This is an optimization exercise on Yosys and OpenROAD, whose aim is small area, not a production implementation. Where RTL was checked, it was by simulation tests only, not by an equivalence proof against the original. The series may have gaps, and a smaller design here may also do less where the tests do not look. The RTL of run 5 was laid out without a check of its function.

## design/flow/run.sh

```bash
#!/bin/bash
# synth_recipe.tcl (not shown) runs the flow's synth.tcl, then flattens the netlist and writes it again
# the make line also repeats each setting of config.mk as NAME=value (left out here)
make -C /OpenROAD-flow-scripts/flow DESIGN_CONFIG=/design/flow/config.mk WORK_HOME=/design/flow/orfs CLKGATE_MAP_FILE= SYNTH_SCRIPT=/design/flow/synth_recipe.tcl finish
```

## design/flow/config.mk

```make
export PLATFORM = sky130hd
export DESIGN_NAME = PIO
export DESIGN_NICKNAME = PIO
export VERILOG_FILES = /design/flow/design.v
export SDC_FILE = /design/flow/constraint.sdc
export NUM_CORES = 4
export LEC_CHECK = 0
export CAP_MARGIN = 20
export CORE_MARGIN = 2
export CORE_UTILIZATION = 40
export SLEW_MARGIN = 20
```

## design/flow/constraint.sdc

```tcl
create_clock -name core_clock -period 8.0 [get_ports {user_clk}]
set_input_delay 1.6000 -clock core_clock [delete_from_list [all_inputs] [get_ports {user_clk}]]
set_output_delay 1.6000 -clock core_clock [all_outputs]
set_load 0.01 [all_outputs]
```

## design/flow/design.v

```verilog
`timescale 1ps/1ps
module PIO_TO_CTRL #(
  parameter TCQ = 1
) (
  input               clk,
  input               rst_n,
  input               req_compl,
  input               compl_done,
  input               cfg_to_turnoff,
  output  reg         cfg_turnoff_ok
  );
  reg                 trn_pending;
  always @ ( posedge clk ) begin
    if (!rst_n )
    begin
      trn_pending <= 0;
    end
    else
    begin
      if (!trn_pending && req_compl)
        trn_pending <= 1'b1;
      else if (compl_done)
        trn_pending <= 1'b0;
    end
  end
  always @ ( posedge clk ) begin
    if (!rst_n )
    begin
      cfg_turnoff_ok <= 1'b0;
    end
    else
    begin
      if ( cfg_to_turnoff  && !trn_pending)
        cfg_turnoff_ok <= 1'b1;
      else
        cfg_turnoff_ok <= 1'b0;
    end
  end
endmodule  
`default_nettype none
`timescale 1ps/1ps
module TX_MUX # (
	parameter C_DATA_WIDTH = 64,
	parameter TCQ = 1,
	parameter KEEP_WIDTH = C_DATA_WIDTH / 8
)(
	input wire clk,
	input wire sys_rst,
	input wire s_axis_tx_tready,
	output wire [C_DATA_WIDTH-1:0] s_axis_tx_tdata,
	output wire [KEEP_WIDTH-1:0] s_axis_tx_tkeep,
	output wire s_axis_tx_tlast,
	output wire s_axis_tx_tvalid,
	output wire tx_src_dsc,
	input wire s_axis_tx1_req,
	output reg s_axis_tx1_ack,
	output wire s_axis_tx1_tready,
	input wire [C_DATA_WIDTH-1:0] s_axis_tx1_tdata,
	input wire [KEEP_WIDTH-1:0] s_axis_tx1_tkeep,
	input wire s_axis_tx1_tlast,
	input wire s_axis_tx1_tvalid,
	input wire tx1_src_dsc,
	input wire s_axis_tx2_req,
	output reg s_axis_tx2_ack,
	output wire s_axis_tx2_tready,
	input wire [C_DATA_WIDTH-1:0] s_axis_tx2_tdata,
	input wire [KEEP_WIDTH-1:0] s_axis_tx2_tkeep,
	input wire s_axis_tx2_tlast,
	input wire s_axis_tx2_tvalid,
	input wire tx2_src_dsc
);
always @(posedge clk) begin
	if (sys_rst) begin
		s_axis_tx1_ack <= 1'b0;
		s_axis_tx2_ack <= 1'b0;
	end else begin
		case ({s_axis_tx2_ack, s_axis_tx1_ack})
		2'b00: begin
			if (s_axis_tx1_req)
				s_axis_tx1_ack <= 1'b1;
			else if (s_axis_tx2_req)
				s_axis_tx2_ack <= 1'b1;
			else begin
				s_axis_tx1_ack <= 1'b0;
				s_axis_tx2_ack <= 1'b0;
			end
		end
		2'b01: begin
			if (~s_axis_tx1_req) begin
				s_axis_tx1_ack <= 1'b0;
				if (s_axis_tx2_req)
					s_axis_tx2_ack <= 1'b1;
			end
		end
		2'b10: begin
			if (~s_axis_tx2_req) begin
				s_axis_tx2_ack <= 1'b0;
				if (s_axis_tx1_req)
					s_axis_tx1_ack <= 1'b1;
			end
		end
		2'b11: begin
		end
		endcase
	end
end
assign s_axis_tx1_tready= s_axis_tx_tready & s_axis_tx1_ack;
assign s_axis_tx2_tready= s_axis_tx_tready & s_axis_tx2_ack;
assign s_axis_tx_tdata  = s_axis_tx2_ack ? s_axis_tx2_tdata:  s_axis_tx1_tdata;
assign s_axis_tx_tkeep  = s_axis_tx2_ack ? s_axis_tx2_tkeep:  s_axis_tx1_tkeep;
assign s_axis_tx_tlast  = s_axis_tx2_ack ? s_axis_tx2_tlast:  s_axis_tx1_tlast;
assign s_axis_tx_tvalid = s_axis_tx2_ack ? s_axis_tx2_tvalid: s_axis_tx1_tvalid;
assign tx_src_dsc       = s_axis_tx2_ack ? tx2_src_dsc:       tx1_src_dsc;
endmodule  
`default_nettype wire
`default_nettype none
`timescale 1ps/1ps
module PIO_EP_MEM_ACCESS  #(
	parameter TCQ = 1
) (
	input wire clk,
	input wire sys_rst,
	output wire soft_reset,
	input wire [13:0] rd_addr,      
	input wire  [3:0] rd_be,        
	output wire [31:0] rd_data,      
	input wire [13:0] wr_addr,      
	input wire  [7:0] wr_be,        
	input wire [31:0] wr_data,      
	input wire        wr_en,        
	output wire       wr_busy,      
	output reg  [2:0] dma_testmode,
	output reg [31:2] dma_addrl,
	output reg [15:0] dma_addrh,
	output reg [31:2] dma_length,
	output reg [31:0] dma_para,
	input wire [31:0] dma_tx_pps,
	input wire [31:0] dma_tx_dw,
	input wire [31:0] dma_rx_pps,
	input wire [31:0] dma_rx_dw,
        input wire        user_lnk_up,
	input wire [15:0] cfg_command,
	input wire [15:0] cfg_dcommand,
	input wire [15:0] cfg_lcommand,
	input wire [15:0] cfg_dcommand2,
        output reg  [1:0] pl_directed_link_change,
        output reg  [1:0] pl_directed_link_width,
        output reg        pl_directed_link_speed,
        output reg        pl_directed_link_auton,
        input wire        pl_directed_change_done,
        input wire        pl_sel_lnk_rate,
        input wire [1:0]  pl_sel_lnk_width,
        input wire [5:0]  pl_ltssm_state,
	input wire [31:0] debug1,
	input wire [31:0] debug2,
	input wire [31:0] debug3,
	input wire [31:0] debug4
);
reg [31:0] read_data;
reg req_link_change;
reg req_link_speed;
reg [1:0] req_link_width;
always @(posedge clk) begin
	if (sys_rst) begin
		req_link_change <= 1'b0;
		req_link_speed <= 2'b0;
		req_link_width <= 2'b00;
		dma_testmode <= 3'b000;
		dma_addrl <= (32'h0000_0000 >> 2);
		dma_addrh <= 16'h0002;
		dma_length <= (32'h0000_0000 >> 2);
		dma_para <= 32'h0016_0A10;
		read_data <= 32'h0;
	end else begin
		req_link_change <= 1'b0;
		if (rd_addr[13:12] == 2'b01) begin  
		case (rd_addr[5:0])
			6'h00:  
				read_data[31:0] <= {3'h0, pl_sel_lnk_rate,  2'h0, pl_sel_lnk_width, 21'h0, dma_testmode};
			6'h01:  
				read_data[31:0] <= {dma_para[31:0]};
			6'h02:  
				read_data[31:0] <= {cfg_command, cfg_lcommand};
			6'h03: begin  
				case (cfg_dcommand[7:5])	 
				3'b000: read_data[31:16] <= 16'd128;
				3'b001: read_data[31:16] <= 16'd256;
				3'b010: read_data[31:16] <= 16'd512;
				3'b011: read_data[31:16] <= 16'd1024;
				3'b100: read_data[31:16] <= 16'd2048;
				3'b101: read_data[31:16] <= 16'd4096;
				default:read_data[31:16] <= 16'd000;
				endcase
				case (cfg_dcommand[14:12])	 
				3'b000: read_data[15:0] <= 16'd128;
				3'b001: read_data[15:0] <= 16'd256;
				3'b010: read_data[15:0] <= 16'd512;
				3'b011: read_data[15:0] <= 16'd1024;
				3'b100: read_data[15:0] <= 16'd2048;
				3'b101: read_data[15:0] <= 16'd4096;
				default: read_data[15:0] <= 16'd000;
				endcase
			end
			6'h04:  
				read_data[31:0] <= {32'h0, dma_addrh[15:0]};
			6'h05:  
				read_data[31:0] <= {dma_addrl[31:2],2'b00};
			6'h06:  
				read_data[31:0] <= {dma_length[31:2],2'b0};
			6'h08:  
				read_data[31:0] <= {dma_tx_pps[31:0]};
			6'h09:  
				read_data[31:0] <= {dma_tx_dw[31:0]};
			6'h0a:  
				read_data[31:0] <= {dma_rx_pps[31:0]};
			6'h0b:  
				read_data[31:0] <= {dma_rx_dw[31:0]};
			6'h10:  
				read_data[31:0] <= debug1;
			6'h11:  
				read_data[31:0] <= debug2;
			6'h12:  
				read_data[31:0] <= debug3;
			6'h13:  
				read_data[31:0] <= debug4;
			default: read_data[31:0] <= 32'h0;
		endcase
		end
		if (wr_addr[13:12] == 2'b01 && wr_en == 1'b1) begin  
			case (wr_addr[5:0])
				6'h00: begin  
					if (wr_be[0]) begin
						req_link_speed <= wr_data[28];
						req_link_width <= wr_data[25:24];
						req_link_change <= 1'b1;
					end
					if (wr_be[3])
						dma_testmode[2:0] <= wr_data[2:0];
				end
				6'h01: begin  
					if (wr_be[0])
						dma_para[31:24] <= wr_data[31:24];
					if (wr_be[1])
						dma_para[23:16] <= wr_data[23:16];
					if (wr_be[2])
						dma_para[15: 8] <= wr_data[15:8];
					if (wr_be[3])
						dma_para[ 7: 0] <= wr_data[7:0];
				end
				6'h04: begin  
					if (wr_be[2])
						dma_addrh[15: 8] <= wr_data[15:8];
					if (wr_be[3])
						dma_addrh[ 7: 0] <= wr_data[7:0];
				end
				6'h05: begin  
					if (wr_be[0])
						dma_addrl[31:24] <= wr_data[31:24];
					if (wr_be[1])
						dma_addrl[23:16] <= wr_data[23:16];
					if (wr_be[2])
						dma_addrl[15: 8] <= wr_data[15:8];
					if (wr_be[3])
						dma_addrl[ 7: 2] <= wr_data[7:2];
				end
				6'h06: begin  
					if (wr_be[0])
						dma_length[31:24] <= wr_data[31:24];
					if (wr_be[1])
						dma_length[23:16] <= wr_data[23:16];
					if (wr_be[2])
						dma_length[15: 8] <= wr_data[15:8];
					if (wr_be[3])
						dma_length[ 7: 2] <= wr_data[7:2];
				end
			endcase
		end
	end
end
parameter LC_IDLE  = 2'b00;
parameter LC_WAIT  = 2'b01;
parameter LC_WAIT2 = 2'b10;
reg [1:0] lc_state;
always @(posedge clk) begin
	if (sys_rst) begin
		lc_state <= LC_IDLE;
		pl_directed_link_change <= 2'b00;
        	pl_directed_link_speed <= 1'b00;
        	pl_directed_link_width <= 2'b00;
		pl_directed_link_auton <= 1'b0;
	end else begin
		case (lc_state)
		LC_IDLE: begin
			if (req_link_change && ((req_link_speed != pl_sel_lnk_rate) || (req_link_width != pl_sel_lnk_width))) begin
				lc_state <= LC_WAIT;
			end
		end
		LC_WAIT: begin
        		if (user_lnk_up && pl_ltssm_state == 6'h16) begin
				if (req_link_speed != pl_sel_lnk_rate) begin
					pl_directed_link_change[1] <= 1'b1;
        				pl_directed_link_speed <= req_link_speed;
				end
				if  (req_link_width != pl_sel_lnk_width) begin
					pl_directed_link_change[0] <= 1'b1;
        				pl_directed_link_width <= req_link_width;
				end
				pl_directed_link_auton <= 1'b0;
				lc_state <= LC_WAIT2;
			end
		end
		LC_WAIT2: begin
        		if (pl_directed_change_done || !user_lnk_up) begin
				pl_directed_link_change[1:0] <= 2'b00;
        			pl_directed_link_speed <= 1'b00;
        			pl_directed_link_width <= 2'b00;
				pl_directed_link_auton <= 1'b0;
				lc_state <= LC_IDLE;
			end
		end
		endcase
	end
end
assign soft_reset = req_link_change;
function [31:0] dec_data;
	input [1:0] sel;
	input [31:0] bar0;
	input [31:0] bar2;
	input [31:0] bios;
	case (sel)
		2'b00: dec_data = 32'h0;
		2'b01: dec_data = bar0;
		2'b10: dec_data = bar2;
		2'b11: dec_data = bios;
	endcase
endfunction
assign rd_data = dec_data(rd_addr[13:12], read_data, 32'h0, 32'h00);
assign wr_busy = 1'b0;
endmodule
`default_nettype wire
`timescale 1ps/1ps
module PIO_RX_ENGINE  #(
  parameter TCQ = 1,
  parameter C_DATA_WIDTH = 64,             
  parameter KEEP_WIDTH = C_DATA_WIDTH / 8                
) (
  input                         clk,
  input                         rst_n,
  input  [C_DATA_WIDTH-1:0]     m_axis_rx_tdata,
  input  [KEEP_WIDTH-1:0]       m_axis_rx_tkeep,
  input                         m_axis_rx_tlast,
  input                         m_axis_rx_tvalid,
  output reg                    m_axis_rx_tready,
  input    [21:0]               m_axis_rx_tuser,
  output reg         req_compl,
  output reg         req_compl_wd,
  input              compl_done,
  output reg [2:0]   req_tc,                         
  output reg         req_td,                         
  output reg         req_ep,                         
  output reg [1:0]   req_attr,                       
  output reg [9:0]   req_len,                        
  output reg [15:0]  req_rid,                        
  output reg [7:0]   req_tag,                        
  output reg [7:0]   req_be,                         
  output reg [15:0]  req_addr,                       
  output reg [13:0]  wr_addr,                        
  output reg [7:0]   wr_be,                          
  output reg [31:0]  wr_data,                        
  output reg         wr_en,                          
  input              wr_busy,                        
  input [3:0] dipsw ,
  input [7:0] debug
);
  localparam PIO_RX_MEM_RD32_FMT_TYPE = 7'b00_00000;
  localparam PIO_RX_MEM_WR32_FMT_TYPE = 7'b10_00000;
  localparam PIO_RX_MEM_RD64_FMT_TYPE = 7'b01_00000;
  localparam PIO_RX_MEM_WR64_FMT_TYPE = 7'b11_00000;
  localparam PIO_RX_IO_RD32_FMT_TYPE  = 7'b00_00010;
  localparam PIO_RX_IO_WR32_FMT_TYPE  = 7'b10_00010;
  localparam PIO_RX_RST_STATE            = 8'b00000000;
  localparam PIO_RX_MEM_RD32_DW1DW2      = 8'b00000001;
  localparam PIO_RX_MEM_WR32_DW1DW2      = 8'b00000010;
  localparam PIO_RX_MEM_RD64_DW1DW2      = 8'b00000100;
  localparam PIO_RX_MEM_WR64_DW1DW2      = 8'b00001000;
  localparam PIO_RX_MEM_WR64_DW3         = 8'b00010000;
  localparam PIO_RX_WAIT_STATE           = 8'b00100000;
  localparam PIO_RX_IO_WR_DW1DW2         = 8'b01000000;
  localparam PIO_RX_IO_MEM_WR_WAIT_STATE = 8'b10000000;
  reg [7:0]          state;
  reg [7:0]          tlp_type;
  wire               io_bar_hit_n;
  wire               mem32_bar_hit_n;
  wire               mem64_bar_hit_n;
  wire               erom_bar_hit_n;
  reg [1:0]          region_select;
  generate
    if (C_DATA_WIDTH == 64) begin : pio_rx_sm_64
      wire               sop;                    
      reg                in_packet_q;
      always@(posedge clk)
      begin
        if(!rst_n)
          in_packet_q <= 1'b0;
        else if (m_axis_rx_tvalid && m_axis_rx_tready && m_axis_rx_tlast)
          in_packet_q <= 1'b0;
        else if (sop && m_axis_rx_tready)
          in_packet_q <= 1'b1;
      end
      assign sop = !in_packet_q && m_axis_rx_tvalid;
      always @ ( posedge clk ) begin
        if (!rst_n )
        begin
          m_axis_rx_tready <= 1'b0;
          req_compl    <= 1'b0;
          req_compl_wd <= 1'b1;
          req_tc       <= 3'b0;
          req_td       <= 1'b0;
          req_ep       <= 1'b0;
          req_attr     <= 2'b0;
          req_len      <= 10'b0;
          req_rid      <= 16'b0;
          req_tag      <= 8'b0;
          req_be       <= 8'b0;
          req_addr     <= 16'b0;
          wr_be        <= 8'b0;
          wr_addr      <= 14'b0;
          wr_data      <= 32'b0;
          wr_en        <= 1'b0;
          state        <= PIO_RX_RST_STATE;
          tlp_type     <= 8'b0;
        end
        else
        begin
          wr_en        <= 1'b0;
          req_compl    <= 1'b0;
          case (state)
            PIO_RX_RST_STATE : begin
              m_axis_rx_tready <= 1'b1;
              req_compl_wd     <= 1'b1;
              if (sop)
              begin
                case (m_axis_rx_tdata[30:24])
                  PIO_RX_MEM_RD32_FMT_TYPE : begin
                    tlp_type     <= m_axis_rx_tdata[31:24];
                    req_len      <= m_axis_rx_tdata[9:0];
                    m_axis_rx_tready <= 1'b0;
                    if (m_axis_rx_tdata[9:0] != 10'b0)
                    begin
                      req_tc     <= m_axis_rx_tdata[22:20];
                      req_td     <= m_axis_rx_tdata[15];
                      req_ep     <= m_axis_rx_tdata[14];
                      req_attr   <= m_axis_rx_tdata[13:12];
                      req_len    <= m_axis_rx_tdata[9:0];
                      req_rid    <= m_axis_rx_tdata[63:48];
                      req_tag    <= m_axis_rx_tdata[47:40];
                      req_be     <= m_axis_rx_tdata[39:32];
                      state      <= PIO_RX_MEM_RD32_DW1DW2;
                    end  
                    else
                    begin
                      state        <= PIO_RX_RST_STATE;
                    end  
                  end  
                  PIO_RX_MEM_WR32_FMT_TYPE : begin
                    tlp_type     <= m_axis_rx_tdata[31:24];
                    req_len      <= m_axis_rx_tdata[9:0];
                    m_axis_rx_tready <= 1'b0;
                    if (m_axis_rx_tdata[9:0] == 10'b1)
                    begin
                      wr_be      <= m_axis_rx_tdata[39:32];
                      state      <= PIO_RX_MEM_WR32_DW1DW2;
                    end  
                    else
                    begin
                      state      <= PIO_RX_RST_STATE;
                    end  
                  end  
                  PIO_RX_MEM_RD64_FMT_TYPE : begin
                    tlp_type     <= m_axis_rx_tdata[31:24];
                    req_len      <= m_axis_rx_tdata[9:0];
                    m_axis_rx_tready <= 1'b0;
                    if (m_axis_rx_tdata[9:0] != 10'b0)
                    begin
                      req_tc     <= m_axis_rx_tdata[22:20];
                      req_td     <= m_axis_rx_tdata[15];
                      req_ep     <= m_axis_rx_tdata[14];
                      req_attr   <= m_axis_rx_tdata[13:12];
                      req_len    <= m_axis_rx_tdata[9:0];
                      req_rid    <= m_axis_rx_tdata[63:48];
                      req_tag    <= m_axis_rx_tdata[47:40];
                      req_be     <= m_axis_rx_tdata[39:32];
                      state        <= PIO_RX_MEM_RD64_DW1DW2;
                    end  
                    else
                    begin
                      state      <= PIO_RX_RST_STATE;
                    end  
                  end  
                  PIO_RX_MEM_WR64_FMT_TYPE : begin
                    tlp_type     <= m_axis_rx_tdata[31:24];
                    req_len      <= m_axis_rx_tdata[9:0];
                    if (m_axis_rx_tdata[9:0] == 10'b1) begin
                      wr_be      <= m_axis_rx_tdata[39:32];
                      state      <= PIO_RX_MEM_WR64_DW1DW2;
                    end  
                    else
                    begin
                      state      <= PIO_RX_RST_STATE;
                    end  
                  end  
                  PIO_RX_IO_RD32_FMT_TYPE : begin
                    tlp_type     <= m_axis_rx_tdata[31:24];
                    req_len      <= m_axis_rx_tdata[9:0];
                    m_axis_rx_tready <= 1'b0;
                    if (m_axis_rx_tdata[9:0] == 10'b1)
                    begin
                      req_tc     <= m_axis_rx_tdata[22:20];
                      req_td     <= m_axis_rx_tdata[15];
                      req_ep     <= m_axis_rx_tdata[14];
                      req_attr   <= m_axis_rx_tdata[13:12];
                      req_len    <= m_axis_rx_tdata[9:0];
                      req_rid    <= m_axis_rx_tdata[63:48];
                      req_tag    <= m_axis_rx_tdata[47:40];
                      req_be     <= m_axis_rx_tdata[39:32];
                      state      <= PIO_RX_MEM_RD32_DW1DW2;
                    end  
                    else
                    begin
                      state      <= PIO_RX_RST_STATE;
                    end  
                  end  
                  PIO_RX_IO_WR32_FMT_TYPE : begin
                    tlp_type     <= m_axis_rx_tdata[31:24];
                    req_len      <= m_axis_rx_tdata[9:0];
                    m_axis_rx_tready <= 1'b0;
                    if (m_axis_rx_tdata[9:0] == 10'b1)
                    begin
                      req_tc     <= m_axis_rx_tdata[22:20];
                      req_td     <= m_axis_rx_tdata[15];
                      req_ep     <= m_axis_rx_tdata[14];
                      req_attr   <= m_axis_rx_tdata[13:12];
                      req_len    <= m_axis_rx_tdata[9:0];
                      req_rid    <= m_axis_rx_tdata[63:48];
                      req_tag    <= m_axis_rx_tdata[47:40];
                      req_be     <= m_axis_rx_tdata[39:32];
                      wr_be      <= m_axis_rx_tdata[39:32];
                      state      <= PIO_RX_IO_WR_DW1DW2;
                    end  
                    else
                    begin
                      state        <= PIO_RX_RST_STATE;
                    end  
                  end  
                  default : begin  
                    state        <= PIO_RX_RST_STATE;
                  end  
                endcase
              end  
              else
                  state <= PIO_RX_RST_STATE;
            end  
            PIO_RX_MEM_RD32_DW1DW2 : begin
              if (m_axis_rx_tvalid)
              begin
                m_axis_rx_tready <= 1'b0;
                req_addr     <= {region_select[1:0],m_axis_rx_tdata[13:2], 2'b00};
                req_compl    <= 1'b1;
                req_compl_wd <= 1'b1;
                state        <= PIO_RX_WAIT_STATE;
              end  
              else
                state        <= PIO_RX_MEM_RD32_DW1DW2;
            end  
            PIO_RX_MEM_WR32_DW1DW2 : begin
              if (m_axis_rx_tvalid)
              begin
                wr_data      <= m_axis_rx_tdata[63:32];
                wr_en        <= 1'b1;
                m_axis_rx_tready <= 1'b0;
                wr_addr      <= {region_select[1:0],m_axis_rx_tdata[13:2]};
                state        <= PIO_RX_WAIT_STATE;
              end  
              else
                state        <= PIO_RX_MEM_WR32_DW1DW2;
            end  
            PIO_RX_MEM_RD64_DW1DW2 : begin
              if (m_axis_rx_tvalid)
              begin
                req_addr     <= {region_select[1:0],m_axis_rx_tdata[45:34], 2'b00};
                req_compl    <= 1'b1;
                req_compl_wd <= 1'b1;
                m_axis_rx_tready <= 1'b0;
                state        <= PIO_RX_WAIT_STATE;
              end  
              else
                state        <= PIO_RX_MEM_RD64_DW1DW2;
            end  
            PIO_RX_MEM_WR64_DW1DW2 : begin
              if (m_axis_rx_tvalid)
              begin
                m_axis_rx_tready <= 1'b0;
                wr_addr        <= {region_select[1:0],m_axis_rx_tdata[45:34]};
                state          <= PIO_RX_MEM_WR64_DW3;
              end  
              else
                state          <= PIO_RX_MEM_WR64_DW1DW2;
            end  
            PIO_RX_MEM_WR64_DW3 : begin
              if (m_axis_rx_tvalid)
              begin
                wr_data      <= m_axis_rx_tdata[31:0];
                wr_en        <= 1'b1;
                m_axis_rx_tready <= 1'b0;
                state        <= PIO_RX_WAIT_STATE;
              end  
              else
                 state        <= PIO_RX_MEM_WR64_DW3;
            end  
            PIO_RX_IO_WR_DW1DW2 : begin
              if (m_axis_rx_tvalid)
              begin
                wr_data         <= m_axis_rx_tdata[63:32];
                wr_en           <= 1'b1;
                m_axis_rx_tready  <= 1'b0;
                wr_addr         <= {region_select[1:0],m_axis_rx_tdata[13:2]};
                req_compl       <= 1'b1;
                req_compl_wd    <= 1'b0;
                state             <= PIO_RX_WAIT_STATE;
              end  
              else
                state             <= PIO_RX_IO_WR_DW1DW2;
            end  
            PIO_RX_WAIT_STATE : begin
              wr_en      <= 1'b0;
              req_compl  <= 1'b0;
              if ((tlp_type == PIO_RX_MEM_WR32_FMT_TYPE) && (!wr_busy))
              begin
                m_axis_rx_tready <= 1'b1;
                state        <= PIO_RX_RST_STATE;
              end  
              else if ((tlp_type == PIO_RX_IO_WR32_FMT_TYPE) && (!wr_busy))
              begin
                m_axis_rx_tready <= 1'b1;
                state        <= PIO_RX_RST_STATE;
              end  
              else if ((tlp_type == PIO_RX_MEM_WR64_FMT_TYPE) && (!wr_busy))
              begin
                m_axis_rx_tready <= 1'b1;
                state        <= PIO_RX_RST_STATE;
              end  
              else if ((tlp_type == PIO_RX_MEM_RD32_FMT_TYPE) && (compl_done))
              begin
                m_axis_rx_tready <= 1'b1;
                state        <= PIO_RX_RST_STATE;
              end  
              else if ((tlp_type == PIO_RX_IO_RD32_FMT_TYPE) && (compl_done))
              begin
                m_axis_rx_tready <= 1'b1;
                state        <= PIO_RX_RST_STATE;
              end  
              else if ((tlp_type == PIO_RX_MEM_RD64_FMT_TYPE) && (compl_done))
              begin
                m_axis_rx_tready <= 1'b1;
                state        <= PIO_RX_RST_STATE;
              end  
              else
                state        <= PIO_RX_WAIT_STATE;
            end  
            default : begin
              state        <= PIO_RX_RST_STATE;
            end  
          endcase
        end
      end
    end
    else if (C_DATA_WIDTH == 128) begin : pio_rx_sm_128
      wire               sof_present = m_axis_rx_tuser[14];
      wire               sof_right = !m_axis_rx_tuser[13] && sof_present;
      wire               sof_mid = m_axis_rx_tuser[13] && sof_present;
      always @ ( posedge clk ) begin
        if (!rst_n )
        begin
          m_axis_rx_tready <= 1'b0;
          req_compl    <= 1'b0;
          req_compl_wd <= 1'b1;
          req_tc       <= 3'b0;
          req_td       <= 1'b0;
          req_ep       <= 1'b0;
          req_attr     <= 2'b0;
          req_len      <= 10'b0;
          req_rid      <= 16'b0;
          req_tag      <= 8'b0;
          req_be       <= 8'b0;
          req_addr     <= 16'b0;
          wr_be        <= 8'b0;
          wr_addr      <= 14'b0;
          wr_data      <= 32'b0;
          wr_en        <= 1'b0;
          state        <= PIO_RX_RST_STATE;
          tlp_type     <= 8'b0;
        end  
        else
        begin
          wr_en        <= 1'b0;
          req_compl    <= 1'b0;
          case (state)
            PIO_RX_RST_STATE : begin
              m_axis_rx_tready  <= 1'b1;
              state             <= PIO_RX_RST_STATE;
              req_compl_wd      <= 1'b1;
              if ((m_axis_rx_tvalid) && (m_axis_rx_tready))
              begin
                if (sof_mid)
                begin
                  tlp_type          <= m_axis_rx_tdata[95:88];
                  req_len           <= m_axis_rx_tdata[73:64];
                  m_axis_rx_tready  <= 1'b0;
                  case (m_axis_rx_tdata[94:88])
                    PIO_RX_MEM_RD32_FMT_TYPE : begin
                      if (m_axis_rx_tdata[73:64] != 10'b0)
                      begin
                        req_tc       <= m_axis_rx_tdata[86:84];
                        req_td       <= m_axis_rx_tdata[79];
                        req_ep       <= m_axis_rx_tdata[78];
                        req_attr     <= m_axis_rx_tdata[77:76];
                        req_len      <= m_axis_rx_tdata[73:64];
                        req_rid      <= m_axis_rx_tdata[127:112];
                        req_tag      <= m_axis_rx_tdata[111:104];
                        req_be       <= m_axis_rx_tdata[103:96];
                        state        <= PIO_RX_MEM_RD32_DW1DW2;
                      end  
                      else
                      begin
                        state        <= PIO_RX_RST_STATE;
                      end  
                    end  
                    PIO_RX_MEM_WR32_FMT_TYPE : begin
                      if (m_axis_rx_tdata[73:64] == 10'b1)
                      begin
                        wr_be        <= m_axis_rx_tdata[103:96];
                        state        <= PIO_RX_MEM_WR32_DW1DW2;
                      end  
                      else
                      begin
                        state        <= PIO_RX_RST_STATE;
                      end  
                    end  
                    PIO_RX_MEM_RD64_FMT_TYPE : begin
                      if (m_axis_rx_tdata[73:64] != 10'b0)
                      begin
                        req_tc       <= m_axis_rx_tdata[86:84];
                        req_td       <= m_axis_rx_tdata[79];
                        req_ep       <= m_axis_rx_tdata[78];
                        req_attr     <= m_axis_rx_tdata[77:76];
                        req_len      <= m_axis_rx_tdata[73:64];
                        req_rid      <= m_axis_rx_tdata[127:112];
                        req_tag      <= m_axis_rx_tdata[111:104];
                        req_be       <= m_axis_rx_tdata[103:96];
                        state        <= PIO_RX_MEM_RD64_DW1DW2;
                      end  
                      else
                      begin
                        state        <= PIO_RX_RST_STATE;
                      end  
                    end  
                    PIO_RX_MEM_WR64_FMT_TYPE : begin
                      if (m_axis_rx_tdata[73:64] == 10'b1)
                      begin
                        wr_be        <= m_axis_rx_tdata[103:96];
                        state        <= PIO_RX_MEM_WR64_DW1DW2;
                      end  
                      else
                      begin
                        state        <= PIO_RX_RST_STATE;
                      end  
                    end  
                    PIO_RX_IO_RD32_FMT_TYPE : begin
                      if (m_axis_rx_tdata[73:64] == 10'b1)
                      begin
                        req_tc       <= m_axis_rx_tdata[86:84];
                        req_td       <= m_axis_rx_tdata[79];
                        req_ep       <= m_axis_rx_tdata[78];
                        req_attr     <= m_axis_rx_tdata[77:76];
                        req_len      <= m_axis_rx_tdata[73:64];
                        req_rid      <= m_axis_rx_tdata[127:112];
                        req_tag      <= m_axis_rx_tdata[111:104];
                        req_be       <= m_axis_rx_tdata[103:96];
                        state        <= PIO_RX_MEM_RD32_DW1DW2;
                      end  
                      else
                      begin
                        state        <= PIO_RX_RST_STATE;
                      end  
                    end  
                    PIO_RX_IO_WR32_FMT_TYPE : begin
                      if (m_axis_rx_tdata[73:64] == 10'b1)
                      begin
                        req_tc       <= m_axis_rx_tdata[86:84];
                        req_td       <= m_axis_rx_tdata[79];
                        req_ep       <= m_axis_rx_tdata[78];
                        req_attr     <= m_axis_rx_tdata[77:76];
                        req_len      <= m_axis_rx_tdata[73:64];
                        req_rid      <= m_axis_rx_tdata[127:112];
                        req_tag      <= m_axis_rx_tdata[111:104];
                        wr_be        <= m_axis_rx_tdata[103:96];
                        state        <= PIO_RX_MEM_WR32_DW1DW2;
                      end  
                      else
                      begin
                        state        <= PIO_RX_RST_STATE;
                      end  
                    end  
                    default : begin  
                      state        <= PIO_RX_RST_STATE;
                    end  
                  endcase  
                end
                else if (sof_right)
                begin
                  tlp_type        <= m_axis_rx_tdata[31:24];
                  req_len         <= m_axis_rx_tdata[9:0];
                  m_axis_rx_tready  <= 1'b0;
                  case (m_axis_rx_tdata[30:24])
                    PIO_RX_MEM_RD32_FMT_TYPE : begin
                      if (m_axis_rx_tdata[9:0] == 10'b1)
                      begin
                        req_tc       <= m_axis_rx_tdata[22:20];
                        req_td       <= m_axis_rx_tdata[15];
                        req_ep       <= m_axis_rx_tdata[14];
                        req_attr     <= m_axis_rx_tdata[13:12];
                        req_len      <= m_axis_rx_tdata[9:0];
                        req_rid      <= m_axis_rx_tdata[63:48];
                        req_tag      <= m_axis_rx_tdata[47:40];
                        req_be       <= m_axis_rx_tdata[39:32];
                        req_addr     <= {region_select[1:0], m_axis_rx_tdata[77:66],2'b00};
                        req_compl    <= 1'b1;
                        req_compl_wd <= 1'b1;
                        state        <= PIO_RX_WAIT_STATE;
                      end  
                      else
                      begin
                        state        <= PIO_RX_RST_STATE;
                      end  
                    end  
                    PIO_RX_MEM_WR32_FMT_TYPE : begin
                      if (m_axis_rx_tdata[9:0] == 10'b1)
                      begin
                        wr_be        <= m_axis_rx_tdata[39:32];
                        wr_data      <= m_axis_rx_tdata[127:96];
                        wr_en        <= 1'b1;
                        wr_addr      <= {region_select[1:0], m_axis_rx_tdata[77:66]};
                        wr_en        <= 1'b1;
                        state        <= PIO_RX_WAIT_STATE;
                      end  
                      else
                      begin
                          state        <= PIO_RX_RST_STATE;
                      end  
                    end  
                    PIO_RX_MEM_RD64_FMT_TYPE : begin
                      if (m_axis_rx_tdata[9:0] == 10'b1)
                      begin
                        req_tc       <= m_axis_rx_tdata[22:20];
                        req_td       <= m_axis_rx_tdata[15];
                        req_ep       <= m_axis_rx_tdata[14];
                        req_attr     <= m_axis_rx_tdata[13:12];
                        req_len      <= m_axis_rx_tdata[9:0];
                        req_rid      <= m_axis_rx_tdata[63:48];
                        req_tag      <= m_axis_rx_tdata[47:40];
                        req_be       <= m_axis_rx_tdata[39:32];
                        req_addr     <= {region_select[1:0], m_axis_rx_tdata[77:66],2'b00};
                        req_compl    <= 1'b1;
                        req_compl_wd <= 1'b1;
                        state        <= PIO_RX_WAIT_STATE;
                      end  
                      else
                      begin
                        state        <= PIO_RX_RST_STATE;
                      end  
                    end  
                    PIO_RX_MEM_WR64_FMT_TYPE : begin
                      if (m_axis_rx_tdata[9:0] == 10'b1)
                      begin
                        wr_be        <= m_axis_rx_tdata[39:32];
                        wr_addr      <= {region_select[1:0], m_axis_rx_tdata[77:66]};
                        state        <= PIO_RX_MEM_WR64_DW3;
                      end  
                      else
                      begin
                        state        <= PIO_RX_WAIT_STATE;
                      end  
                    end  
                    PIO_RX_IO_RD32_FMT_TYPE : begin
                      if (m_axis_rx_tdata[9:0] == 10'b1)
                      begin
                        req_tc       <= m_axis_rx_tdata[22:20];
                        req_td       <= m_axis_rx_tdata[15];
                        req_ep       <= m_axis_rx_tdata[14];
                        req_attr     <= m_axis_rx_tdata[13:12];
                        req_len      <= m_axis_rx_tdata[9:0];
                        req_rid      <= m_axis_rx_tdata[63:48];
                        req_tag      <= m_axis_rx_tdata[47:40];
                        req_be       <= m_axis_rx_tdata[39:32];
                        req_addr     <= {region_select[1:0], m_axis_rx_tdata[77:66],2'b00};
                        req_compl    <= 1'b1;
                        req_compl_wd <= 1'b1;
                        state        <= PIO_RX_WAIT_STATE;
                      end  
                      else
                      begin
                        state        <= PIO_RX_RST_STATE;
                      end  
                    end  
                    PIO_RX_IO_WR32_FMT_TYPE : begin
                      if (m_axis_rx_tdata[9:0] == 10'b1)
                      begin
                        wr_be        <= m_axis_rx_tdata[39:32];
                        req_tc       <= m_axis_rx_tdata[22:20];
                        req_td       <= m_axis_rx_tdata[15];
                        req_ep       <= m_axis_rx_tdata[14];
                        req_attr     <= m_axis_rx_tdata[13:12];
                        req_len      <= m_axis_rx_tdata[9:0];
                        req_rid      <= m_axis_rx_tdata[63:48];
                        req_tag      <= m_axis_rx_tdata[47:40];
                        wr_data      <= m_axis_rx_tdata[127:96];
                        wr_en        <= 1'b1;
                        wr_addr      <= {region_select[1:0], m_axis_rx_tdata[77:66]};
                        wr_en        <= 1'b1;
                        req_compl    <= 1'b1;
                        req_compl_wd <= 1'b0;
                        state        <= PIO_RX_WAIT_STATE;
                      end  
                      else
                      begin
                        state        <= PIO_RX_RST_STATE;
                      end  
                    end  
                  endcase  
                end  
              end
              else  
                state <= PIO_RX_RST_STATE;
            end  
            PIO_RX_MEM_WR64_DW3 : begin
              if (m_axis_rx_tvalid)
              begin
                wr_data        <= m_axis_rx_tdata[31:0];
                wr_en          <= 1'b1;
                state          <= PIO_RX_WAIT_STATE;
              end  
              else
              begin
                state          <= PIO_RX_MEM_WR64_DW3;
              end  
            end  
            PIO_RX_MEM_RD32_DW1DW2 : begin
              if (m_axis_rx_tvalid)
              begin
                m_axis_rx_tready  <= 1'b0;
                req_addr          <= {region_select[1:0], m_axis_rx_tdata[13:2], 2'b00};
                req_compl         <= 1'b1;
                req_compl_wd      <= 1'b1;
                state             <= PIO_RX_WAIT_STATE;
              end  
              else
              begin
                state             <= PIO_RX_MEM_RD32_DW1DW2;
              end  
            end  
            PIO_RX_MEM_WR32_DW1DW2 : begin
              if (m_axis_rx_tvalid)
              begin
                wr_data           <= m_axis_rx_tdata[63:32];
                wr_en             <= 1'b1;
                m_axis_rx_tready  <= 1'b0;
                wr_addr           <= {region_select[1:0], m_axis_rx_tdata[13:2]};
                state             <= PIO_RX_WAIT_STATE;
              end  
              else
              begin
                state             <= PIO_RX_MEM_WR32_DW1DW2;
              end  
            end  
            PIO_RX_IO_WR_DW1DW2 : begin
              if (m_axis_rx_tvalid)
              begin
                wr_data           <= m_axis_rx_tdata[63:32];
                wr_en             <= 1'b1;
                m_axis_rx_tready  <= 1'b0;
                wr_addr           <= {region_select[1:0], m_axis_rx_tdata[13:2]};
                req_compl         <= 1'b1;
                req_compl_wd      <= 1'b0;
                state             <= PIO_RX_WAIT_STATE;
              end  
              else
              begin
                state             <= PIO_RX_MEM_WR32_DW1DW2;
              end  
            end  
            PIO_RX_MEM_RD64_DW1DW2 : begin
              if (m_axis_rx_tvalid)
              begin
                req_addr         <= {region_select[1:0], m_axis_rx_tdata[13:2], 2'b00};
                req_compl        <= 1'b1;
                req_compl_wd     <= 1'b1;
                m_axis_rx_tready <= 1'b0;
                state            <= PIO_RX_WAIT_STATE;
              end  
              else
              begin
                state        <= PIO_RX_MEM_RD64_DW1DW2;
              end  
            end  
            PIO_RX_MEM_WR64_DW1DW2 : begin
              if (m_axis_rx_tvalid)
              begin
                m_axis_rx_tready  <= 1'b0;
                wr_addr           <= {region_select[1:0], m_axis_rx_tdata[13:2]};
                wr_data           <= m_axis_rx_tdata[95:64];
                wr_en             <= 1'b1;
                state             <= PIO_RX_WAIT_STATE;
              end  
              else
              begin
                state            <= PIO_RX_MEM_WR64_DW1DW2;
              end  
            end  
            PIO_RX_WAIT_STATE : begin
              wr_en      <= 1'b0;
              req_compl  <= 1'b0;
              if ((tlp_type == PIO_RX_MEM_WR32_FMT_TYPE) &&(!wr_busy))
              begin
                m_axis_rx_tready  <= 1'b1;
                state             <= PIO_RX_RST_STATE;
              end  
              else if ((tlp_type == PIO_RX_IO_WR32_FMT_TYPE) && (!wr_busy))
              begin
                m_axis_rx_tready <= 1'b1;
                state        <= PIO_RX_RST_STATE;
              end  
              else if ((tlp_type == PIO_RX_MEM_WR64_FMT_TYPE) && (!wr_busy))
              begin
                m_axis_rx_tready <= 1'b1;
                state        <= PIO_RX_RST_STATE;
              end  
              else if ((tlp_type == PIO_RX_MEM_RD32_FMT_TYPE) && (compl_done))
              begin
                m_axis_rx_tready <= 1'b1;
                state        <= PIO_RX_RST_STATE;
              end  
              else if ((tlp_type == PIO_RX_IO_RD32_FMT_TYPE) && (compl_done))
              begin
                m_axis_rx_tready <= 1'b1;
                state        <= PIO_RX_RST_STATE;
              end  
              else if ((tlp_type == PIO_RX_MEM_RD64_FMT_TYPE) && (compl_done))
              begin
                m_axis_rx_tready <= 1'b1;
                state        <= PIO_RX_RST_STATE;
              end  
              else
              begin
                state        <= PIO_RX_WAIT_STATE;
              end
            end  
            default : begin
              state        <= PIO_RX_RST_STATE;
            end  
          endcase
        end  
      end  
    end  
  endgenerate
assign    mem64_bar_hit_n = ~(m_axis_rx_tuser[4]);
assign    io_bar_hit_n = 1'b1;
assign    mem32_bar_hit_n = ~(m_axis_rx_tuser[2]);
assign    erom_bar_hit_n  = ~(m_axis_rx_tuser[8]);
  always @*
  begin
    case ({io_bar_hit_n, mem32_bar_hit_n, mem64_bar_hit_n, erom_bar_hit_n})
      4'b0111 : begin
        region_select = 2'b00;     
      end  
      4'b1011 : begin
        region_select = 2'b01;     
      end  
      4'b1101 : begin
        region_select = 2'b10;     
      end  
      4'b1110 : begin
        region_select = 2'b11;     
      end  
      default : begin
        region_select = 2'b00;     
      end  
    endcase  
  end
endmodule  
`default_nettype none
`timescale 1ps/1ps
module PIO_TX_ENGINE    #(
  parameter C_DATA_WIDTH = 64,
  parameter TCQ = 1,
  parameter KEEP_WIDTH = C_DATA_WIDTH / 8
)(
  input wire        clk,
  input wire        rst_n,
  output  reg                     s_axis_tx_req,
  input wire                      s_axis_tx_ack,
  input wire                      s_axis_tx_tready,
  output  reg [C_DATA_WIDTH-1:0]  s_axis_tx_tdata,
  output  reg [KEEP_WIDTH-1:0]    s_axis_tx_tkeep,
  output  reg                     s_axis_tx_tlast,
  output  reg                     s_axis_tx_tvalid,
  output wire                     tx_src_dsc,
  input wire                      req_compl,
  input wire                      req_compl_wd,
  output reg                      compl_done,
  input wire [2:0]                req_tc,
  input wire                      req_td,
  input wire                      req_ep,
  input wire [1:0]                req_attr,
  input wire [9:0]                req_len,
  input wire [15:0]               req_rid,
  input wire [7:0]                req_tag,
  input wire [7:0]                req_be,
  input wire [15:0]               req_addr,
  output wire [13:0]              rd_addr,
  output reg [3:0]                rd_be,
  input wire [31:0]               rd_data,
  input wire [15:0]               completer_id
);
localparam PIO_CPLD_FMT_TYPE      = 7'b10_01010;
localparam PIO_CPL_FMT_TYPE       = 7'b00_01010;
localparam PIO_TX_RST_STATE       = 2'b00;
localparam PIO_TX_CPLD_QW1_FIRST  = 2'b01;
localparam PIO_TX_CPLD_QW1_TEMP   = 2'b10;
localparam PIO_TX_CPLD_QW1        = 2'b11;
  reg [11:0]              byte_count;
  reg [6:0]               lower_addr;
  reg                     req_compl_q;
  reg                     req_compl_wd_q;
  reg                     compl_busy_i;
  wire                    compl_wd;
  assign tx_src_dsc = 1'b0;
  assign rd_addr = req_addr[15:2];
  always @(posedge clk) begin
    if (!rst_n)
    begin
     rd_be <= 0;
    end else begin
     rd_be <= req_be[3:0];
    end
  end
  always @ (rd_be) begin
    casex (rd_be[3:0])
      4'b1xx1 : byte_count = 12'h004;
      4'b01x1 : byte_count = 12'h003;
      4'b1x10 : byte_count = 12'h003;
      4'b0011 : byte_count = 12'h002;
      4'b0110 : byte_count = 12'h002;
      4'b1100 : byte_count = 12'h002;
      4'b0001 : byte_count = 12'h001;
      4'b0010 : byte_count = 12'h001;
      4'b0100 : byte_count = 12'h001;
      4'b1000 : byte_count = 12'h001;
      4'b0000 : byte_count = 12'h001;
      default : byte_count = 12'h001;
    endcase
  end
  always @ ( posedge clk ) begin
    if (!rst_n ) 
    begin
      req_compl_q      <= 1'b0;
      req_compl_wd_q   <= 1'b1;
    end  
    else
    begin
      req_compl_q      <= req_compl;
      req_compl_wd_q   <= req_compl_wd;
    end  
  end
    always @ (rd_be or req_addr or compl_wd) begin
    casex ({compl_wd, rd_be[3:0]})
       5'b1_0000 : lower_addr = {req_addr[6:2], 2'b00};
       5'b1_xxx1 : lower_addr = {req_addr[6:2], 2'b00};
       5'b1_xx10 : lower_addr = {req_addr[6:2], 2'b01};
       5'b1_x100 : lower_addr = {req_addr[6:2], 2'b10};
       5'b1_1000 : lower_addr = {req_addr[6:2], 2'b11};
       5'b0_xxxx : lower_addr = 8'h0;
       default   : lower_addr = 8'h0;
    endcase  
    end
  generate
    if (C_DATA_WIDTH == 64) begin : gen_cpl_64
      reg         [1:0]            state;
      assign compl_wd = req_compl_wd_q;
      always @ ( posedge clk ) begin
        if (!rst_n ) 
        begin
          s_axis_tx_tlast   <= 1'b0;
          s_axis_tx_tvalid  <= 1'b0;
          s_axis_tx_tdata   <= {C_DATA_WIDTH{1'b0}};
          s_axis_tx_tkeep   <= {KEEP_WIDTH{1'b0}};
          s_axis_tx_req     <= 1'b0;
          compl_done        <= 1'b0;
          compl_busy_i      <= 1'b0;
          state             <= PIO_TX_RST_STATE;
        end  
        else
        begin
          compl_done        <= 1'b0;
          if (req_compl_q ) 
            compl_busy_i <= 1'b1;
          case ( state )
            PIO_TX_RST_STATE : begin
              if (compl_busy_i) 
              begin
                s_axis_tx_req     <= 1'b1;
                s_axis_tx_tdata   <= {C_DATA_WIDTH{1'b0}};
                s_axis_tx_tkeep   <= 8'hFF;
                s_axis_tx_tlast   <= 1'b0;
                s_axis_tx_tvalid  <= 1'b0;
                  if (s_axis_tx_tready && s_axis_tx_ack)
                    state             <= PIO_TX_CPLD_QW1_FIRST;
                  else
                  state             <= PIO_TX_RST_STATE;
               end
              else
              begin
                s_axis_tx_req     <= 1'b0;
                s_axis_tx_tlast   <= 1'b0;
                s_axis_tx_tvalid  <= 1'b0;
                s_axis_tx_tdata   <= 64'b0;
                s_axis_tx_tkeep   <= 8'hFF;
                compl_done        <= 1'b0;
                state             <= PIO_TX_RST_STATE;
              end  
              end  
            PIO_TX_CPLD_QW1_FIRST : begin
              if (s_axis_tx_tready) begin
                s_axis_tx_tlast  <= 1'b0;
                s_axis_tx_tdata  <= {                       
                                      completer_id,              
                                      {3'b0},                    
                                      {1'b0},                    
                                      byte_count,                
                                      {1'b0},                    
                                      (req_compl_wd_q ?
                                      PIO_CPLD_FMT_TYPE :
                                      PIO_CPL_FMT_TYPE),         
                                      {1'b0},                    
                                      req_tc,                    
                                      {4'b0},                    
                                      req_td,                    
                                      req_ep,                    
                                      req_attr,                  
                                      {2'b0},                    
                                      req_len                    
                                      };
                s_axis_tx_tkeep   <= 8'hFF;
                state             <= PIO_TX_CPLD_QW1_TEMP;
                end
            else
                state             <= PIO_TX_RST_STATE;
               end  
            PIO_TX_CPLD_QW1_TEMP : begin   
                s_axis_tx_tvalid <= 1'b1;
                state             <= PIO_TX_CPLD_QW1;
            end
            PIO_TX_CPLD_QW1 : begin
              if (s_axis_tx_tready)
              begin
                s_axis_tx_tlast  <= 1'b1;
                s_axis_tx_tvalid <= 1'b1;
                s_axis_tx_tdata  <= {         
                                      rd_data,     
                                      req_rid,     
                                      req_tag,     
                                      {1'b0},      
                                      lower_addr   
                                      };
                if (req_compl_wd_q)
                  s_axis_tx_tkeep <= 8'hFF;
                else
                  s_axis_tx_tkeep <= 8'h0F;
                compl_done        <= 1'b1;
                compl_busy_i      <= 1'b0;
                state             <= PIO_TX_RST_STATE;
              end  
              else
                state             <= PIO_TX_CPLD_QW1;
            end  
            default : begin
              state             <= PIO_TX_RST_STATE;
            end
          endcase
        end  
      end
    end
    else if (C_DATA_WIDTH == 128) begin : gen_cpl_128
      reg                     hold_state;
      reg                     req_compl_q2;
      reg                     req_compl_wd_q2;
      assign compl_wd = req_compl_wd_q2;
      always @ ( posedge clk ) begin
        if (!rst_n ) 
        begin
          req_compl_q2      <= 1'b0;
          req_compl_wd_q2   <= 1'b0;
        end  
        else
        begin
          req_compl_q2      <= req_compl_q;
          req_compl_wd_q2   <= req_compl_wd_q;
        end  
      end
      always @ ( posedge clk ) begin
        if (!rst_n ) 
        begin
          s_axis_tx_tlast   <= 1'b0;
          s_axis_tx_tvalid  <= 1'b0;
          s_axis_tx_tdata   <= {C_DATA_WIDTH{1'b0}};
          s_axis_tx_tkeep   <= {KEEP_WIDTH{1'b0}};
          s_axis_tx_req     <= 1'b0;
          compl_done        <= 1'b0;
          hold_state        <= 1'b0;
        end  
        else
        begin
          if (req_compl_q2 | hold_state)
          begin
            if (s_axis_tx_tready & s_axis_tx_ack) 
            begin
              s_axis_tx_tlast   <= 1'b1;
              s_axis_tx_tvalid  <= 1'b1;
              s_axis_tx_tdata   <= {                    
                                  rd_data,                   
                                  req_rid,                   
                                  req_tag,                   
                                  {1'b0},                    
                                  lower_addr,                
                                  completer_id,              
                                  {3'b0},                    
                                  {1'b0},                    
                                  byte_count,                
                                  {1'b0},                    
                                  (req_compl_wd_q2 ?
                                  PIO_CPLD_FMT_TYPE :
                                  PIO_CPL_FMT_TYPE),         
                                  {1'b0},                    
                                  req_tc,                    
                                  {4'b0},                    
                                  req_td,                    
                                  req_ep,                    
                                  req_attr,                  
                                  {2'b0},                    
                                  req_len                    
                                  };
              if (req_compl_wd_q2)
                s_axis_tx_tkeep   <= 16'hFFFF;
              else
                s_axis_tx_tkeep   <= 16'h0FFF;
              compl_done        <= 1'b1;
              hold_state        <= 1'b0;
              s_axis_tx_req     <= 1'b0;
            end  
            else begin
              hold_state        <= 1'b1;
              s_axis_tx_req     <= 1'b1;
            end
          end  
          else
          begin
            s_axis_tx_tlast   <= 1'b0;
            s_axis_tx_tvalid  <= 1'b0;
            s_axis_tx_tdata   <= {C_DATA_WIDTH{1'b0}};
            s_axis_tx_tkeep   <= {KEEP_WIDTH{1'b1}};
            compl_done        <= 1'b0;
          end  
        end  
      end
    end
  endgenerate
endmodule  
`default_nettype wire
`default_nettype none
`timescale 1ps/1ps
module PIO_DMATEST # (
	parameter C_DATA_WIDTH = 64,
	parameter TCQ = 1,
	parameter KEEP_WIDTH = C_DATA_WIDTH / 8
)(
	input wire clk,
	input wire sys_rst,
	input wire soft_reset,
	input wire s_axis_other_req,
	output reg s_axis_tx_req,
	input wire s_axis_tx_ack,
	input wire s_axis_tx_tready,
	output reg [C_DATA_WIDTH-1:0] s_axis_tx_tdata,
	output reg [KEEP_WIDTH-1:0] s_axis_tx_tkeep,
	output reg s_axis_tx_tlast,
	output reg s_axis_tx_tvalid,
	output wire tx_src_dsc,
	input wire [15:0] cfg_completer_id,
	input wire [C_DATA_WIDTH-1:0] m_axis_rx_tdata,
	input wire [KEEP_WIDTH-1:0] m_axis_rx_tkeep,
	input wire m_axis_rx_tlast,
	input wire m_axis_rx_tvalid,
	input wire [21:0] m_axis_rx_tuser,
        input wire [15:0] cfg_command,
        input wire [15:0] cfg_dcommand,
        input wire [15:0] cfg_lcommand,
        input wire [15:0] cfg_dcommand2,
	input wire  [2:0] dma_testmode,
	input wire [31:2] dma_addrl,
	input wire [15:0] dma_addrh,
	input wire [31:2] dma_length,
	input wire [31:0] dma_para,
	output reg [31:0] dma_tx_pps,
	output reg [31:0] dma_tx_dw,
	output reg [31:0] dma_rx_pps,
	output reg [31:0] dma_rx_dw,
	output reg [31:0] debug1,
	output reg [31:0] debug2,
	output reg [31:0] debug3,
	output reg [31:0] debug4
);
wire sof_present = m_axis_rx_tuser[14];
wire sof_right = !m_axis_rx_tuser[13] & sof_present;
wire sof_mid = m_axis_rx_tuser[13] & sof_present;
wire eof_present = m_axis_rx_tuser[21];
reg oneshot_1sec;
reg [27:0] counter_1sec;
always @(posedge clk) begin
	if (sys_rst) begin
		counter_1sec <= 28'd2_500;
		oneshot_1sec <= 1'b0;
	end else begin
		oneshot_1sec <= 1'b0;
		if (counter_1sec != 28'd0) begin
			counter_1sec <= counter_1sec - 28'd1;
		end else begin
			oneshot_1sec <= 1'b1;
			counter_1sec <= 28'd2_500;
		end
	end
end
parameter TLP_TX_IDLE       = 3'b000;
parameter TLP_TX_WRITE      = 3'b001;
parameter TLP_TX_READ       = 3'b010;
parameter TLP_TX_READWAIT   = 3'b011;
parameter TLP_TX_READWRITE  = 3'b101;
parameter TLP_TX_LOOP       = 3'b100;
reg [2:0] tx_state;
reg [15:0] tlp_tx_count;
reg [7:0] tlp_rx_count;
reg [31:0] tlp_tx_pps;
reg [31:0] tlp_tx_dw;
reg [31:0] tlp_rx_pps;
reg [31:0] tlp_rx_dw;
reg [31:2] dma_addr;
reg [31:2] dma_len;
reg [7:0] tlp_tx_tag;
reg [7:0] tlp_rx_tag;
reg tx_done;
reg rx_done;
reg [15:0] tlp_remain;
always @(posedge clk) begin
	if (sys_rst) begin
		dma_addr <= 30'h0;
		dma_len <= 30'h0;
		tlp_tx_tag <= 8'h0;
		tlp_rx_tag <= 8'h0;
		tlp_tx_pps <= 32'h00;
		tlp_tx_dw <= 32'h00;
		dma_tx_pps <= 32'h00;
		dma_tx_dw <= 32'h00;
		tlp_tx_count <= 16'h0;
		s_axis_tx_req <= 1'b0;
		s_axis_tx_tvalid <= 1'b0;
		s_axis_tx_tlast <= 1'b0;
		s_axis_tx_tkeep <= 16'h0000;
		s_axis_tx_tdata <= 128'h00000000_00000000_00000000_00000000;
		tx_done <= 1'b0;
		tx_state <= TLP_TX_IDLE;
	end else begin
		tx_done <= 1'b0;
		if (oneshot_1sec) begin
			dma_tx_pps <= tlp_tx_pps;
			dma_tx_dw <= tlp_tx_dw;
			tlp_tx_pps <= 32'h00;
			tlp_tx_dw <= 32'h00;
		end
		case (tx_state)
		TLP_TX_IDLE: begin
			tlp_tx_count <= 16'h0;
			s_axis_tx_tvalid <= 1'b0;
			s_axis_tx_tlast <= 1'b0;
			s_axis_tx_tkeep <= 16'h0000;
			s_axis_tx_tdata <= 128'h00000000_00000000_00000000_00000000;
			if (dma_testmode != 3'h0 && s_axis_other_req == 1'b0) begin
				if (dma_addr == 30'h0) begin
					dma_addr <= dma_addrl;
					dma_len  <= dma_length;
				end
				s_axis_tx_req <= 1'b1;
				if (s_axis_tx_ack && s_axis_tx_tready)
					if (dma_testmode == 3'b001)
						tx_state <= TLP_TX_WRITE;
					else if (dma_testmode[1])
						tx_state <= TLP_TX_READ;
					else if (dma_testmode[2])
						tx_state <= TLP_TX_READWRITE;
			end else
				s_axis_tx_req <= 1'b0;
		end
		TLP_TX_WRITE: begin
			tlp_tx_count <= tlp_tx_count + 16'h1;
			case (tlp_tx_count)
			16'h0: begin
				s_axis_tx_tvalid <= 1'b1;
				s_axis_tx_tlast <= 1'b0;
				s_axis_tx_tkeep <= 16'hffff;
				s_axis_tx_tdata <= {{dma_addr, 2'b00}, {16'h00, dma_addrh}, cfg_completer_id, tlp_tx_tag[7:0], 8'hFF, 24'h600000, dma_para[7:0]};
			end
			16'h1: begin
				s_axis_tx_tvalid <= 1'b1;
				s_axis_tx_tlast <= 1'b0;
				s_axis_tx_tdata <= {tlp_tx_pps[31:0],96'hFFFF0000_FFFFFFFF_55D50040};
			end
			16'h2: begin
				s_axis_tx_tvalid <= 1'b1;
				s_axis_tx_tlast <= 1'b0;
				s_axis_tx_tdata <= 128'h0A5AC0A8_00004011_002E0000_08004500;
			end
			16'h3: begin
				s_axis_tx_tvalid <= 1'b1;
				s_axis_tx_tlast <= 1'b0;
				s_axis_tx_tdata <= 128'hCC00CC00_001A0000_02660D5E_0165C0A8;
			end
			16'h4: begin
				s_axis_tx_tvalid <= 1'b1;
				s_axis_tx_tlast <= 1'b1;
				s_axis_tx_tkeep <= 16'hffff;
				s_axis_tx_tdata <= 128'h40414243_3C3D3E3F_38393A3B_34353637;
				tx_done <= 1'b1;
				if (!oneshot_1sec) begin
					tlp_tx_pps <= tlp_tx_pps + 32'h1;
				end
				dma_addr <= dma_addr + {22'h00, dma_para[7:0]};
				dma_len <= dma_len - {22'h00, dma_para[7:0]};
				tlp_tx_tag <= tlp_tx_tag + 8'h1;
				if (dma_len == 30'h00) begin
					dma_addr <= dma_addrl;
					dma_len  <= dma_length;
				end
				if (s_axis_tx_tready && s_axis_other_req == 1'b0) begin
					tlp_tx_count <= 16'h0;
				end
			end
			default: begin
				s_axis_tx_tvalid <= 1'b0;
				s_axis_tx_tlast <= 1'b0;
				s_axis_tx_tkeep <= 16'h0000;
				s_axis_tx_tdata <= 128'h00000000_00000000_00000000_00000000;
				s_axis_tx_req <= 1'b0;
				tx_state <= TLP_TX_IDLE;
			end
			endcase
		end
		TLP_TX_READ: begin
			s_axis_tx_tvalid <= 1'b0;
			s_axis_tx_tlast <= 1'b0;
			s_axis_tx_tkeep <= 16'h0000;
			s_axis_tx_tdata <= 128'h00000000_00000000_00000000_00000000;
			tlp_tx_count <= tlp_tx_count + 16'h1;
			if (tlp_tx_count == dma_para[15:8]) begin
				tlp_tx_count <= 16'h0;
				if (tlp_remain <= dma_para[31:16]) begin
					tx_done <= 1'b1;
					s_axis_tx_tvalid <= 1'b1;
					s_axis_tx_tlast <= 1'b1;
					s_axis_tx_tkeep <= 16'hffff;
					s_axis_tx_tdata <= {{dma_addr, 2'b00}, {16'h0, dma_addrh}, cfg_completer_id, tlp_rx_tag[7:0], 8'hff, 24'h200000, dma_para[7:0]};
					if (!oneshot_1sec) begin
						tlp_tx_pps <= tlp_tx_pps + 32'h1;
						tlp_tx_dw <= tlp_tx_dw + {24'h0, dma_para[7:0]};
					end
					dma_addr <= dma_addr + {22'h00, dma_para[7:0]};
					dma_len <= dma_len - {22'h00, dma_para[7:0]};
					tlp_rx_tag <= tlp_rx_tag + 8'h1;
					if (dma_len == 30'h00) begin
						dma_addr <= dma_addrl;
						dma_len  <= dma_length;
					end
					if (s_axis_tx_tready && s_axis_other_req == 1'b0) begin
						if (dma_testmode[0] == 1'b0)
							tx_state <= TLP_TX_READ;
						else
							tx_state <= TLP_TX_READWAIT;
					end else begin
						s_axis_tx_req <= 1'b0;
						tx_state <= TLP_TX_IDLE;
					end
				end
				if (s_axis_tx_tready == 1'b0 || s_axis_other_req) begin
					s_axis_tx_req <= 1'b0;
					tx_state <= TLP_TX_IDLE;
				end
			end
		end
		TLP_TX_READWAIT: begin
			s_axis_tx_tvalid <= 1'b0;
			s_axis_tx_tlast <= 1'b0;
			s_axis_tx_tkeep <= 16'h0000;
			s_axis_tx_tdata <= 128'h00000000_00000000_00000000_00000000;
			if (s_axis_tx_tready == 1'b0 || s_axis_other_req) begin
				s_axis_tx_req <= 1'b0;
				tx_state <= TLP_TX_IDLE;
			end else if (rx_done)
				tx_state <= TLP_TX_READ;
		end
		TLP_TX_READWRITE: begin
			tx_state <= TLP_TX_IDLE;
		end
		TLP_TX_LOOP: begin
			s_axis_tx_tvalid <= 1'b0;
			s_axis_tx_tlast <= 1'b0;
			s_axis_tx_tkeep <= 16'h0000;
			s_axis_tx_tdata <= 128'h00000000_00000000_00000000_00000000;
			s_axis_tx_req <= 1'b0;
		end
		endcase
	end
end
assign tx_src_dsc = 1'b0;
always @(posedge clk) begin
	if (sys_rst) begin
		tlp_rx_pps <= 32'h00;
		tlp_rx_dw <= 32'h00;
		dma_rx_pps <= 32'h00;
		dma_rx_dw <= 32'h00;
		tlp_rx_count <= 8'h0;
		rx_done <= 1'b0;
		debug1 <= 32'h0;
		debug2 <= 32'h0;
		debug3 <= 32'h0;
	end else begin
		if (oneshot_1sec) begin
			dma_rx_pps <= tlp_rx_pps;
			dma_rx_dw <= tlp_rx_dw;
			tlp_rx_pps <= 32'h00;
			tlp_rx_dw <= 32'h00;
		end
		if (m_axis_rx_tvalid) begin
			if (sof_present) begin
				tlp_rx_count <= 8'h0;
				if ((m_axis_rx_tuser[13] == 1'b0 && m_axis_rx_tdata[30:24]==7'b1001010) || (m_axis_rx_tuser[13] == 1'b1 && m_axis_rx_tdata[94:88]==7'b1001010)) begin   
case (tlp_rx_pps)
32'h0: debug1 <= m_axis_rx_tdata[127:96];
32'h1: debug2 <= m_axis_rx_tdata[127:96];
32'h2: debug3 <= m_axis_rx_tdata[127:96];
endcase
					if (!oneshot_1sec) begin
						tlp_rx_pps <= tlp_rx_pps + 32'h1;
						tlp_rx_dw <= tlp_rx_dw + {22'h0, m_axis_rx_tuser[13] ? m_axis_rx_tdata[73:64] : m_axis_rx_tdata[9:0]};
					end
					rx_done <= 1'b1;
				end else
					rx_done <= 1'b0;
			end else begin
				tlp_rx_count <= tlp_rx_count + 8'h1;
				rx_done <= 1'b0;
			end
		end else
			rx_done <= 1'b0;
	end
end
always @(posedge clk) begin
	if (sys_rst || soft_reset) begin
		tlp_remain <= 16'd0;
		if (sys_rst)
			debug4 <= 32'h0;
	end else begin
debug4 <= {16'h0, tlp_remain};
		if (tx_done == 1'b1 && rx_done == 1'b0)
			tlp_remain <= tlp_remain + 16'd1;
		else if (tx_done == 1'b0 && rx_done == 1'b1)
			tlp_remain <= tlp_remain - 16'd1;
	end
end
endmodule  
`default_nettype wire
`timescale 1ps/1ps
module PIO_EP #(
  parameter C_DATA_WIDTH = 64,	     
  parameter KEEP_WIDTH = C_DATA_WIDTH / 8,	       
  parameter TCQ	= 1
) (
  input			 sys_rst,
  input			 clk,
  input			 rst_n,
  input                  user_lnk_up,
  output  [1:0]                 pl_directed_link_change,
  output  [1:0]                 pl_directed_link_width,
  output                        pl_directed_link_speed,
  output                        pl_directed_link_auton,
  input                         pl_directed_change_done,
  input                         pl_sel_lnk_rate,
  input [1:0]                   pl_sel_lnk_width,
  input [5:0]                   pl_ltssm_state,
  input			 s_axis_tx_tready,
  output  [C_DATA_WIDTH-1:0]    s_axis_tx_tdata,
  output  [KEEP_WIDTH-1:0]      s_axis_tx_tkeep,
  output			s_axis_tx_tlast,
  output			s_axis_tx_tvalid,
  output			tx_src_dsc,
  input   [C_DATA_WIDTH-1:0]    m_axis_rx_tdata,
  input   [KEEP_WIDTH-1:0]      m_axis_rx_tkeep,
  input			 m_axis_rx_tlast,
  input			 m_axis_rx_tvalid,
  output			m_axis_rx_tready,
  input   [21:0]		m_axis_rx_tuser,
  output			req_compl,
  output			compl_done,
  input   [15:0]		cfg_completer_id,
  input [15:0]                  cfg_command,
  input [15:0]                  cfg_dcommand,
  input [15:0]                  cfg_lcommand,
  input [15:0]                  cfg_dcommand2,
	input [3:0] dipsw,
	output [7:0] led
);
    wire  [13:0]      rd_addr;
    wire  [3:0]       rd_be;
    wire  [31:0]      rd_data;
    wire  [13:0]      wr_addr;
    wire  [7:0]       wr_be;
    wire  [31:0]      wr_data;
    wire	      wr_en;
    wire	      wr_busy;
    wire	      req_compl_int;
    wire	      req_compl_wd;
    wire	      compl_done_int;
    wire  [2:0]       req_tc;
    wire	      req_td;
    wire	      req_ep;
    wire  [1:0]       req_attr;
    wire  [9:0]       req_len;
    wire  [15:0]      req_rid;
    wire  [7:0]       req_tag;
    wire  [7:0]       req_be;
    wire  [15:0]      req_addr;
    wire              m_axis_rx_tready1;
    assign m_axis_rx_tready = 1'b1;  
wire  [2:0] dma_testmode;
wire [31:2] dma_addrl;
wire [15:0] dma_addrh;
wire [31:2] dma_length;
wire [31:0] dma_para;
wire [31:0] dma_tx_pps;
wire [31:0] dma_tx_dw;
wire [31:0] dma_rx_pps;
wire [31:0] dma_rx_dw;
wire soft_reset;
wire [7:0] debug = 8'h00;
wire [31:0] debug1, debug2, debug3, debug4;
    PIO_EP_MEM_ACCESS  #(
       .TCQ( TCQ )
       ) EP_MEM_inst (
      .sys_rst(sys_rst),        
      .clk(clk),	        
      .soft_reset(soft_reset),
      .rd_addr(rd_addr),      
      .rd_be(rd_be),	  
      .rd_data(rd_data),      
      .wr_addr(wr_addr),      
      .wr_be(wr_be),	  
      .wr_data(wr_data),      
      .wr_en(wr_en),	  
      .wr_busy(wr_busy),      
	.dma_testmode(dma_testmode),
	.dma_addrl(dma_addrl),
	.dma_addrh(dma_addrh),
	.dma_length(dma_length),
	.dma_para(dma_para),
	.dma_tx_pps(dma_tx_pps),
	.dma_tx_dw(dma_tx_dw),
	.dma_rx_pps(dma_rx_pps),
	.dma_rx_dw(dma_rx_dw),
        .user_lnk_up(user_lnk_up),
        .cfg_command( cfg_command ),
        .cfg_dcommand( cfg_dcommand ),
        .cfg_lcommand( cfg_lcommand ),
        .cfg_dcommand2( cfg_dcommand2 ),
        .pl_directed_link_auton( pl_directed_link_auton ),
        .pl_directed_link_change( pl_directed_link_change ),
        .pl_directed_link_speed( pl_directed_link_speed ),
        .pl_directed_link_width( pl_directed_link_width ),
        .pl_directed_change_done( pl_directed_change_done ),
        .pl_sel_lnk_rate ( pl_sel_lnk_rate ),
        .pl_sel_lnk_width ( pl_sel_lnk_width ),
        .pl_ltssm_state ( pl_ltssm_state ),
	.debug1(debug1),
	.debug2(debug2),
	.debug3(debug3),
	.debug4(debug4)
      );
  PIO_RX_ENGINE #(
    .C_DATA_WIDTH( C_DATA_WIDTH ),
    .KEEP_WIDTH( KEEP_WIDTH ),
    .TCQ( TCQ )
  ) EP_RX_inst (
    .clk(clk),			       
    .rst_n(rst_n),			   
    .m_axis_rx_tdata( m_axis_rx_tdata ),     
    .m_axis_rx_tkeep( m_axis_rx_tkeep ),     
    .m_axis_rx_tlast( m_axis_rx_tlast ),     
    .m_axis_rx_tvalid( m_axis_rx_tvalid ),   
    .m_axis_rx_tready( m_axis_rx_tready1 ),   
    .m_axis_rx_tuser ( m_axis_rx_tuser ),    
    .req_compl(req_compl_int),	       
    .req_compl_wd(req_compl_wd),	     
    .compl_done(compl_done_int),	     
    .req_tc(req_tc),			 
    .req_td(req_td),			 
    .req_ep(req_ep),			 
    .req_attr(req_attr),		     
    .req_len(req_len),		       
    .req_rid(req_rid),		       
    .req_tag(req_tag),		       
    .req_be(req_be),			 
    .req_addr(req_addr),		     
    .wr_addr(wr_addr),		       
    .wr_be(wr_be),			   
    .wr_data(wr_data),		       
    .wr_en(wr_en),			   
    .wr_busy(wr_busy),		       
    .dipsw(dipsw),
    .debug(debug)
  );
wire s_axis_tx1_req, s_axis_tx2_req;
wire s_axis_tx1_ack, s_axis_tx2_ack;
wire s_axis_tx1_tready, s_axis_tx2_tready;
wire [C_DATA_WIDTH-1:0] s_axis_tx1_tdata, s_axis_tx2_tdata;
wire [KEEP_WIDTH-1:0] s_axis_tx1_tkeep, s_axis_tx2_tkeep;
wire s_axis_tx1_tlast, s_axis_tx2_tlast;
wire s_axis_tx1_tvalid, s_axis_tx2_tvalid;
wire tx1_src_dsc, tx2_src_dsc;
TX_MUX # (
	.C_DATA_WIDTH( C_DATA_WIDTH ),
	.KEEP_WIDTH( KEEP_WIDTH ),
	.TCQ( TCQ )
) TXMUX_inst (
	.clk(clk),
	.sys_rst(sys_rst),
	.s_axis_tx_tready(s_axis_tx_tready),
	.s_axis_tx_tdata(s_axis_tx_tdata),
	.s_axis_tx_tkeep(s_axis_tx_tkeep),
	.s_axis_tx_tlast(s_axis_tx_tlast),
	.s_axis_tx_tvalid(s_axis_tx_tvalid),
	.tx_src_dsc(tx_src_dsc),
	.s_axis_tx1_req(s_axis_tx1_req),
	.s_axis_tx1_ack(s_axis_tx1_ack),
	.s_axis_tx1_tready(s_axis_tx1_tready),
	.s_axis_tx1_tdata(s_axis_tx1_tdata),
	.s_axis_tx1_tkeep(s_axis_tx1_tkeep),
	.s_axis_tx1_tlast(s_axis_tx1_tlast),
	.s_axis_tx1_tvalid(s_axis_tx1_tvalid),
	.tx1_src_dsc(tx1_src_dsc),
	.s_axis_tx2_req(s_axis_tx2_req),
	.s_axis_tx2_ack(s_axis_tx2_ack),
	.s_axis_tx2_tready(s_axis_tx2_tready),
	.s_axis_tx2_tdata(s_axis_tx2_tdata),
	.s_axis_tx2_tkeep(s_axis_tx2_tkeep),
	.s_axis_tx2_tlast(s_axis_tx2_tlast),
	.s_axis_tx2_tvalid(s_axis_tx2_tvalid),
	.tx2_src_dsc(tx2_src_dsc)
);
  PIO_TX_ENGINE #(
    .C_DATA_WIDTH( C_DATA_WIDTH ),
    .KEEP_WIDTH( KEEP_WIDTH ),
    .TCQ( TCQ )
  )EP_TX_inst(
    .clk(clk),				   
    .rst_n(rst_n),			       
    .s_axis_tx_req(s_axis_tx1_req),
    .s_axis_tx_ack(s_axis_tx1_ack),
    .s_axis_tx_tready( s_axis_tx1_tready ),       
    .s_axis_tx_tdata( s_axis_tx1_tdata ),	 
    .s_axis_tx_tkeep( s_axis_tx1_tkeep ),	 
    .s_axis_tx_tlast( s_axis_tx1_tlast ),	 
    .s_axis_tx_tvalid( s_axis_tx1_tvalid ),       
    .tx_src_dsc( tx1_src_dsc ),		   
    .req_compl(req_compl_int),		 
    .req_compl_wd(req_compl_wd),	       
    .compl_done(compl_done_int),		 
    .req_tc(req_tc),			   
    .req_td(req_td),			   
    .req_ep(req_ep),			   
    .req_attr(req_attr),		       
    .req_len(req_len),			 
    .req_rid(req_rid),			 
    .req_tag(req_tag),			 
    .req_be(req_be),			   
    .req_addr(req_addr),		       
    .rd_addr(rd_addr),			 
    .rd_be(rd_be),			     
    .rd_data(rd_data),			 
    .completer_id(cfg_completer_id)	    
    );
PIO_DMATEST # (
	.C_DATA_WIDTH( C_DATA_WIDTH ),
	.KEEP_WIDTH( KEEP_WIDTH ),
	.TCQ( TCQ )
) PIO_DMATEST_inst (
	.clk(clk),
	.sys_rst(sys_rst),
        .soft_reset(soft_reset),
	.s_axis_other_req(s_axis_tx1_req),
	.s_axis_tx_req(s_axis_tx2_req),
	.s_axis_tx_ack(s_axis_tx2_ack),
	.s_axis_tx_tready( s_axis_tx2_tready ),       
	.s_axis_tx_tdata( s_axis_tx2_tdata ),	 
	.s_axis_tx_tkeep( s_axis_tx2_tkeep ),	 
	.s_axis_tx_tlast( s_axis_tx2_tlast ),	 
	.s_axis_tx_tvalid( s_axis_tx2_tvalid ),       
	.tx_src_dsc( tx2_src_dsc ),		   
	.cfg_completer_id(cfg_completer_id),    
	.m_axis_rx_tdata( m_axis_rx_tdata ),     
	.m_axis_rx_tkeep( m_axis_rx_tkeep ),     
	.m_axis_rx_tlast( m_axis_rx_tlast ),     
	.m_axis_rx_tvalid( m_axis_rx_tvalid ),   
	.m_axis_rx_tuser ( m_axis_rx_tuser ),    
        .cfg_command( cfg_command ),
        .cfg_dcommand( cfg_dcommand ),
        .cfg_lcommand( cfg_lcommand ),
        .cfg_dcommand2( cfg_dcommand2 ),
	.dma_testmode(dma_testmode),
	.dma_addrl(dma_addrl),
	.dma_addrh(dma_addrh),
	.dma_length(dma_length),
	.dma_para(dma_para),
	.dma_tx_pps(dma_tx_pps),
	.dma_tx_dw(dma_tx_dw),
	.dma_rx_pps(dma_rx_pps),
	.dma_rx_dw(dma_rx_dw),
	.debug1(debug1),
	.debug2(debug2),
	.debug3(debug3),
	.debug4(debug4)
);
assign led = debug;
assign req_compl  = req_compl_int;
assign compl_done = compl_done_int;
endmodule  
`timescale 1ps/1ps
module PIO #(
  parameter C_DATA_WIDTH = 128,             
  parameter KEEP_WIDTH = C_DATA_WIDTH / 8,               
  parameter TCQ        = 1
)(
  input                         sys_rst,
  input                         user_clk,
  input                         user_reset,
  input                         user_lnk_up,
  output  [1:0]                 pl_directed_link_change,
  output  [1:0]                 pl_directed_link_width,
  output                        pl_directed_link_speed,
  output                        pl_directed_link_auton,
  input                         pl_directed_change_done,
  input                         pl_sel_lnk_rate,
  input [1:0]                   pl_sel_lnk_width,
  input [5:0]                   pl_ltssm_state,
  input                         s_axis_tx_tready,
  output  [C_DATA_WIDTH-1:0]    s_axis_tx_tdata,
  output  [KEEP_WIDTH-1:0]      s_axis_tx_tkeep,
  output                        s_axis_tx_tlast,
  output                        s_axis_tx_tvalid,
  output                        tx_src_dsc,
  input  [C_DATA_WIDTH-1:0]     m_axis_rx_tdata,
  input  [KEEP_WIDTH-1:0]       m_axis_rx_tkeep,
  input                         m_axis_rx_tlast,
  input                         m_axis_rx_tvalid,
  output                        m_axis_rx_tready,
  input    [21:0]               m_axis_rx_tuser,
  input                         cfg_to_turnoff,
  output                        cfg_turnoff_ok,
  input [15:0]                  cfg_completer_id,
  input [15:0]                  cfg_command,
  input [15:0]                  cfg_dcommand,
  input [15:0]                  cfg_lcommand,
  input [15:0]                  cfg_dcommand2,
	input [3:0] dipsw,
	output [7:0] led
);  
  wire          req_compl;
  wire          compl_done;
  reg           pio_reset_n;
  always @(posedge user_clk) begin
    if (user_reset)
        pio_reset_n <= 1'b0;
    else
        pio_reset_n <= user_lnk_up;
  end
  PIO_EP  #(
    .C_DATA_WIDTH( C_DATA_WIDTH ),
    .KEEP_WIDTH( KEEP_WIDTH ),
    .TCQ( TCQ )
  ) PIO_EP_inst (
    .sys_rst( sys_rst ),
    .clk( user_clk ),                              
    .rst_n( pio_reset_n ),                         
    .user_lnk_up( user_lnk_up ),
    .pl_directed_link_change( pl_directed_link_change ),
    .pl_directed_link_width( pl_directed_link_width ),
    .pl_directed_link_speed( pl_directed_link_speed ),
    .pl_directed_link_auton( pl_directed_link_auton ),
    .pl_directed_change_done ( pl_directed_change_done ),
    .pl_sel_lnk_rate ( pl_sel_lnk_rate ),
    .pl_sel_lnk_width ( pl_sel_lnk_width ),
    .pl_ltssm_state ( pl_ltssm_state ),
    .s_axis_tx_tready( s_axis_tx_tready ),         
    .s_axis_tx_tdata( s_axis_tx_tdata ),           
    .s_axis_tx_tkeep( s_axis_tx_tkeep ),           
    .s_axis_tx_tlast( s_axis_tx_tlast ),           
    .s_axis_tx_tvalid( s_axis_tx_tvalid ),         
    .tx_src_dsc( tx_src_dsc ),                     
    .m_axis_rx_tdata( m_axis_rx_tdata ),           
    .m_axis_rx_tkeep( m_axis_rx_tkeep ),           
    .m_axis_rx_tlast( m_axis_rx_tlast ),           
    .m_axis_rx_tvalid( m_axis_rx_tvalid ),         
    .m_axis_rx_tready( m_axis_rx_tready ),         
    .m_axis_rx_tuser ( m_axis_rx_tuser ),          
    .req_compl(req_compl),                         
    .compl_done(compl_done),                       
    .cfg_completer_id ( cfg_completer_id ),         
    .cfg_command( cfg_command ),
    .cfg_dcommand( cfg_dcommand ),
    .cfg_lcommand( cfg_lcommand ),
    .cfg_dcommand2( cfg_dcommand2 ),
	.dipsw(dipsw),
	.led(led)
  );
  PIO_TO_CTRL #(
    .TCQ( TCQ )
  ) PIO_TO_inst  (
    .clk( user_clk ),                        
    .rst_n( pio_reset_n ),                   
    .req_compl( req_compl ),                 
    .compl_done( compl_done ),               
    .cfg_to_turnoff( cfg_to_turnoff ),       
    .cfg_turnoff_ok( cfg_turnoff_ok )        
  );
endmodule  
```

==> run notes, run 1 <==
Floorplanning
The initial utilization of the core area, before any placement, comes to 40.2%. The floorplan row count is 126. 431 I/O pins were placed. In this run the standard cell core region covers 117000 um2. The die area is 121000 um2.

Measured along the x axis, the die boundary spans 347 um. From bottom edge to top edge, the die measures 347 um.

Global routing
The initial antenna violation count came to 7. The via count of the first global-routing pass is 38800. Global routing used 29.4% of the available tracks across all layers. The global-route wire length before repair is 266000 um. The remaining global-route overflow is 0. Entering global routing, the biggest net connects 152 pins.

Drt
The detailed router finished its first iteration with 5458 violations. The via count is 42700. The pre-antenna-repair detailed-routing pass consisted of 9 iterations.

The final layout contains routed wiring with a total length of 185000 um. The detailed-route DRC error count is 0. After detailed routing, the number of vias per cell comes to 5.93. The detailed-route wire length per cell is 25.6 um. The count of nets left with antenna violations once routing finished came out at 0.

Setup path
The startpoint of the worst-slack reg-to-reg timing path is PIO_EP_inst.PIO_DMATEST_inst.dma_len[15]. Walking the worst path, the cells encountered are clkdlybuf4s50_1, mux2_2, ha_1, fa_1, a21o_1, a21oi_1, nor2b_1, o21a_1, o21ai_0, o21a_1, and4b_1, mux2i_1. The worst register-to-register path ends at PIO_EP_inst.PIO_DMATEST_inst.dma_len[18]. The worst setup path is of the input port to flop kind.

The largest delay contributor family on the critical path is compound AO/OA/AOI/OAI gates. The number of buffers and inverters on the critical path is 1. At the worst endpoint, the required time is 8.60 ns. The category of the worst setup path capture point is a flop. For flop-to-flop paths, the worst setup slack is 3.85 ns. The worst endpoint data arrival time is 5.67 ns. The most numerous cell type found on the critical path is o21a_1. The kind of launch point of the worst setup path is an input port. The number of cells traversed by the worst register-to-register path is 9. The maximum cell stage delay along the critical path is 0.94 ns. The launching instance or port of the critical path is m_axis_rx_tuser[13]. On the critical path, the stage with the largest delay is an instance of clkdlybuf4s50_1.

Synth
The share of the Yosys chip area taken by registers is 42.6%. The synthesized netlist devotes 17.8% of its cell area to compound gates. The fraction of synthesized cell area taken by the top area cell type is 41.6%. The netlist uses 93 different library cells.

In the post-synthesis netlist, the biggest area contributors are dfxtp_1 (42%), mux2i_1 (9.0%), nor2_1 (5.8%), nand2_1 (4.2%), a21oi_1 (3.3%). After synthesis, the largest family of logic cells by area is simple AND/OR/NAND/NOR gates. The synthesized cell area is 47200 um2. In the synthesized netlist, the cells that appear most often are dfxtp_1 (980), nor2_1 (729), nand2_1 (527).

Counting flops with an async set or reset pin after synthesis yields a share of 0%. The average instance in the mapped netlist occupies 8.71 um2. The synthesized-area fraction occupied by xor and xnor cells is 2.51%. In the synthesized netlist, the number of instances is 5419.

The portion of synthesized area spent on multiplexers is 11.2%. The synthesized-area fraction occupied by adder cells is 2.46%. After synthesis the netlist holds a flip-flop and latch count of 996. The largest area contributor in the synthesized netlist is dfxtp_1. Among all flip-flop cells after synthesis, the most frequent one is dfxtp_1.

After Yosys synthesis, and, or, nand and nor cells account for 19.2% of the synthesized area. The number of warning messages in the yosys log is 7. The number of enable flip-flop cells after synthesis is 16. Yosys instantiated no cell more often than dfxtp_1.

Timing
The number of setup violations in the final report is 0. Setup repair after global routing left no endpoint under its margin. The sum of negative setup slack is 0 ns.

Between clock sinks in the finished design, the worst skew comes to 0.0397 ns. Subtracting the final worst setup slack from the clock period gives 5.07 ns. At the pin with the least slew margin, the transition time is 1.26 ns. Based on the critical path, the design can be clocked at up to 197 MHz. The number of max-slew violations in the final report is 0. The share of the cycle needed by the critical path after routing is 63.4%. The count of final hold-check violations is 0. The worst relative slew slack is 15.3%. The worst setup slack after layout is 2.93 ns. The worst hold slack across all endpoints is 0.426 ns.

CTS
The later pin in the worst-skew pair is clocked with a latency of 0.73 ns. TritonCTS built the clock tree. The post-cts hold buffer count is 0. The total setup buffers inserted after CTS is 0. Clock tree synthesis found a total of 996 sinks. The number of buffers created by CTS is 110. The post-cts resize count is 0. The clock tree synthesis step divided the H-tree into 3 levels. The register clock-pin slew on the reported worst setup and hold paths is 0.06 ns. The maximum number of buffers from clock root to sink is 3. CTS placed an instance of clkbuf_16 at the clock tree root.

Min path
The min-delay analysis places its worst path in the category flop to flop. Counting instances, the worst hold path has a depth of 1. The startpoint identified for the worst hold timing path is PIO_EP_inst.EP_TX_inst.req_compl_q.

Outcome
The flow ran to the end and the layout has no timing, DRC or antenna violations.

Placed design
During placement, the flow inserted port buffers numbering 351. Once detailed placement completed, the half-perimeter wirelength came to 133000 um. Including well taps, the total number of placed cells is 6995. In this run the cell area measured after placement is 51800 um2. The setup slack at placement is 2.19 ns. The congestion estimate from routability-driven global placement came to 0.965.

Cells and area
The layout-stage area growth over the synthesis result is 18.2%. The fraction of layout instances using a drive strength above 1 is 7.71%. The final cell count without fillers is 7206. For this run, the post-layout net count is 5929. The filler cell count in the final layout is 11200.

Job
The max-capacitance violation count is 0.
==> run 1: worst max-delay path by stage <==
stage                                                  to  slack (ns)  cells past startpoint
2_1_floorplan  PIO_EP_inst.PIO_DMATEST_inst.tlp_rx_dw[30]        3.29                     14
3_5_place_dp   PIO_EP_inst.PIO_DMATEST_inst.tlp_rx_dw[26]        2.19                     12
6_report       PIO_EP_inst.PIO_DMATEST_inst.tlp_rx_dw[26]        2.93                     12
3_3_place_gp   PIO_EP_inst.PIO_DMATEST_inst.tlp_rx_dw[26]        2.18                     12
4_1_cts        PIO_EP_inst.PIO_DMATEST_inst.tlp_rx_dw[26]        2.93                     12
5_1_grt        PIO_EP_inst.PIO_DMATEST_inst.tlp_rx_dw[26]        2.73                     12
==> run 1: layer usage <==
metal | up-vias | share of wire, % | track usage, %
met5 | - | 0 | 0
met4 | 0 | 4.9 | 13.5
met3 | 330 | 8.7 | 5.08
met2 | 1970 | 43 | 44.5
met1 | 20700 | 43 | 40.6
li1 | 19800 | - | -
==> run 1: metrics by stage <==
stage / utilization, %
2_1_floorplan: -
3_3_place_gp: 44.1
3_5_place_dp: 44.1
4_1_cts: 47.5
5_1_grt: 47.5
6_report: 47.5
==> run 1: flip-flops by register name, summed over array words and instances (netlist names), 32 cells and up <==
signal / count
PIO_EP_inst.PIO_DMATEST_inst.dma_tx_pps: 32
PIO_EP_inst.PIO_DMATEST_inst.debug1: 32
PIO_EP_inst.EP_RX_inst.wr_data: 32
PIO_EP_inst.PIO_DMATEST_inst.tlp_rx_pps: 32
PIO_EP_inst.PIO_DMATEST_inst.debug3: 32
PIO_EP_inst.EP_MEM_inst.dma_para: 32
PIO_EP_inst.PIO_DMATEST_inst.tlp_rx_dw: 32
PIO_EP_inst.PIO_DMATEST_inst.debug2: 32
PIO_EP_inst.PIO_DMATEST_inst.s_axis_tx_tdata: 96
PIO_EP_inst.EP_TX_inst.s_axis_tx_tdata: 101
PIO_EP_inst.PIO_DMATEST_inst.dma_rx_dw: 32
PIO_EP_inst.PIO_DMATEST_inst.dma_rx_pps: 32
PIO_EP_inst.EP_MEM_inst.read_data: 32
PIO_EP_inst.PIO_DMATEST_inst.tlp_tx_dw: 32
PIO_EP_inst.PIO_DMATEST_inst.dma_tx_dw: 32
PIO_EP_inst.PIO_DMATEST_inst.tlp_tx_pps: 32
==> run 1: placed cells by master (no fill, tap or decap), types with 16 or more instances in the layout <==
cell,instances
xor2_1,68
mux2i_1,425
nor2b_1,30
a31oi_1,57
a221oi_1,39
edfxtp_1,16
o31ai_1,17
and4_1,22
o211ai_1,16
clkinv_2,20
clkbuf_8,30
buf_4,63
or4_1,28
and3_1,50
a222oi_1,48
mux2_2,93
clkdlybuf4s50_1,350
nand2b_1,21
or3_1,35
nand4_1,51
and2_1,88
o211a_1,65
nand2_1,521
xnor2_1,67
o21a_1,22
a21o_1,53
nor3_1,92
a22oi_1,137
a211oi_1,45
ha_1,84
nor4_1,46
o21ai_0,226
dfxtp_1,977
a21oi_1,313
a22o_1,56
inv_1,86
clkbuf_1,20
nand3_1,163
clkbuf_16,112
nor2_1,718
==> run 1: cell type report <==
cell class	count	area [um2]	area share (%)
clock buffer	162	3290	5.90
clock inverter	43	638	1.14
timing repair buffer	418	4060	7.29
antenna	5	12.5	0.0224
multi-input combinational	3957	25400	45.5
inverter	89	335	0.601
tap	1536	1920	3.45
sequential	996	20100	36.1
==> run 1: kinds of logic after synthesis <==
family	count (synthesis)
AOI/OAI and AO/OA	1233
xor gates and xnor gates	135
adders and majority gates	90
buffers and inverters	479
DFF	996
muxes	518
other	2
and+or+nand+nor	1966
==> run 1: worst reg2reg max path, delay by kind of cell, from the launching register on <==
kind / cells / cell delay, ns
flip-flops: 1 / 0.36
AND/OR/NAND/NOR: 5 / 2.07
buffers and inverters: 1 / 0.72
AO/OA/AOI/OAI: 3 / 0.91
**Run 1: power grid**

Scale bar: 100 um. Pins as bars on the die edge.
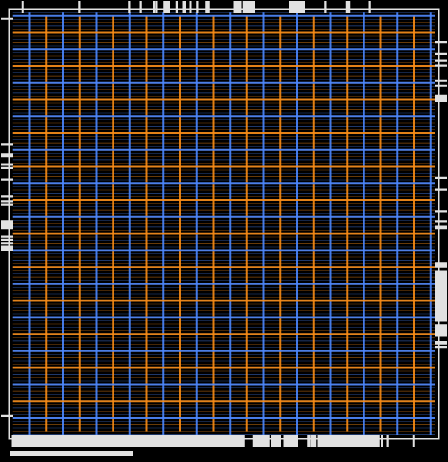
VDD -> orange
VSS -> blue
rows = 126
signal pins = 431
met5 straps = 25
met4 straps = 25

**Run 1: placed cells, one color a class**

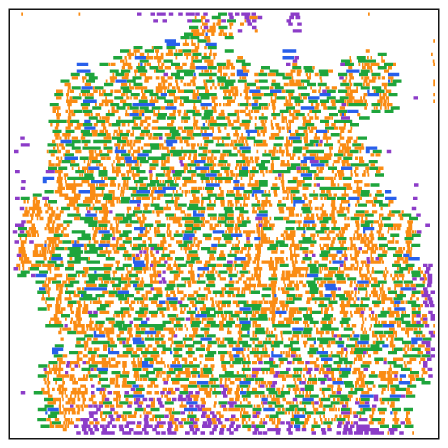
remaining buffers and delay cells -> purple  # cells 418, share of their area 7.5%
combinational and other logic -> orange  # cells 4046, share of their area 48%
sequential cells -> green  # cells 996, share of their area 37%
clock drivers and dummy loads -> blue  # cells 205, share of their area 7.3%

**Run 1: clock distribution**

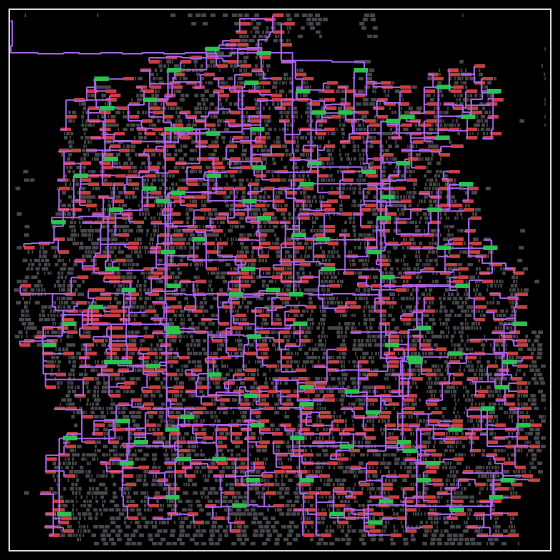
flip-flops -> red  # count 996
clock drivers -> green  # count 110
clock wires -> purple  # length 13500 um
flops lie = spread over the die

--- run 2 (changed files replaced; the others as in run 1) ---
==> design/flow/design.v <==
`timescale 1ps/1ps
module PIO_TO_CTRL #(
  parameter TCQ = 1
) (
  input               clk,
  input               rst_n,
  input               req_compl,
  input               compl_done,
  input               cfg_to_turnoff,
  output  reg         cfg_turnoff_ok
  );
  reg                 trn_pending;
  always @ ( posedge clk ) begin
    if (!rst_n )
    begin
      trn_pending <= 0;
    end
    else
    begin
      if (!trn_pending && req_compl)
        trn_pending <= 1'b1;
      else if (compl_done)
        trn_pending <= 1'b0;
    end
  end
  always @ ( posedge clk ) begin
    if (!rst_n )
    begin
      cfg_turnoff_ok <= 1'b0;
    end
    else
    begin
      if ( cfg_to_turnoff  && !trn_pending)
        cfg_turnoff_ok <= 1'b1;
      else
        cfg_turnoff_ok <= 1'b0;
    end
  end
endmodule  
`default_nettype none
`timescale 1ps/1ps
module TX_MUX # (
	parameter C_DATA_WIDTH = 64,
	parameter TCQ = 1,
	parameter KEEP_WIDTH = C_DATA_WIDTH / 8
)(
	input wire clk,
	input wire sys_rst,
	input wire s_axis_tx_tready,
	output wire [C_DATA_WIDTH-1:0] s_axis_tx_tdata,
	output wire [KEEP_WIDTH-1:0] s_axis_tx_tkeep,
	output wire s_axis_tx_tlast,
	output wire s_axis_tx_tvalid,
	output wire tx_src_dsc,
	input wire s_axis_tx1_req,
	output reg s_axis_tx1_ack,
	output wire s_axis_tx1_tready,
	input wire [C_DATA_WIDTH-1:0] s_axis_tx1_tdata,
	input wire [KEEP_WIDTH-1:0] s_axis_tx1_tkeep,
	input wire s_axis_tx1_tlast,
	input wire s_axis_tx1_tvalid,
	input wire tx1_src_dsc,
	input wire s_axis_tx2_req,
	output reg s_axis_tx2_ack,
	output wire s_axis_tx2_tready,
	input wire [C_DATA_WIDTH-1:0] s_axis_tx2_tdata,
	input wire [KEEP_WIDTH-1:0] s_axis_tx2_tkeep,
	input wire s_axis_tx2_tlast,
	input wire s_axis_tx2_tvalid,
	input wire tx2_src_dsc
);
always @(posedge clk) begin
	if (sys_rst) begin
		s_axis_tx1_ack <= 1'b0;
		s_axis_tx2_ack <= 1'b0;
	end else begin
		case ({s_axis_tx2_ack, s_axis_tx1_ack})
		2'b00: begin
			if (s_axis_tx1_req)
				s_axis_tx1_ack <= 1'b1;
			else if (s_axis_tx2_req)
				s_axis_tx2_ack <= 1'b1;
			else begin
				s_axis_tx1_ack <= 1'b0;
				s_axis_tx2_ack <= 1'b0;
			end
		end
		2'b01: begin
			if (~s_axis_tx1_req) begin
				s_axis_tx1_ack <= 1'b0;
				if (s_axis_tx2_req)
					s_axis_tx2_ack <= 1'b1;
			end
		end
		2'b10: begin
			if (~s_axis_tx2_req) begin
				s_axis_tx2_ack <= 1'b0;
				if (s_axis_tx1_req)
					s_axis_tx1_ack <= 1'b1;
			end
		end
		2'b11: begin
		end
		endcase
	end
end
assign s_axis_tx1_tready= s_axis_tx_tready & s_axis_tx1_ack;
assign s_axis_tx2_tready= s_axis_tx_tready & s_axis_tx2_ack;
assign s_axis_tx_tdata  = s_axis_tx2_ack ? s_axis_tx2_tdata:  s_axis_tx1_tdata;
assign s_axis_tx_tkeep  = s_axis_tx2_ack ? s_axis_tx2_tkeep:  s_axis_tx1_tkeep;
assign s_axis_tx_tlast  = s_axis_tx2_ack ? s_axis_tx2_tlast:  s_axis_tx1_tlast;
assign s_axis_tx_tvalid = s_axis_tx2_ack ? s_axis_tx2_tvalid: s_axis_tx1_tvalid;
assign tx_src_dsc       = s_axis_tx2_ack ? tx2_src_dsc:       tx1_src_dsc;
endmodule  
`default_nettype wire
`default_nettype none
`timescale 1ps/1ps
module PIO_EP_MEM_ACCESS  #(
	parameter TCQ = 1
) (
	input wire clk,
	input wire sys_rst,
	output wire soft_reset,
	input wire [13:0] rd_addr,      
	input wire  [3:0] rd_be,        
	output wire [31:0] rd_data,      
	input wire  [2:0] wr_tgt,       
	input wire  [3:0] wr_be,        
	input wire [31:0] wr_data,      
	input wire        wr_en,        
	output wire       wr_busy,      
	output reg  [2:0] dma_testmode,
	output reg [31:2] dma_addrl,
	output reg [15:0] dma_addrh,
	output reg [31:2] dma_length,
	output reg [31:0] dma_para,
	input wire [31:0] dma_tx_pps,
	input wire [31:0] dma_tx_dw,
	input wire [31:0] dma_rx_pps,
	input wire [31:0] dma_rx_dw,
        input wire        user_lnk_up,
	input wire [15:0] cfg_command,
	input wire [15:0] cfg_dcommand,
	input wire [15:0] cfg_lcommand,
	input wire [15:0] cfg_dcommand2,
        output reg  [1:0] pl_directed_link_change,
        output reg  [1:0] pl_directed_link_width,
        output reg        pl_directed_link_speed,
        output reg        pl_directed_link_auton,
        input wire        pl_directed_change_done,
        input wire        pl_sel_lnk_rate,
        input wire [1:0]  pl_sel_lnk_width,
        input wire [5:0]  pl_ltssm_state,
	input wire [31:0] debug1,
	input wire [31:0] debug2,
	input wire [31:0] debug3,
	input wire [31:0] debug4
);
reg [31:0] read_data;
reg req_link_change;
reg req_link_speed;
reg [1:0] req_link_width;
always @(posedge clk) begin
	if (sys_rst) begin
		req_link_change <= 1'b0;
		req_link_speed <= 2'b0;
		req_link_width <= 2'b00;
		dma_testmode <= 3'b000;
		dma_addrl <= (32'h0000_0000 >> 2);
		dma_addrh <= 16'h0002;
		dma_length <= (32'h0000_0000 >> 2);
		dma_para <= 32'h0016_0A10;
		read_data <= 32'h0;
	end else begin
		req_link_change <= 1'b0;
		if (rd_addr[13:12] == 2'b01) begin  
		case (rd_addr[5:0])
			6'h00:  
				read_data[31:0] <= {3'h0, pl_sel_lnk_rate,  2'h0, pl_sel_lnk_width, 21'h0, dma_testmode};
			6'h01:  
				read_data[31:0] <= {dma_para[31:0]};
			6'h02:  
				read_data[31:0] <= {cfg_command, cfg_lcommand};
			6'h03: begin  
				case (cfg_dcommand[7:5])	 
				3'b000: read_data[31:16] <= 16'd128;
				3'b001: read_data[31:16] <= 16'd256;
				3'b010: read_data[31:16] <= 16'd512;
				3'b011: read_data[31:16] <= 16'd1024;
				3'b100: read_data[31:16] <= 16'd2048;
				3'b101: read_data[31:16] <= 16'd4096;
				default:read_data[31:16] <= 16'd000;
				endcase
				case (cfg_dcommand[14:12])	 
				3'b000: read_data[15:0] <= 16'd128;
				3'b001: read_data[15:0] <= 16'd256;
				3'b010: read_data[15:0] <= 16'd512;
				3'b011: read_data[15:0] <= 16'd1024;
				3'b100: read_data[15:0] <= 16'd2048;
				3'b101: read_data[15:0] <= 16'd4096;
				default: read_data[15:0] <= 16'd000;
				endcase
			end
			6'h04:  
				read_data[31:0] <= {32'h0, dma_addrh[15:0]};
			6'h05:  
				read_data[31:0] <= {dma_addrl[31:2],2'b00};
			6'h06:  
				read_data[31:0] <= {dma_length[31:2],2'b0};
			6'h08:  
				read_data[31:0] <= {dma_tx_pps[31:0]};
			6'h09:  
				read_data[31:0] <= {dma_tx_dw[31:0]};
			6'h0a:  
				read_data[31:0] <= {dma_rx_pps[31:0]};
			6'h0b:  
				read_data[31:0] <= {dma_rx_dw[31:0]};
			6'h10:  
				read_data[31:0] <= debug1;
			6'h11:  
				read_data[31:0] <= debug2;
			6'h12:  
				read_data[31:0] <= debug3;
			6'h13:  
				read_data[31:0] <= debug4;
			default: read_data[31:0] <= 32'h0;
		endcase
		end
		if (wr_en == 1'b1) begin  
			case (wr_tgt)
				3'd1: begin  
					if (wr_be[0]) begin
						req_link_speed <= wr_data[28];
						req_link_width <= wr_data[25:24];
						req_link_change <= 1'b1;
					end
					if (wr_be[3])
						dma_testmode[2:0] <= wr_data[2:0];
				end
				3'd2: begin  
					if (wr_be[0])
						dma_para[31:24] <= wr_data[31:24];
					if (wr_be[1])
						dma_para[23:16] <= wr_data[23:16];
					if (wr_be[2])
						dma_para[15: 8] <= wr_data[15:8];
					if (wr_be[3])
						dma_para[ 7: 0] <= wr_data[7:0];
				end
				3'd3: begin  
					if (wr_be[2])
						dma_addrh[15: 8] <= wr_data[15:8];
					if (wr_be[3])
						dma_addrh[ 7: 0] <= wr_data[7:0];
				end
				3'd4: begin  
					if (wr_be[0])
						dma_addrl[31:24] <= wr_data[31:24];
					if (wr_be[1])
						dma_addrl[23:16] <= wr_data[23:16];
					if (wr_be[2])
						dma_addrl[15: 8] <= wr_data[15:8];
					if (wr_be[3])
						dma_addrl[ 7: 2] <= wr_data[7:2];
				end
				3'd5: begin  
					if (wr_be[0])
						dma_length[31:24] <= wr_data[31:24];
					if (wr_be[1])
						dma_length[23:16] <= wr_data[23:16];
					if (wr_be[2])
						dma_length[15: 8] <= wr_data[15:8];
					if (wr_be[3])
						dma_length[ 7: 2] <= wr_data[7:2];
				end
			default: ;
			endcase
		end
	end
end
parameter LC_IDLE  = 2'b00;
parameter LC_WAIT  = 2'b01;
parameter LC_WAIT2 = 2'b10;
reg [1:0] lc_state;
always @(posedge clk) begin
	if (sys_rst) begin
		lc_state <= LC_IDLE;
		pl_directed_link_change <= 2'b00;
        	pl_directed_link_speed <= 1'b00;
        	pl_directed_link_width <= 2'b00;
		pl_directed_link_auton <= 1'b0;
	end else begin
		case (lc_state)
		LC_IDLE: begin
			if (req_link_change && ((req_link_speed != pl_sel_lnk_rate) || (req_link_width != pl_sel_lnk_width))) begin
				lc_state <= LC_WAIT;
			end
		end
		LC_WAIT: begin
        		if (user_lnk_up && pl_ltssm_state == 6'h16) begin
				if (req_link_speed != pl_sel_lnk_rate) begin
					pl_directed_link_change[1] <= 1'b1;
        				pl_directed_link_speed <= req_link_speed;
				end
				if  (req_link_width != pl_sel_lnk_width) begin
					pl_directed_link_change[0] <= 1'b1;
        				pl_directed_link_width <= req_link_width;
				end
				pl_directed_link_auton <= 1'b0;
				lc_state <= LC_WAIT2;
			end
		end
		LC_WAIT2: begin
        		if (pl_directed_change_done || !user_lnk_up) begin
				pl_directed_link_change[1:0] <= 2'b00;
        			pl_directed_link_speed <= 1'b00;
        			pl_directed_link_width <= 2'b00;
				pl_directed_link_auton <= 1'b0;
				lc_state <= LC_IDLE;
			end
		end
		endcase
	end
end
assign soft_reset = req_link_change;
function [31:0] dec_data;
	input [1:0] sel;
	input [31:0] bar0;
	input [31:0] bar2;
	input [31:0] bios;
	case (sel)
		2'b00: dec_data = 32'h0;
		2'b01: dec_data = bar0;
		2'b10: dec_data = bar2;
		2'b11: dec_data = bios;
	endcase
endfunction
assign rd_data = dec_data(rd_addr[13:12], read_data, 32'h0, 32'h00);
assign wr_busy = 1'b0;
endmodule
`default_nettype wire
`timescale 1ps/1ps
module PIO_RX_ENGINE  #(
  parameter TCQ = 1,
  parameter C_DATA_WIDTH = 64,
  parameter KEEP_WIDTH = C_DATA_WIDTH / 8
) (
  input                         clk,
  input                         rst_n,
  input  [C_DATA_WIDTH-1:0]     m_axis_rx_tdata,
  input                         m_axis_rx_tvalid,
  input    [21:0]               m_axis_rx_tuser,
  output reg         req_compl,
  output reg         req_compl_wd,
  input              compl_done,
  output reg [2:0]   req_tc,
  output reg         req_td,
  output reg         req_ep,
  output reg [1:0]   req_attr,
  output reg [9:0]   req_len,
  output reg [15:0]  req_rid,
  output reg [7:0]   req_tag,
  output reg [3:0]   req_be,
  output reg         req_bar0,       
  output reg [5:0]   req_idx,        
  output reg [2:0]   wr_tgt,         
  output reg [3:0]   wr_be,
  output reg [31:0]  wr_data,
  output reg         wr_en
);
  localparam S_RST   = 3'd0;
  localparam S_RD    = 3'd1;    
  localparam S_WR32  = 3'd2;    
  localparam S_WR64  = 3'd3;    
  localparam S_DW3   = 3'd4;    
  localparam S_WAITW = 3'd5;    
  localparam S_WAITR = 3'd6;    
  localparam S_WAITS = 3'd7;    
  localparam T_NONE = 3'd0;
  localparam T_R00  = 3'd1;
  localparam T_R01  = 3'd2;
  localparam T_R04  = 3'd3;
  localparam T_R05  = 3'd4;
  localparam T_R06  = 3'd5;
  reg [2:0] state;
  reg       stuck;
  reg       rx_ready;
  wire sof_present = m_axis_rx_tuser[14];
  wire sof_mid     = m_axis_rx_tuser[13];
  wire bar0 = m_axis_rx_tuser[2] & ~m_axis_rx_tuser[4] & ~m_axis_rx_tuser[8];
  wire [63:0] hdr = sof_mid ? m_axis_rx_tdata[127:64] : m_axis_rx_tdata[63:0];
  wire [6:0]  fmt_type = hdr[30:24];
  wire        fmt_b7   = hdr[31];
  wire [9:0]  len      = hdr[9:0];
  wire        len1     = (len == 10'd1);
  wire        lennz    = (len != 10'd0);
  wire is_rd32 = (fmt_type == 7'b00_00000);
  wire is_wr32 = (fmt_type == 7'b10_00000);
  wire is_rd64 = (fmt_type == 7'b01_00000);
  wire is_wr64 = (fmt_type == 7'b11_00000);
  wire is_iord = (fmt_type == 7'b00_00010);
  wire is_iowr = (fmt_type == 7'b10_00010);
  function [2:0] tgt;
    input       b0;
    input [5:0] idx;
    begin
      if (!b0)
        tgt = T_NONE;
      else case (idx)
        6'h00: tgt = T_R00;
        6'h01: tgt = T_R01;
        6'h04: tgt = T_R04;
        6'h05: tgt = T_R05;
        6'h06: tgt = T_R06;
        default: tgt = T_NONE;
      endcase
    end
  endfunction
  wire sop = m_axis_rx_tvalid && rx_ready && sof_present;
  wire ld_rd_mid  = sof_mid && (((is_rd32 || is_rd64) && lennz) || (is_iord && len1));
  wire ld_rd_rt   = !sof_mid && (is_rd32 || is_rd64 || is_iord) && len1;
  wire ld_io      = is_iowr && len1;
  wire ld_wbe     = (is_wr32 || is_wr64 || is_iowr) && len1;
  always @(posedge clk) begin
    if (sop) begin
      req_len <= len;
      if (ld_rd_mid || ld_rd_rt || ld_io) begin
        req_tc   <= hdr[22:20];
        req_td   <= hdr[15];
        req_ep   <= hdr[14];
        req_attr <= hdr[13:12];
        req_rid  <= hdr[63:48];
        req_tag  <= hdr[47:40];
      end
      if (ld_wbe)
        wr_be <= hdr[35:32];
      stuck <= fmt_b7;
    end
    if (sop && !sof_mid && (is_wr32 || is_iowr)) begin
      wr_data <= m_axis_rx_tdata[127:96];
    end else if (state == S_WR32) begin
      wr_data <= m_axis_rx_tdata[63:32];
    end else if (state == S_WR64) begin
      wr_data <= m_axis_rx_tdata[95:64];
    end else begin
      wr_data <= m_axis_rx_tdata[31:0];
    end
    if (sop && !sof_mid)
      wr_tgt <= tgt(bar0, m_axis_rx_tdata[71:66]);
    else if (state == S_WR32 || state == S_WR64)
      wr_tgt <= tgt(bar0, m_axis_rx_tdata[7:2]);
  end
  always @(posedge clk) begin
    if (!rst_n) begin
      rx_ready     <= 1'b0;
      req_compl    <= 1'b0;
      req_compl_wd <= 1'b1;
      req_be       <= 4'b0;
      req_bar0     <= 1'b0;
      req_idx      <= 6'b0;
      wr_en        <= 1'b0;
      state        <= S_RST;
    end else begin
      wr_en        <= 1'b0;
      req_compl    <= 1'b0;
      case (state)
        S_RST: begin
          rx_ready     <= 1'b1;
          req_compl_wd <= 1'b1;
          if (sop) begin
            rx_ready <= 1'b0;
            if (sof_mid) begin
              if (ld_rd_mid)
                req_be <= hdr[35:32];
              if (ld_rd_mid)
                state <= S_RD;
              else if ((is_wr32 || is_iowr) && len1)
                state <= S_WR32;
              else if (is_wr64 && len1)
                state <= S_WR64;
            end else begin
              if (ld_rd_rt) begin
                req_be    <= hdr[35:32];
                req_bar0  <= bar0;
                req_idx   <= m_axis_rx_tdata[71:66];
                req_compl <= 1'b1;
                state     <= fmt_b7 ? S_WAITS : S_WAITR;
              end else if ((is_wr32 || is_iowr) && len1) begin
                wr_en     <= 1'b1;
                if (is_iowr) begin
                  req_compl    <= 1'b1;
                  req_compl_wd <= 1'b0;
                end
                state     <= fmt_b7 ? S_WAITS : S_WAITW;
              end else if (is_wr64) begin
                if (len1)
                  state <= S_DW3;
                else
                  state <= fmt_b7 ? S_WAITS : S_WAITW;
              end
            end
          end
        end
        S_RD: if (m_axis_rx_tvalid) begin
          req_bar0     <= bar0;
          req_idx      <= m_axis_rx_tdata[7:2];
          req_compl    <= 1'b1;
          req_compl_wd <= 1'b1;
          state        <= stuck ? S_WAITS : S_WAITR;
        end
        S_WR32, S_WR64, S_DW3: if (m_axis_rx_tvalid) begin
          wr_en <= 1'b1;
          state <= stuck ? S_WAITS : S_WAITW;
        end
        S_WAITW: begin
          rx_ready <= 1'b1;
          state    <= S_RST;
        end
        S_WAITR: if (compl_done) begin
          rx_ready <= 1'b1;
          state    <= S_RST;
        end
        default: ;
      endcase
    end
  end
endmodule  
`default_nettype none
`timescale 1ps/1ps
module PIO_TX_ENGINE    #(
  parameter C_DATA_WIDTH = 64,
  parameter TCQ = 1,
  parameter KEEP_WIDTH = C_DATA_WIDTH / 8
)(
  input wire        clk,
  input wire        rst_n,
  output  reg                     s_axis_tx_req,
  input wire                      s_axis_tx_ack,
  input wire                      s_axis_tx_tready,
  output  reg [C_DATA_WIDTH-1:0]  s_axis_tx_tdata,
  output  reg [KEEP_WIDTH-1:0]    s_axis_tx_tkeep,
  output  reg                     s_axis_tx_tlast,
  output  reg                     s_axis_tx_tvalid,
  output wire                     tx_src_dsc,
  input wire                      req_compl,
  input wire                      req_compl_wd,
  output reg                      compl_done,
  input wire [2:0]                req_tc,
  input wire                      req_td,
  input wire                      req_ep,
  input wire [1:0]                req_attr,
  input wire [9:0]                req_len,
  input wire [15:0]               req_rid,
  input wire [7:0]                req_tag,
  input wire [3:0]                req_be,
  input wire [15:0]               req_addr,
  output wire [13:0]              rd_addr,
  output reg [3:0]                rd_be,
  input wire [31:0]               rd_data,
  input wire [15:0]               completer_id
);
localparam PIO_CPLD_FMT_TYPE      = 7'b10_01010;
localparam PIO_CPL_FMT_TYPE       = 7'b00_01010;
localparam PIO_TX_RST_STATE       = 2'b00;
localparam PIO_TX_CPLD_QW1_FIRST  = 2'b01;
localparam PIO_TX_CPLD_QW1_TEMP   = 2'b10;
localparam PIO_TX_CPLD_QW1        = 2'b11;
  reg [11:0]              byte_count;
  reg [6:0]               lower_addr;
  reg                     req_compl_q;
  reg                     req_compl_wd_q;
  reg                     compl_busy_i;
  wire                    compl_wd;
  assign tx_src_dsc = 1'b0;
  assign rd_addr = req_addr[15:2];
  always @(posedge clk) begin
    if (!rst_n)
    begin
     rd_be <= 0;
    end else begin
     rd_be <= req_be[3:0];
    end
  end
  always @ (rd_be) begin
    casex (rd_be[3:0])
      4'b1xx1 : byte_count = 12'h004;
      4'b01x1 : byte_count = 12'h003;
      4'b1x10 : byte_count = 12'h003;
      4'b0011 : byte_count = 12'h002;
      4'b0110 : byte_count = 12'h002;
      4'b1100 : byte_count = 12'h002;
      4'b0001 : byte_count = 12'h001;
      4'b0010 : byte_count = 12'h001;
      4'b0100 : byte_count = 12'h001;
      4'b1000 : byte_count = 12'h001;
      4'b0000 : byte_count = 12'h001;
      default : byte_count = 12'h001;
    endcase
  end
  always @ ( posedge clk ) begin
    if (!rst_n ) 
    begin
      req_compl_q      <= 1'b0;
      req_compl_wd_q   <= 1'b1;
    end  
    else
    begin
      req_compl_q      <= req_compl;
      req_compl_wd_q   <= req_compl_wd;
    end  
  end
    always @ (rd_be or req_addr or compl_wd) begin
    casex ({compl_wd, rd_be[3:0]})
       5'b1_0000 : lower_addr = {req_addr[6:2], 2'b00};
       5'b1_xxx1 : lower_addr = {req_addr[6:2], 2'b00};
       5'b1_xx10 : lower_addr = {req_addr[6:2], 2'b01};
       5'b1_x100 : lower_addr = {req_addr[6:2], 2'b10};
       5'b1_1000 : lower_addr = {req_addr[6:2], 2'b11};
       5'b0_xxxx : lower_addr = 8'h0;
       default   : lower_addr = 8'h0;
    endcase  
    end
  generate
    if (C_DATA_WIDTH == 64) begin : gen_cpl_64
      reg         [1:0]            state;
      assign compl_wd = req_compl_wd_q;
      always @ ( posedge clk ) begin
        if (!rst_n ) 
        begin
          s_axis_tx_tlast   <= 1'b0;
          s_axis_tx_tvalid  <= 1'b0;
          s_axis_tx_tdata   <= {C_DATA_WIDTH{1'b0}};
          s_axis_tx_tkeep   <= {KEEP_WIDTH{1'b0}};
          s_axis_tx_req     <= 1'b0;
          compl_done        <= 1'b0;
          compl_busy_i      <= 1'b0;
          state             <= PIO_TX_RST_STATE;
        end  
        else
        begin
          compl_done        <= 1'b0;
          if (req_compl_q ) 
            compl_busy_i <= 1'b1;
          case ( state )
            PIO_TX_RST_STATE : begin
              if (compl_busy_i) 
              begin
                s_axis_tx_req     <= 1'b1;
                s_axis_tx_tdata   <= {C_DATA_WIDTH{1'b0}};
                s_axis_tx_tkeep   <= 8'hFF;
                s_axis_tx_tlast   <= 1'b0;
                s_axis_tx_tvalid  <= 1'b0;
                  if (s_axis_tx_tready && s_axis_tx_ack)
                    state             <= PIO_TX_CPLD_QW1_FIRST;
                  else
                  state             <= PIO_TX_RST_STATE;
               end
              else
              begin
                s_axis_tx_req     <= 1'b0;
                s_axis_tx_tlast   <= 1'b0;
                s_axis_tx_tvalid  <= 1'b0;
                s_axis_tx_tdata   <= 64'b0;
                s_axis_tx_tkeep   <= 8'hFF;
                compl_done        <= 1'b0;
                state             <= PIO_TX_RST_STATE;
              end  
              end  
            PIO_TX_CPLD_QW1_FIRST : begin
              if (s_axis_tx_tready) begin
                s_axis_tx_tlast  <= 1'b0;
                s_axis_tx_tdata  <= {                       
                                      completer_id,              
                                      {3'b0},                    
                                      {1'b0},                    
                                      byte_count,                
                                      {1'b0},                    
                                      (req_compl_wd_q ?
                                      PIO_CPLD_FMT_TYPE :
                                      PIO_CPL_FMT_TYPE),         
                                      {1'b0},                    
                                      req_tc,                    
                                      {4'b0},                    
                                      req_td,                    
                                      req_ep,                    
                                      req_attr,                  
                                      {2'b0},                    
                                      req_len                    
                                      };
                s_axis_tx_tkeep   <= 8'hFF;
                state             <= PIO_TX_CPLD_QW1_TEMP;
                end
            else
                state             <= PIO_TX_RST_STATE;
               end  
            PIO_TX_CPLD_QW1_TEMP : begin   
                s_axis_tx_tvalid <= 1'b1;
                state             <= PIO_TX_CPLD_QW1;
            end
            PIO_TX_CPLD_QW1 : begin
              if (s_axis_tx_tready)
              begin
                s_axis_tx_tlast  <= 1'b1;
                s_axis_tx_tvalid <= 1'b1;
                s_axis_tx_tdata  <= {         
                                      rd_data,     
                                      req_rid,     
                                      req_tag,     
                                      {1'b0},      
                                      lower_addr   
                                      };
                if (req_compl_wd_q)
                  s_axis_tx_tkeep <= 8'hFF;
                else
                  s_axis_tx_tkeep <= 8'h0F;
                compl_done        <= 1'b1;
                compl_busy_i      <= 1'b0;
                state             <= PIO_TX_RST_STATE;
              end  
              else
                state             <= PIO_TX_CPLD_QW1;
            end  
            default : begin
              state             <= PIO_TX_RST_STATE;
            end
          endcase
        end  
      end
    end
    else if (C_DATA_WIDTH == 128) begin : gen_cpl_128
      reg                     hold_state;
      reg                     req_compl_q2;
      reg                     req_compl_wd_q2;
      assign compl_wd = req_compl_wd_q2;
      always @ ( posedge clk ) begin
        if (!rst_n ) 
        begin
          req_compl_q2      <= 1'b0;
          req_compl_wd_q2   <= 1'b0;
        end  
        else
        begin
          req_compl_q2      <= req_compl_q;
          req_compl_wd_q2   <= req_compl_wd_q;
        end  
      end
      always @ ( posedge clk ) begin
        if (!rst_n ) 
        begin
          s_axis_tx_tlast   <= 1'b0;
          s_axis_tx_tvalid  <= 1'b0;
          s_axis_tx_tdata   <= {C_DATA_WIDTH{1'b0}};
          s_axis_tx_tkeep   <= {KEEP_WIDTH{1'b0}};
          s_axis_tx_req     <= 1'b0;
          compl_done        <= 1'b0;
          hold_state        <= 1'b0;
        end  
        else
        begin
          if (req_compl_q2 | hold_state)
          begin
            if (s_axis_tx_tready & s_axis_tx_ack) 
            begin
              s_axis_tx_tlast   <= 1'b1;
              s_axis_tx_tvalid  <= 1'b1;
              s_axis_tx_tdata   <= {                    
                                  rd_data,                   
                                  req_rid,                   
                                  req_tag,                   
                                  {1'b0},                    
                                  lower_addr,                
                                  completer_id,              
                                  {3'b0},                    
                                  {1'b0},                    
                                  byte_count,                
                                  {1'b0},                    
                                  (req_compl_wd_q2 ?
                                  PIO_CPLD_FMT_TYPE :
                                  PIO_CPL_FMT_TYPE),         
                                  {1'b0},                    
                                  req_tc,                    
                                  {4'b0},                    
                                  req_td,                    
                                  req_ep,                    
                                  req_attr,                  
                                  {2'b0},                    
                                  req_len                    
                                  };
              if (req_compl_wd_q2)
                s_axis_tx_tkeep   <= 16'hFFFF;
              else
                s_axis_tx_tkeep   <= 16'h0FFF;
              compl_done        <= 1'b1;
              hold_state        <= 1'b0;
              s_axis_tx_req     <= 1'b0;
            end  
            else begin
              hold_state        <= 1'b1;
              s_axis_tx_req     <= 1'b1;
            end
          end  
          else
          begin
            s_axis_tx_tlast   <= 1'b0;
            s_axis_tx_tvalid  <= 1'b0;
            s_axis_tx_tdata   <= {C_DATA_WIDTH{1'b0}};
            s_axis_tx_tkeep   <= {KEEP_WIDTH{1'b1}};
            compl_done        <= 1'b0;
          end  
        end  
      end
    end
  endgenerate
endmodule  
`default_nettype wire
`default_nettype none
`timescale 1ps/1ps
module PIO_DMATEST # (
	parameter C_DATA_WIDTH = 64,
	parameter TCQ = 1,
	parameter KEEP_WIDTH = C_DATA_WIDTH / 8
)(
	input wire clk,
	input wire sys_rst,
	input wire soft_reset,
	input wire s_axis_other_req,
	output reg s_axis_tx_req,
	input wire s_axis_tx_ack,
	input wire s_axis_tx_tready,
	output wire [C_DATA_WIDTH-1:0] s_axis_tx_tdata,
	output wire [KEEP_WIDTH-1:0] s_axis_tx_tkeep,
	output wire s_axis_tx_tlast,
	output wire s_axis_tx_tvalid,
	output wire tx_src_dsc,
	input wire [15:0] cfg_completer_id,
	input wire [C_DATA_WIDTH-1:0] m_axis_rx_tdata,
	input wire [KEEP_WIDTH-1:0] m_axis_rx_tkeep,
	input wire m_axis_rx_tlast,
	input wire m_axis_rx_tvalid,
	input wire [21:0] m_axis_rx_tuser,
	input wire [15:0] cfg_command,
	input wire [15:0] cfg_dcommand,
	input wire [15:0] cfg_lcommand,
	input wire [15:0] cfg_dcommand2,
	input wire  [2:0] dma_testmode,
	input wire [31:2] dma_addrl,
	input wire [15:0] dma_addrh,
	input wire [31:2] dma_length,
	input wire [31:0] dma_para,
	output wire [31:0] dma_tx_pps,
	output wire [31:0] dma_tx_dw,
	output wire [31:0] dma_rx_pps,
	output wire [31:0] dma_rx_dw,
	output reg [31:0] debug1,
	output reg [31:0] debug2,
	output reg [31:0] debug3,
	output wire [31:0] debug4
);
wire sof_present = m_axis_rx_tuser[14];
reg oneshot_1sec;
reg [11:0] counter_1sec;
always @(posedge clk) begin
	if (sys_rst) begin
		counter_1sec <= 12'd2500;
		oneshot_1sec <= 1'b0;
	end else begin
		oneshot_1sec <= (counter_1sec == 12'd0);
		if (counter_1sec != 12'd0)
			counter_1sec <= counter_1sec - 12'd1;
		else
			counter_1sec <= 12'd2500;
	end
end
localparam TLP_TX_IDLE      = 2'd0;
localparam TLP_TX_WRITE     = 2'd1;
localparam TLP_TX_READ      = 2'd2;
localparam TLP_TX_READWAIT  = 2'd3;
localparam K_ZERO = 3'd0;
localparam K_W1   = 3'd1;
localparam K_W2   = 3'd2;
localparam K_W3   = 3'd3;
localparam K_W4   = 3'd4;
localparam K_WH   = 3'd5;	 
localparam K_RH   = 3'd6;	 
reg [1:0] tx_state;
reg rw_wait;
reg [15:0] tlp_tx_count;
reg [11:0] tlp_tx_pps;
reg [19:0] tlp_tx_dw;
reg [11:0] tlp_rx_pps;
reg [21:0] tlp_rx_dw;
reg [11:0] st_tx_pps;
reg [19:0] st_tx_dw;
reg [11:0] st_rx_pps;
reg [21:0] st_rx_dw;
reg [31:2] dma_addr;
reg [31:2] dma_len;
reg [7:0] tlp_tx_tag;
reg [7:0] tlp_rx_tag;
reg tx_done;
reg rx_done;
reg [15:0] tlp_remain;
reg [15:0] debug4_r;
reg [2:0]  kind;
reg [31:0] b_hi;	 
reg [15:0] b_ah;	 
reg [15:0] b_cid;	 
reg [7:0]  b_tag;	 
reg [7:0]  b_len;	 
wire read_fire = (tlp_tx_count == {8'h00, dma_para[15:8]});
wire read_send = read_fire && (tlp_remain <= dma_para[31:16]);
wire go_on = s_axis_tx_tready && !s_axis_other_req;
always @(posedge clk) begin
	if (sys_rst) begin
		dma_addr <= 30'h0;
		dma_len <= 30'h0;
		tlp_tx_tag <= 8'h0;
		tlp_rx_tag <= 8'h0;
		tlp_tx_pps <= 12'h0;
		tlp_tx_dw <= 20'h0;
		st_tx_pps <= 12'h0;
		st_tx_dw <= 20'h0;
		tlp_tx_count <= 16'h0;
		s_axis_tx_req <= 1'b0;
		kind <= K_ZERO;
		tx_done <= 1'b0;
		tx_state <= TLP_TX_IDLE;
		rw_wait <= 1'b0;
	end else begin
		tx_done <= 1'b0;
		rw_wait <= 1'b0;
		kind <= K_ZERO;
		if (oneshot_1sec) begin
			st_tx_pps <= tlp_tx_pps;
			st_tx_dw <= tlp_tx_dw;
			tlp_tx_pps <= 12'h0;
			tlp_tx_dw <= 20'h0;
		end
		case (tx_state)
		TLP_TX_IDLE: begin
			tlp_tx_count <= 16'h0;
			if (rw_wait) begin
			end else if (dma_testmode != 3'h0 && s_axis_other_req == 1'b0) begin
				if (dma_addr == 30'h0) begin
					dma_addr <= dma_addrl;
					dma_len  <= dma_length;
				end
				s_axis_tx_req <= 1'b1;
				if (s_axis_tx_ack && s_axis_tx_tready) begin
					if (dma_testmode == 3'b001)
						tx_state <= TLP_TX_WRITE;
					else if (dma_testmode[1])
						tx_state <= TLP_TX_READ;
					else if (dma_testmode[2])
						rw_wait <= 1'b1;
				end
			end else
				s_axis_tx_req <= 1'b0;
		end
		TLP_TX_WRITE: begin
			tlp_tx_count <= tlp_tx_count + 16'h1;
			case (tlp_tx_count[2:0])
			3'd0: kind <= K_WH;
			3'd1: kind <= K_W1;
			3'd2: kind <= K_W2;
			3'd3: kind <= K_W3;
			3'd4: begin
				kind <= K_W4;
				tx_done <= 1'b1;
				if (!oneshot_1sec)
					tlp_tx_pps <= tlp_tx_pps + 12'h1;
				dma_addr <= dma_addr + {22'h00, dma_para[7:0]};
				dma_len <= dma_len - {22'h00, dma_para[7:0]};
				tlp_tx_tag <= tlp_tx_tag + 8'h1;
				if (dma_len == 30'h00) begin
					dma_addr <= dma_addrl;
					dma_len  <= dma_length;
				end
				if (go_on)
					tlp_tx_count <= 16'h0;
			end
			default: begin
				s_axis_tx_req <= 1'b0;
				tx_state <= TLP_TX_IDLE;
			end
			endcase
		end
		TLP_TX_READ: begin
			tlp_tx_count <= tlp_tx_count + 16'h1;
			if (read_fire) begin
				tlp_tx_count <= 16'h0;
				if (read_send) begin
					tx_done <= 1'b1;
					kind <= K_RH;
					if (!oneshot_1sec) begin
						tlp_tx_pps <= tlp_tx_pps + 12'h1;
						tlp_tx_dw <= tlp_tx_dw + {12'h0, dma_para[7:0]};
					end
					dma_addr <= dma_addr + {22'h00, dma_para[7:0]};
					dma_len <= dma_len - {22'h00, dma_para[7:0]};
					tlp_rx_tag <= tlp_rx_tag + 8'h1;
					if (dma_len == 30'h00) begin
						dma_addr <= dma_addrl;
						dma_len  <= dma_length;
					end
					if (go_on && dma_testmode[0])
						tx_state <= TLP_TX_READWAIT;
				end
				if (!go_on) begin
					s_axis_tx_req <= 1'b0;
					tx_state <= TLP_TX_IDLE;
				end
			end
		end
		TLP_TX_READWAIT: begin
			if (!go_on) begin
				s_axis_tx_req <= 1'b0;
				tx_state <= TLP_TX_IDLE;
			end else if (rx_done)
				tx_state <= TLP_TX_READ;
		end
		endcase
	end
end
always @(posedge clk) begin
	if (tx_state == TLP_TX_WRITE && tlp_tx_count[2:0] == 3'd1)
		b_hi <= {20'h0, tlp_tx_pps};
	else
		b_hi <= {dma_addr, 2'b00};
	b_ah <= dma_addrh;
	b_cid <= cfg_completer_id;
	b_tag <= (tx_state == TLP_TX_WRITE) ? tlp_tx_tag : tlp_rx_tag;
	b_len <= dma_para[7:0];
end
wire k_wh = (kind == K_WH);
wire k_rh = (kind == K_RH);
wire k_h  = k_wh | k_rh;
wire k_w1 = (kind == K_W1);
wire k_w2 = (kind == K_W2);
wire k_w3 = (kind == K_W3);
wire k_w4 = (kind == K_W4);
assign s_axis_tx_tvalid = (kind != K_ZERO);
assign s_axis_tx_tlast  = k_w4 | k_rh;
assign s_axis_tx_tkeep  = {KEEP_WIDTH{s_axis_tx_tvalid}};
assign s_axis_tx_tdata  =
	({128{k_h}}  & {b_hi, 16'h0, b_ah, b_cid, b_tag, 8'hFF, 8'h00, 8'h00, 8'h00, b_len}) |
	({128{k_wh}} & 128'h00000000_00000000_00000000_60000000) |
	({128{k_rh}} & 128'h00000000_00000000_00000000_20000000) |
	({128{k_w1}} & {b_hi, 96'hFFFF0000_FFFFFFFF_55D50040}) |
	({128{k_w2}} & 128'h0A5AC0A8_00004011_002E0000_08004500) |
	({128{k_w3}} & 128'hCC00CC00_001A0000_02660D5E_0165C0A8) |
	({128{k_w4}} & 128'h40414243_3C3D3E3F_38393A3B_34353637);
assign tx_src_dsc = 1'b0;
wire cpld = m_axis_rx_tuser[13] ? (m_axis_rx_tdata[94:88] == 7'b1001010)
                                : (m_axis_rx_tdata[30:24] == 7'b1001010);
wire rx_hit = m_axis_rx_tvalid && sof_present && cpld;
always @(posedge clk) begin
	if (sys_rst) begin
		tlp_rx_pps <= 12'h0;
		tlp_rx_dw <= 22'h0;
		st_rx_pps <= 12'h0;
		st_rx_dw <= 22'h0;
		rx_done <= 1'b0;
		debug1 <= 32'h0;
		debug2 <= 32'h0;
		debug3 <= 32'h0;
	end else begin
		if (oneshot_1sec) begin
			st_rx_pps <= tlp_rx_pps;
			st_rx_dw <= tlp_rx_dw;
			tlp_rx_pps <= 12'h0;
			tlp_rx_dw <= 22'h0;
		end
		rx_done <= rx_hit;
		if (rx_hit) begin
			if (tlp_rx_pps == 12'd0) debug1 <= m_axis_rx_tdata[127:96];
			if (tlp_rx_pps == 12'd1) debug2 <= m_axis_rx_tdata[127:96];
			if (tlp_rx_pps == 12'd2) debug3 <= m_axis_rx_tdata[127:96];
			if (!oneshot_1sec) begin
				tlp_rx_pps <= tlp_rx_pps + 12'h1;
				tlp_rx_dw <= tlp_rx_dw + {12'h0, m_axis_rx_tuser[13] ? m_axis_rx_tdata[73:64] : m_axis_rx_tdata[9:0]};
			end
		end
	end
end
always @(posedge clk) begin
	if (sys_rst || soft_reset) begin
		tlp_remain <= 16'd0;
		if (sys_rst)
			debug4_r <= 16'h0;
	end else begin
		debug4_r <= tlp_remain;
		if (tx_done == 1'b1 && rx_done == 1'b0)
			tlp_remain <= tlp_remain + 16'd1;
		else if (tx_done == 1'b0 && rx_done == 1'b1)
			tlp_remain <= tlp_remain - 16'd1;
	end
end
assign dma_tx_pps = {20'h0, st_tx_pps};
assign dma_tx_dw  = {12'h0, st_tx_dw};
assign dma_rx_pps = {20'h0, st_rx_pps};
assign dma_rx_dw  = {10'h0, st_rx_dw};
assign debug4     = {16'h0, debug4_r};
endmodule
`default_nettype wire
`timescale 1ps/1ps
module PIO_EP #(
  parameter C_DATA_WIDTH = 64,	     
  parameter KEEP_WIDTH = C_DATA_WIDTH / 8,	       
  parameter TCQ	= 1
) (
  input			 sys_rst,
  input			 clk,
  input			 rst_n,
  input                  user_lnk_up,
  output  [1:0]                 pl_directed_link_change,
  output  [1:0]                 pl_directed_link_width,
  output                        pl_directed_link_speed,
  output                        pl_directed_link_auton,
  input                         pl_directed_change_done,
  input                         pl_sel_lnk_rate,
  input [1:0]                   pl_sel_lnk_width,
  input [5:0]                   pl_ltssm_state,
  input			 s_axis_tx_tready,
  output  [C_DATA_WIDTH-1:0]    s_axis_tx_tdata,
  output  [KEEP_WIDTH-1:0]      s_axis_tx_tkeep,
  output			s_axis_tx_tlast,
  output			s_axis_tx_tvalid,
  output			tx_src_dsc,
  input   [C_DATA_WIDTH-1:0]    m_axis_rx_tdata,
  input   [KEEP_WIDTH-1:0]      m_axis_rx_tkeep,
  input			 m_axis_rx_tlast,
  input			 m_axis_rx_tvalid,
  output			m_axis_rx_tready,
  input   [21:0]		m_axis_rx_tuser,
  output			req_compl,
  output			compl_done,
  input   [15:0]		cfg_completer_id,
  input [15:0]                  cfg_command,
  input [15:0]                  cfg_dcommand,
  input [15:0]                  cfg_lcommand,
  input [15:0]                  cfg_dcommand2,
	input [3:0] dipsw,
	output [7:0] led
);
    wire  [13:0]      rd_addr;
    wire  [3:0]       rd_be;
    wire  [31:0]      rd_data;
    wire  [2:0]       wr_tgt;
    wire  [3:0]       wr_be;
    wire  [31:0]      wr_data;
    wire	      wr_en;
    wire	      wr_busy;
    wire	      req_compl_int;
    wire	      req_compl_wd;
    wire	      compl_done_int;
    wire  [2:0]       req_tc;
    wire	      req_td;
    wire	      req_ep;
    wire  [1:0]       req_attr;
    wire  [9:0]       req_len;
    wire  [15:0]      req_rid;
    wire  [7:0]       req_tag;
    wire  [3:0]       req_be;
    wire              req_bar0;
    wire  [5:0]       req_idx;
    wire  [15:0]      req_addr = {1'b0, req_bar0, 6'b0, req_idx, 2'b00};
    wire              m_axis_rx_tready1;
    assign m_axis_rx_tready = 1'b1;  
wire  [2:0] dma_testmode;
wire [31:2] dma_addrl;
wire [15:0] dma_addrh;
wire [31:2] dma_length;
wire [31:0] dma_para;
wire [31:0] dma_tx_pps;
wire [31:0] dma_tx_dw;
wire [31:0] dma_rx_pps;
wire [31:0] dma_rx_dw;
wire soft_reset;
wire [7:0] debug = 8'h00;
wire [31:0] debug1, debug2, debug3, debug4;
    PIO_EP_MEM_ACCESS  #(
       .TCQ( TCQ )
       ) EP_MEM_inst (
      .sys_rst(sys_rst),        
      .clk(clk),	        
      .soft_reset(soft_reset),
      .rd_addr(rd_addr),      
      .rd_be(rd_be),	  
      .rd_data(rd_data),      
      .wr_tgt(wr_tgt),        
      .wr_be(wr_be),	  
      .wr_data(wr_data),      
      .wr_en(wr_en),	  
      .wr_busy(wr_busy),      
	.dma_testmode(dma_testmode),
	.dma_addrl(dma_addrl),
	.dma_addrh(dma_addrh),
	.dma_length(dma_length),
	.dma_para(dma_para),
	.dma_tx_pps(dma_tx_pps),
	.dma_tx_dw(dma_tx_dw),
	.dma_rx_pps(dma_rx_pps),
	.dma_rx_dw(dma_rx_dw),
        .user_lnk_up(user_lnk_up),
        .cfg_command( cfg_command ),
        .cfg_dcommand( cfg_dcommand ),
        .cfg_lcommand( cfg_lcommand ),
        .cfg_dcommand2( cfg_dcommand2 ),
        .pl_directed_link_auton( pl_directed_link_auton ),
        .pl_directed_link_change( pl_directed_link_change ),
        .pl_directed_link_speed( pl_directed_link_speed ),
        .pl_directed_link_width( pl_directed_link_width ),
        .pl_directed_change_done( pl_directed_change_done ),
        .pl_sel_lnk_rate ( pl_sel_lnk_rate ),
        .pl_sel_lnk_width ( pl_sel_lnk_width ),
        .pl_ltssm_state ( pl_ltssm_state ),
	.debug1(debug1),
	.debug2(debug2),
	.debug3(debug3),
	.debug4(debug4)
      );
  PIO_RX_ENGINE #(
    .C_DATA_WIDTH( C_DATA_WIDTH ),
    .KEEP_WIDTH( KEEP_WIDTH ),
    .TCQ( TCQ )
  ) EP_RX_inst (
    .clk(clk),
    .rst_n(rst_n),
    .m_axis_rx_tdata( m_axis_rx_tdata ),
    .m_axis_rx_tvalid( m_axis_rx_tvalid ),
    .m_axis_rx_tuser ( m_axis_rx_tuser ),
    .req_compl(req_compl_int),
    .req_compl_wd(req_compl_wd),
    .compl_done(compl_done_int),
    .req_tc(req_tc),
    .req_td(req_td),
    .req_ep(req_ep),
    .req_attr(req_attr),
    .req_len(req_len),
    .req_rid(req_rid),
    .req_tag(req_tag),
    .req_be(req_be),
    .req_bar0(req_bar0),
    .req_idx(req_idx),
    .wr_tgt(wr_tgt),
    .wr_be(wr_be),
    .wr_data(wr_data),
    .wr_en(wr_en)
  );
wire s_axis_tx1_req, s_axis_tx2_req;
wire s_axis_tx1_ack, s_axis_tx2_ack;
wire s_axis_tx1_tready, s_axis_tx2_tready;
wire [C_DATA_WIDTH-1:0] s_axis_tx1_tdata, s_axis_tx2_tdata;
wire [KEEP_WIDTH-1:0] s_axis_tx1_tkeep, s_axis_tx2_tkeep;
wire s_axis_tx1_tlast, s_axis_tx2_tlast;
wire s_axis_tx1_tvalid, s_axis_tx2_tvalid;
wire tx1_src_dsc, tx2_src_dsc;
TX_MUX # (
	.C_DATA_WIDTH( C_DATA_WIDTH ),
	.KEEP_WIDTH( KEEP_WIDTH ),
	.TCQ( TCQ )
) TXMUX_inst (
	.clk(clk),
	.sys_rst(sys_rst),
	.s_axis_tx_tready(s_axis_tx_tready),
	.s_axis_tx_tdata(s_axis_tx_tdata),
	.s_axis_tx_tkeep(s_axis_tx_tkeep),
	.s_axis_tx_tlast(s_axis_tx_tlast),
	.s_axis_tx_tvalid(s_axis_tx_tvalid),
	.tx_src_dsc(tx_src_dsc),
	.s_axis_tx1_req(s_axis_tx1_req),
	.s_axis_tx1_ack(s_axis_tx1_ack),
	.s_axis_tx1_tready(s_axis_tx1_tready),
	.s_axis_tx1_tdata(s_axis_tx1_tdata),
	.s_axis_tx1_tkeep(s_axis_tx1_tkeep),
	.s_axis_tx1_tlast(s_axis_tx1_tlast),
	.s_axis_tx1_tvalid(s_axis_tx1_tvalid),
	.tx1_src_dsc(tx1_src_dsc),
	.s_axis_tx2_req(s_axis_tx2_req),
	.s_axis_tx2_ack(s_axis_tx2_ack),
	.s_axis_tx2_tready(s_axis_tx2_tready),
	.s_axis_tx2_tdata(s_axis_tx2_tdata),
	.s_axis_tx2_tkeep(s_axis_tx2_tkeep),
	.s_axis_tx2_tlast(s_axis_tx2_tlast),
	.s_axis_tx2_tvalid(s_axis_tx2_tvalid),
	.tx2_src_dsc(tx2_src_dsc)
);
  PIO_TX_ENGINE #(
    .C_DATA_WIDTH( C_DATA_WIDTH ),
    .KEEP_WIDTH( KEEP_WIDTH ),
    .TCQ( TCQ )
  )EP_TX_inst(
    .clk(clk),				   
    .rst_n(rst_n),			       
    .s_axis_tx_req(s_axis_tx1_req),
    .s_axis_tx_ack(s_axis_tx1_ack),
    .s_axis_tx_tready( s_axis_tx1_tready ),       
    .s_axis_tx_tdata( s_axis_tx1_tdata ),	 
    .s_axis_tx_tkeep( s_axis_tx1_tkeep ),	 
    .s_axis_tx_tlast( s_axis_tx1_tlast ),	 
    .s_axis_tx_tvalid( s_axis_tx1_tvalid ),       
    .tx_src_dsc( tx1_src_dsc ),		   
    .req_compl(req_compl_int),		 
    .req_compl_wd(req_compl_wd),	       
    .compl_done(compl_done_int),		 
    .req_tc(req_tc),			   
    .req_td(req_td),			   
    .req_ep(req_ep),			   
    .req_attr(req_attr),		       
    .req_len(req_len),			 
    .req_rid(req_rid),			 
    .req_tag(req_tag),			 
    .req_be(req_be),			   
    .req_addr(req_addr),		       
    .rd_addr(rd_addr),			 
    .rd_be(rd_be),			     
    .rd_data(rd_data),			 
    .completer_id(cfg_completer_id)	    
    );
PIO_DMATEST # (
	.C_DATA_WIDTH( C_DATA_WIDTH ),
	.KEEP_WIDTH( KEEP_WIDTH ),
	.TCQ( TCQ )
) PIO_DMATEST_inst (
	.clk(clk),
	.sys_rst(sys_rst),
        .soft_reset(soft_reset),
	.s_axis_other_req(s_axis_tx1_req),
	.s_axis_tx_req(s_axis_tx2_req),
	.s_axis_tx_ack(s_axis_tx2_ack),
	.s_axis_tx_tready( s_axis_tx2_tready ),       
	.s_axis_tx_tdata( s_axis_tx2_tdata ),	 
	.s_axis_tx_tkeep( s_axis_tx2_tkeep ),	 
	.s_axis_tx_tlast( s_axis_tx2_tlast ),	 
	.s_axis_tx_tvalid( s_axis_tx2_tvalid ),       
	.tx_src_dsc( tx2_src_dsc ),		   
	.cfg_completer_id(cfg_completer_id),    
	.m_axis_rx_tdata( m_axis_rx_tdata ),     
	.m_axis_rx_tkeep( m_axis_rx_tkeep ),     
	.m_axis_rx_tlast( m_axis_rx_tlast ),     
	.m_axis_rx_tvalid( m_axis_rx_tvalid ),   
	.m_axis_rx_tuser ( m_axis_rx_tuser ),    
        .cfg_command( cfg_command ),
        .cfg_dcommand( cfg_dcommand ),
        .cfg_lcommand( cfg_lcommand ),
        .cfg_dcommand2( cfg_dcommand2 ),
	.dma_testmode(dma_testmode),
	.dma_addrl(dma_addrl),
	.dma_addrh(dma_addrh),
	.dma_length(dma_length),
	.dma_para(dma_para),
	.dma_tx_pps(dma_tx_pps),
	.dma_tx_dw(dma_tx_dw),
	.dma_rx_pps(dma_rx_pps),
	.dma_rx_dw(dma_rx_dw),
	.debug1(debug1),
	.debug2(debug2),
	.debug3(debug3),
	.debug4(debug4)
);
assign led = debug;
assign req_compl  = req_compl_int;
assign compl_done = compl_done_int;
endmodule  
`timescale 1ps/1ps
module PIO #(
  parameter C_DATA_WIDTH = 128,             
  parameter KEEP_WIDTH = C_DATA_WIDTH / 8,               
  parameter TCQ        = 1
)(
  input                         sys_rst,
  input                         user_clk,
  input                         user_reset,
  input                         user_lnk_up,
  output  [1:0]                 pl_directed_link_change,
  output  [1:0]                 pl_directed_link_width,
  output                        pl_directed_link_speed,
  output                        pl_directed_link_auton,
  input                         pl_directed_change_done,
  input                         pl_sel_lnk_rate,
  input [1:0]                   pl_sel_lnk_width,
  input [5:0]                   pl_ltssm_state,
  input                         s_axis_tx_tready,
  output  [C_DATA_WIDTH-1:0]    s_axis_tx_tdata,
  output  [KEEP_WIDTH-1:0]      s_axis_tx_tkeep,
  output                        s_axis_tx_tlast,
  output                        s_axis_tx_tvalid,
  output                        tx_src_dsc,
  input  [C_DATA_WIDTH-1:0]     m_axis_rx_tdata,
  input  [KEEP_WIDTH-1:0]       m_axis_rx_tkeep,
  input                         m_axis_rx_tlast,
  input                         m_axis_rx_tvalid,
  output                        m_axis_rx_tready,
  input    [21:0]               m_axis_rx_tuser,
  input                         cfg_to_turnoff,
  output                        cfg_turnoff_ok,
  input [15:0]                  cfg_completer_id,
  input [15:0]                  cfg_command,
  input [15:0]                  cfg_dcommand,
  input [15:0]                  cfg_lcommand,
  input [15:0]                  cfg_dcommand2,
	input [3:0] dipsw,
	output [7:0] led
);  
  wire          req_compl;
  wire          compl_done;
  reg           pio_reset_n;
  always @(posedge user_clk) begin
    if (user_reset)
        pio_reset_n <= 1'b0;
    else
        pio_reset_n <= user_lnk_up;
  end
  PIO_EP  #(
    .C_DATA_WIDTH( C_DATA_WIDTH ),
    .KEEP_WIDTH( KEEP_WIDTH ),
    .TCQ( TCQ )
  ) PIO_EP_inst (
    .sys_rst( sys_rst ),
    .clk( user_clk ),                              
    .rst_n( pio_reset_n ),                         
    .user_lnk_up( user_lnk_up ),
    .pl_directed_link_change( pl_directed_link_change ),
    .pl_directed_link_width( pl_directed_link_width ),
    .pl_directed_link_speed( pl_directed_link_speed ),
    .pl_directed_link_auton( pl_directed_link_auton ),
    .pl_directed_change_done ( pl_directed_change_done ),
    .pl_sel_lnk_rate ( pl_sel_lnk_rate ),
    .pl_sel_lnk_width ( pl_sel_lnk_width ),
    .pl_ltssm_state ( pl_ltssm_state ),
    .s_axis_tx_tready( s_axis_tx_tready ),         
    .s_axis_tx_tdata( s_axis_tx_tdata ),           
    .s_axis_tx_tkeep( s_axis_tx_tkeep ),           
    .s_axis_tx_tlast( s_axis_tx_tlast ),           
    .s_axis_tx_tvalid( s_axis_tx_tvalid ),         
    .tx_src_dsc( tx_src_dsc ),                     
    .m_axis_rx_tdata( m_axis_rx_tdata ),           
    .m_axis_rx_tkeep( m_axis_rx_tkeep ),           
    .m_axis_rx_tlast( m_axis_rx_tlast ),           
    .m_axis_rx_tvalid( m_axis_rx_tvalid ),         
    .m_axis_rx_tready( m_axis_rx_tready ),         
    .m_axis_rx_tuser ( m_axis_rx_tuser ),          
    .req_compl(req_compl),                         
    .compl_done(compl_done),                       
    .cfg_completer_id ( cfg_completer_id ),         
    .cfg_command( cfg_command ),
    .cfg_dcommand( cfg_dcommand ),
    .cfg_lcommand( cfg_lcommand ),
    .cfg_dcommand2( cfg_dcommand2 ),
	.dipsw(dipsw),
	.led(led)
  );
  PIO_TO_CTRL #(
    .TCQ( TCQ )
  ) PIO_TO_inst  (
    .clk( user_clk ),                        
    .rst_n( pio_reset_n ),                   
    .req_compl( req_compl ),                 
    .compl_done( compl_done ),               
    .cfg_to_turnoff( cfg_to_turnoff ),       
    .cfg_turnoff_ok( cfg_turnoff_ok )        
  );
endmodule  
==> design/flow/config.mk <==
export PLATFORM = sky130hd
export DESIGN_NAME = PIO
export DESIGN_NICKNAME = PIO
export VERILOG_FILES = /design/flow/design.v
export SDC_FILE = /design/flow/constraint.sdc
export NUM_CORES = 4
export LEC_CHECK = 0
export CAP_MARGIN = 20
export CORE_MARGIN = 2
export CORE_UTILIZATION = 40
export CTS_BUF_LIST = sky130_fd_sc_hd__clkbuf_4 sky130_fd_sc_hd__clkbuf_8
export SLEW_MARGIN = 20
==> run notes, run 2 <==
Outcome
The run finished with no timing, DRC or antenna violations.

Drt
The number of nets with antenna violations after routing is 0 (unchanged). The number of design-rule violations left by the first detailed-router iteration was 4401 (-19%). The via count is 36100 (-16%). The detailed-route wire length per cell is 25.1 um (-2.0%). The length of the first detailed-routing pass in iterations is 9 (unchanged).

The final wirelength came to 155000 um (-16%). The detailed-route DRC error count is 0 (unchanged). The via-per-instance ratio is 5.86 (-1.3%).

Cells and area
In the layout the commonest cells are dfxtp_1 (755), nand2_1 (543), nor2_1 (481), a21oi_1 (465), clkdlybuf4s50_1 (349). The layout net count is 5132 (-13%). The fraction of layout instances using a drive strength above 1 is 9.37% (+1.7 points). Counting flops per register, the top entry is PIO_EP_inst.EP_TX_inst.s_axis_tx_tdata. The flip-flop count of the largest register after layout is 101 (unchanged).

The library cell used most frequently in the layout, excluding fill and tap cells, is dfxtp_1. The layout-stage area growth over the synthesis result is 19.3%.

Setup path
The worst endpoint data arrival time is 4.11 ns (-1.56 ns). The highest net fanout along the worst path is 20. The required arrival time at the worst endpoint is 6.40 ns (-2.20 ns).

The type of the worst setup path is flop to output pin.

Global routing
The remaining global-route overflow came to 0 (unchanged). The initial antenna violation count is 15 (+8). The via count of the first global-routing pass is 32400 (-16%).

The global-route wire length before repair came to 221000 um (-17%). The global-route usage over all layers came to 30.2% (+0.81 points). The pin count of the biggest net entering global routing came to 103 (-32%).

Floorplanning
The floorplan row count is 114 (-9.5%). The starting utilization of the core area is 40.3% (+0.095 points). The die area is 99700 um2 (-17%). The horizontal die dimension was 316 um (-9.1%).

The area of the placeable core is 96600 um2 (-18%). The number of top-level pins is 431 (unchanged). The floorplan die height is 316 um (-9.1%).

CTS
The count of clock tree sinks came to 824 (-17%). The library cell used as clock root buffer is clkbuf_8. The clock tree from TritonCTS is done. The register clock-pin slew on the reported worst setup and hold paths is 0.06 ns (about the same). The post-cts resize count is 0 (unchanged). The clock network latency to the later pin of the worst-skew pair is 0.85 ns (+0.12 ns). The deepest level of the CTS H-tree is 4 (+1). The total setup buffers inserted after CTS was 0 (unchanged). The maximum number of buffers from clock root to sink came to 3 (unchanged). The post-cts hold buffer count came to 0 (unchanged).

Synth
After synthesis, the largest family of logic cells by area is simple AND/OR/NAND/NOR gates. After synthesis, the most frequently instantiated cells are dfxtp_1 (759), nand2_1 (548), nor2_1 (492). The mean instance size in the synthesized netlist is 8.58 um2 (-1.5%). The fraction of synthesized cell area taken by the top area cell type is 39.1% (-2.5 points). The post-synthesis simple-gate area fraction came to 19.0% (-0.21 points). The number of different library cells in the post-synthesis netlist was 89 (-4.3%). The synthesized cell area is 38900 um2 (-18%). After synthesis, the cell types taking the most area are dfxtp_1 (39%), mux2i_1 (6.8%), a21oi_1 (6.0%), nand2_1 (5.3%), edfxtp_1 (5.0%).

The async set-reset flop share out of synthesis came to 0% (unchanged). The prevailing post-synth register cell is dfxtp_1. The number of enable flip-flop cells after synthesis is 65 (+49). The number of warning messages in the yosys log was 7 (unchanged). Among all cell types in the netlist, the one instantiated most often is dfxtp_1. The largest total area in the synthesized netlist belongs to dfxtp_1. The multiplexer fraction of the synthesized cell area is 8.62% (-2.6 points). The register area share after synthesis was 44.1% (+1.5 points). The synthesized-area fraction occupied by xor and xnor cells came to 1.64% (-0.86 points). The post-synthesis compound-gate area fraction was 18.7% (+0.92 points).

Timing
The final worst clock skew was 0.0591 ns (+0.0194 ns). The minimum clock period came to 5.71 ns (+0.640 ns). The number of setup violations in the final report is 0 (unchanged).

The count of final hold-check violations is 0 (unchanged). The actual transition at the worst max-transition pin is 1.19 ns (-0.0716 ns). The number of max-slew violations in the final report is 0 (unchanged). The sum of negative setup slack was 0 ns (unchanged). The share of the cycle needed by the critical path after routing is 71.4% (+8.0 points). The highest clock rate is 175 MHz (-11%).

Placed design
The post-DP HPWL is 114000 um (-14%). The number of buffers added on ports is 351 (unchanged).

Min path
The min-delay analysis places its worst path in the category flop to flop.

Job
The max-capacitance violation count is 0 (unchanged).
run 2: through the flow:
step,instances,cell area (um2),hold WS (ns),utilization (%),setup WS (ns)
after detailed placement,5899,43200,0.362,44.8,2.61
after global routing,6155,46400,0.349,48.0,2.07
final,6158,46400,0.348,48.0,2.29
after CTS,6153,46300,0.344,48.0,2.25
after floorplan,4545,38900,0.350,-,3.04
after global placement,5899,43200,0.356,44.8,2.62
run 2: cell type report:
class | count | area [um2] | area share, %
clock buffer | 215 | 2710 | 5.84
timing repair buffer | 414 | 4010 | 8.64
tap | 1276 | 1600 | 3.44
multi-input combinational | 3272 | 20100 | 43.3
antenna | 4 | 10.0 | 0.0216
sequential | 824 | 17200 | 37.0
clock inverter | 39 | 384 | 0.828
inverter | 114 | 428 | 0.923
run 2: metal layers:
layer | part of all wire, % | wire, um | global-route usage [%]
met5 | 0.077 | 119 | 0
met1 | 42 | 65200 | 41.1
met3 | 11 | 17100 | 8.63
met2 | 42 | 65300 | 44.5
met4 | 4.5 | 7010 | 13.0
run 2: path summary, 6_finish.rpt:
path                                        start                                        end  slack (ns)  cells past startpoint
max          PIO_EP_inst.PIO_DMATEST_inst.kind[1]                       s_axis_tx_tdata[107]        2.29                      5
min          PIO_EP_inst.EP_MEM_inst.dma_addrh[6]       PIO_EP_inst.PIO_DMATEST_inst.b_ah[6]        0.35                      0
max reg2reg  PIO_EP_inst.EP_MEM_inst.dma_para[17]  PIO_EP_inst.PIO_DMATEST_inst.dma_addr[31]        3.62                     11
min reg2reg  PIO_EP_inst.EP_MEM_inst.dma_addrh[6]       PIO_EP_inst.PIO_DMATEST_inst.b_ah[6]        0.35                      0
run 2: cells by family (layout without fill, tap and decap cells):
| family | count (synthesis) | count (layout) |
|---|---|---|
| and+or+nand+nor | 1627 | 1627 |
| buffers and inverters | 449 | 782 |
| adders and majority gates | 95 | 95 |
| DFF | 824 | 824 |
| AOI/OAI and AO/OA | 1135 | 1135 |
| muxes | 327 | 327 |
| other | 2 | 19 |
| xor gates and xnor gates | 73 | 73 |
run 2: critical path, cell delays in order (launching register included):
cell and delay, ns:
dfxtp_1 0.83, nand2_1 0.69, nor2_1 0.80, a21oi_1 0.11
a21oi_1 0.26, clkdlybuf4s50_1 0.59
**Run 2: placed cells, one color a class**

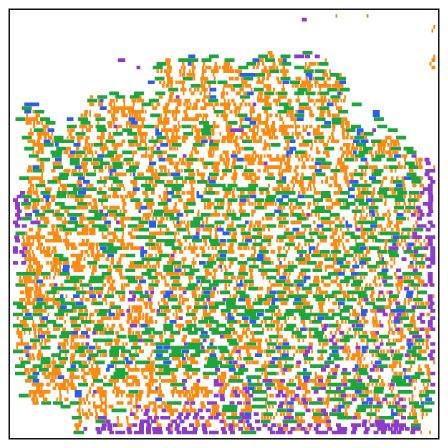
remaining buffers and delay cells -> purple  # cells 414, share of their area 8.9%
combinational and other logic -> orange  # cells 3386, share of their area 46%
clock drivers and dummy loads -> blue  # cells 254, share of their area 6.9%
sequential cells -> green  # cells 824, share of their area 38%

**Run 2: clock distribution**

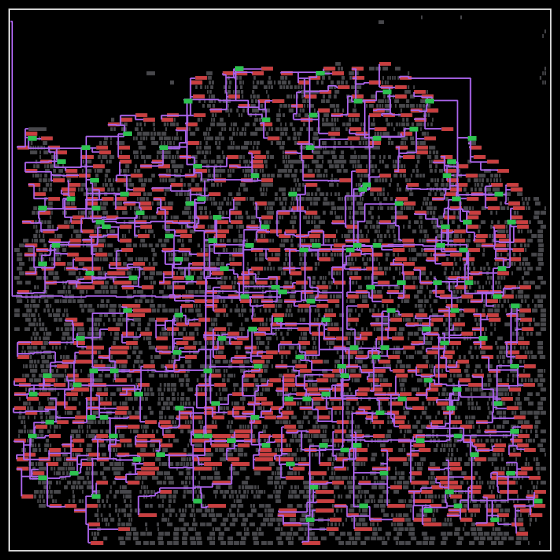
flip-flops -> red  # count 824
clock wires -> purple  # length 11600 um
clock drivers -> green  # count 143
routed clock nets = 144

**Run 2: power grid**

Scale bar: 100 um. Pins as bars on the die edge.
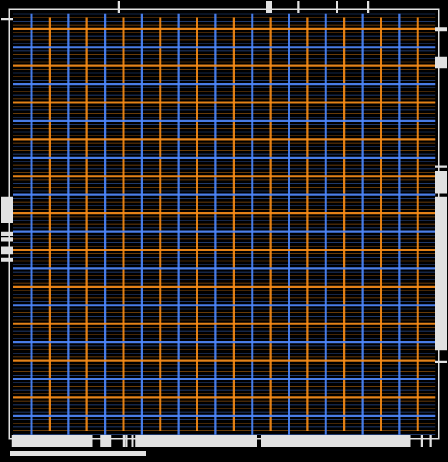
VSS -> blue
VDD -> orange
met1 rails = 115
met5 straps = 22
rows = 114
signal pins = 431

## Run 3: what changed since run 2
--- a/design/flow/config.mk
+++ b/design/flow/config.mk
@@ -8,5 +8,4 @@
 export CAP_MARGIN = 20
 export CORE_MARGIN = 2
 export CORE_UTILIZATION = 40
-export CTS_BUF_LIST = sky130_fd_sc_hd__clkbuf_4 sky130_fd_sc_hd__clkbuf_8
 export SLEW_MARGIN = 20
==> run notes, run 3 <==
Floorplanning
The floorplan row count was 114 (unchanged). The horizontal die dimension is 316 um (unchanged). The floorplan die height came to 316 um (unchanged). The starting utilization of the core area came to 40.3% (unchanged).

The area of the placeable core is 96600 um2 (unchanged). The number of top-level pins came to 431 (unchanged). The die area is 99700 um2 (unchanged).

Timing
The highest clock rate is 181 MHz (+3.2%). The number of max-slew violations in the final report is 0 (unchanged). The count of final hold-check violations is 0 (unchanged).

Setup repair after global routing left no endpoint under its margin. The share of the cycle needed by the critical path after routing is 69.1% (-2.2 points). The actual transition at the worst max-transition pin came to 1.26 ns (+0.0666 ns). The number of setup violations in the final report is 0 (unchanged). The sum of negative setup slack is 0 ns (unchanged).

The worst hold slack across all endpoints is 0.359 ns (+0.0109 ns). The minimum clock period is 5.53 ns (-0.178 ns). The worst relative slew slack is 15.8%. The final worst clock skew was 0.0356 ns (-0.0235 ns).

Setup path
The cell that appears most often on the critical path is a21oi_1. The largest delay contributor family on the critical path is simple AND/OR/NAND/NOR gates. The kind of launch point of the worst setup path is a flop. The maximum cell stage delay along the critical path was 0.84 ns (about the same). The highest net fanout along the worst path is 20 (unchanged). The worst register-to-register path begins at PIO_EP_inst.EP_MEM_inst.dma_para[17]. The count of buffering cells on the critical path with inverters included is 1 (unchanged). The worst endpoint data arrival time is 3.93 ns (-0.18 ns). Walking the worst path, the cells encountered are nand2_1, nor2_1, a21oi_1, a21oi_1, clkdlybuf4s50_1. The number of cells traversed by the worst register-to-register path is 11 (unchanged). For this design, the slowest cell found on the critical path is dfxtp_1. The type of the worst setup path is flop to output pin. The required arrival time at the worst endpoint is 6.40 ns (about the same). The register-to-register setup slack is 3.65 ns (+0.03 ns). The category of the worst setup path capture point is an output pin. The worst register-to-register path ends at PIO_EP_inst.PIO_DMATEST_inst.dma_addr[31].

Cells and area
The register name with the most flops is PIO_EP_inst.EP_TX_inst.s_axis_tx_tdata. Compared with the post-synthesis result, the final layout area differs by 19.1%. The area taken by flip-flops and latches is 17200 um2 (unchanged). The layout has 9335 filler cells.

The multi-input logic area was 20100 um2 (unchanged). The library cell used most frequently in the layout, excluding fill and tap cells, is dfxtp_1. The flip-flop count of the largest register after layout is 101 (unchanged). The layout net count is 5079 (-1.0%). The post-route cell area is 46300 um2 (-0.11%). The fraction of layout instances using a drive strength above 1 is 7.16% (-2.2 points). The library cells used most frequently in the layout, excluding fill and tap cells, are dfxtp_1 (755), nand2_1 (543), nor2_1 (481), a21oi_1 (465), clkdlybuf4s50_1 (349).

Global routing
The initial antenna violation count came to 12 (-3). The remaining global-route overflow was 0 (unchanged). The global-route wire length before repair is 221000 um (about the same). The pin count of the biggest net entering global routing came to 103 (unchanged).

The via count of the first global-routing pass is 32100 (-0.93%). The global-route usage over all layers is 30.1% (-0.12 points).

CTS
The clock network latency to the later pin of the worst-skew pair is 0.68 ns (-0.17 ns). The deepest level of the CTS H-tree is 3 (-1). The total setup buffers inserted after CTS is 0 (unchanged). The count of clock tree sinks is 824 (unchanged). The post-cts hold buffer count was 0 (unchanged).

The number of buffers created by CTS is 90. The clock tree from TritonCTS is done. The post-cts resize count came to 0 (unchanged). The library cell used as clock root buffer is clkbuf_16. The register clock-pin slew on the reported worst setup and hold paths is 0.06 ns (about the same).

The maximum number of buffers from clock root to sink was 3 (unchanged).

Drt
The length of the first detailed-routing pass in iterations is 9 (unchanged). The via count is 35800 (-0.77%). The final wirelength came to 155000 um (-0.15%). The number of design-rule violations left by the first detailed-router iteration is 4506 (+2.4%). The detailed-route DRC error count is 0 (unchanged). The number of nets with antenna violations after routing was 0 (unchanged). The via-per-instance ratio came to 5.90 (+0.68%).

Min path
The path class of the lowest-slack min-delay path is flop to flop. The hold-critical path endpoint is PIO_EP_inst.PIO_DMATEST_inst.b_ah[6]. The count of cells along the worst hold path is 0 (unchanged). In this run the most critical hold path is launched from PIO_EP_inst.EP_MEM_inst.dma_addrh[6].

Placed design
The number of buffers added on ports is 351 (unchanged). The congestion estimate from routability-driven global placement came to 0.978. The post-DP HPWL is 114000 um (unchanged). The total cell area at the placement stage is 43200 um2 (unchanged).

Synth
The register area share after synthesis was 44.1% (unchanged). The async set-reset flop share out of synthesis came to 0% (unchanged). The synthesized design contains 824 register bits. Counting every instance in the synthesized netlist gives 4532. The prevailing post-synth register cell is dfxtp_1. The number of warning messages in the yosys log came to 7 (unchanged).

Sorting the synthesized cells by area gives the leading types as dfxtp_1 (39%), mux2i_1 (6.8%), a21oi_1 (6.0%), nand2_1 (5.3%), edfxtp_1 (5.0%). Yosys instantiated no cell more often than dfxtp_1. Sorting the synthesized cells by how often they occur yields dfxtp_1 (759), nand2_1 (548), nor2_1 (492). The synthesized cell area is 38900 um2 (unchanged). The largest area contributor in the synthesized netlist is dfxtp_1. The mean instance size in the synthesized netlist is 8.58 um2 (unchanged).

The fraction of synthesized cell area taken by the top area cell type is 39.1% (unchanged). The number of enable flip-flop cells after synthesis is 65 (unchanged). The number of different library cells in the post-synthesis netlist is 89 (unchanged).

Outcome
The flow ran to the end and the layout has no timing, DRC or antenna violations.

Job
The max-capacitance violation count is 0 (unchanged).
-- run 3: cell counts after synthesis --
Identical to the previous run, type by type.
-- run 3: area by class of cell --
class | count | share of cell area (%)
timing repair buffer | 414 | 8.65
antenna | 4 | 0.0216
sequential | 824 | 37.0
clock inverter | 27 | 0.718
clock buffer | 138 | 5.85
tap | 1276 | 3.45
inverter | 114 | 0.924
multi-input combinational | 3272 | 43.4
-- run 3: routing by layer --
| layer | track usage [%] | vias to the layer above | part of all wire, % |
|---|---|---|---|
| li1 | - | 16500 | - |
| met3 | 7.87 | 298 | 11 |
| met2 | 44.6 | 1711 | 42 |
| met5 | 0 | - | 0.11 |
| met4 | 12.2 | 10 | 4.6 |
| met1 | 41.4 | 17300 | 42 |
-- run 3: through the flow --
step           setup slack [ns]  cells
2_1_floorplan              3.04   4545
6_report                   2.47   6069
4_1_cts                    2.43   6064
3_5_place_dp               2.61   5899
5_1_grt                    2.22   6065
3_3_place_gp               2.62   5899
-- run 3: worst max path at each step --
stage,depth (start not counted),slack [ns],from,to
6_report,5,2.47,PIO_EP_inst.PIO_DMATEST_inst.kind[1],s_axis_tx_tdata[122]
5_1_grt,5,2.22,PIO_EP_inst.PIO_DMATEST_inst.kind[1],s_axis_tx_tdata[5]
3_5_place_dp,14,2.61,m_axis_rx_tuser[13],PIO_EP_inst.PIO_DMATEST_inst.tlp_rx_dw[16]
4_1_cts,5,2.43,PIO_EP_inst.PIO_DMATEST_inst.kind[0],s_axis_tx_tdata[124]
3_3_place_gp,14,2.62,m_axis_rx_tuser[13],PIO_EP_inst.PIO_DMATEST_inst.tlp_rx_dw[16]
2_1_floorplan,16,3.04,m_axis_rx_tuser[13],PIO_EP_inst.PIO_DMATEST_inst.tlp_rx_dw[17]
-- run 3: logic make-up (layout without fill, tap and decap cells) --
group                    count (synthesis)  after routing  share of synthesized area, %
flip-flops                             824            824                          44.1
AO/OA/AOI/OAI                         1135           1135                          18.7
other                                    2             19                        0.0193
multiplexers                           327            327                          8.62
XOR/XNOR                                73             73                          1.64
buffers and inverters                  449            693                          4.75
AND/OR/NAND/NOR                       1627           1627                          19.0
adder cells (fa/ha/maj)                 95             95                          3.15
**Run 3: congestion heat map**

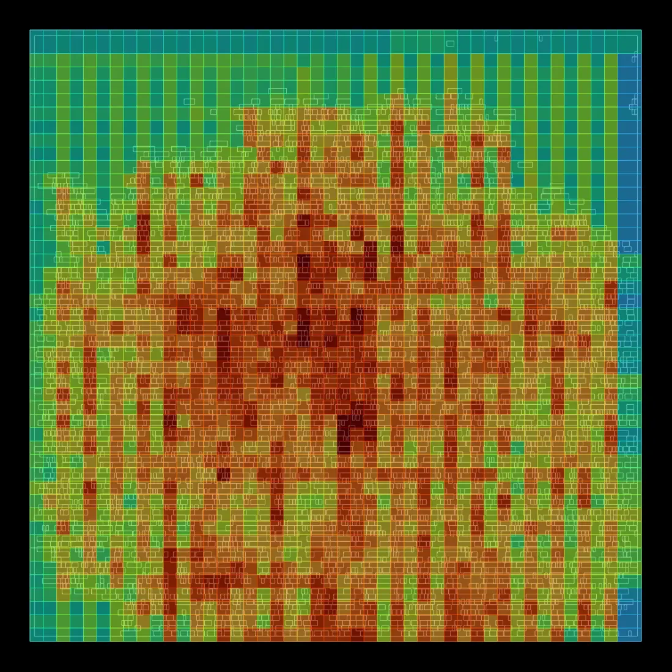
share of the core filled with cells: 48.0%
average wire length per cell after detail routing: 25.5 um

**Run 3: clock distribution**

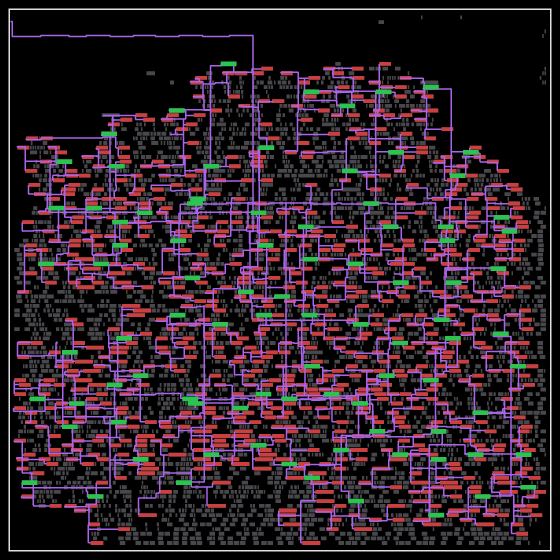
flip-flops -> red  # count 824
clock drivers -> green  # count 90
clock wires -> purple  # length 10800 um
routed clock nets = 91

**Run 3: metal layers overlaid**

Scale bar: 100 um.
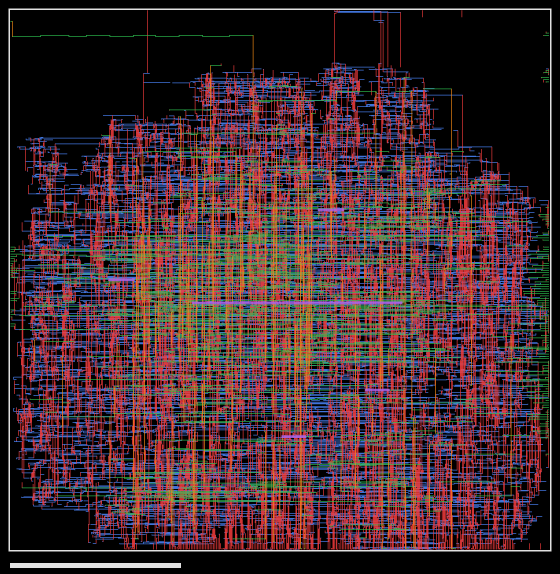
metal 1 -> blue  # wire length 65.4 mm
metal 2 -> red  # wire length 65.6 mm
metal 4 -> orange  # wire length 7070 um
metal 3 -> green  # wire length 16300 um
metal 5 -> purple  # wire length 175 um

==> run 4: a larger rewrite; changed files in full <==
removed: design/flow/run.sh
==> design/flow/design.v <==
`timescale 1ps/1ps
module PIO_TO_CTRL #(
  parameter TCQ = 1
) (
  input               clk,
  input               rst_n,
  input               req_compl,
  input               compl_done,
  input               cfg_to_turnoff,
  output  reg         cfg_turnoff_ok
  );
  reg                 trn_pending;
  always @ ( posedge clk ) begin
    if (!rst_n )
    begin
      trn_pending <= 0;
    end
    else
    begin
      if (!trn_pending && req_compl)
        trn_pending <= 1'b1;
      else if (compl_done)
        trn_pending <= 1'b0;
    end
  end
  always @ ( posedge clk ) begin
    if (!rst_n )
    begin
      cfg_turnoff_ok <= 1'b0;
    end
    else
    begin
      if ( cfg_to_turnoff  && !trn_pending)
        cfg_turnoff_ok <= 1'b1;
      else
        cfg_turnoff_ok <= 1'b0;
    end
  end
endmodule  
`default_nettype none
`timescale 1ps/1ps
module TX_MUX # (
	parameter C_DATA_WIDTH = 64,
	parameter TCQ = 1,
	parameter KEEP_WIDTH = C_DATA_WIDTH / 8
)(
	input wire clk,
	input wire sys_rst,
	input wire s_axis_tx_tready,
	output wire [C_DATA_WIDTH-1:0] s_axis_tx_tdata,
	output wire [KEEP_WIDTH-1:0] s_axis_tx_tkeep,
	output wire s_axis_tx_tlast,
	output wire s_axis_tx_tvalid,
	output wire tx_src_dsc,
	input wire s_axis_tx1_req,
	output reg s_axis_tx1_ack,
	output wire s_axis_tx1_tready,
	input wire [C_DATA_WIDTH-1:0] s_axis_tx1_tdata,
	input wire [KEEP_WIDTH-1:0] s_axis_tx1_tkeep,
	input wire s_axis_tx1_tlast,
	input wire s_axis_tx1_tvalid,
	input wire tx1_src_dsc,
	input wire s_axis_tx2_req,
	output reg s_axis_tx2_ack,
	output wire s_axis_tx2_tready,
	input wire [C_DATA_WIDTH-1:0] s_axis_tx2_tdata,
	input wire [KEEP_WIDTH-1:0] s_axis_tx2_tkeep,
	input wire s_axis_tx2_tlast,
	input wire s_axis_tx2_tvalid,
	input wire tx2_src_dsc
);
always @(posedge clk) begin
	if (sys_rst) begin
		s_axis_tx1_ack <= 1'b0;
		s_axis_tx2_ack <= 1'b0;
	end else begin
		case ({s_axis_tx2_ack, s_axis_tx1_ack})
		2'b00: begin
			if (s_axis_tx1_req)
				s_axis_tx1_ack <= 1'b1;
			else if (s_axis_tx2_req)
				s_axis_tx2_ack <= 1'b1;
			else begin
				s_axis_tx1_ack <= 1'b0;
				s_axis_tx2_ack <= 1'b0;
			end
		end
		2'b01: begin
			if (~s_axis_tx1_req) begin
				s_axis_tx1_ack <= 1'b0;
				if (s_axis_tx2_req)
					s_axis_tx2_ack <= 1'b1;
			end
		end
		2'b10: begin
			if (~s_axis_tx2_req) begin
				s_axis_tx2_ack <= 1'b0;
				if (s_axis_tx1_req)
					s_axis_tx1_ack <= 1'b1;
			end
		end
		2'b11: begin
		end
		endcase
	end
end
assign s_axis_tx1_tready= s_axis_tx_tready & s_axis_tx1_ack;
assign s_axis_tx2_tready= s_axis_tx_tready & s_axis_tx2_ack;
assign s_axis_tx_tdata  = s_axis_tx2_tdata | (s_axis_tx1_tdata & {C_DATA_WIDTH{s_axis_tx1_tvalid & ~s_axis_tx2_ack}});
assign s_axis_tx_tkeep  = s_axis_tx2_ack ? s_axis_tx2_tkeep:  s_axis_tx1_tkeep;
assign s_axis_tx_tlast  = s_axis_tx2_ack ? s_axis_tx2_tlast:  s_axis_tx1_tlast;
assign s_axis_tx_tvalid = s_axis_tx2_ack ? s_axis_tx2_tvalid: s_axis_tx1_tvalid;
assign tx_src_dsc       = s_axis_tx2_ack ? tx2_src_dsc:       tx1_src_dsc;
endmodule  
`default_nettype wire
`default_nettype none
`timescale 1ps/1ps
module PIO_EP_MEM_ACCESS  #(
	parameter TCQ = 1
) (
	input wire clk,
	input wire sys_rst,
	output wire soft_reset,
	input wire        rd_bar0,      
	input wire  [5:0] rd_idx,       
	output wire [31:0] rd_data,
	input wire  [2:0] wr_tgt,       
	input wire  [3:0] wr_be,
	input wire [31:0] wr_data,
	input wire        wr_en,
	output reg  [2:0] dma_testmode,
	output reg [31:2] dma_addrl,
	output reg [15:0] dma_addrh,
	output reg [31:2] dma_length,
	output reg [31:0] dma_para,
	input wire        st_valid,
	input wire [11:0] dma_tx_pps,
	input wire [19:0] dma_tx_dw,
	input wire [11:0] dma_rx_pps,
	input wire [21:0] dma_rx_dw,
	input wire  [2:0] debug_valid,
	input wire [31:0] debug1,
	input wire [31:0] debug2,
	input wire [31:0] debug3,
	input wire [15:0] debug4,
	input wire        user_lnk_up,
	input wire [15:0] cfg_command,
	input wire [15:0] cfg_dcommand,
	input wire [15:0] cfg_lcommand,
	output reg  [1:0] pl_directed_link_change,
	output reg  [1:0] pl_directed_link_width,
	output reg        pl_directed_link_speed,
	output wire       pl_directed_link_auton,
	input wire        pl_directed_change_done,
	input wire        pl_sel_lnk_rate,
	input wire  [1:0] pl_sel_lnk_width,
	input wire  [5:0] pl_ltssm_state
);
reg [31:0] read_data;
reg req_link_change;
reg req_link_speed;
reg [1:0] req_link_width;
function [15:0] size_bytes;
	input [2:0] code;
	case (code)
	3'b000: size_bytes = 16'd128;
	3'b001: size_bytes = 16'd256;
	3'b010: size_bytes = 16'd512;
	3'b011: size_bytes = 16'd1024;
	3'b100: size_bytes = 16'd2048;
	3'b101: size_bytes = 16'd4096;
	default: size_bytes = 16'd0;
	endcase
endfunction
wire nr = ~sys_rst;
wire s00 = (rd_idx == 6'h00) & nr;
wire s01 = (rd_idx == 6'h01) & nr;
wire s02 = (rd_idx == 6'h02) & nr;
wire s03 = (rd_idx == 6'h03) & nr;
wire s04 = (rd_idx == 6'h04) & nr;
wire s05 = (rd_idx == 6'h05) & nr;
wire s06 = (rd_idx == 6'h06) & nr;
wire s08 = (rd_idx == 6'h08) & st_valid & nr;
wire s09 = (rd_idx == 6'h09) & st_valid & nr;
wire s0a = (rd_idx == 6'h0a) & st_valid & nr;
wire s0b = (rd_idx == 6'h0b) & st_valid & nr;
wire s10 = (rd_idx == 6'h10) & debug_valid[0] & nr;
wire s11 = (rd_idx == 6'h11) & debug_valid[1] & nr;
wire s12 = (rd_idx == 6'h12) & debug_valid[2] & nr;
wire s13 = (rd_idx == 6'h13) & nr;
wire [31:0] rd_mux =
	({32{s00}} & {3'h0, pl_sel_lnk_rate, 2'h0, pl_sel_lnk_width, 21'h0, dma_testmode}) |
	({32{s01}} & dma_para) |
	({32{s02}} & {cfg_command, cfg_lcommand}) |
	({32{s03}} & {size_bytes(cfg_dcommand[7:5]), size_bytes(cfg_dcommand[14:12])}) |
	({32{s04}} & {16'h0, dma_addrh}) |
	({32{s05}} & {dma_addrl, 2'b00}) |
	({32{s06}} & {dma_length, 2'b00}) |
	({32{s08}} & {20'h0, dma_tx_pps}) |
	({32{s09}} & {12'h0, dma_tx_dw}) |
	({32{s0a}} & {20'h0, dma_rx_pps}) |
	({32{s0b}} & {10'h0, dma_rx_dw}) |
	({32{s10}} & debug1) |
	({32{s11}} & debug2) |
	({32{s12}} & debug3) |
	({32{s13}} & {16'h0, debug4});
wire [31:0] wd = wr_data & {32{nr}};
wire we0 = wr_en && (wr_tgt == 3'd1);
wire we1 = wr_en && (wr_tgt == 3'd2);
wire we4 = wr_en && (wr_tgt == 3'd3);
wire we5 = wr_en && (wr_tgt == 3'd4);
wire we6 = wr_en && (wr_tgt == 3'd5);
always @(posedge clk) begin
	if (sys_rst | rd_bar0)
		read_data <= rd_mux;
	req_link_change <= we0 & wr_be[0] & nr;
	if (sys_rst | (we0 & wr_be[0])) begin
		req_link_speed <= wd[28];
		req_link_width <= wd[25:24];
	end
	if (sys_rst | (we0 & wr_be[3])) dma_testmode <= wd[2:0];
	if (sys_rst | (we1 & wr_be[0])) dma_para[31:24] <= wd[31:24];
	if (sys_rst | (we1 & wr_be[1])) dma_para[23:16] <= wd[23:16] | {3'b000, sys_rst, 1'b0, sys_rst, sys_rst, 1'b0};
	if (sys_rst | (we1 & wr_be[2])) dma_para[15: 8] <= wd[15:8] | {4'b0000, sys_rst, 1'b0, sys_rst, 1'b0};
	if (sys_rst | (we1 & wr_be[3])) dma_para[ 7: 0] <= wd[7:0] | {3'b000, sys_rst, 4'b0000};
	if (sys_rst | (we4 & wr_be[2])) dma_addrh[15: 8] <= wd[15:8];
	if (sys_rst | (we4 & wr_be[3])) dma_addrh[ 7: 0] <= wd[7:0] | {6'b000000, sys_rst, 1'b0};
	if (sys_rst | (we5 & wr_be[0])) dma_addrl[31:24] <= wd[31:24];
	if (sys_rst | (we5 & wr_be[1])) dma_addrl[23:16] <= wd[23:16];
	if (sys_rst | (we5 & wr_be[2])) dma_addrl[15: 8] <= wd[15:8];
	if (sys_rst | (we5 & wr_be[3])) dma_addrl[ 7: 2] <= wd[7:2];
	if (sys_rst | (we6 & wr_be[0])) dma_length[31:24] <= wd[31:24];
	if (sys_rst | (we6 & wr_be[1])) dma_length[23:16] <= wd[23:16];
	if (sys_rst | (we6 & wr_be[2])) dma_length[15: 8] <= wd[15:8];
	if (sys_rst | (we6 & wr_be[3])) dma_length[ 7: 2] <= wd[7:2];
end
localparam LC_IDLE  = 2'b00;
localparam LC_WAIT  = 2'b01;
localparam LC_WAIT2 = 2'b10;
reg [1:0] lc_state;
always @(posedge clk) begin
	if (sys_rst) begin
		lc_state <= LC_IDLE;
		pl_directed_link_change <= 2'b00;
		pl_directed_link_speed <= 1'b0;
		pl_directed_link_width <= 2'b00;
	end else begin
		case (lc_state)
		LC_IDLE: begin
			if (req_link_change && ((req_link_speed != pl_sel_lnk_rate) || (req_link_width != pl_sel_lnk_width)))
				lc_state <= LC_WAIT;
		end
		LC_WAIT: begin
			if (user_lnk_up && pl_ltssm_state == 6'h16) begin
				if (req_link_speed != pl_sel_lnk_rate) begin
					pl_directed_link_change[1] <= 1'b1;
					pl_directed_link_speed <= req_link_speed;
				end
				if (req_link_width != pl_sel_lnk_width) begin
					pl_directed_link_change[0] <= 1'b1;
					pl_directed_link_width <= req_link_width;
				end
				lc_state <= LC_WAIT2;
			end
		end
		LC_WAIT2: begin
			if (pl_directed_change_done || !user_lnk_up) begin
				pl_directed_link_change <= 2'b00;
				pl_directed_link_speed <= 1'b0;
				pl_directed_link_width <= 2'b00;
				lc_state <= LC_IDLE;
			end
		end
		default: ;
		endcase
	end
end
assign pl_directed_link_auton = 1'b0;
assign soft_reset = req_link_change;
assign rd_data = rd_bar0 ? read_data : 32'h0;
endmodule
`default_nettype wire
`timescale 1ps/1ps
module PIO_RX_ENGINE  #(
  parameter TCQ = 1,
  parameter C_DATA_WIDTH = 64,
  parameter KEEP_WIDTH = C_DATA_WIDTH / 8
) (
  input                         clk,
  input                         rst_n,
  input  [C_DATA_WIDTH-1:0]     m_axis_rx_tdata,
  input                         m_axis_rx_tvalid,
  input    [21:0]               m_axis_rx_tuser,
  output reg         req_compl,
  output reg         req_compl_wd,
  input              compl_done,
  output reg [2:0]   req_tc,
  output reg         req_td,
  output reg         req_ep,
  output reg [1:0]   req_attr,
  output reg [9:0]   req_len,
  output reg [15:0]  req_rid,
  output reg [7:0]   req_tag,
  output reg [3:0]   req_be,
  output reg         req_bar0,       
  output reg [5:0]   req_idx,        
  output reg [2:0]   wr_tgt,         
  output reg [3:0]   wr_be,
  output reg [31:0]  wr_data,
  output reg         wr_en
);
  localparam S_RST   = 3'd0;
  localparam S_RD    = 3'd1;    
  localparam S_WR32  = 3'd2;    
  localparam S_WR64  = 3'd3;    
  localparam S_DW3   = 3'd4;    
  localparam S_WAITW = 3'd5;    
  localparam S_WAITR = 3'd6;    
  localparam S_WAITS = 3'd7;    
  localparam T_NONE = 3'd0;
  localparam T_R00  = 3'd1;
  localparam T_R01  = 3'd2;
  localparam T_R04  = 3'd3;
  localparam T_R05  = 3'd4;
  localparam T_R06  = 3'd5;
  reg [2:0] state;
  reg       stuck;
  reg       rx_ready;
  wire sof_present = m_axis_rx_tuser[14];
  wire sof_mid     = m_axis_rx_tuser[13];
  wire bar0 = m_axis_rx_tuser[2] & ~m_axis_rx_tuser[4] & ~m_axis_rx_tuser[8];
  wire [63:0] hdr = sof_mid ? m_axis_rx_tdata[127:64] : m_axis_rx_tdata[63:0];
  wire [6:0]  fmt_type = hdr[30:24];
  wire        fmt_b7   = hdr[31];
  wire [9:0]  len      = hdr[9:0];
  wire        len1     = (len == 10'd1);
  wire        lennz    = (len != 10'd0);
  wire is_rd32 = (fmt_type == 7'b00_00000);
  wire is_wr32 = (fmt_type == 7'b10_00000);
  wire is_rd64 = (fmt_type == 7'b01_00000);
  wire is_wr64 = (fmt_type == 7'b11_00000);
  wire is_iord = (fmt_type == 7'b00_00010);
  wire is_iowr = (fmt_type == 7'b10_00010);
  function [2:0] tgt;
    input       b0;
    input [5:0] idx;
    begin
      if (!b0)
        tgt = T_NONE;
      else case (idx)
        6'h00: tgt = T_R00;
        6'h01: tgt = T_R01;
        6'h04: tgt = T_R04;
        6'h05: tgt = T_R05;
        6'h06: tgt = T_R06;
        default: tgt = T_NONE;
      endcase
    end
  endfunction
  wire sop = m_axis_rx_tvalid && rx_ready && sof_present;
  wire ld_rd_mid  = sof_mid && (((is_rd32 || is_rd64) && lennz) || (is_iord && len1));
  wire ld_rd_rt   = !sof_mid && (is_rd32 || is_rd64 || is_iord) && len1;
  wire ld_io      = is_iowr && len1;
  wire ld_wbe     = (is_wr32 || is_wr64 || is_iowr) && len1;
  always @(posedge clk) begin
    if (sop) begin
      req_len <= len;
      if (ld_rd_mid || ld_rd_rt || ld_io) begin
        req_tc   <= hdr[22:20];
        req_td   <= hdr[15];
        req_ep   <= hdr[14];
        req_attr <= hdr[13:12];
        req_rid  <= hdr[63:48];
        req_tag  <= hdr[47:40];
      end
      if (ld_wbe)
        wr_be <= hdr[35:32];
      stuck <= fmt_b7;
    end
    if (sop && !sof_mid && (is_wr32 || is_iowr)) begin
      wr_data <= m_axis_rx_tdata[127:96];
    end else if (state == S_WR32) begin
      wr_data <= m_axis_rx_tdata[63:32];
    end else if (state == S_WR64) begin
      wr_data <= m_axis_rx_tdata[95:64];
    end else begin
      wr_data <= m_axis_rx_tdata[31:0];
    end
    if (sop && !sof_mid)
      wr_tgt <= tgt(bar0, m_axis_rx_tdata[71:66]);
    else if (state == S_WR32 || state == S_WR64)
      wr_tgt <= tgt(bar0, m_axis_rx_tdata[7:2]);
  end
  always @(posedge clk) begin
    if (!rst_n) begin
      rx_ready     <= 1'b0;
      req_compl    <= 1'b0;
      req_compl_wd <= 1'b1;
      req_be       <= 4'b0;
      req_bar0     <= 1'b0;
      req_idx      <= 6'b0;
      wr_en        <= 1'b0;
      state        <= S_RST;
    end else begin
      wr_en        <= 1'b0;
      req_compl    <= 1'b0;
      case (state)
        S_RST: begin
          rx_ready     <= 1'b1;
          req_compl_wd <= 1'b1;
          if (sop) begin
            rx_ready <= 1'b0;
            if (sof_mid) begin
              if (ld_rd_mid)
                req_be <= hdr[35:32];
              if (ld_rd_mid)
                state <= S_RD;
              else if ((is_wr32 || is_iowr) && len1)
                state <= S_WR32;
              else if (is_wr64 && len1)
                state <= S_WR64;
            end else begin
              if (ld_rd_rt) begin
                req_be    <= hdr[35:32];
                req_bar0  <= bar0;
                req_idx   <= m_axis_rx_tdata[71:66];
                req_compl <= 1'b1;
                state     <= fmt_b7 ? S_WAITS : S_WAITR;
              end else if ((is_wr32 || is_iowr) && len1) begin
                wr_en     <= 1'b1;
                if (is_iowr) begin
                  req_compl    <= 1'b1;
                  req_compl_wd <= 1'b0;
                end
                state     <= fmt_b7 ? S_WAITS : S_WAITW;
              end else if (is_wr64) begin
                if (len1)
                  state <= S_DW3;
                else
                  state <= fmt_b7 ? S_WAITS : S_WAITW;
              end
            end
          end
        end
        S_RD: if (m_axis_rx_tvalid) begin
          req_bar0     <= bar0;
          req_idx      <= m_axis_rx_tdata[7:2];
          req_compl    <= 1'b1;
          req_compl_wd <= 1'b1;
          state        <= stuck ? S_WAITS : S_WAITR;
        end
        S_WR32, S_WR64, S_DW3: if (m_axis_rx_tvalid) begin
          wr_en <= 1'b1;
          state <= stuck ? S_WAITS : S_WAITW;
        end
        S_WAITW: begin
          rx_ready <= 1'b1;
          state    <= S_RST;
        end
        S_WAITR: if (compl_done) begin
          rx_ready <= 1'b1;
          state    <= S_RST;
        end
        default: ;
      endcase
    end
  end
endmodule  
`default_nettype none
`timescale 1ps/1ps
module PIO_TX_ENGINE    #(
  parameter C_DATA_WIDTH = 64,
  parameter TCQ = 1,
  parameter KEEP_WIDTH = C_DATA_WIDTH / 8
)(
  input wire        clk,
  input wire        rst_n,
  output  reg                     s_axis_tx_req,
  input wire                      s_axis_tx_ack,
  input wire                      s_axis_tx_tready,
  output  reg [C_DATA_WIDTH-1:0]  s_axis_tx_tdata,    
  output  wire [KEEP_WIDTH-1:0]   s_axis_tx_tkeep,
  output  wire                    s_axis_tx_tlast,
  output  reg                     s_axis_tx_tvalid,
  output wire                     tx_src_dsc,
  input wire                      req_compl,
  input wire                      req_compl_wd,
  output wire                     compl_done,
  input wire [2:0]                req_tc,
  input wire                      req_td,
  input wire                      req_ep,
  input wire [1:0]                req_attr,
  input wire [9:0]                req_len,
  input wire [15:0]               req_rid,
  input wire [7:0]                req_tag,
  input wire [3:0]                req_be,
  input wire [4:0]                req_addr,      
  input wire [31:0]               rd_data,
  input wire [15:0]               completer_id
);
localparam PIO_CPLD_FMT_TYPE      = 7'b10_01010;
localparam PIO_CPL_FMT_TYPE       = 7'b00_01010;
  reg [3:0]   rd_be;
  reg [11:0]  byte_count;
  reg [6:0]   lower_addr;
  reg         req_compl_q, req_compl_wd_q;
  reg         req_compl_q2, req_compl_wd_q2;
  reg         hold_state;
  reg         keep_hi, keep_lo;
  assign tx_src_dsc = 1'b0;
  always @(posedge clk)
    rd_be <= req_be;
  always @ (rd_be) begin
    casex (rd_be[3:0])
      4'b1xx1 : byte_count = 12'h004;
      4'b01x1 : byte_count = 12'h003;
      4'b1x10 : byte_count = 12'h003;
      4'b0011 : byte_count = 12'h002;
      4'b0110 : byte_count = 12'h002;
      4'b1100 : byte_count = 12'h002;
      4'b0001 : byte_count = 12'h001;
      4'b0010 : byte_count = 12'h001;
      4'b0100 : byte_count = 12'h001;
      4'b1000 : byte_count = 12'h001;
      4'b0000 : byte_count = 12'h001;
      default : byte_count = 12'h001;
    endcase
  end
  always @ (rd_be or req_addr or req_compl_wd_q2) begin
    casex ({req_compl_wd_q2, rd_be[3:0]})
       5'b1_0000 : lower_addr = {req_addr[4:0], 2'b00};
       5'b1_xxx1 : lower_addr = {req_addr[4:0], 2'b00};
       5'b1_xx10 : lower_addr = {req_addr[4:0], 2'b01};
       5'b1_x100 : lower_addr = {req_addr[4:0], 2'b10};
       5'b1_1000 : lower_addr = {req_addr[4:0], 2'b11};
       default   : lower_addr = 7'h0;
    endcase
  end
  always @ ( posedge clk ) begin
    if (!rst_n) begin
      req_compl_q     <= 1'b0;
      req_compl_wd_q  <= 1'b1;
      req_compl_q2    <= 1'b0;
      req_compl_wd_q2 <= 1'b0;
    end else begin
      req_compl_q     <= req_compl;
      req_compl_wd_q  <= req_compl_wd;
      req_compl_q2    <= req_compl_q;
      req_compl_wd_q2 <= req_compl_wd_q;
    end
  end
  wire pending = req_compl_q2 | hold_state;
  wire send    = pending & s_axis_tx_tready & s_axis_tx_ack;
  always @ ( posedge clk ) begin
    if (send)
      s_axis_tx_tdata <= {
                          rd_data,                   
                          req_rid,                   
                          req_tag,                   
                          {1'b0},                    
                          lower_addr,                
                          completer_id,              
                          {3'b0},                    
                          {1'b0},                    
                          byte_count,                
                          {1'b0},                    
                          (req_compl_wd_q2 ?
                          PIO_CPLD_FMT_TYPE :
                          PIO_CPL_FMT_TYPE),         
                          {1'b0},                    
                          req_tc,                    
                          {4'b0},                    
                          req_td,                    
                          req_ep,                    
                          req_attr,                  
                          {2'b0},                    
                          req_len                    
                          };
  end
  always @ ( posedge clk ) begin
    if (!rst_n) begin
      s_axis_tx_tvalid  <= 1'b0;
      keep_hi           <= 1'b0;
      keep_lo           <= 1'b0;
      s_axis_tx_req     <= 1'b0;
      hold_state        <= 1'b0;
    end else if (pending) begin
      if (send) begin
        s_axis_tx_tvalid  <= 1'b1;
        keep_hi           <= req_compl_wd_q2;
        keep_lo           <= 1'b1;
        hold_state        <= 1'b0;
        s_axis_tx_req     <= 1'b0;
      end else begin
        hold_state        <= 1'b1;
        s_axis_tx_req     <= 1'b1;
      end
    end else begin
      s_axis_tx_tvalid  <= 1'b0;
      keep_hi           <= 1'b1;
      keep_lo           <= 1'b1;
    end
  end
  assign s_axis_tx_tlast = s_axis_tx_tvalid;
  assign compl_done      = s_axis_tx_tvalid;
  assign s_axis_tx_tkeep = {{4{keep_hi}}, {12{keep_lo}}};
endmodule  
`default_nettype wire
`default_nettype none
`timescale 1ps/1ps
module PIO_DMATEST # (
	parameter C_DATA_WIDTH = 64,
	parameter TCQ = 1,
	parameter KEEP_WIDTH = C_DATA_WIDTH / 8
)(
	input wire clk,
	input wire sys_rst,
	input wire soft_reset,
	input wire s_axis_other_req,
	output reg s_axis_tx_req,
	input wire s_axis_tx_ack,
	input wire s_axis_tx_tready,
	output wire [C_DATA_WIDTH-1:0] s_axis_tx_tdata,
	output wire [KEEP_WIDTH-1:0] s_axis_tx_tkeep,
	output wire s_axis_tx_tlast,
	output wire s_axis_tx_tvalid,
	output wire tx_src_dsc,
	input wire [15:0] cfg_completer_id,
	input wire [C_DATA_WIDTH-1:0] m_axis_rx_tdata,
	input wire [KEEP_WIDTH-1:0] m_axis_rx_tkeep,
	input wire m_axis_rx_tlast,
	input wire m_axis_rx_tvalid,
	input wire [21:0] m_axis_rx_tuser,
	input wire [15:0] cfg_command,
	input wire [15:0] cfg_dcommand,
	input wire [15:0] cfg_lcommand,
	input wire [15:0] cfg_dcommand2,
	input wire  [2:0] dma_testmode,
	input wire [31:2] dma_addrl,
	input wire [15:0] dma_addrh,
	input wire [31:2] dma_length,
	input wire [31:0] dma_para,
	output reg        st_valid,
	output wire [11:0] dma_tx_pps,
	output wire [19:0] dma_tx_dw,
	output wire [11:0] dma_rx_pps,
	output wire [21:0] dma_rx_dw,
	output reg  [2:0] debug_valid,
	output reg [31:0] debug1,
	output reg [31:0] debug2,
	output reg [31:0] debug3,
	output wire [15:0] debug4
);
wire sof_present = m_axis_rx_tuser[14];
reg oneshot_1sec;
reg [11:0] lfsr_1sec;
wire lfsr_end = (lfsr_1sec == 12'he9d);
always @(posedge clk) begin
	if (sys_rst) begin
		lfsr_1sec <= 12'h001;
		oneshot_1sec <= 1'b0;
	end else begin
		oneshot_1sec <= lfsr_end;
		if (lfsr_end)
			lfsr_1sec <= 12'h001;
		else
			lfsr_1sec <= {lfsr_1sec[10:0], lfsr_1sec[11] ^ lfsr_1sec[10] ^ lfsr_1sec[9] ^ lfsr_1sec[3]};
	end
end
localparam TLP_TX_IDLE      = 2'd0;
localparam TLP_TX_WRITE     = 2'd1;
localparam TLP_TX_READ      = 2'd2;
localparam TLP_TX_READWAIT  = 2'd3;
localparam K_ZERO = 3'd0;
localparam K_W1   = 3'd1;
localparam K_W2   = 3'd2;
localparam K_W3   = 3'd3;
localparam K_W4   = 3'd4;
localparam K_WH   = 3'd5;	 
localparam K_RH   = 3'd6;	 
reg [1:0] tx_state;
reg rw_wait;
reg [15:0] tlp_tx_count;
reg [11:0] tlp_tx_pps;
reg [19:0] tlp_tx_dw;
reg [11:0] tlp_rx_pps;
reg [21:0] tlp_rx_dw;
reg [11:0] st_tx_pps;
reg [19:0] st_tx_dw;
reg [11:0] st_rx_pps;
reg [21:0] st_rx_dw;
reg [31:2] dma_addr;
reg [31:2] dma_len;
reg [7:0] tlp_tx_tag;
reg [7:0] tlp_rx_tag;
reg tx_done;
reg rx_done;
reg [15:0] tlp_remain;
reg [15:0] debug4_r;
reg [2:0]  kind;
reg [31:0] b_hi;	 
reg [15:0] b_ah;	 
reg [15:0] b_cid;	 
reg [7:0]  b_tag;	 
reg [7:0]  b_len;	 
wire read_fire = (tlp_tx_count == {8'h00, dma_para[15:8]});
wire read_send = read_fire && (tlp_remain <= dma_para[31:16]);
wire go_on = s_axis_tx_tready && !s_axis_other_req;
always @(posedge clk) begin
	if (sys_rst) begin
		dma_addr <= 30'h0;
		tlp_tx_tag <= 8'h0;
		tlp_rx_tag <= 8'h0;
		tlp_tx_pps <= 12'h0;
		tlp_tx_dw <= 20'h0;
		s_axis_tx_req <= 1'b0;
		kind <= K_ZERO;
		tx_done <= 1'b0;
		tx_state <= TLP_TX_IDLE;
		rw_wait <= 1'b0;
	end else begin
		tx_done <= 1'b0;
		rw_wait <= 1'b0;
		kind <= K_ZERO;
		if (oneshot_1sec) begin
			tlp_tx_pps <= 12'h0;
			tlp_tx_dw <= 20'h0;
		end
		case (tx_state)
		TLP_TX_IDLE: begin
			tlp_tx_count <= 16'h0;
			if (rw_wait) begin
			end else if (dma_testmode != 3'h0 && s_axis_other_req == 1'b0) begin
				if (dma_addr == 30'h0) begin
					dma_addr <= dma_addrl;
					dma_len  <= dma_length;
				end
				s_axis_tx_req <= 1'b1;
				if (s_axis_tx_ack && s_axis_tx_tready) begin
					if (dma_testmode == 3'b001)
						tx_state <= TLP_TX_WRITE;
					else if (dma_testmode[1])
						tx_state <= TLP_TX_READ;
					else if (dma_testmode[2])
						rw_wait <= 1'b1;
				end
			end else
				s_axis_tx_req <= 1'b0;
		end
		TLP_TX_WRITE: begin
			tlp_tx_count <= tlp_tx_count + 16'h1;
			case (tlp_tx_count[2:0])
			3'd0: kind <= K_WH;
			3'd1: kind <= K_W1;
			3'd2: kind <= K_W2;
			3'd3: kind <= K_W3;
			3'd4: begin
				kind <= K_W4;
				tx_done <= 1'b1;
				if (!oneshot_1sec)
					tlp_tx_pps <= tlp_tx_pps + 12'h1;
				dma_addr <= dma_addr + {22'h00, dma_para[7:0]};
				dma_len <= dma_len - {22'h00, dma_para[7:0]};
				tlp_tx_tag <= tlp_tx_tag + 8'h1;
				if (dma_len == 30'h00) begin
					dma_addr <= dma_addrl;
					dma_len  <= dma_length;
				end
				if (go_on)
					tlp_tx_count <= 16'h0;
			end
			default: begin
				s_axis_tx_req <= 1'b0;
				tx_state <= TLP_TX_IDLE;
			end
			endcase
		end
		TLP_TX_READ: begin
			tlp_tx_count <= tlp_tx_count + 16'h1;
			if (read_fire) begin
				tlp_tx_count <= 16'h0;
				if (read_send) begin
					tx_done <= 1'b1;
					kind <= K_RH;
					if (!oneshot_1sec) begin
						tlp_tx_pps <= tlp_tx_pps + 12'h1;
						tlp_tx_dw <= tlp_tx_dw + {12'h0, dma_para[7:0]};
					end
					dma_addr <= dma_addr + {22'h00, dma_para[7:0]};
					dma_len <= dma_len - {22'h00, dma_para[7:0]};
					tlp_rx_tag <= tlp_rx_tag + 8'h1;
					if (dma_len == 30'h00) begin
						dma_addr <= dma_addrl;
						dma_len  <= dma_length;
					end
					if (go_on && dma_testmode[0])
						tx_state <= TLP_TX_READWAIT;
				end
				if (!go_on) begin
					s_axis_tx_req <= 1'b0;
					tx_state <= TLP_TX_IDLE;
				end
			end
		end
		TLP_TX_READWAIT: begin
			if (!go_on) begin
				s_axis_tx_req <= 1'b0;
				tx_state <= TLP_TX_IDLE;
			end else if (rx_done)
				tx_state <= TLP_TX_READ;
		end
		endcase
	end
end
always @(posedge clk) begin
	if (tx_state == TLP_TX_WRITE && tlp_tx_count[2:0] == 3'd1)
		b_hi <= {20'h0, tlp_tx_pps};
	else
		b_hi <= {dma_addr, 2'b00};
	b_ah <= dma_addrh;
	b_cid <= cfg_completer_id;
	b_tag <= (tx_state == TLP_TX_WRITE) ? tlp_tx_tag : tlp_rx_tag;
	b_len <= dma_para[7:0];
end
wire k_wh = (kind == K_WH) & s_axis_tx_ack;
wire k_rh = (kind == K_RH) & s_axis_tx_ack;
wire k_h  = k_wh | k_rh;
wire k_w1 = (kind == K_W1) & s_axis_tx_ack;
wire k_w2 = (kind == K_W2) & s_axis_tx_ack;
wire k_w3 = (kind == K_W3) & s_axis_tx_ack;
wire k_w4 = (kind == K_W4) & s_axis_tx_ack;
assign s_axis_tx_tvalid = (kind != K_ZERO);
assign s_axis_tx_tlast  = (kind == K_W4) | (kind == K_RH);
assign s_axis_tx_tkeep  = {KEEP_WIDTH{s_axis_tx_tvalid}};
assign s_axis_tx_tdata  =
	({128{k_h}}  & {b_hi, 16'h0, b_ah, b_cid, b_tag, 8'hFF, 8'h00, 8'h00, 8'h00, b_len}) |
	({128{k_wh}} & 128'h00000000_00000000_00000000_60000000) |
	({128{k_rh}} & 128'h00000000_00000000_00000000_20000000) |
	({128{k_w1}} & {b_hi, 96'hFFFF0000_FFFFFFFF_55D50040}) |
	({128{k_w2}} & 128'h0A5AC0A8_00004011_002E0000_08004500) |
	({128{k_w3}} & 128'hCC00CC00_001A0000_02660D5E_0165C0A8) |
	({128{k_w4}} & 128'h40414243_3C3D3E3F_38393A3B_34353637);
assign tx_src_dsc = 1'b0;
wire cpld = m_axis_rx_tuser[13] ? (m_axis_rx_tdata[94:88] == 7'b1001010)
                                : (m_axis_rx_tdata[30:24] == 7'b1001010);
wire rx_hit = m_axis_rx_tvalid && sof_present && cpld;
always @(posedge clk) begin
	if (sys_rst) begin
		tlp_rx_pps <= 12'h0;
		tlp_rx_dw <= 22'h0;
		rx_done <= 1'b0;
		debug_valid <= 3'b000;
	end else begin
		if (oneshot_1sec) begin
			tlp_rx_pps <= 12'h0;
			tlp_rx_dw <= 22'h0;
		end
		rx_done <= rx_hit;
		if (rx_hit) begin
			if (tlp_rx_pps == 12'd0) debug_valid[0] <= 1'b1;
			if (tlp_rx_pps == 12'd1) debug_valid[1] <= 1'b1;
			if (tlp_rx_pps == 12'd2) debug_valid[2] <= 1'b1;
			if (!oneshot_1sec) begin
				tlp_rx_pps <= tlp_rx_pps + 12'h1;
				tlp_rx_dw <= tlp_rx_dw + {12'h0, m_axis_rx_tuser[13] ? m_axis_rx_tdata[73:64] : m_axis_rx_tdata[9:0]};
			end
		end
	end
end
always @(posedge clk) begin
	if (oneshot_1sec) begin
		st_tx_pps <= tlp_tx_pps;
		st_tx_dw <= tlp_tx_dw;
		st_rx_pps <= tlp_rx_pps;
		st_rx_dw <= tlp_rx_dw;
	end
	if (rx_hit && tlp_rx_pps == 12'd0) debug1 <= m_axis_rx_tdata[127:96];
	if (rx_hit && tlp_rx_pps == 12'd1) debug2 <= m_axis_rx_tdata[127:96];
	if (rx_hit && tlp_rx_pps == 12'd2) debug3 <= m_axis_rx_tdata[127:96];
end
always @(posedge clk) begin
	if (sys_rst)
		st_valid <= 1'b0;
	else if (oneshot_1sec)
		st_valid <= 1'b1;
end
always @(posedge clk) begin
	if (sys_rst || soft_reset) begin
		tlp_remain <= 16'd0;
		if (sys_rst)
			debug4_r <= 16'h0;
	end else begin
		debug4_r <= tlp_remain;
		if (tx_done == 1'b1 && rx_done == 1'b0)
			tlp_remain <= tlp_remain + 16'd1;
		else if (tx_done == 1'b0 && rx_done == 1'b1)
			tlp_remain <= tlp_remain - 16'd1;
	end
end
assign dma_tx_pps = st_tx_pps;
assign dma_tx_dw  = st_tx_dw;
assign dma_rx_pps = st_rx_pps;
assign dma_rx_dw  = st_rx_dw;
assign debug4     = debug4_r;
endmodule
`default_nettype wire
`timescale 1ps/1ps
module PIO_EP #(
  parameter C_DATA_WIDTH = 64,	     
  parameter KEEP_WIDTH = C_DATA_WIDTH / 8,	       
  parameter TCQ	= 1
) (
  input			 sys_rst,
  input			 clk,
  input			 rst_n,
  input                  user_lnk_up,
  output  [1:0]                 pl_directed_link_change,
  output  [1:0]                 pl_directed_link_width,
  output                        pl_directed_link_speed,
  output                        pl_directed_link_auton,
  input                         pl_directed_change_done,
  input                         pl_sel_lnk_rate,
  input [1:0]                   pl_sel_lnk_width,
  input [5:0]                   pl_ltssm_state,
  input			 s_axis_tx_tready,
  output  [C_DATA_WIDTH-1:0]    s_axis_tx_tdata,
  output  [KEEP_WIDTH-1:0]      s_axis_tx_tkeep,
  output			s_axis_tx_tlast,
  output			s_axis_tx_tvalid,
  output			tx_src_dsc,
  input   [C_DATA_WIDTH-1:0]    m_axis_rx_tdata,
  input   [KEEP_WIDTH-1:0]      m_axis_rx_tkeep,
  input			 m_axis_rx_tlast,
  input			 m_axis_rx_tvalid,
  output			m_axis_rx_tready,
  input   [21:0]		m_axis_rx_tuser,
  output			req_compl,
  output			compl_done,
  input   [15:0]		cfg_completer_id,
  input [15:0]                  cfg_command,
  input [15:0]                  cfg_dcommand,
  input [15:0]                  cfg_lcommand,
  input [15:0]                  cfg_dcommand2,
	input [3:0] dipsw,
	output [7:0] led
);
    wire  [13:0]      rd_addr;
    wire  [3:0]       rd_be;
    wire  [31:0]      rd_data;
    wire  [2:0]       wr_tgt;
    wire  [3:0]       wr_be;
    wire  [31:0]      wr_data;
    wire	      wr_en;
    wire	      wr_busy;
    wire	      req_compl_int;
    wire	      req_compl_wd;
    wire	      compl_done_int;
    wire  [2:0]       req_tc;
    wire	      req_td;
    wire	      req_ep;
    wire  [1:0]       req_attr;
    wire  [9:0]       req_len;
    wire  [15:0]      req_rid;
    wire  [7:0]       req_tag;
    wire  [3:0]       req_be;
    wire              req_bar0;
    wire  [5:0]       req_idx;
    wire  [15:0]      req_addr = {1'b0, req_bar0, 6'b0, req_idx, 2'b00};
    wire              m_axis_rx_tready1;
    assign m_axis_rx_tready = 1'b1;  
wire  [2:0] dma_testmode;
wire [31:2] dma_addrl;
wire [15:0] dma_addrh;
wire [31:2] dma_length;
wire [31:0] dma_para;
wire        st_valid;
wire [11:0] dma_tx_pps;
wire [19:0] dma_tx_dw;
wire [11:0] dma_rx_pps;
wire [21:0] dma_rx_dw;
wire  [2:0] debug_valid;
wire soft_reset;
wire [7:0] debug = 8'h00;
wire [31:0] debug1, debug2, debug3;
wire [15:0] debug4;
    PIO_EP_MEM_ACCESS  #(
       .TCQ( TCQ )
       ) EP_MEM_inst (
      .sys_rst(sys_rst),
      .clk(clk),
      .soft_reset(soft_reset),
      .rd_bar0(req_bar0),
      .rd_idx(req_idx),
      .rd_data(rd_data),
      .wr_tgt(wr_tgt),
      .wr_be(wr_be),
      .wr_data(wr_data),
      .wr_en(wr_en),
      .dma_testmode(dma_testmode),
      .dma_addrl(dma_addrl),
      .dma_addrh(dma_addrh),
      .dma_length(dma_length),
      .dma_para(dma_para),
      .st_valid(st_valid),
      .dma_tx_pps(dma_tx_pps),
      .dma_tx_dw(dma_tx_dw),
      .dma_rx_pps(dma_rx_pps),
      .dma_rx_dw(dma_rx_dw),
      .debug_valid(debug_valid),
      .debug1(debug1),
      .debug2(debug2),
      .debug3(debug3),
      .debug4(debug4),
      .user_lnk_up(user_lnk_up),
      .cfg_command( cfg_command ),
      .cfg_dcommand( cfg_dcommand ),
      .cfg_lcommand( cfg_lcommand ),
      .pl_directed_link_auton( pl_directed_link_auton ),
      .pl_directed_link_change( pl_directed_link_change ),
      .pl_directed_link_speed( pl_directed_link_speed ),
      .pl_directed_link_width( pl_directed_link_width ),
      .pl_directed_change_done( pl_directed_change_done ),
      .pl_sel_lnk_rate ( pl_sel_lnk_rate ),
      .pl_sel_lnk_width ( pl_sel_lnk_width ),
      .pl_ltssm_state ( pl_ltssm_state )
      );
  PIO_RX_ENGINE #(
    .C_DATA_WIDTH( C_DATA_WIDTH ),
    .KEEP_WIDTH( KEEP_WIDTH ),
    .TCQ( TCQ )
  ) EP_RX_inst (
    .clk(clk),
    .rst_n(rst_n),
    .m_axis_rx_tdata( m_axis_rx_tdata ),
    .m_axis_rx_tvalid( m_axis_rx_tvalid ),
    .m_axis_rx_tuser ( m_axis_rx_tuser ),
    .req_compl(req_compl_int),
    .req_compl_wd(req_compl_wd),
    .compl_done(compl_done_int),
    .req_tc(req_tc),
    .req_td(req_td),
    .req_ep(req_ep),
    .req_attr(req_attr),
    .req_len(req_len),
    .req_rid(req_rid),
    .req_tag(req_tag),
    .req_be(req_be),
    .req_bar0(req_bar0),
    .req_idx(req_idx),
    .wr_tgt(wr_tgt),
    .wr_be(wr_be),
    .wr_data(wr_data),
    .wr_en(wr_en)
  );
wire s_axis_tx1_req, s_axis_tx2_req;
wire s_axis_tx1_ack, s_axis_tx2_ack;
wire s_axis_tx1_tready, s_axis_tx2_tready;
wire [C_DATA_WIDTH-1:0] s_axis_tx1_tdata, s_axis_tx2_tdata;
wire [KEEP_WIDTH-1:0] s_axis_tx1_tkeep, s_axis_tx2_tkeep;
wire s_axis_tx1_tlast, s_axis_tx2_tlast;
wire s_axis_tx1_tvalid, s_axis_tx2_tvalid;
wire tx1_src_dsc, tx2_src_dsc;
TX_MUX # (
	.C_DATA_WIDTH( C_DATA_WIDTH ),
	.KEEP_WIDTH( KEEP_WIDTH ),
	.TCQ( TCQ )
) TXMUX_inst (
	.clk(clk),
	.sys_rst(sys_rst),
	.s_axis_tx_tready(s_axis_tx_tready),
	.s_axis_tx_tdata(s_axis_tx_tdata),
	.s_axis_tx_tkeep(s_axis_tx_tkeep),
	.s_axis_tx_tlast(s_axis_tx_tlast),
	.s_axis_tx_tvalid(s_axis_tx_tvalid),
	.tx_src_dsc(tx_src_dsc),
	.s_axis_tx1_req(s_axis_tx1_req),
	.s_axis_tx1_ack(s_axis_tx1_ack),
	.s_axis_tx1_tready(s_axis_tx1_tready),
	.s_axis_tx1_tdata(s_axis_tx1_tdata),
	.s_axis_tx1_tkeep(s_axis_tx1_tkeep),
	.s_axis_tx1_tlast(s_axis_tx1_tlast),
	.s_axis_tx1_tvalid(s_axis_tx1_tvalid),
	.tx1_src_dsc(tx1_src_dsc),
	.s_axis_tx2_req(s_axis_tx2_req),
	.s_axis_tx2_ack(s_axis_tx2_ack),
	.s_axis_tx2_tready(s_axis_tx2_tready),
	.s_axis_tx2_tdata(s_axis_tx2_tdata),
	.s_axis_tx2_tkeep(s_axis_tx2_tkeep),
	.s_axis_tx2_tlast(s_axis_tx2_tlast),
	.s_axis_tx2_tvalid(s_axis_tx2_tvalid),
	.tx2_src_dsc(tx2_src_dsc)
);
  PIO_TX_ENGINE #(
    .C_DATA_WIDTH( C_DATA_WIDTH ),
    .KEEP_WIDTH( KEEP_WIDTH ),
    .TCQ( TCQ )
  )EP_TX_inst(
    .clk(clk),				   
    .rst_n(rst_n),			       
    .s_axis_tx_req(s_axis_tx1_req),
    .s_axis_tx_ack(s_axis_tx1_ack),
    .s_axis_tx_tready( s_axis_tx1_tready ),       
    .s_axis_tx_tdata( s_axis_tx1_tdata ),	 
    .s_axis_tx_tkeep( s_axis_tx1_tkeep ),	 
    .s_axis_tx_tlast( s_axis_tx1_tlast ),	 
    .s_axis_tx_tvalid( s_axis_tx1_tvalid ),       
    .tx_src_dsc( tx1_src_dsc ),		   
    .req_compl(req_compl_int),		 
    .req_compl_wd(req_compl_wd),	       
    .compl_done(compl_done_int),		 
    .req_tc(req_tc),			   
    .req_td(req_td),			   
    .req_ep(req_ep),			   
    .req_attr(req_attr),		       
    .req_len(req_len),			 
    .req_rid(req_rid),			 
    .req_tag(req_tag),			 
    .req_be(req_be),			   
    .req_addr(req_idx[4:0]),
    .rd_data(rd_data),			 
    .completer_id(cfg_completer_id)	    
    );
PIO_DMATEST # (
	.C_DATA_WIDTH( C_DATA_WIDTH ),
	.KEEP_WIDTH( KEEP_WIDTH ),
	.TCQ( TCQ )
) PIO_DMATEST_inst (
	.clk(clk),
	.sys_rst(sys_rst),
        .soft_reset(soft_reset),
	.s_axis_other_req(s_axis_tx1_req),
	.s_axis_tx_req(s_axis_tx2_req),
	.s_axis_tx_ack(s_axis_tx2_ack),
	.s_axis_tx_tready( s_axis_tx2_tready ),       
	.s_axis_tx_tdata( s_axis_tx2_tdata ),	 
	.s_axis_tx_tkeep( s_axis_tx2_tkeep ),	 
	.s_axis_tx_tlast( s_axis_tx2_tlast ),	 
	.s_axis_tx_tvalid( s_axis_tx2_tvalid ),       
	.tx_src_dsc( tx2_src_dsc ),		   
	.cfg_completer_id(cfg_completer_id),    
	.m_axis_rx_tdata( m_axis_rx_tdata ),     
	.m_axis_rx_tkeep( m_axis_rx_tkeep ),     
	.m_axis_rx_tlast( m_axis_rx_tlast ),     
	.m_axis_rx_tvalid( m_axis_rx_tvalid ),   
	.m_axis_rx_tuser ( m_axis_rx_tuser ),    
        .cfg_command( cfg_command ),
        .cfg_dcommand( cfg_dcommand ),
        .cfg_lcommand( cfg_lcommand ),
        .cfg_dcommand2( cfg_dcommand2 ),
	.dma_testmode(dma_testmode),
	.dma_addrl(dma_addrl),
	.dma_addrh(dma_addrh),
	.dma_length(dma_length),
	.dma_para(dma_para),
	.st_valid(st_valid),
	.dma_tx_pps(dma_tx_pps),
	.dma_tx_dw(dma_tx_dw),
	.dma_rx_pps(dma_rx_pps),
	.dma_rx_dw(dma_rx_dw),
	.debug_valid(debug_valid),
	.debug1(debug1),
	.debug2(debug2),
	.debug3(debug3),
	.debug4(debug4)
);
assign led = debug;
assign req_compl  = req_compl_int;
assign compl_done = compl_done_int;
endmodule  
`timescale 1ps/1ps
module PIO #(
  parameter C_DATA_WIDTH = 128,             
  parameter KEEP_WIDTH = C_DATA_WIDTH / 8,               
  parameter TCQ        = 1
)(
  input                         sys_rst,
  input                         user_clk,
  input                         user_reset,
  input                         user_lnk_up,
  output  [1:0]                 pl_directed_link_change,
  output  [1:0]                 pl_directed_link_width,
  output                        pl_directed_link_speed,
  output                        pl_directed_link_auton,
  input                         pl_directed_change_done,
  input                         pl_sel_lnk_rate,
  input [1:0]                   pl_sel_lnk_width,
  input [5:0]                   pl_ltssm_state,
  input                         s_axis_tx_tready,
  output  [C_DATA_WIDTH-1:0]    s_axis_tx_tdata,
  output  [KEEP_WIDTH-1:0]      s_axis_tx_tkeep,
  output                        s_axis_tx_tlast,
  output                        s_axis_tx_tvalid,
  output                        tx_src_dsc,
  input  [C_DATA_WIDTH-1:0]     m_axis_rx_tdata,
  input  [KEEP_WIDTH-1:0]       m_axis_rx_tkeep,
  input                         m_axis_rx_tlast,
  input                         m_axis_rx_tvalid,
  output                        m_axis_rx_tready,
  input    [21:0]               m_axis_rx_tuser,
  input                         cfg_to_turnoff,
  output                        cfg_turnoff_ok,
  input [15:0]                  cfg_completer_id,
  input [15:0]                  cfg_command,
  input [15:0]                  cfg_dcommand,
  input [15:0]                  cfg_lcommand,
  input [15:0]                  cfg_dcommand2,
	input [3:0] dipsw,
	output [7:0] led
);  
  wire          req_compl;
  wire          compl_done;
  reg           pio_reset_n;
  always @(posedge user_clk) begin
    if (user_reset)
        pio_reset_n <= 1'b0;
    else
        pio_reset_n <= user_lnk_up;
  end
  PIO_EP  #(
    .C_DATA_WIDTH( C_DATA_WIDTH ),
    .KEEP_WIDTH( KEEP_WIDTH ),
    .TCQ( TCQ )
  ) PIO_EP_inst (
    .sys_rst( sys_rst ),
    .clk( user_clk ),                              
    .rst_n( pio_reset_n ),                         
    .user_lnk_up( user_lnk_up ),
    .pl_directed_link_change( pl_directed_link_change ),
    .pl_directed_link_width( pl_directed_link_width ),
    .pl_directed_link_speed( pl_directed_link_speed ),
    .pl_directed_link_auton( pl_directed_link_auton ),
    .pl_directed_change_done ( pl_directed_change_done ),
    .pl_sel_lnk_rate ( pl_sel_lnk_rate ),
    .pl_sel_lnk_width ( pl_sel_lnk_width ),
    .pl_ltssm_state ( pl_ltssm_state ),
    .s_axis_tx_tready( s_axis_tx_tready ),         
    .s_axis_tx_tdata( s_axis_tx_tdata ),           
    .s_axis_tx_tkeep( s_axis_tx_tkeep ),           
    .s_axis_tx_tlast( s_axis_tx_tlast ),           
    .s_axis_tx_tvalid( s_axis_tx_tvalid ),         
    .tx_src_dsc( tx_src_dsc ),                     
    .m_axis_rx_tdata( m_axis_rx_tdata ),           
    .m_axis_rx_tkeep( m_axis_rx_tkeep ),           
    .m_axis_rx_tlast( m_axis_rx_tlast ),           
    .m_axis_rx_tvalid( m_axis_rx_tvalid ),         
    .m_axis_rx_tready( m_axis_rx_tready ),         
    .m_axis_rx_tuser ( m_axis_rx_tuser ),          
    .req_compl(req_compl),                         
    .compl_done(compl_done),                       
    .cfg_completer_id ( cfg_completer_id ),         
    .cfg_command( cfg_command ),
    .cfg_dcommand( cfg_dcommand ),
    .cfg_lcommand( cfg_lcommand ),
    .cfg_dcommand2( cfg_dcommand2 ),
	.dipsw(dipsw),
	.led(led)
  );
  PIO_TO_CTRL #(
    .TCQ( TCQ )
  ) PIO_TO_inst  (
    .clk( user_clk ),                        
    .rst_n( pio_reset_n ),                   
    .req_compl( req_compl ),                 
    .compl_done( compl_done ),               
    .cfg_to_turnoff( cfg_to_turnoff ),       
    .cfg_turnoff_ok( cfg_turnoff_ok )        
  );
endmodule  
==> design/flow/flow/run.sh <==
#!/bin/bash
# Standard ORFS layout (standard.sh, standard synthesis) with two changes:
#  - port buffers use sky130_fd_sc_hd__buf_1 (every port still gets its own buffer);
#  - clock tree: no dummy loads; clkbuf_16 root and trunk, clkbuf_8 leaf buffers
#    driving sink clusters of up to 11 flip-flops within 50 um.
# make's full output goes to flow_make.log; each ORFS step logs under orfs/logs/.
set -euo pipefail
bash standard.sh \
  "BUFFER_PORTS_ARGS=-buffer_cell sky130_fd_sc_hd__buf_1" \
  "CTS_ARGS=-sink_clustering_enable -repair_clock_nets -dont_use_dummy_load -buf_list {sky130_fd_sc_hd__clkbuf_8 sky130_fd_sc_hd__clkbuf_16} -root_buf sky130_fd_sc_hd__clkbuf_16 -tree_buf sky130_fd_sc_hd__clkbuf_16 -sink_clustering_buffer sky130_fd_sc_hd__clkbuf_8 -sink_clustering_size 11 -sink_clustering_max_diameter 50" \
  finish > flow_make.log 2>&1 || { tail -50 flow_make.log; exit 1; }
tail -5 flow_make.log
==> design/flow/standard.sh <==
#!/bin/bash
# synth_recipe.tcl (not shown) runs the flow's synth.tcl, then flattens the netlist and writes it again
# the make line also repeats each setting of config.mk as NAME=value (left out here)
make -C /OpenROAD-flow-scripts/flow DESIGN_CONFIG=/design/flow/config.mk WORK_HOME=/design/flow/orfs CLKGATE_MAP_FILE= SYNTH_SCRIPT=/design/flow/synth_recipe.tcl "${@:-finish}"
==> run notes, run 4 <==
Outcome
The flow ran to the end and the layout has no timing, DRC or antenna violations.

Floorplanning
The area of the placeable core is 91800 um2 (-4.9%). The die area is 95100 um2 (-4.6%). The horizontal die dimension is 308 um (-2.3%). The floorplan row count is 111 (-2.6%). The number of top-level pins is 431 (unchanged). The starting utilization of the core area came to 40.4% (+0.12 points). The floorplan die height is 308 um (-2.3%).

Synth
The mean instance size in the synthesized netlist was 11.4 um2 (+33%). By area the synthesized netlist is led by edfxtp_1 (42%), dfxtp_1 (17%), ha_1 (3.0%), nand2_1 (2.5%), a21oi_1 (2.4%). The leading cell type by number of instances after synthesis is edfxtp_1. The flop and latch count out of synthesis is 828 (+0.49%). Ranked by instance count, the synthesized netlist is headed by edfxtp_1 (519), dfxtp_1 (309), nand2_1 (251).

The fraction of synthesized cell area taken by the top area cell type is 42.0% (+3.0 points). The count of mapped cells out of synthesis was 3244 (-28%). The async set-reset flop share out of synthesis is 0% (unchanged). The number of warning messages in the yosys log is 7 (unchanged). Among all flip-flop cells after synthesis, the most frequent one is edfxtp_1. The largest area contributor in the synthesized netlist is edfxtp_1. The number of enable flip-flop cells after synthesis is 519 (+700%).

The synthesized cell area is 37100 um2 (-4.7%). The number of different library cells in the post-synthesis netlist came to 78 (-12%). The register area share after synthesis was 58.7% (+15 points).

Placed design
The number of buffers added on ports is 351 (unchanged). The final RePlAce weighted congestion is 0.941 (-3.7%). The number of placed cells counting well taps was 4688 (-21%). The total cell area at the placement stage is 39500 um2 (-8.5%). The post-DP HPWL is 94500 um (-17%).

Job
The max-capacitance violation count was 0 (unchanged).

Timing
The worst hold slack across all endpoints came to 0.350 ns (-0.00911 ns). The actual transition at the worst max-transition pin is 1.19 ns (-0.0643 ns). The number of setup violations in the final report is 0 (unchanged). The share of the cycle needed by the critical path after routing is 68.1% (-1.0 points). The count of final hold-check violations came to 0 (unchanged). The worst relative slew slack is 20.6% (+4.8 points). The minimum clock period was 5.45 ns (-0.0836 ns). Setup repair after global routing left no endpoint under its margin. The number of max-slew violations in the final report came to 0 (unchanged).

The sum of negative setup slack is 0 ns (unchanged). The final worst clock skew was 0.0466 ns (+0.0110 ns). The highest clock rate came to 184 MHz (+1.5%).

Cells and area
The post-route cell area is 40900 um2 (-12%). The multi-input logic area is 14200 um2 (-29%). Leaving out fill and tap cells, the most frequent cells in the layout are edfxtp_1 (519), buf_1 (349), dfxtp_1 (307), nand2_1 (251), nor2_1 (222). The register name with the most flops is PIO_EP_inst.EP_TX_inst.s_axis_tx_tdata. The fraction of layout instances using a drive strength above 1 came to 7.66% (+0.50 points). The flip-flop count of the largest register after layout came to 100 (-0.99%). The final cell count without fillers is 4783 (-21%). The layout net count is 3901 (-23%). From synthesis to final layout, the design area changed by 10.3%. The area taken by flip-flops and latches is 21800 um2 (+27%).

The filler cell count in the final layout is 8701 (-6.8%). The most common library cell in the layout ignoring fill and taps is edfxtp_1.

Setup path
The critical path starts at PIO_EP_inst.TXMUX_inst.s_axis_tx2_ack. The category of the worst setup path capture point is an output pin. The required arrival time at the worst endpoint is 6.40 ns (about the same). The worst endpoint data arrival time is 3.85 ns (-0.08 ns). The worst setup path is launched from a flop. The startpoint of the worst-slack reg-to-reg timing path is PIO_EP_inst.PIO_DMATEST_inst.dma_len[11]. The worst setup path is of the flop to output pin kind.

The highest net fanout along the worst path is 24 (+20%).

Drt
The detailed-route DRC error count is 0 (unchanged). The number of design-rule violations left by the first detailed-router iteration is 3556 (-21%). The number of nets with antenna violations after routing was 0 (unchanged). The length of the first detailed-routing pass in iterations is 8 (-1). The via-per-instance ratio was 5.83 (-1.1%). The detailed-route wire length per cell is 27.0 um (+6.1%).

The via count is 27900 (-22%). The final wirelength came to 129000 um (-16%).

CTS
The clock tree from TritonCTS is done. The number of buffers created by CTS is 91 (+1.1%). The post-cts hold buffer count is 0 (unchanged). The library cell used as clock root buffer is clkbuf_16.

The total setup buffers inserted after CTS is 0 (unchanged). The clock network latency to the later pin of the worst-skew pair is 0.63 ns (-0.05 ns). The deepest level of the CTS H-tree was 3 (unchanged).

The count of clock tree sinks is 828 (+0.49%). The post-cts resize count came to 0 (unchanged). The register clock-pin slew on the reported worst setup and hold paths is 0.08 ns (+0.02 ns). The maximum number of buffers from clock root to sink is 3 (unchanged).

Global routing
The via count of the first global-routing pass is 25600 (-20%). The global-route usage over all layers is 26.4% (-3.7 points). The pin count of the biggest net entering global routing was 79 (-23%). The remaining global-route overflow is 0 (unchanged). The initial antenna violation count is 16 (+4). The global-route wire length before repair is 180000 um (-19%).

Min path
The min-delay analysis places its worst path in the category flop to flop. The startpoint of the tightest hold check path is PIO_EP_inst.EP_MEM_inst.dma_addrh[13].
run 4: cell count changes after synthesis, sizes merged, moves of 207 or more:
cell,change
nor2,-258
mux2i,-207
dfxtp,-450
nand2,-298
edfxtp,+454
a21oi,-288
run 4: stage by stage:
| step | worst slack, ns | util (%) |
|---|---|---|
| 6_report | 2.55 | 44.6 |
| 3_3_place_gp | 2.51 | 43.1 |
| 5_1_grt | 2.44 | 44.6 |
| 4_1_cts | 2.58 | 44.5 |
| 3_5_place_dp | 2.47 | 43.1 |
| 2_1_floorplan | 1.57 | - |
run 4: layer usage:
metal	part of all wire (%)	up-vias	track usage, %
met5	0.062	-	0
met4	4.1	12	10.0
met3	11	279	8.27
met2	45	1301	40.3
met1	41	13700	35.0
li1	-	12600	-
run 4: final timing paths:
kind | to | slack (ns) | cells after the start
max | s_axis_tx_tdata[20] | 2.55 | 6
min reg2reg | PIO_EP_inst.PIO_DMATEST_inst.b_ah[13] | 0.35 | 0
min | PIO_EP_inst.PIO_DMATEST_inst.b_ah[13] | 0.35 | 0
max reg2reg | PIO_EP_inst.PIO_DMATEST_inst.dma_addr[12] | 3.57 | 9
run 4: area by class of cell:
cell class                 count  area share (%)
inverter                      83           0.762
multi-input combinational   2132            34.7
sequential                   828            53.2
antenna                        3          0.0184
clock buffer                  91            3.31
tap                         1243            3.80
timing repair buffer         403            4.19
run 4: critical path: stages (launching register included):
cell and delay [ns]:
dfxtp_1 0.69, nand2_1 0.29, nor3_2 0.67, buf_4 0.52, or2_2 0.59, a21o_1 0.14, buf_1 0.28
run 4: cell families (layout without fill, tap and decap cells):
family / count (synthesis) / after routing / synth area share (%)
AND/OR/NAND/NOR: 1027 / 1027 / 13.9
flip-flops: 828 / 828 / 58.7
AO/OA/AOI/OAI: 761 / 761 / 14.4
buffers and inverters: 297 / 577 / 3.46
multiplexers: 119 / 119 / 3.42
XOR/XNOR: 116 / 116 / 2.74
adder cells (fa/ha/maj): 94 / 94 / 3.27
other: 2 / 18 / 0.0203
**Run 4: placed cells, one color a class**

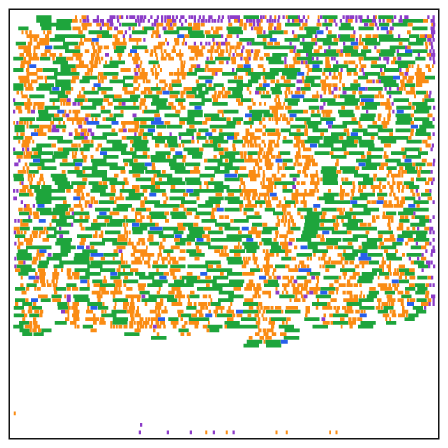
remaining buffers and delay cells -> purple  # cells 403, share of their area 4.4%
sequential cells -> green  # cells 828, share of their area 55%
combinational and other logic -> orange  # cells 2215, share of their area 37%
clock drivers -> blue  # cells 91, share of their area 3.4%

**Run 4: clock distribution**

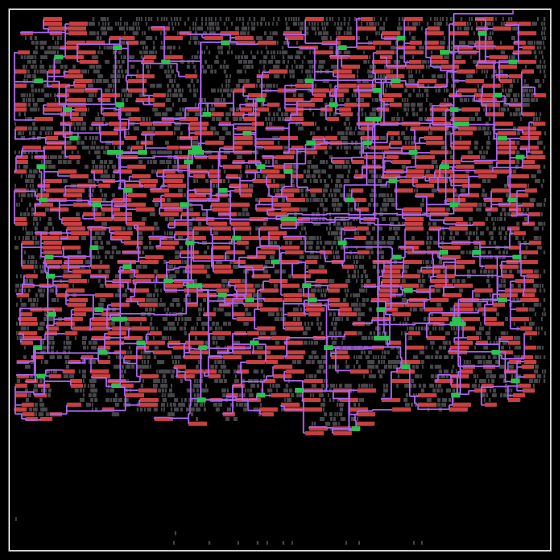
clock wires -> purple  # length 10300 um
clock drivers -> green  # count 91
flip-flops -> red  # count 828
routed clock nets = 92

**Run 4: congestion heat map**

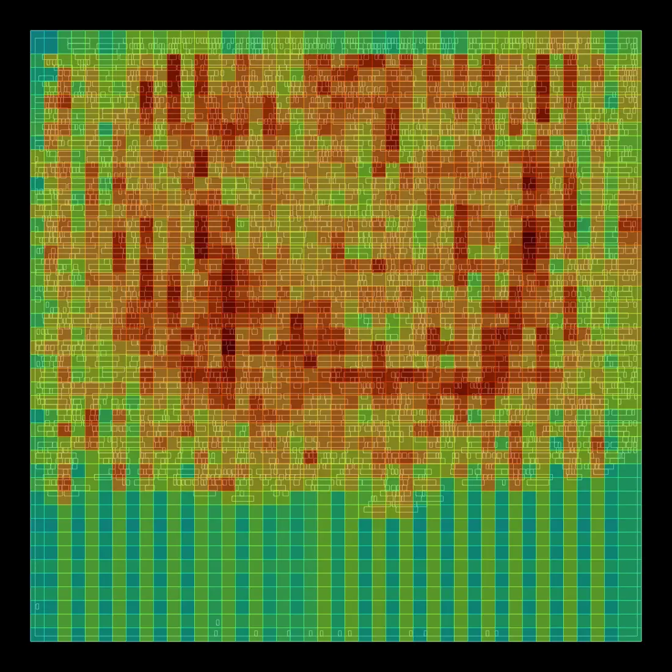
peak-usage layer in the global routing report: met2
grt met3 use: 8.27%

## Run 5: what changed since run 4
--- a/design/flow/design.v
+++ b/design/flow/design.v
@@ -653,18 +653,17 @@
 );
 wire sof_present = m_axis_rx_tuser[14];
 reg oneshot_1sec;
-reg [11:0] lfsr_1sec;
-wire lfsr_end = (lfsr_1sec == 12'he9d);
+reg [11:0] counter_1sec;
 always @(posedge clk) begin
 	if (sys_rst) begin
-		lfsr_1sec <= 12'h001;
+		counter_1sec <= 12'd2500;
 		oneshot_1sec <= 1'b0;
 	end else begin
-		oneshot_1sec <= lfsr_end;
-		if (lfsr_end)
-			lfsr_1sec <= 12'h001;
+		oneshot_1sec <= (counter_1sec == 12'd0);
+		if (counter_1sec != 12'd0)
+			counter_1sec <= counter_1sec - 12'd1;
 		else
-			lfsr_1sec <= {lfsr_1sec[10:0], lfsr_1sec[11] ^ lfsr_1sec[10] ^ lfsr_1sec[9] ^ lfsr_1sec[3]};
+			counter_1sec <= 12'd2500;
 	end
 end
 localparam TLP_TX_IDLE      = 2'd0;
==> design/flow/flow/run.sh (replaced) <==
#!/bin/bash
# Standard ORFS layout (standard.sh, standard synthesis) with two changes:
#  - port buffers use sky130_fd_sc_hd__buf_1 (every port still gets its own buffer);
#  - clock tree: no dummy loads, and the buffers and sink clusters set below.
# make's full output goes to flow_make.log; each ORFS step logs under orfs/logs/.
set -euo pipefail
bash standard.sh \
  "BUFFER_PORTS_ARGS=-buffer_cell sky130_fd_sc_hd__buf_1" \
  "CTS_ARGS=-sink_clustering_enable -repair_clock_nets -dont_use_dummy_load" \
  finish > flow_make.log 2>&1 || { tail -50 flow_make.log; exit 1; }
tail -5 flow_make.log
==> run notes, run 5 <==
CTS
The maximum number of buffers from clock root to sink is 3 (unchanged). The post-cts hold buffer count came to 0 (unchanged). TritonCTS built the clock tree.

The cell sitting at the root of the clock tree is a clkbuf_16. The post-cts resize count is 0 (unchanged). The register clock-pin slew on the reported worst setup and hold paths is 0.06 ns (-0.02 ns). The number of buffers created by CTS is 86 (-5.5%).

The clock network latency to the later pin of the worst-skew pair is 0.65 ns (+0.02 ns). The total setup buffers inserted after CTS was 0 (unchanged).

Cells and area
The fraction of layout instances using a drive strength above 1 is 7.45% (-0.21 points). The post-route cell area is 41800 um2 (+2.1%). The area taken by flip-flops and latches is 21800 um2 (unchanged). The layout-stage area growth over the synthesis result is 12.2%. The flip-flop count of the largest register after layout is 100 (unchanged). In the layout the commonest cells are edfxtp_1 (519), buf_1 (349), dfxtp_1 (307), nand2_1 (266), nor2_1 (217). The filler cell count in the final layout was 8673 (-0.32%). The register name with the most flops is PIO_EP_inst.EP_TX_inst.s_axis_tx_tdata. The layout net count is 3908 (+0.18%). The library cell used most frequently in the layout, excluding fill and tap cells, is edfxtp_1.

The multi-input logic area was 14300 um2 (+0.92%).

Drt
The detailed-route DRC error count came to 0 (unchanged). The via count came to 27900 (-0.022%). The number of nets with antenna violations after routing is 0 (unchanged). The number of design-rule violations left by the first detailed-router iteration is 3650 (+2.6%). The final wirelength is 125000 um (-3.1%).

The via-per-instance ratio is 5.82 (-0.17%). The length of the first detailed-routing pass in iterations is 9 (+1).

Setup path
For this design, the slowest cell found on the critical path is o31ai_1. The worst endpoint data arrival time is 5.70 ns (+1.85 ns). The required arrival time at the worst endpoint is 8.58 ns (+2.18 ns). The kind of launch point of the worst setup path is an input port.

The highest net fanout along the worst path was 21 (-13%). The critical path goes through clkbuf_2, o21ai_0, ha_1, inv_1, fa_1, nor2b_1, o21ai_0, a21oi_1, nor3_1, o31ai_1, nand3_1, or4_1, nand2_1. Among the stages of the critical path, the cell type that occurs most often is o21ai_0.

The startpoint identified for the worst register-to-register timing path is PIO_EP_inst.EP_MEM_inst.dma_para[30]. In this run the worst setup path begins at m_axis_rx_tuser[13]. The type of the worst setup path is input port to flop. The maximum cell stage delay along the critical path is 0.70 ns (about the same).

Timing
The worst relative slew slack was 20.4% (-0.22 points). The number of setup violations in the final report came to 0 (unchanged). The actual transition at the worst max-transition pin is 1.19 ns (+0.000489 ns). The number of max-slew violations in the final report came to 0 (unchanged). Setup repair after global routing left no endpoint under its margin. The sum of negative setup slack is 0 ns (unchanged).

The highest clock rate came to 195 MHz (+6.5%). The share of the cycle needed by the critical path after routing is 64.0% (-4.1 points). The minimum clock period came to 5.12 ns (-0.331 ns).

Global routing
The remaining global-route overflow was 0 (unchanged). The global-route wire length before repair is 177000 um (-1.7%). The global-route usage over all layers is 25.5% (-0.87 points). The pin count of the biggest net entering global routing is 66 (-16%).

Synth
The synthesized cell area is 37200 um2 (+0.39%). The flop and latch count out of synthesis is 828 (unchanged). In the post-synthesis netlist, the biggest area contributors are edfxtp_1 (42%), dfxtp_1 (17%), ha_1 (3.0%), nand2_1 (2.7%), nor2_1 (2.3%). The fraction of synthesized cell area taken by the top area cell type is 41.9% (-0.17 points). The mean instance size in the synthesized netlist is 11.4 um2 (-0.25%). The async set-reset flop share out of synthesis is 0% (unchanged). The number of different library cells in the post-synthesis netlist came to 82 (+5.1%). edfxtp_1 takes more of the synthesized area than any other cell. After synthesis, the most frequently instantiated cells are edfxtp_1 (519), dfxtp_1 (309), nand2_1 (266). The register area share after synthesis was 58.5% (-0.23 points). For this run, the leading register cell type out of synthesis is edfxtp_1.

The count of mapped cells out of synthesis came to 3265 (+0.65%). The most common cell in the synthesized netlist is edfxtp_1. The number of enable flip-flop cells after synthesis is 519 (unchanged).

Floorplanning
The starting utilization of the core area came to 40.5% (+0.098 points). The number of top-level pins is 431 (unchanged). The area of the placeable core was 91900 um2 (+0.15%). The horizontal die dimension is 309 um (+0.19%).

Placed design
The post-DP HPWL is 92200 um (-2.4%). The setup slack at placement is 2.32 ns (-0.152 ns). The final RePlAce weighted congestion is 0.923 (-1.9%).

Outcome
The run finished with no timing, DRC or antenna violations.

Job
The max-capacitance violation count is 0 (unchanged).
run 5: cell types whose count changed after synthesis, moves of 12 or more:
cell	change
a21oi_1	-43
nand2_1	+15
nand4_1	+12
nor4_1	-13
o21ai_0	+35
o21ai_1	+20
run 5: metrics by stage:
stage                     hold WS [ns]  cells  utilization (%)
final                            0.351   4790             45.4
after global routing             0.354   4788             45.4
after CTS                        0.350   4786             45.4
after detailed placement         0.342   4700             43.1
after global placement           0.343   4700             43.1
after floorplan                  0.330   3278                -
run 5: cell type report:
class | instances | area share (%)
sequential | 828 | 52.1
multi-input combinational | 2150 | 34.3
timing repair buffer | 394 | 3.94
tap | 1243 | 3.72
inverter | 85 | 0.764
antenna | 4 | 0.0240
clock buffer | 86 | 5.15
run 5: cell families (layout without fill, tap and decap cells):
kind of cell    count (synthesis)  count (layout)  synth area share (%)
fa+ha+maj                      95              95                  3.29
other cells                     2              19                0.0202
buf+inv                       300             565                  3.48
simple gates                 1031            1031                  13.8
xor+xnor                      121             121                  2.85
mux                           122             122                  3.52
compound gates                766             766                  14.5
flops                         828             828                  58.5
run 5: critical path: cells and delay by family:
| kind | cells | cell delay [ns] |
|---|---|---|
| buf+inv | 2 | 0.43 |
| simple gates | 5 | 1.21 |
| compound gates | 4 | 1.69 |
| fa+ha+maj | 2 | 0.74 |
run 5: per-layer routing:
metal  global-route usage (%)  vias up  part of all wire [%]
li1                         -    12600                     -
met1                     36.9    13700                    43
met2                     38.2     1373                    44
met3                     5.95      195                    11
met4                     6.93        2                   2.8
met5                        0        -                0.0056
run 5: final timing paths:
path	to	slack, ns	depth (start not counted)
setup / recovery	PIO_EP_inst.PIO_DMATEST_inst.tlp_rx_dw[20]	2.88	13
hold reg to reg	PIO_EP_inst.EP_TX_inst.rd_be[0]	0.35	0
setup reg to reg	PIO_EP_inst.PIO_DMATEST_inst.tlp_tx_dw[18]	4.00	11
hold / removal	PIO_EP_inst.EP_TX_inst.rd_be[0]	0.35	0
**Run 5: clock distribution**

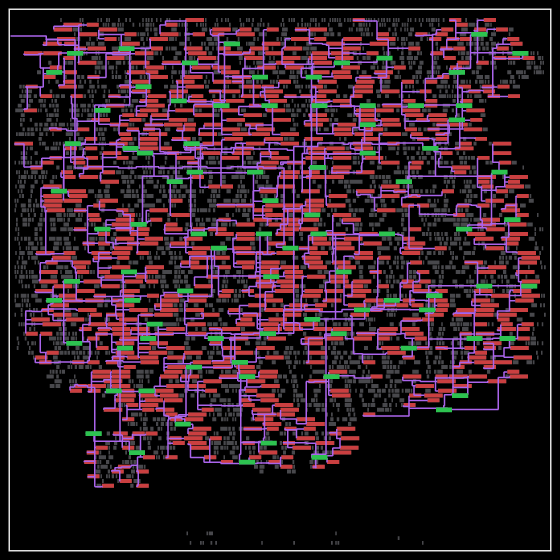
clock drivers -> green  # count 86
flip-flops -> red  # count 828
clock wires -> purple  # length 9990 um
routed clock nets = 87

**Run 5: metal layers overlaid**

Scale bar: 100 um.
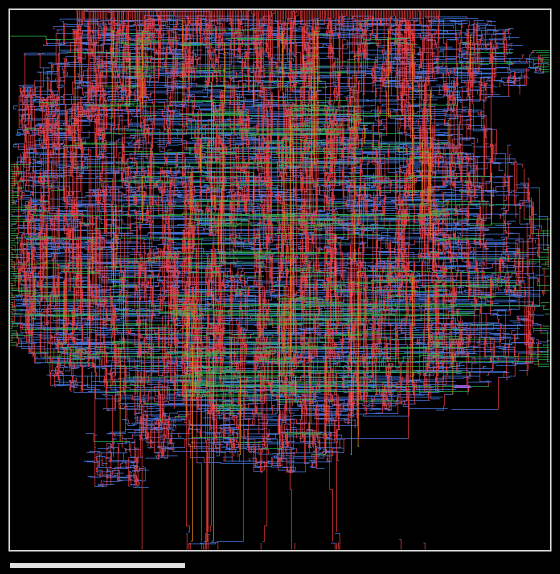
metal 5 -> purple  # wire length 7.40 um
metal 2 -> red  # wire length 55.1 mm
metal 4 -> orange  # wire length 3500 um
metal 3 -> green  # wire length 13200 um
metal 1 -> blue  # wire length 53.4 mm

**Run 5: power grid**

Scale bar: 100 um. Pins as bars on the die edge.
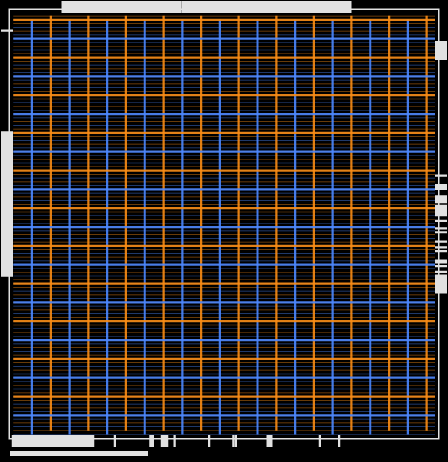
VDD -> orange
VSS -> blue
met5 straps = 22
signal pins = 431
rows = 111
met4 straps = 22

## Run 6: what changed since run 5
--- a/design/flow/design.v
+++ b/design/flow/design.v
@@ -653,17 +653,18 @@
 );
 wire sof_present = m_axis_rx_tuser[14];
 reg oneshot_1sec;
-reg [11:0] counter_1sec;
+reg [11:0] lfsr_1sec;
+wire lfsr_end = (lfsr_1sec == 12'he9d);
 always @(posedge clk) begin
 	if (sys_rst) begin
-		counter_1sec <= 12'd2500;
+		lfsr_1sec <= 12'h001;
 		oneshot_1sec <= 1'b0;
 	end else begin
-		oneshot_1sec <= (counter_1sec == 12'd0);
-		if (counter_1sec != 12'd0)
-			counter_1sec <= counter_1sec - 12'd1;
+		oneshot_1sec <= lfsr_end;
+		if (lfsr_end)
+			lfsr_1sec <= 12'h001;
 		else
-			counter_1sec <= 12'd2500;
+			lfsr_1sec <= {lfsr_1sec[10:0], lfsr_1sec[11] ^ lfsr_1sec[10] ^ lfsr_1sec[9] ^ lfsr_1sec[3]};
 	end
 end
 localparam TLP_TX_IDLE      = 2'd0;
==> design/flow/flow/run.sh (replaced) <==
#!/bin/bash
# Standard ORFS layout (standard.sh, standard synthesis) with two changes:
#  - port buffers use sky130_fd_sc_hd__buf_1 (every port still gets its own buffer);
#  - clock tree: no dummy loads; clkbuf_16 root and trunk, clkbuf_4 leaf buffers
#    driving sink clusters of up to 9 flip-flops within 45 um.
# make's full output goes to flow_make.log; each ORFS step logs under orfs/logs/.
set -euo pipefail
bash standard.sh \
  "BUFFER_PORTS_ARGS=-buffer_cell sky130_fd_sc_hd__buf_1" \
  "CTS_ARGS=-sink_clustering_enable -repair_clock_nets -dont_use_dummy_load -buf_list {sky130_fd_sc_hd__clkbuf_4 sky130_fd_sc_hd__clkbuf_16} -root_buf sky130_fd_sc_hd__clkbuf_16 -tree_buf sky130_fd_sc_hd__clkbuf_16 -sink_clustering_buffer sky130_fd_sc_hd__clkbuf_4 -sink_clustering_size 9 -sink_clustering_max_diameter 45" \
  finish > flow_make.log 2>&1 || { tail -50 flow_make.log; exit 1; }
tail -5 flow_make.log
==> run notes, run 6 <==
Synth
The flop and latch count out of synthesis is 828 (unchanged). In the post-synthesis netlist, the cell with the most instances is edfxtp_1. The largest area contributor in the synthesized netlist is edfxtp_1. After synthesis, the cell types taking the most area are edfxtp_1 (42%), dfxtp_1 (17%), ha_1 (3.0%), nand2_1 (2.5%), a21oi_1 (2.4%).

The synthesized cell area is 37100 um2 (-0.39%). The fraction of synthesized cell area taken by the top area cell type came to 42.0% (+0.17 points). The async set-reset flop share out of synthesis is 0% (unchanged).

The register area share after synthesis came to 58.7% (+0.23 points). The number of different library cells in the post-synthesis netlist was 78 (-4.9%). The mean instance size in the synthesized netlist is 11.4 um2 (+0.25%).

By count the netlist is led by edfxtp_1 (519), dfxtp_1 (309), nand2_1 (251).

CTS
The clock network latency to the later pin of the worst-skew pair is 0.63 ns (-0.02 ns). The post-cts resize count is 0 (unchanged). The clock tree from TritonCTS is done. The total setup buffers inserted after CTS is 0 (unchanged). The maximum number of buffers from clock root to sink came to 3 (unchanged). The number of buffers created by CTS is 110 (+28%). In this run the clock root is driven by a clkbuf_16. The register clock-pin slew on the reported worst setup and hold paths was 0.10 ns (+0.04 ns).

The post-cts hold buffer count is 0 (unchanged).

Timing
The sum of negative setup slack was 0 ns (unchanged). The minimum clock period came to 5.46 ns (+0.339 ns). The actual transition at the worst max-transition pin is 1.18 ns (-0.00840 ns).

The highest clock rate is 183 MHz (-6.2%). The worst relative slew slack was 20.0% (-0.38 points). Setup repair after global routing left no endpoint under its margin. The number of max-slew violations in the final report is 0 (unchanged).

The number of setup violations in the final report was 0 (unchanged). The share of the cycle needed by the critical path after routing came to 68.2% (+4.2 points).

Drt
The detailed-route DRC error count came to 0 (unchanged). The number of nets with antenna violations after routing is 0 (unchanged). The via count came to 28200 (+1.0%). The length of the first detailed-routing pass in iterations is 7 (-2). The final wirelength came to 130000 um (+3.5%). The number of design-rule violations left by the first detailed-router iteration came to 3579 (-1.9%).

The via-per-instance ratio is 5.86 (+0.77%).

Setup path
The worst register-to-register path begins at PIO_EP_inst.PIO_DMATEST_inst.dma_len[11]. The kind of launch point of the worst setup path is a flop. The required arrival time at the worst endpoint is 6.40 ns (-2.18 ns). The count of buffering cells on the critical path with inverters included is 2 (unchanged). The worst endpoint data arrival time came to 3.86 ns (-1.84 ns). The number of cells traversed by the worst register-to-register path was 9 (-2). The critical path goes through nand2_1, nor3_2, buf_4, or2_2, a21o_1, buf_1. The type of the worst setup path is flop to output pin. The capturing point of the worst reg2reg path is PIO_EP_inst.PIO_DMATEST_inst.dma_addr[14]. The highest-delay cell along the critical path is nor3_2. The largest delay contributor family on the critical path is simple AND/OR/NAND/NOR gates.

The maximum cell stage delay along the critical path is 0.71 ns (about the same).

Placed design
The number of placed cells counting well taps is 4688 (-0.26%). The final RePlAce weighted congestion is 0.941 (+2.0%). The post-DP HPWL was 94500 um (+2.4%).

Job
The max-capacitance violation count is 0 (unchanged).

Cells and area
From synthesis to final layout, the design area changed by 9.32%. The layout net count came to 3920 (+0.31%). The fraction of layout instances using a drive strength above 1 was 8.16% (+0.70 points). The flip-flop count of the largest register after layout came to 100 (unchanged). The top cell types in the final layout, fill and taps aside, are edfxtp_1 (519), buf_1 (349), dfxtp_1 (307), nand2_1 (251), nor2_1 (222).

Global routing
The remaining global-route overflow is 0 (unchanged). The pin count of the biggest net entering global routing was 79 (+20%). The global-route usage over all layers was 26.4% (+0.93 points). The global-route wire length before repair came to 182000 um (+2.6%).

Min path
The count of cells along the worst hold path is 0 (unchanged). The hold-critical path endpoint is PIO_EP_inst.EP_TX_inst.rd_be[3].

Outcome
The flow ran to the end and the layout has no timing, DRC or antenna violations.

Floorplanning
The number of top-level pins came to 431 (unchanged).
-- run 6: worst max-delay path by stage --
| stage | start | end | slack (ns) | cells after the start |
|---|---|---|---|---|
| 6_report | PIO_EP_inst.TXMUX_inst.s_axis_tx2_ack | s_axis_tx_tdata[20] | 2.54 | 6 |
| 5_1_grt | PIO_EP_inst.TXMUX_inst.s_axis_tx2_ack | s_axis_tx_tdata[48] | 2.43 | 6 |
| 4_1_cts | PIO_EP_inst.TXMUX_inst.s_axis_tx2_ack | s_axis_tx_tdata[20] | 2.58 | 6 |
| 3_5_place_dp | m_axis_rx_tuser[13] | PIO_EP_inst.PIO_DMATEST_inst.tlp_rx_dw[21] | 2.47 | 12 |
| 3_3_place_gp | m_axis_rx_tuser[13] | PIO_EP_inst.PIO_DMATEST_inst.tlp_rx_dw[21] | 2.51 | 12 |
| 2_1_floorplan | s_axis_tx_tready | PIO_EP_inst.EP_TX_inst.s_axis_tx_tdata[0] | 1.57 | 2 |
-- run 6: cells by family after synthesis --
family,Yosys count,share of synthesized area [%]
AOI/OAI and AO/OA,761,14.4
xor gates and xnor gates,116,2.74
adders and majority gates,94,3.27
buffers and inverters,297,3.46
DFF,828,58.7
muxes,119,3.42
other,2,0.0203
and+or+nand+nor,1027,13.9
-- run 6: final cells by class --
class	count	area (um2)
multi-input cells	2132	14200
inverters	83	312
clock buffers	110	983
repair buffers	403	1710
well taps	1243	1560
fillers	8789	51300
diodes	3	7.51
flip-flops and latches	828	21800
-- run 6: through the flow --
step           utilization [%]  cell area [um2]  setup WS [ns]  hold WS (ns)
2_1_floorplan                -            37100           1.57         0.330
3_3_place_gp              43.1            39500           2.51         0.344
3_5_place_dp              43.1            39500           2.47         0.347
4_1_cts                   44.1            40500           2.58         0.356
5_1_grt                   44.1            40500           2.43         0.364
6_report                  44.1            40500           2.54         0.363
-- run 6: per-layer routing --
layer  wire, um  track usage (%)
met2      58100             40.7
met5         60                0
met3      13400             7.21
met1      53300             35.9
met4       4810             9.03
**Run 6: placed cells, one color a class**

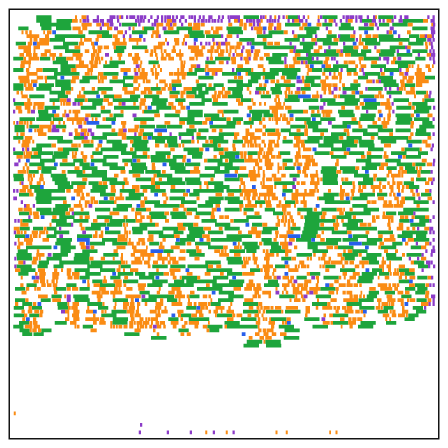
sequential cells -> green  # cells 828, share of their area 56%
remaining buffers and delay cells -> purple  # cells 403, share of their area 4.4%
combinational and other logic -> orange  # cells 2215, share of their area 37%
clock drivers -> blue  # cells 110, share of their area 2.5%

**Run 6: clock distribution**

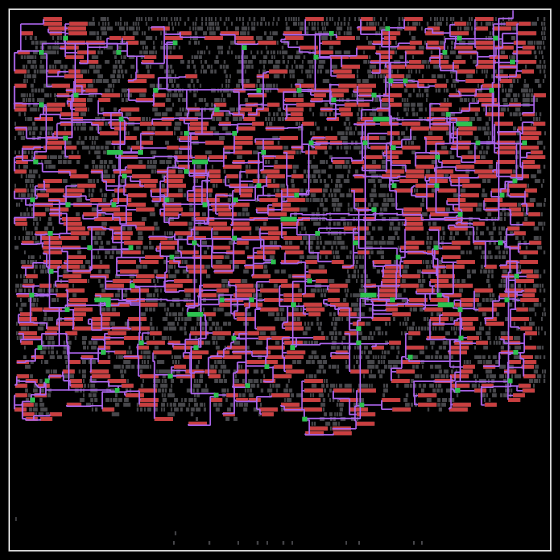
clock wires -> purple  # length 10400 um
flip-flops -> red  # count 828
clock drivers -> green  # count 110
routed clock nets = 111

**Run 6: congestion heat map**

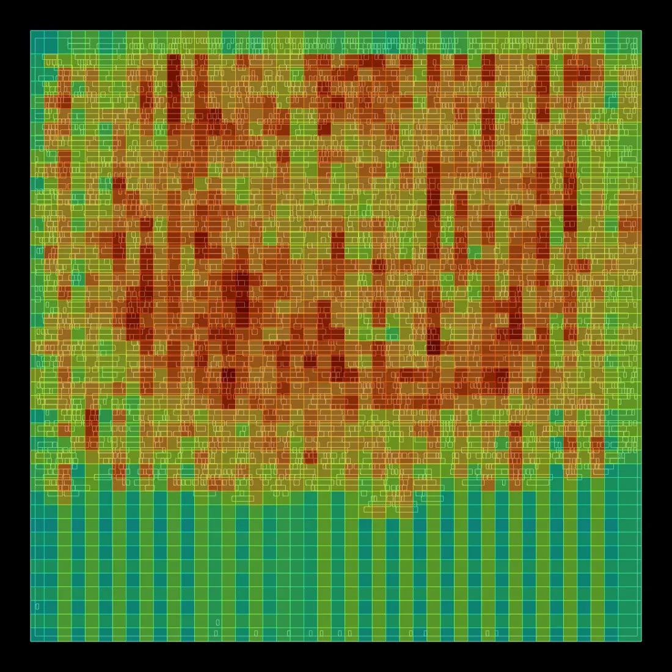
average wire length per cell after detail routing: 27.0 um
share of the core filled with cells: 44.1%
met1 capacity usage during global routing: 35.9%

## Run 7: what changed since run 6
==> design/flow/run.sh (new file) <==
#!/bin/bash
# synth_recipe.tcl (not shown) runs the flow's synth.tcl, then flattens the netlist and writes it again
# the make line also repeats each setting of config.mk as NAME=value (left out here)
make -C /OpenROAD-flow-scripts/flow DESIGN_CONFIG=/design/flow/config.mk WORK_HOME=/design/flow/orfs CLKGATE_MAP_FILE= SYNTH_SCRIPT=/design/flow/synth_recipe.tcl finish
removed: design/flow/flow/run.sh
removed: design/flow/standard.sh
==> run notes, run 7 <==
CTS
The post-cts resize count is 0 (unchanged). TritonCTS built the clock tree. The clock network latency to the later pin of the worst-skew pair is 0.65 ns (+0.02 ns). The register clock-pin slew on the reported worst setup and hold paths came to 0.06 ns (-0.04 ns).

The post-cts hold buffer count was 0 (unchanged). The number of buffers created by CTS is 86 (-22%). The total setup buffers inserted after CTS is 0 (unchanged). Clock tree synthesis selected as its root buffer the cell clkbuf_16. The maximum number of buffers from clock root to sink came to 3 (unchanged).

Setup path
The largest delay contributor family on the critical path is buffers and inverters. The count of buffering cells on the critical path with inverters included was 3 (+1). The maximum cell stage delay along the critical path is 0.66 ns (-0.05 ns). The cell depth of the worst setup path came to 8 (+2). The required arrival time at the worst endpoint is 6.40 ns (about the same).

The slowest stage of the critical path is the dfxtp_1 cell. The worst endpoint data arrival time is 3.81 ns (-0.05 ns). The kind of launch point of the worst setup path is a flop.

The type of the worst setup path is flop to output pin. The number of cells traversed by the worst register-to-register path is 9 (unchanged). Traced cell by cell, the critical path runs through inv_1, nor2_1, nand2_1, nor2_1, buf_4, or2_2, a221o_1, clkdlybuf4s50_1.

Timing
Setup repair after global routing left no endpoint under its margin. The highest clock rate was 185 MHz (+0.81%). The worst setup slack after layout is 2.59 ns (+0.0437 ns). The share of the cycle needed by the critical path after routing is 67.7% (-0.55 points).

The number of max-slew violations in the final report is 0 (unchanged). The minimum clock period is 5.41 ns (-0.0437 ns). The number of setup violations in the final report came to 0 (unchanged). The worst relative slew slack came to 22.1% (+2.1 points). The actual transition at the worst max-transition pin was 1.17 ns (-0.0156 ns).

Synth
Summed over all instances, the cell type with the most area after synthesis is edfxtp_1. The async set-reset flop share out of synthesis came to 0% (unchanged). Among all cell types in the netlist, the one instantiated most often is edfxtp_1. The flop and latch count out of synthesis is 828 (unchanged). The mean instance size in the synthesized netlist is 11.4 um2 (unchanged). Sorting the synthesized cells by area gives the leading types as edfxtp_1 (42%), dfxtp_1 (17%), ha_1 (3.0%), nand2_1 (2.5%), a21oi_1 (2.4%). The register area share after synthesis was 58.7% (unchanged). The synthesized cell area is 37100 um2 (unchanged). The number of different library cells in the post-synthesis netlist is 78 (unchanged).

Drt
The detailed-route DRC error count is 0 (unchanged). The via-per-instance ratio came to 5.80 (-1.2%). The length of the first detailed-routing pass in iterations is 6 (-1). The number of design-rule violations left by the first detailed-router iteration is 3538 (-1.1%). The final wirelength is 131000 um (+1.1%).

The detailed route wirelength on metal3 came to 12700 um (-5.5%). The highest metal layer carrying signal wires in the routed design is met5. The wire length on met1 came to 53500 um (+0.40%). The number of nets with antenna violations after routing is 0 (unchanged).

The met2 routed wirelength came to 60000 um (+3.3%). The detailed-route wire length per cell is 27.0 um (+0.10%). The via count was 28100 (-0.16%).

Placed design
The number of placed cells counting well taps is 4688 (unchanged). The setup slack at placement came to 2.54 ns (+0.0711 ns). The final RePlAce weighted congestion was 0.923 (-2.0%). The post-DP HPWL was 95800 um (+1.4%).

Global routing
The global-route usage over all layers came to 26.8% (+0.37 points). The pin count of the biggest net entering global routing is 78 (-1.3%). The global-route wire length before repair is 184000 um (+1.2%).

Cells and area
The post-route cell area is 44500 um2 (+9.9%). The layout net count is 3896 (-0.61%). The layout-stage area growth over the synthesis result is 20.1%. The fraction of layout instances using a drive strength above 1 was 8.59% (+0.44 points).

The library cells used most frequently in the layout, excluding fill and tap cells, are edfxtp_1 (519), clkdlybuf4s50_1 (349), dfxtp_1 (307), nand2_1 (250), nor2_1 (223). The count of inserted antenna diode cells came to 0 (-3).

Outcome
The run finished with no timing, DRC or antenna violations.

Min path
The count of cells along the worst hold path came to 0 (unchanged).

Floorplanning
The number of top-level pins is 431 (unchanged).
run 7: kinds of logic after synthesis:
logic type      synth area share [%]
fa+ha+maj                       3.27
other cells                   0.0203
compound gates                  14.4
simple gates                    13.9
buf+inv                         3.46
flops                           58.7
xor+xnor                        2.74
mux                             3.42
run 7: stage by stage:
| stage | util (%) | hold WS, ns |
|---|---|---|
| after floorplan | - | 0.330 |
| after global placement | 45.4 | 0.342 |
| after detailed placement | 45.4 | 0.340 |
| after CTS | 48.5 | 0.353 |
| after global routing | 48.5 | 0.366 |
| final | 48.5 | 0.354 |
run 7: final timing paths:
path,start,end,slack (ns)
max,PIO_EP_inst.TXMUX_inst.s_axis_tx2_ack,s_axis_tx_tdata[68],2.59
min reg2reg,PIO_EP_inst.EP_RX_inst.req_be[0],PIO_EP_inst.EP_TX_inst.rd_be[0],0.35
min,PIO_EP_inst.EP_RX_inst.req_be[0],PIO_EP_inst.EP_TX_inst.rd_be[0],0.35
max reg2reg,PIO_EP_inst.PIO_DMATEST_inst.dma_len[11],PIO_EP_inst.PIO_DMATEST_inst.dma_addr[14],3.61
run 7: cell type report:
type / count / area, um2
clock buffers: 124 / 2500
fillers: 8320 / 47300
inverters: 83 / 312
well taps: 1243 / 1560
multi-input cells: 2132 / 14200
flip-flops and latches: 828 / 21800
repair buffers: 403 / 3890
clock inverters: 38 / 322
run 7: worst reg2reg max path: stages, from the launching register on:
cell and delay [ns]:
edfxtp_1 0.47, or4_4 0.63, or3_1 0.51, or3_4 0.46
o31ai_4 0.67, buf_4 0.77, nor2_1 0.28, a32o_1 0.32
nand2_1 0.07, a21oi_1 0.06
run 7: per-layer routing:
| metal | track usage, % | vias to the layer above |
|---|---|---|
| met5 | 0 | - |
| met4 | 9.19 | 6 |
| met3 | 6.17 | 259 |
| met2 | 42.3 | 1449 |
| met1 | 36.2 | 13800 |
| li1 | - | 12600 |
**Run 7: metal layers overlaid**

Scale bar: 100 um.
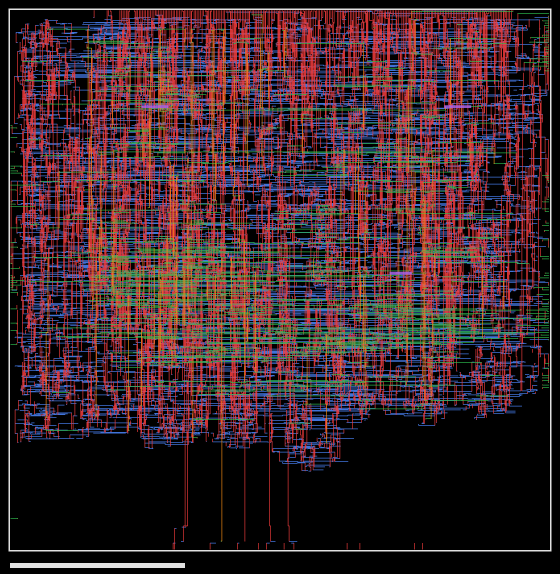
metal 1 -> blue  # wire length 53.5 mm
metal 3 -> green  # wire length 12700 um
metal 2 -> red  # wire length 60.0 mm
metal 5 -> purple  # wire length 38.6 um
metal 4 -> orange  # wire length 4890 um

**Run 7: placed cells, one color a class**

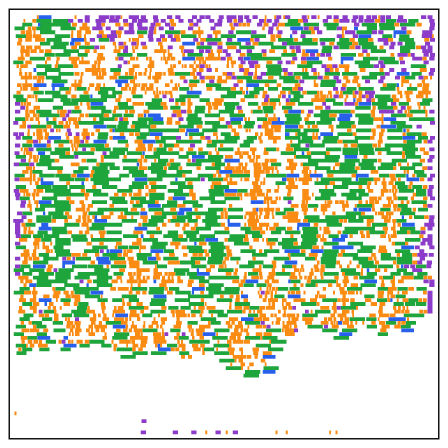
sequential cells -> green  # cells 828, share of their area 51%
clock drivers and dummy loads -> blue  # cells 162, share of their area 6.6%
combinational and other logic -> orange  # cells 2215, share of their area 34%
remaining buffers and delay cells -> purple  # cells 403, share of their area 9.1%

**Run 7: power grid**

Scale bar: 100 um. Pins as bars on the die edge.
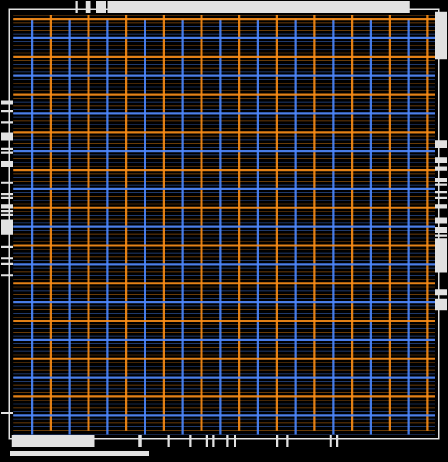
VDD -> orange
VSS -> blue
rows = 111
met5 straps = 22
met4 straps = 22

## Run 8: what changed since run 7
==> design/flow/flow/run.sh (new file) <==
#!/bin/bash
# Standard ORFS layout (standard.sh, standard synthesis) with two changes:
#  - port buffers use sky130_fd_sc_hd__buf_1 (every port still gets its own buffer);
#  - clock tree: no dummy loads; clkbuf_16 root and trunk, clkbuf_4 leaf buffers
#    driving sink clusters of up to 8 flip-flops within 40 um.
# make's full output goes to flow_make.log; each ORFS step logs under orfs/logs/.
set -euo pipefail
bash standard.sh \
  "BUFFER_PORTS_ARGS=-buffer_cell sky130_fd_sc_hd__buf_1" \
  "CTS_ARGS=-sink_clustering_enable -repair_clock_nets -dont_use_dummy_load -buf_list {sky130_fd_sc_hd__clkbuf_4 sky130_fd_sc_hd__clkbuf_16} -root_buf sky130_fd_sc_hd__clkbuf_16 -tree_buf sky130_fd_sc_hd__clkbuf_16 -sink_clustering_buffer sky130_fd_sc_hd__clkbuf_4 -sink_clustering_size 8 -sink_clustering_max_diameter 40" \
  finish > flow_make.log 2>&1 || { tail -50 flow_make.log; exit 1; }
tail -5 flow_make.log
==> design/flow/standard.sh (new file) <==
#!/bin/bash
# synth_recipe.tcl (not shown) runs the flow's synth.tcl, then flattens the netlist and writes it again
# the make line also repeats each setting of config.mk as NAME=value (left out here)
make -C /OpenROAD-flow-scripts/flow DESIGN_CONFIG=/design/flow/config.mk WORK_HOME=/design/flow/orfs CLKGATE_MAP_FILE= SYNTH_SCRIPT=/design/flow/synth_recipe.tcl "${@:-finish}"
removed: design/flow/run.sh
==> run notes, run 8 <==
Setup path
STA classifies the critical path endpoint as an output pin. The worst endpoint data arrival time is 3.79 ns (-0.02 ns). The required arrival time at the worst endpoint is 6.40 ns (about the same). The critical path in this run is classified as flop to output pin. In this run the critical register-to-register path is captured at PIO_EP_inst.PIO_DMATEST_inst.dma_addr[14]. The highest net fanout along the worst path is 24. The register-to-register setup slack is 3.58 ns (-0.03 ns).

The startpoint of the worst-slack reg-to-reg timing path is PIO_EP_inst.PIO_DMATEST_inst.dma_len[11]. The kind of launch point of the worst setup path is a flop. The number of cells traversed by the worst register-to-register path is 9 (unchanged).

Placed design
The post-DP HPWL is 94500 um (-1.4%). The final RePlAce weighted congestion came to 0.941 (+2.0%). The number of buffers added on ports is 351. Summing all placed instances gives a cell area of 39500 um2.

Min path
For hold timing, the worst endpoint is PIO_EP_inst.EP_TX_inst.rd_be[3]. The count of cells along the worst hold path is 0 (unchanged). The startpoint of the tightest hold check path is PIO_EP_inst.EP_RX_inst.req_be[3].

Synth
In the post-synthesis netlist, the cell with the most instances is edfxtp_1. The mean instance size in the synthesized netlist is 11.4 um2 (unchanged). The flop and latch count out of synthesis came to 828 (unchanged). The number of different library cells in the post-synthesis netlist was 78 (unchanged).

By area the synthesized netlist is led by edfxtp_1 (42%), dfxtp_1 (17%), ha_1 (3.0%), nand2_1 (2.5%), a21oi_1 (2.4%). The synthesized cell area came to 37100 um2 (unchanged). The register area share after synthesis is 58.7% (unchanged). The async set-reset flop share out of synthesis came to 0% (unchanged).

By count the netlist is led by edfxtp_1 (519), dfxtp_1 (309), nand2_1 (251). The largest area contributor in the synthesized netlist is edfxtp_1. The count of mapped cells out of synthesis is 3244.

Drt
The detailed-route DRC error count is 0 (unchanged). The via-per-instance ratio is 5.86 (+1.2%). The via count is 28200 (+0.39%). The final wirelength is 129000 um (-1.2%). The detailed-route wire length per cell is 26.9 um (-0.46%). The number of design-rule violations left by the first detailed-router iteration is 3436 (-2.9%). The length of the first detailed-routing pass in iterations is 6 (unchanged).

The number of nets with antenna violations after routing is 0 (unchanged).

Cells and area
The top cell types in the final layout, fill and taps aside, are edfxtp_1 (519), buf_1 (349), dfxtp_1 (307), nand2_1 (251), nor2_1 (222). The fraction of layout instances using a drive strength above 1 was 8.41% (-0.18 points). The layout net count is 3930 (+0.87%). Counting flops per register, the top entry is PIO_EP_inst.EP_TX_inst.s_axis_tx_tdata. The area growth from synthesis to layout is 9.53%.

The post-route cell area is 40600 um2 (-8.8%). The filler cell count in the final layout came to 8790 (+5.6%).

Global routing
The via count of the first global-routing pass is 25900. The pin count of the biggest net entering global routing came to 79 (+1.3%). The global-route usage over all layers came to 26.4% (-0.34 points). The global-route wire length before repair is 182000 um (-1.2%).

CTS
The post-cts hold buffer count is 0 (unchanged). TritonCTS built the clock tree. The clock network latency to the later pin of the worst-skew pair came to 0.64 ns (about the same).

The maximum number of buffers from clock root to sink is 3 (unchanged). The total setup buffers inserted after CTS is 0 (unchanged). The count of clock tree sinks is 828. The post-cts resize count is 0 (unchanged). The register clock-pin slew on the reported worst setup and hold paths is 0.09 ns (+0.03 ns). The number of buffers created by CTS is 120 (+40%). The library cell used as clock root buffer is clkbuf_16.

Timing
Setup repair after global routing left no endpoint under its margin. The count of final hold-check violations came to 0. The worst relative slew slack came to 22.3% (+0.21 points).

The actual transition at the worst max-transition pin is 1.16 ns (-0.00432 ns). The minimum clock period was 5.39 ns (-0.0233 ns). The share of the cycle needed by the critical path after routing is 67.4% (-0.29 points). The highest clock rate is 186 MHz (+0.43%). The number of max-slew violations in the final report was 0 (unchanged). The number of setup violations in the final report is 0 (unchanged).

Outcome
The run finished with no timing, DRC or antenna violations.

Floorplanning
The floorplan row count is 111. The number of top-level pins is 431 (unchanged).
run 8: cell counts after synthesis:
No cell type changed its count.
run 8: area by class of cell:
type | count | area (um2) | area share (%)
Sequential cell | 828 | 21800 | 53.6
Multi-Input combinational cell | 2132 | 14200 | 34.9
Timing Repair Buffer | 403 | 1710 | 4.22
Tap cell | 1243 | 1560 | 3.83
Clock buffer | 120 | 1060 | 2.61
Inverter | 83 | 312 | 0.767
Antenna cell | 4 | 10.0 | 0.0247
run 8: kinds of logic after synthesis:
kind of cell,Yosys count,share of synthesized area [%]
xor gates and xnor gates,116,2.74
muxes,119,3.42
DFF,828,58.7
buffers and inverters,297,3.46
AOI/OAI and AO/OA,761,14.4
adders and majority gates,94,3.27
other,2,0.0203
and+or+nand+nor,1027,13.9
run 8: critical path, cell delays in order, from the launching register on:
cell and delay (ns):
dfxtp_1 0.67, nand2_1 0.29, nor3_2 0.67, buf_4 0.52
or2_2 0.58, a221o_1 0.22, buf_1 0.20
run 8: metrics by stage:
step,worst slack [ns],utilization [%],std cells,hold slack (ns)
after global placement,2.51,43.1,4688,0.344
after CTS,2.57,44.2,4808,0.363
after global routing,2.46,44.2,4809,0.367
final,2.61,44.2,4813,0.364
after floorplan,1.57,-,3257,0.330
after detailed placement,2.47,43.1,4688,0.347
run 8: how the worst max path moves through the flow:
stage | start | to | slack [ns]
after global placement | m_axis_rx_tuser[13] | PIO_EP_inst.PIO_DMATEST_inst.tlp_rx_dw[21] | 2.51
after detailed placement | m_axis_rx_tuser[13] | PIO_EP_inst.PIO_DMATEST_inst.tlp_rx_dw[21] | 2.47
after floorplan | s_axis_tx_tready | PIO_EP_inst.EP_TX_inst.s_axis_tx_tdata[0] | 1.57
after global routing | PIO_EP_inst.TXMUX_inst.s_axis_tx2_ack | s_axis_tx_tdata[48] | 2.46
after CTS | PIO_EP_inst.TXMUX_inst.s_axis_tx2_ack | s_axis_tx_tdata[20] | 2.57
final | PIO_EP_inst.TXMUX_inst.s_axis_tx2_ack | s_axis_tx_tdata[48] | 2.61
run 8: layer usage:
layer / global-route usage (%) / up-vias / part of all wire, %
met1: 35.9 / 14000 / 41
met3: 7.10 / 222 / 10
met2: 40.6 / 1351 / 45
met5: 0 / - / 0.13
li1: - / 12700 / -
met4: 9.38 / 8 / 3.4
**Run 8: clock distribution**

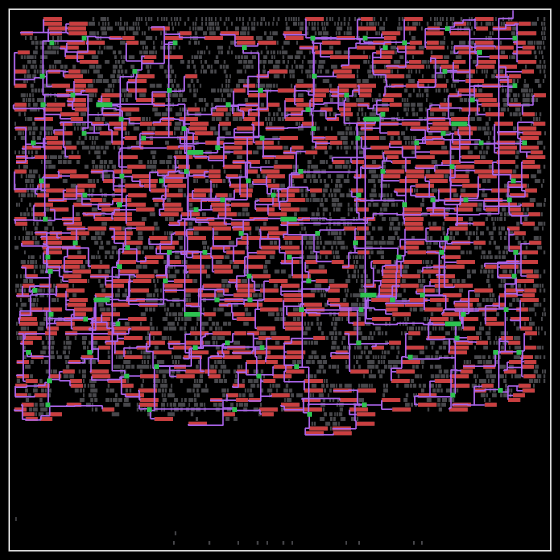
clock drivers -> green  # count 120
flip-flops -> red  # count 828
clock wires -> purple  # length 10300 um
routed clock nets = 121

**Run 8: metal layers overlaid**

Scale bar: 100 um.
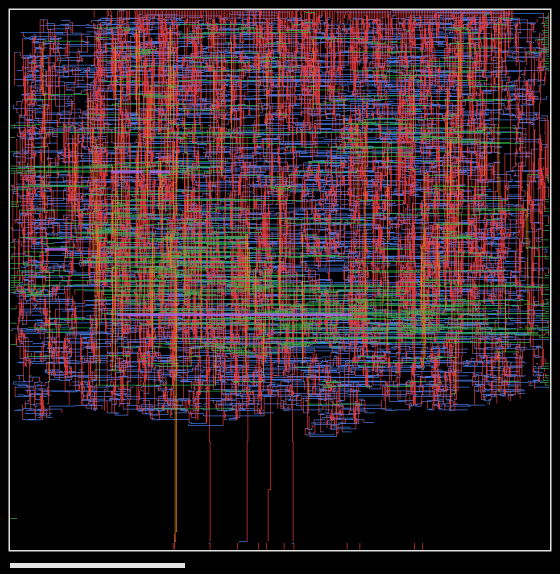
metal 1 -> blue  # wire length 53.0 mm
metal 2 -> red  # wire length 58.5 mm
metal 5 -> purple  # wire length 170 um
metal 3 -> green  # wire length 13300 um
metal 4 -> orange  # wire length 4400 um

**Run 8: placed cells, one color a class**

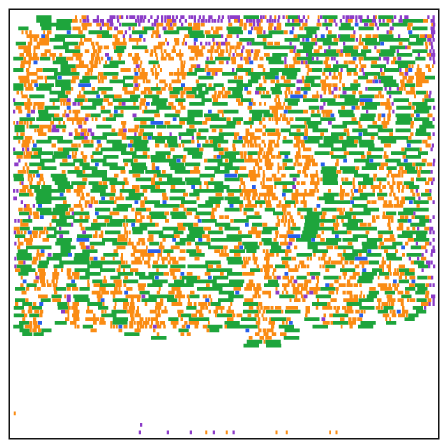
combinational and other logic -> orange  # cells 2215, share of their area 37%
remaining buffers and delay cells -> purple  # cells 403, share of their area 4.4%
sequential cells -> green  # cells 828, share of their area 56%
clock drivers -> blue  # cells 120, share of their area 2.7%


==> layout pictures side by side <==
Congestion heat map.
image #1
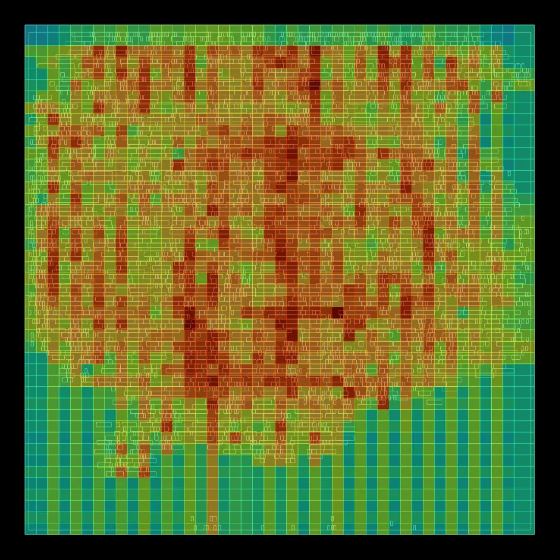
image #2
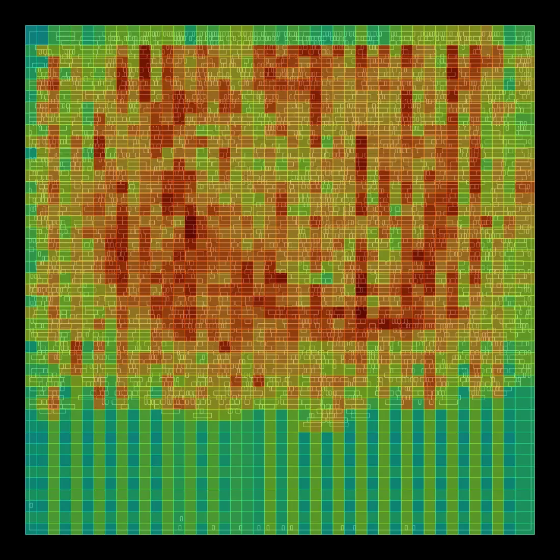
image #3
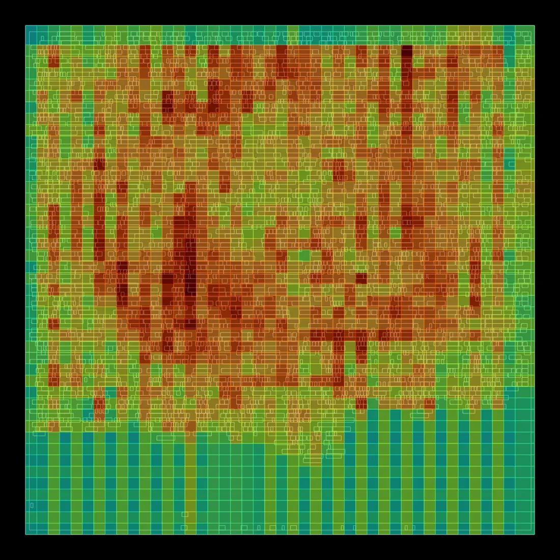
image #4
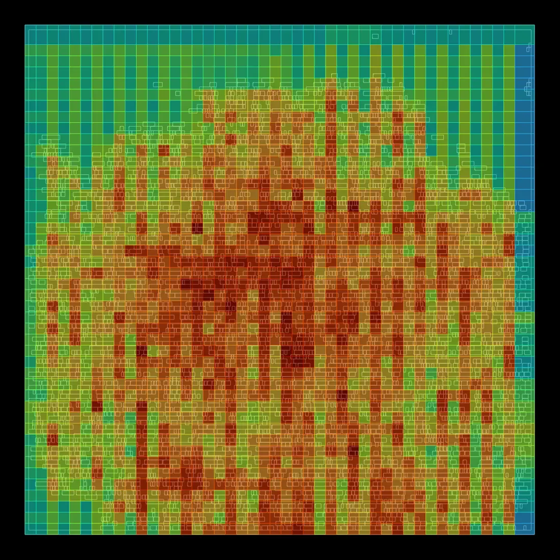
image #5
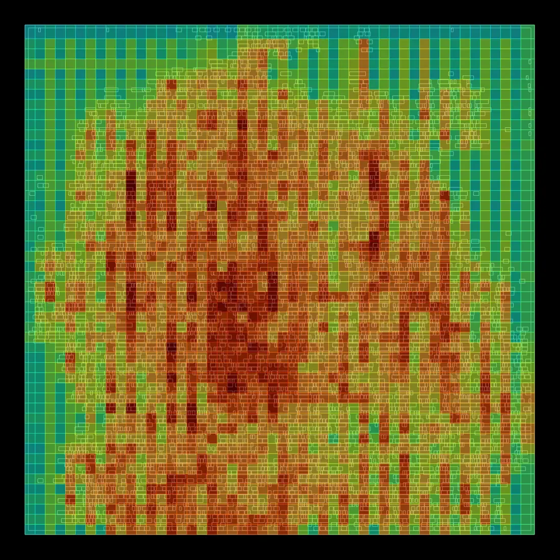
- image #5 = run 1
- image #4 = run 2
- image #1 = run 5
- image #3 = run 7
- image #2 = run 8


==> screenshots <==
Metal layers overlaid.
Scale bar: 100 um.
(a)
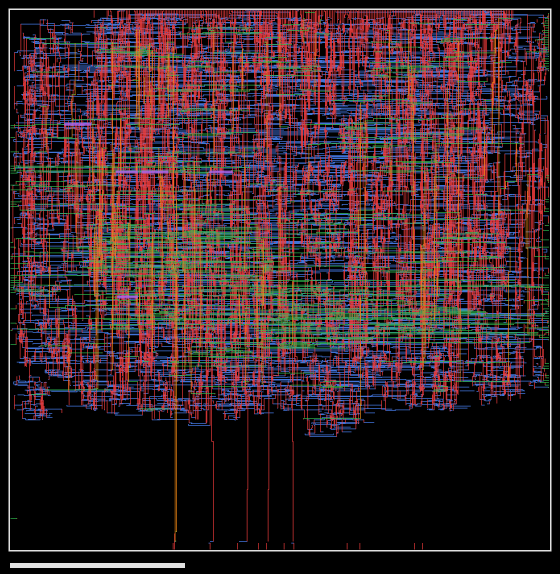
(b)
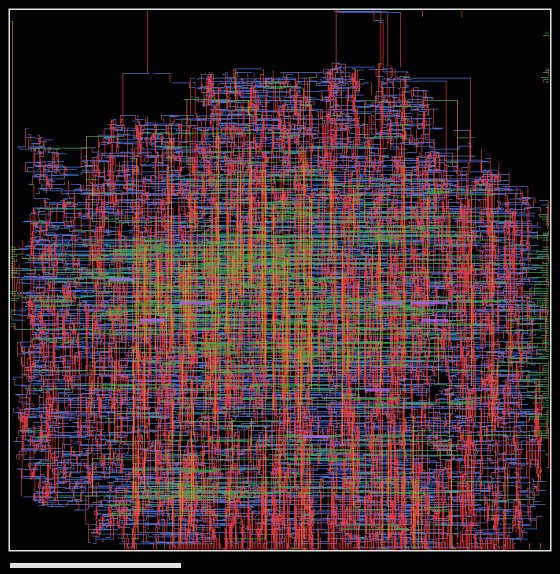
(c)
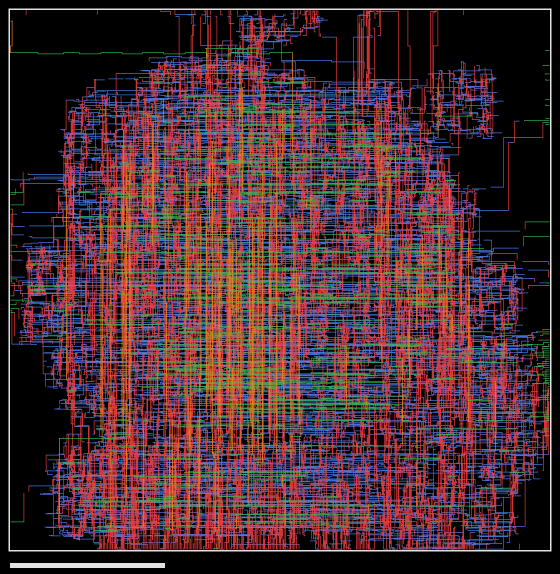
run 2: (b)
run 6: (a)
run 1: (c)
The one with the most wire is (c).

## re-timing with driven ports
In the flow no input, the clock included, has a driving cell. The finished layouts below were timed again as built, in two steps. Step 1: set_driving_cell puts a clkbuf_16 on user_clk and a buf_2 on each other input, an assumption about the parent block. Step 2 times the ports against the registers' clock, not the clock port: input delays grow and output delays shrink by t, the midpoint of the rising clock arrivals with the driver on. a / b / c = ideal / step 1 / step 2; a / b = the first two.
run | t (ns) | slack for setup (ns) | pins driven straight from the clock port
run 1 | 0.789 | 2.930 / 2.974 / 2.185 | 1
run 2 | 0.891 | 2.290 / 2.223 / 2.498 | 1
run 3 | 0.738 | 2.468 / 2.394 / 2.488 | 1
run 4 | 0.679 | 2.552 / 2.481 / 2.355 | 1
run 5 | 0.694 | 2.883 / 2.915 / 2.222 | 1
run 6 | 0.673 | 2.544 / 2.475 / 2.396 | 1
run 7 | 0.708 | 2.588 / 2.520 / 2.473 | 1
run 8 | 0.683 | 2.611 / 2.543 / 2.416 | 1
After both steps every run listed still meets setup and hold. For run 1, which loses most, drivers alone change the setup slack by +0.044 ns; drivers and shift together by -0.745 ns.
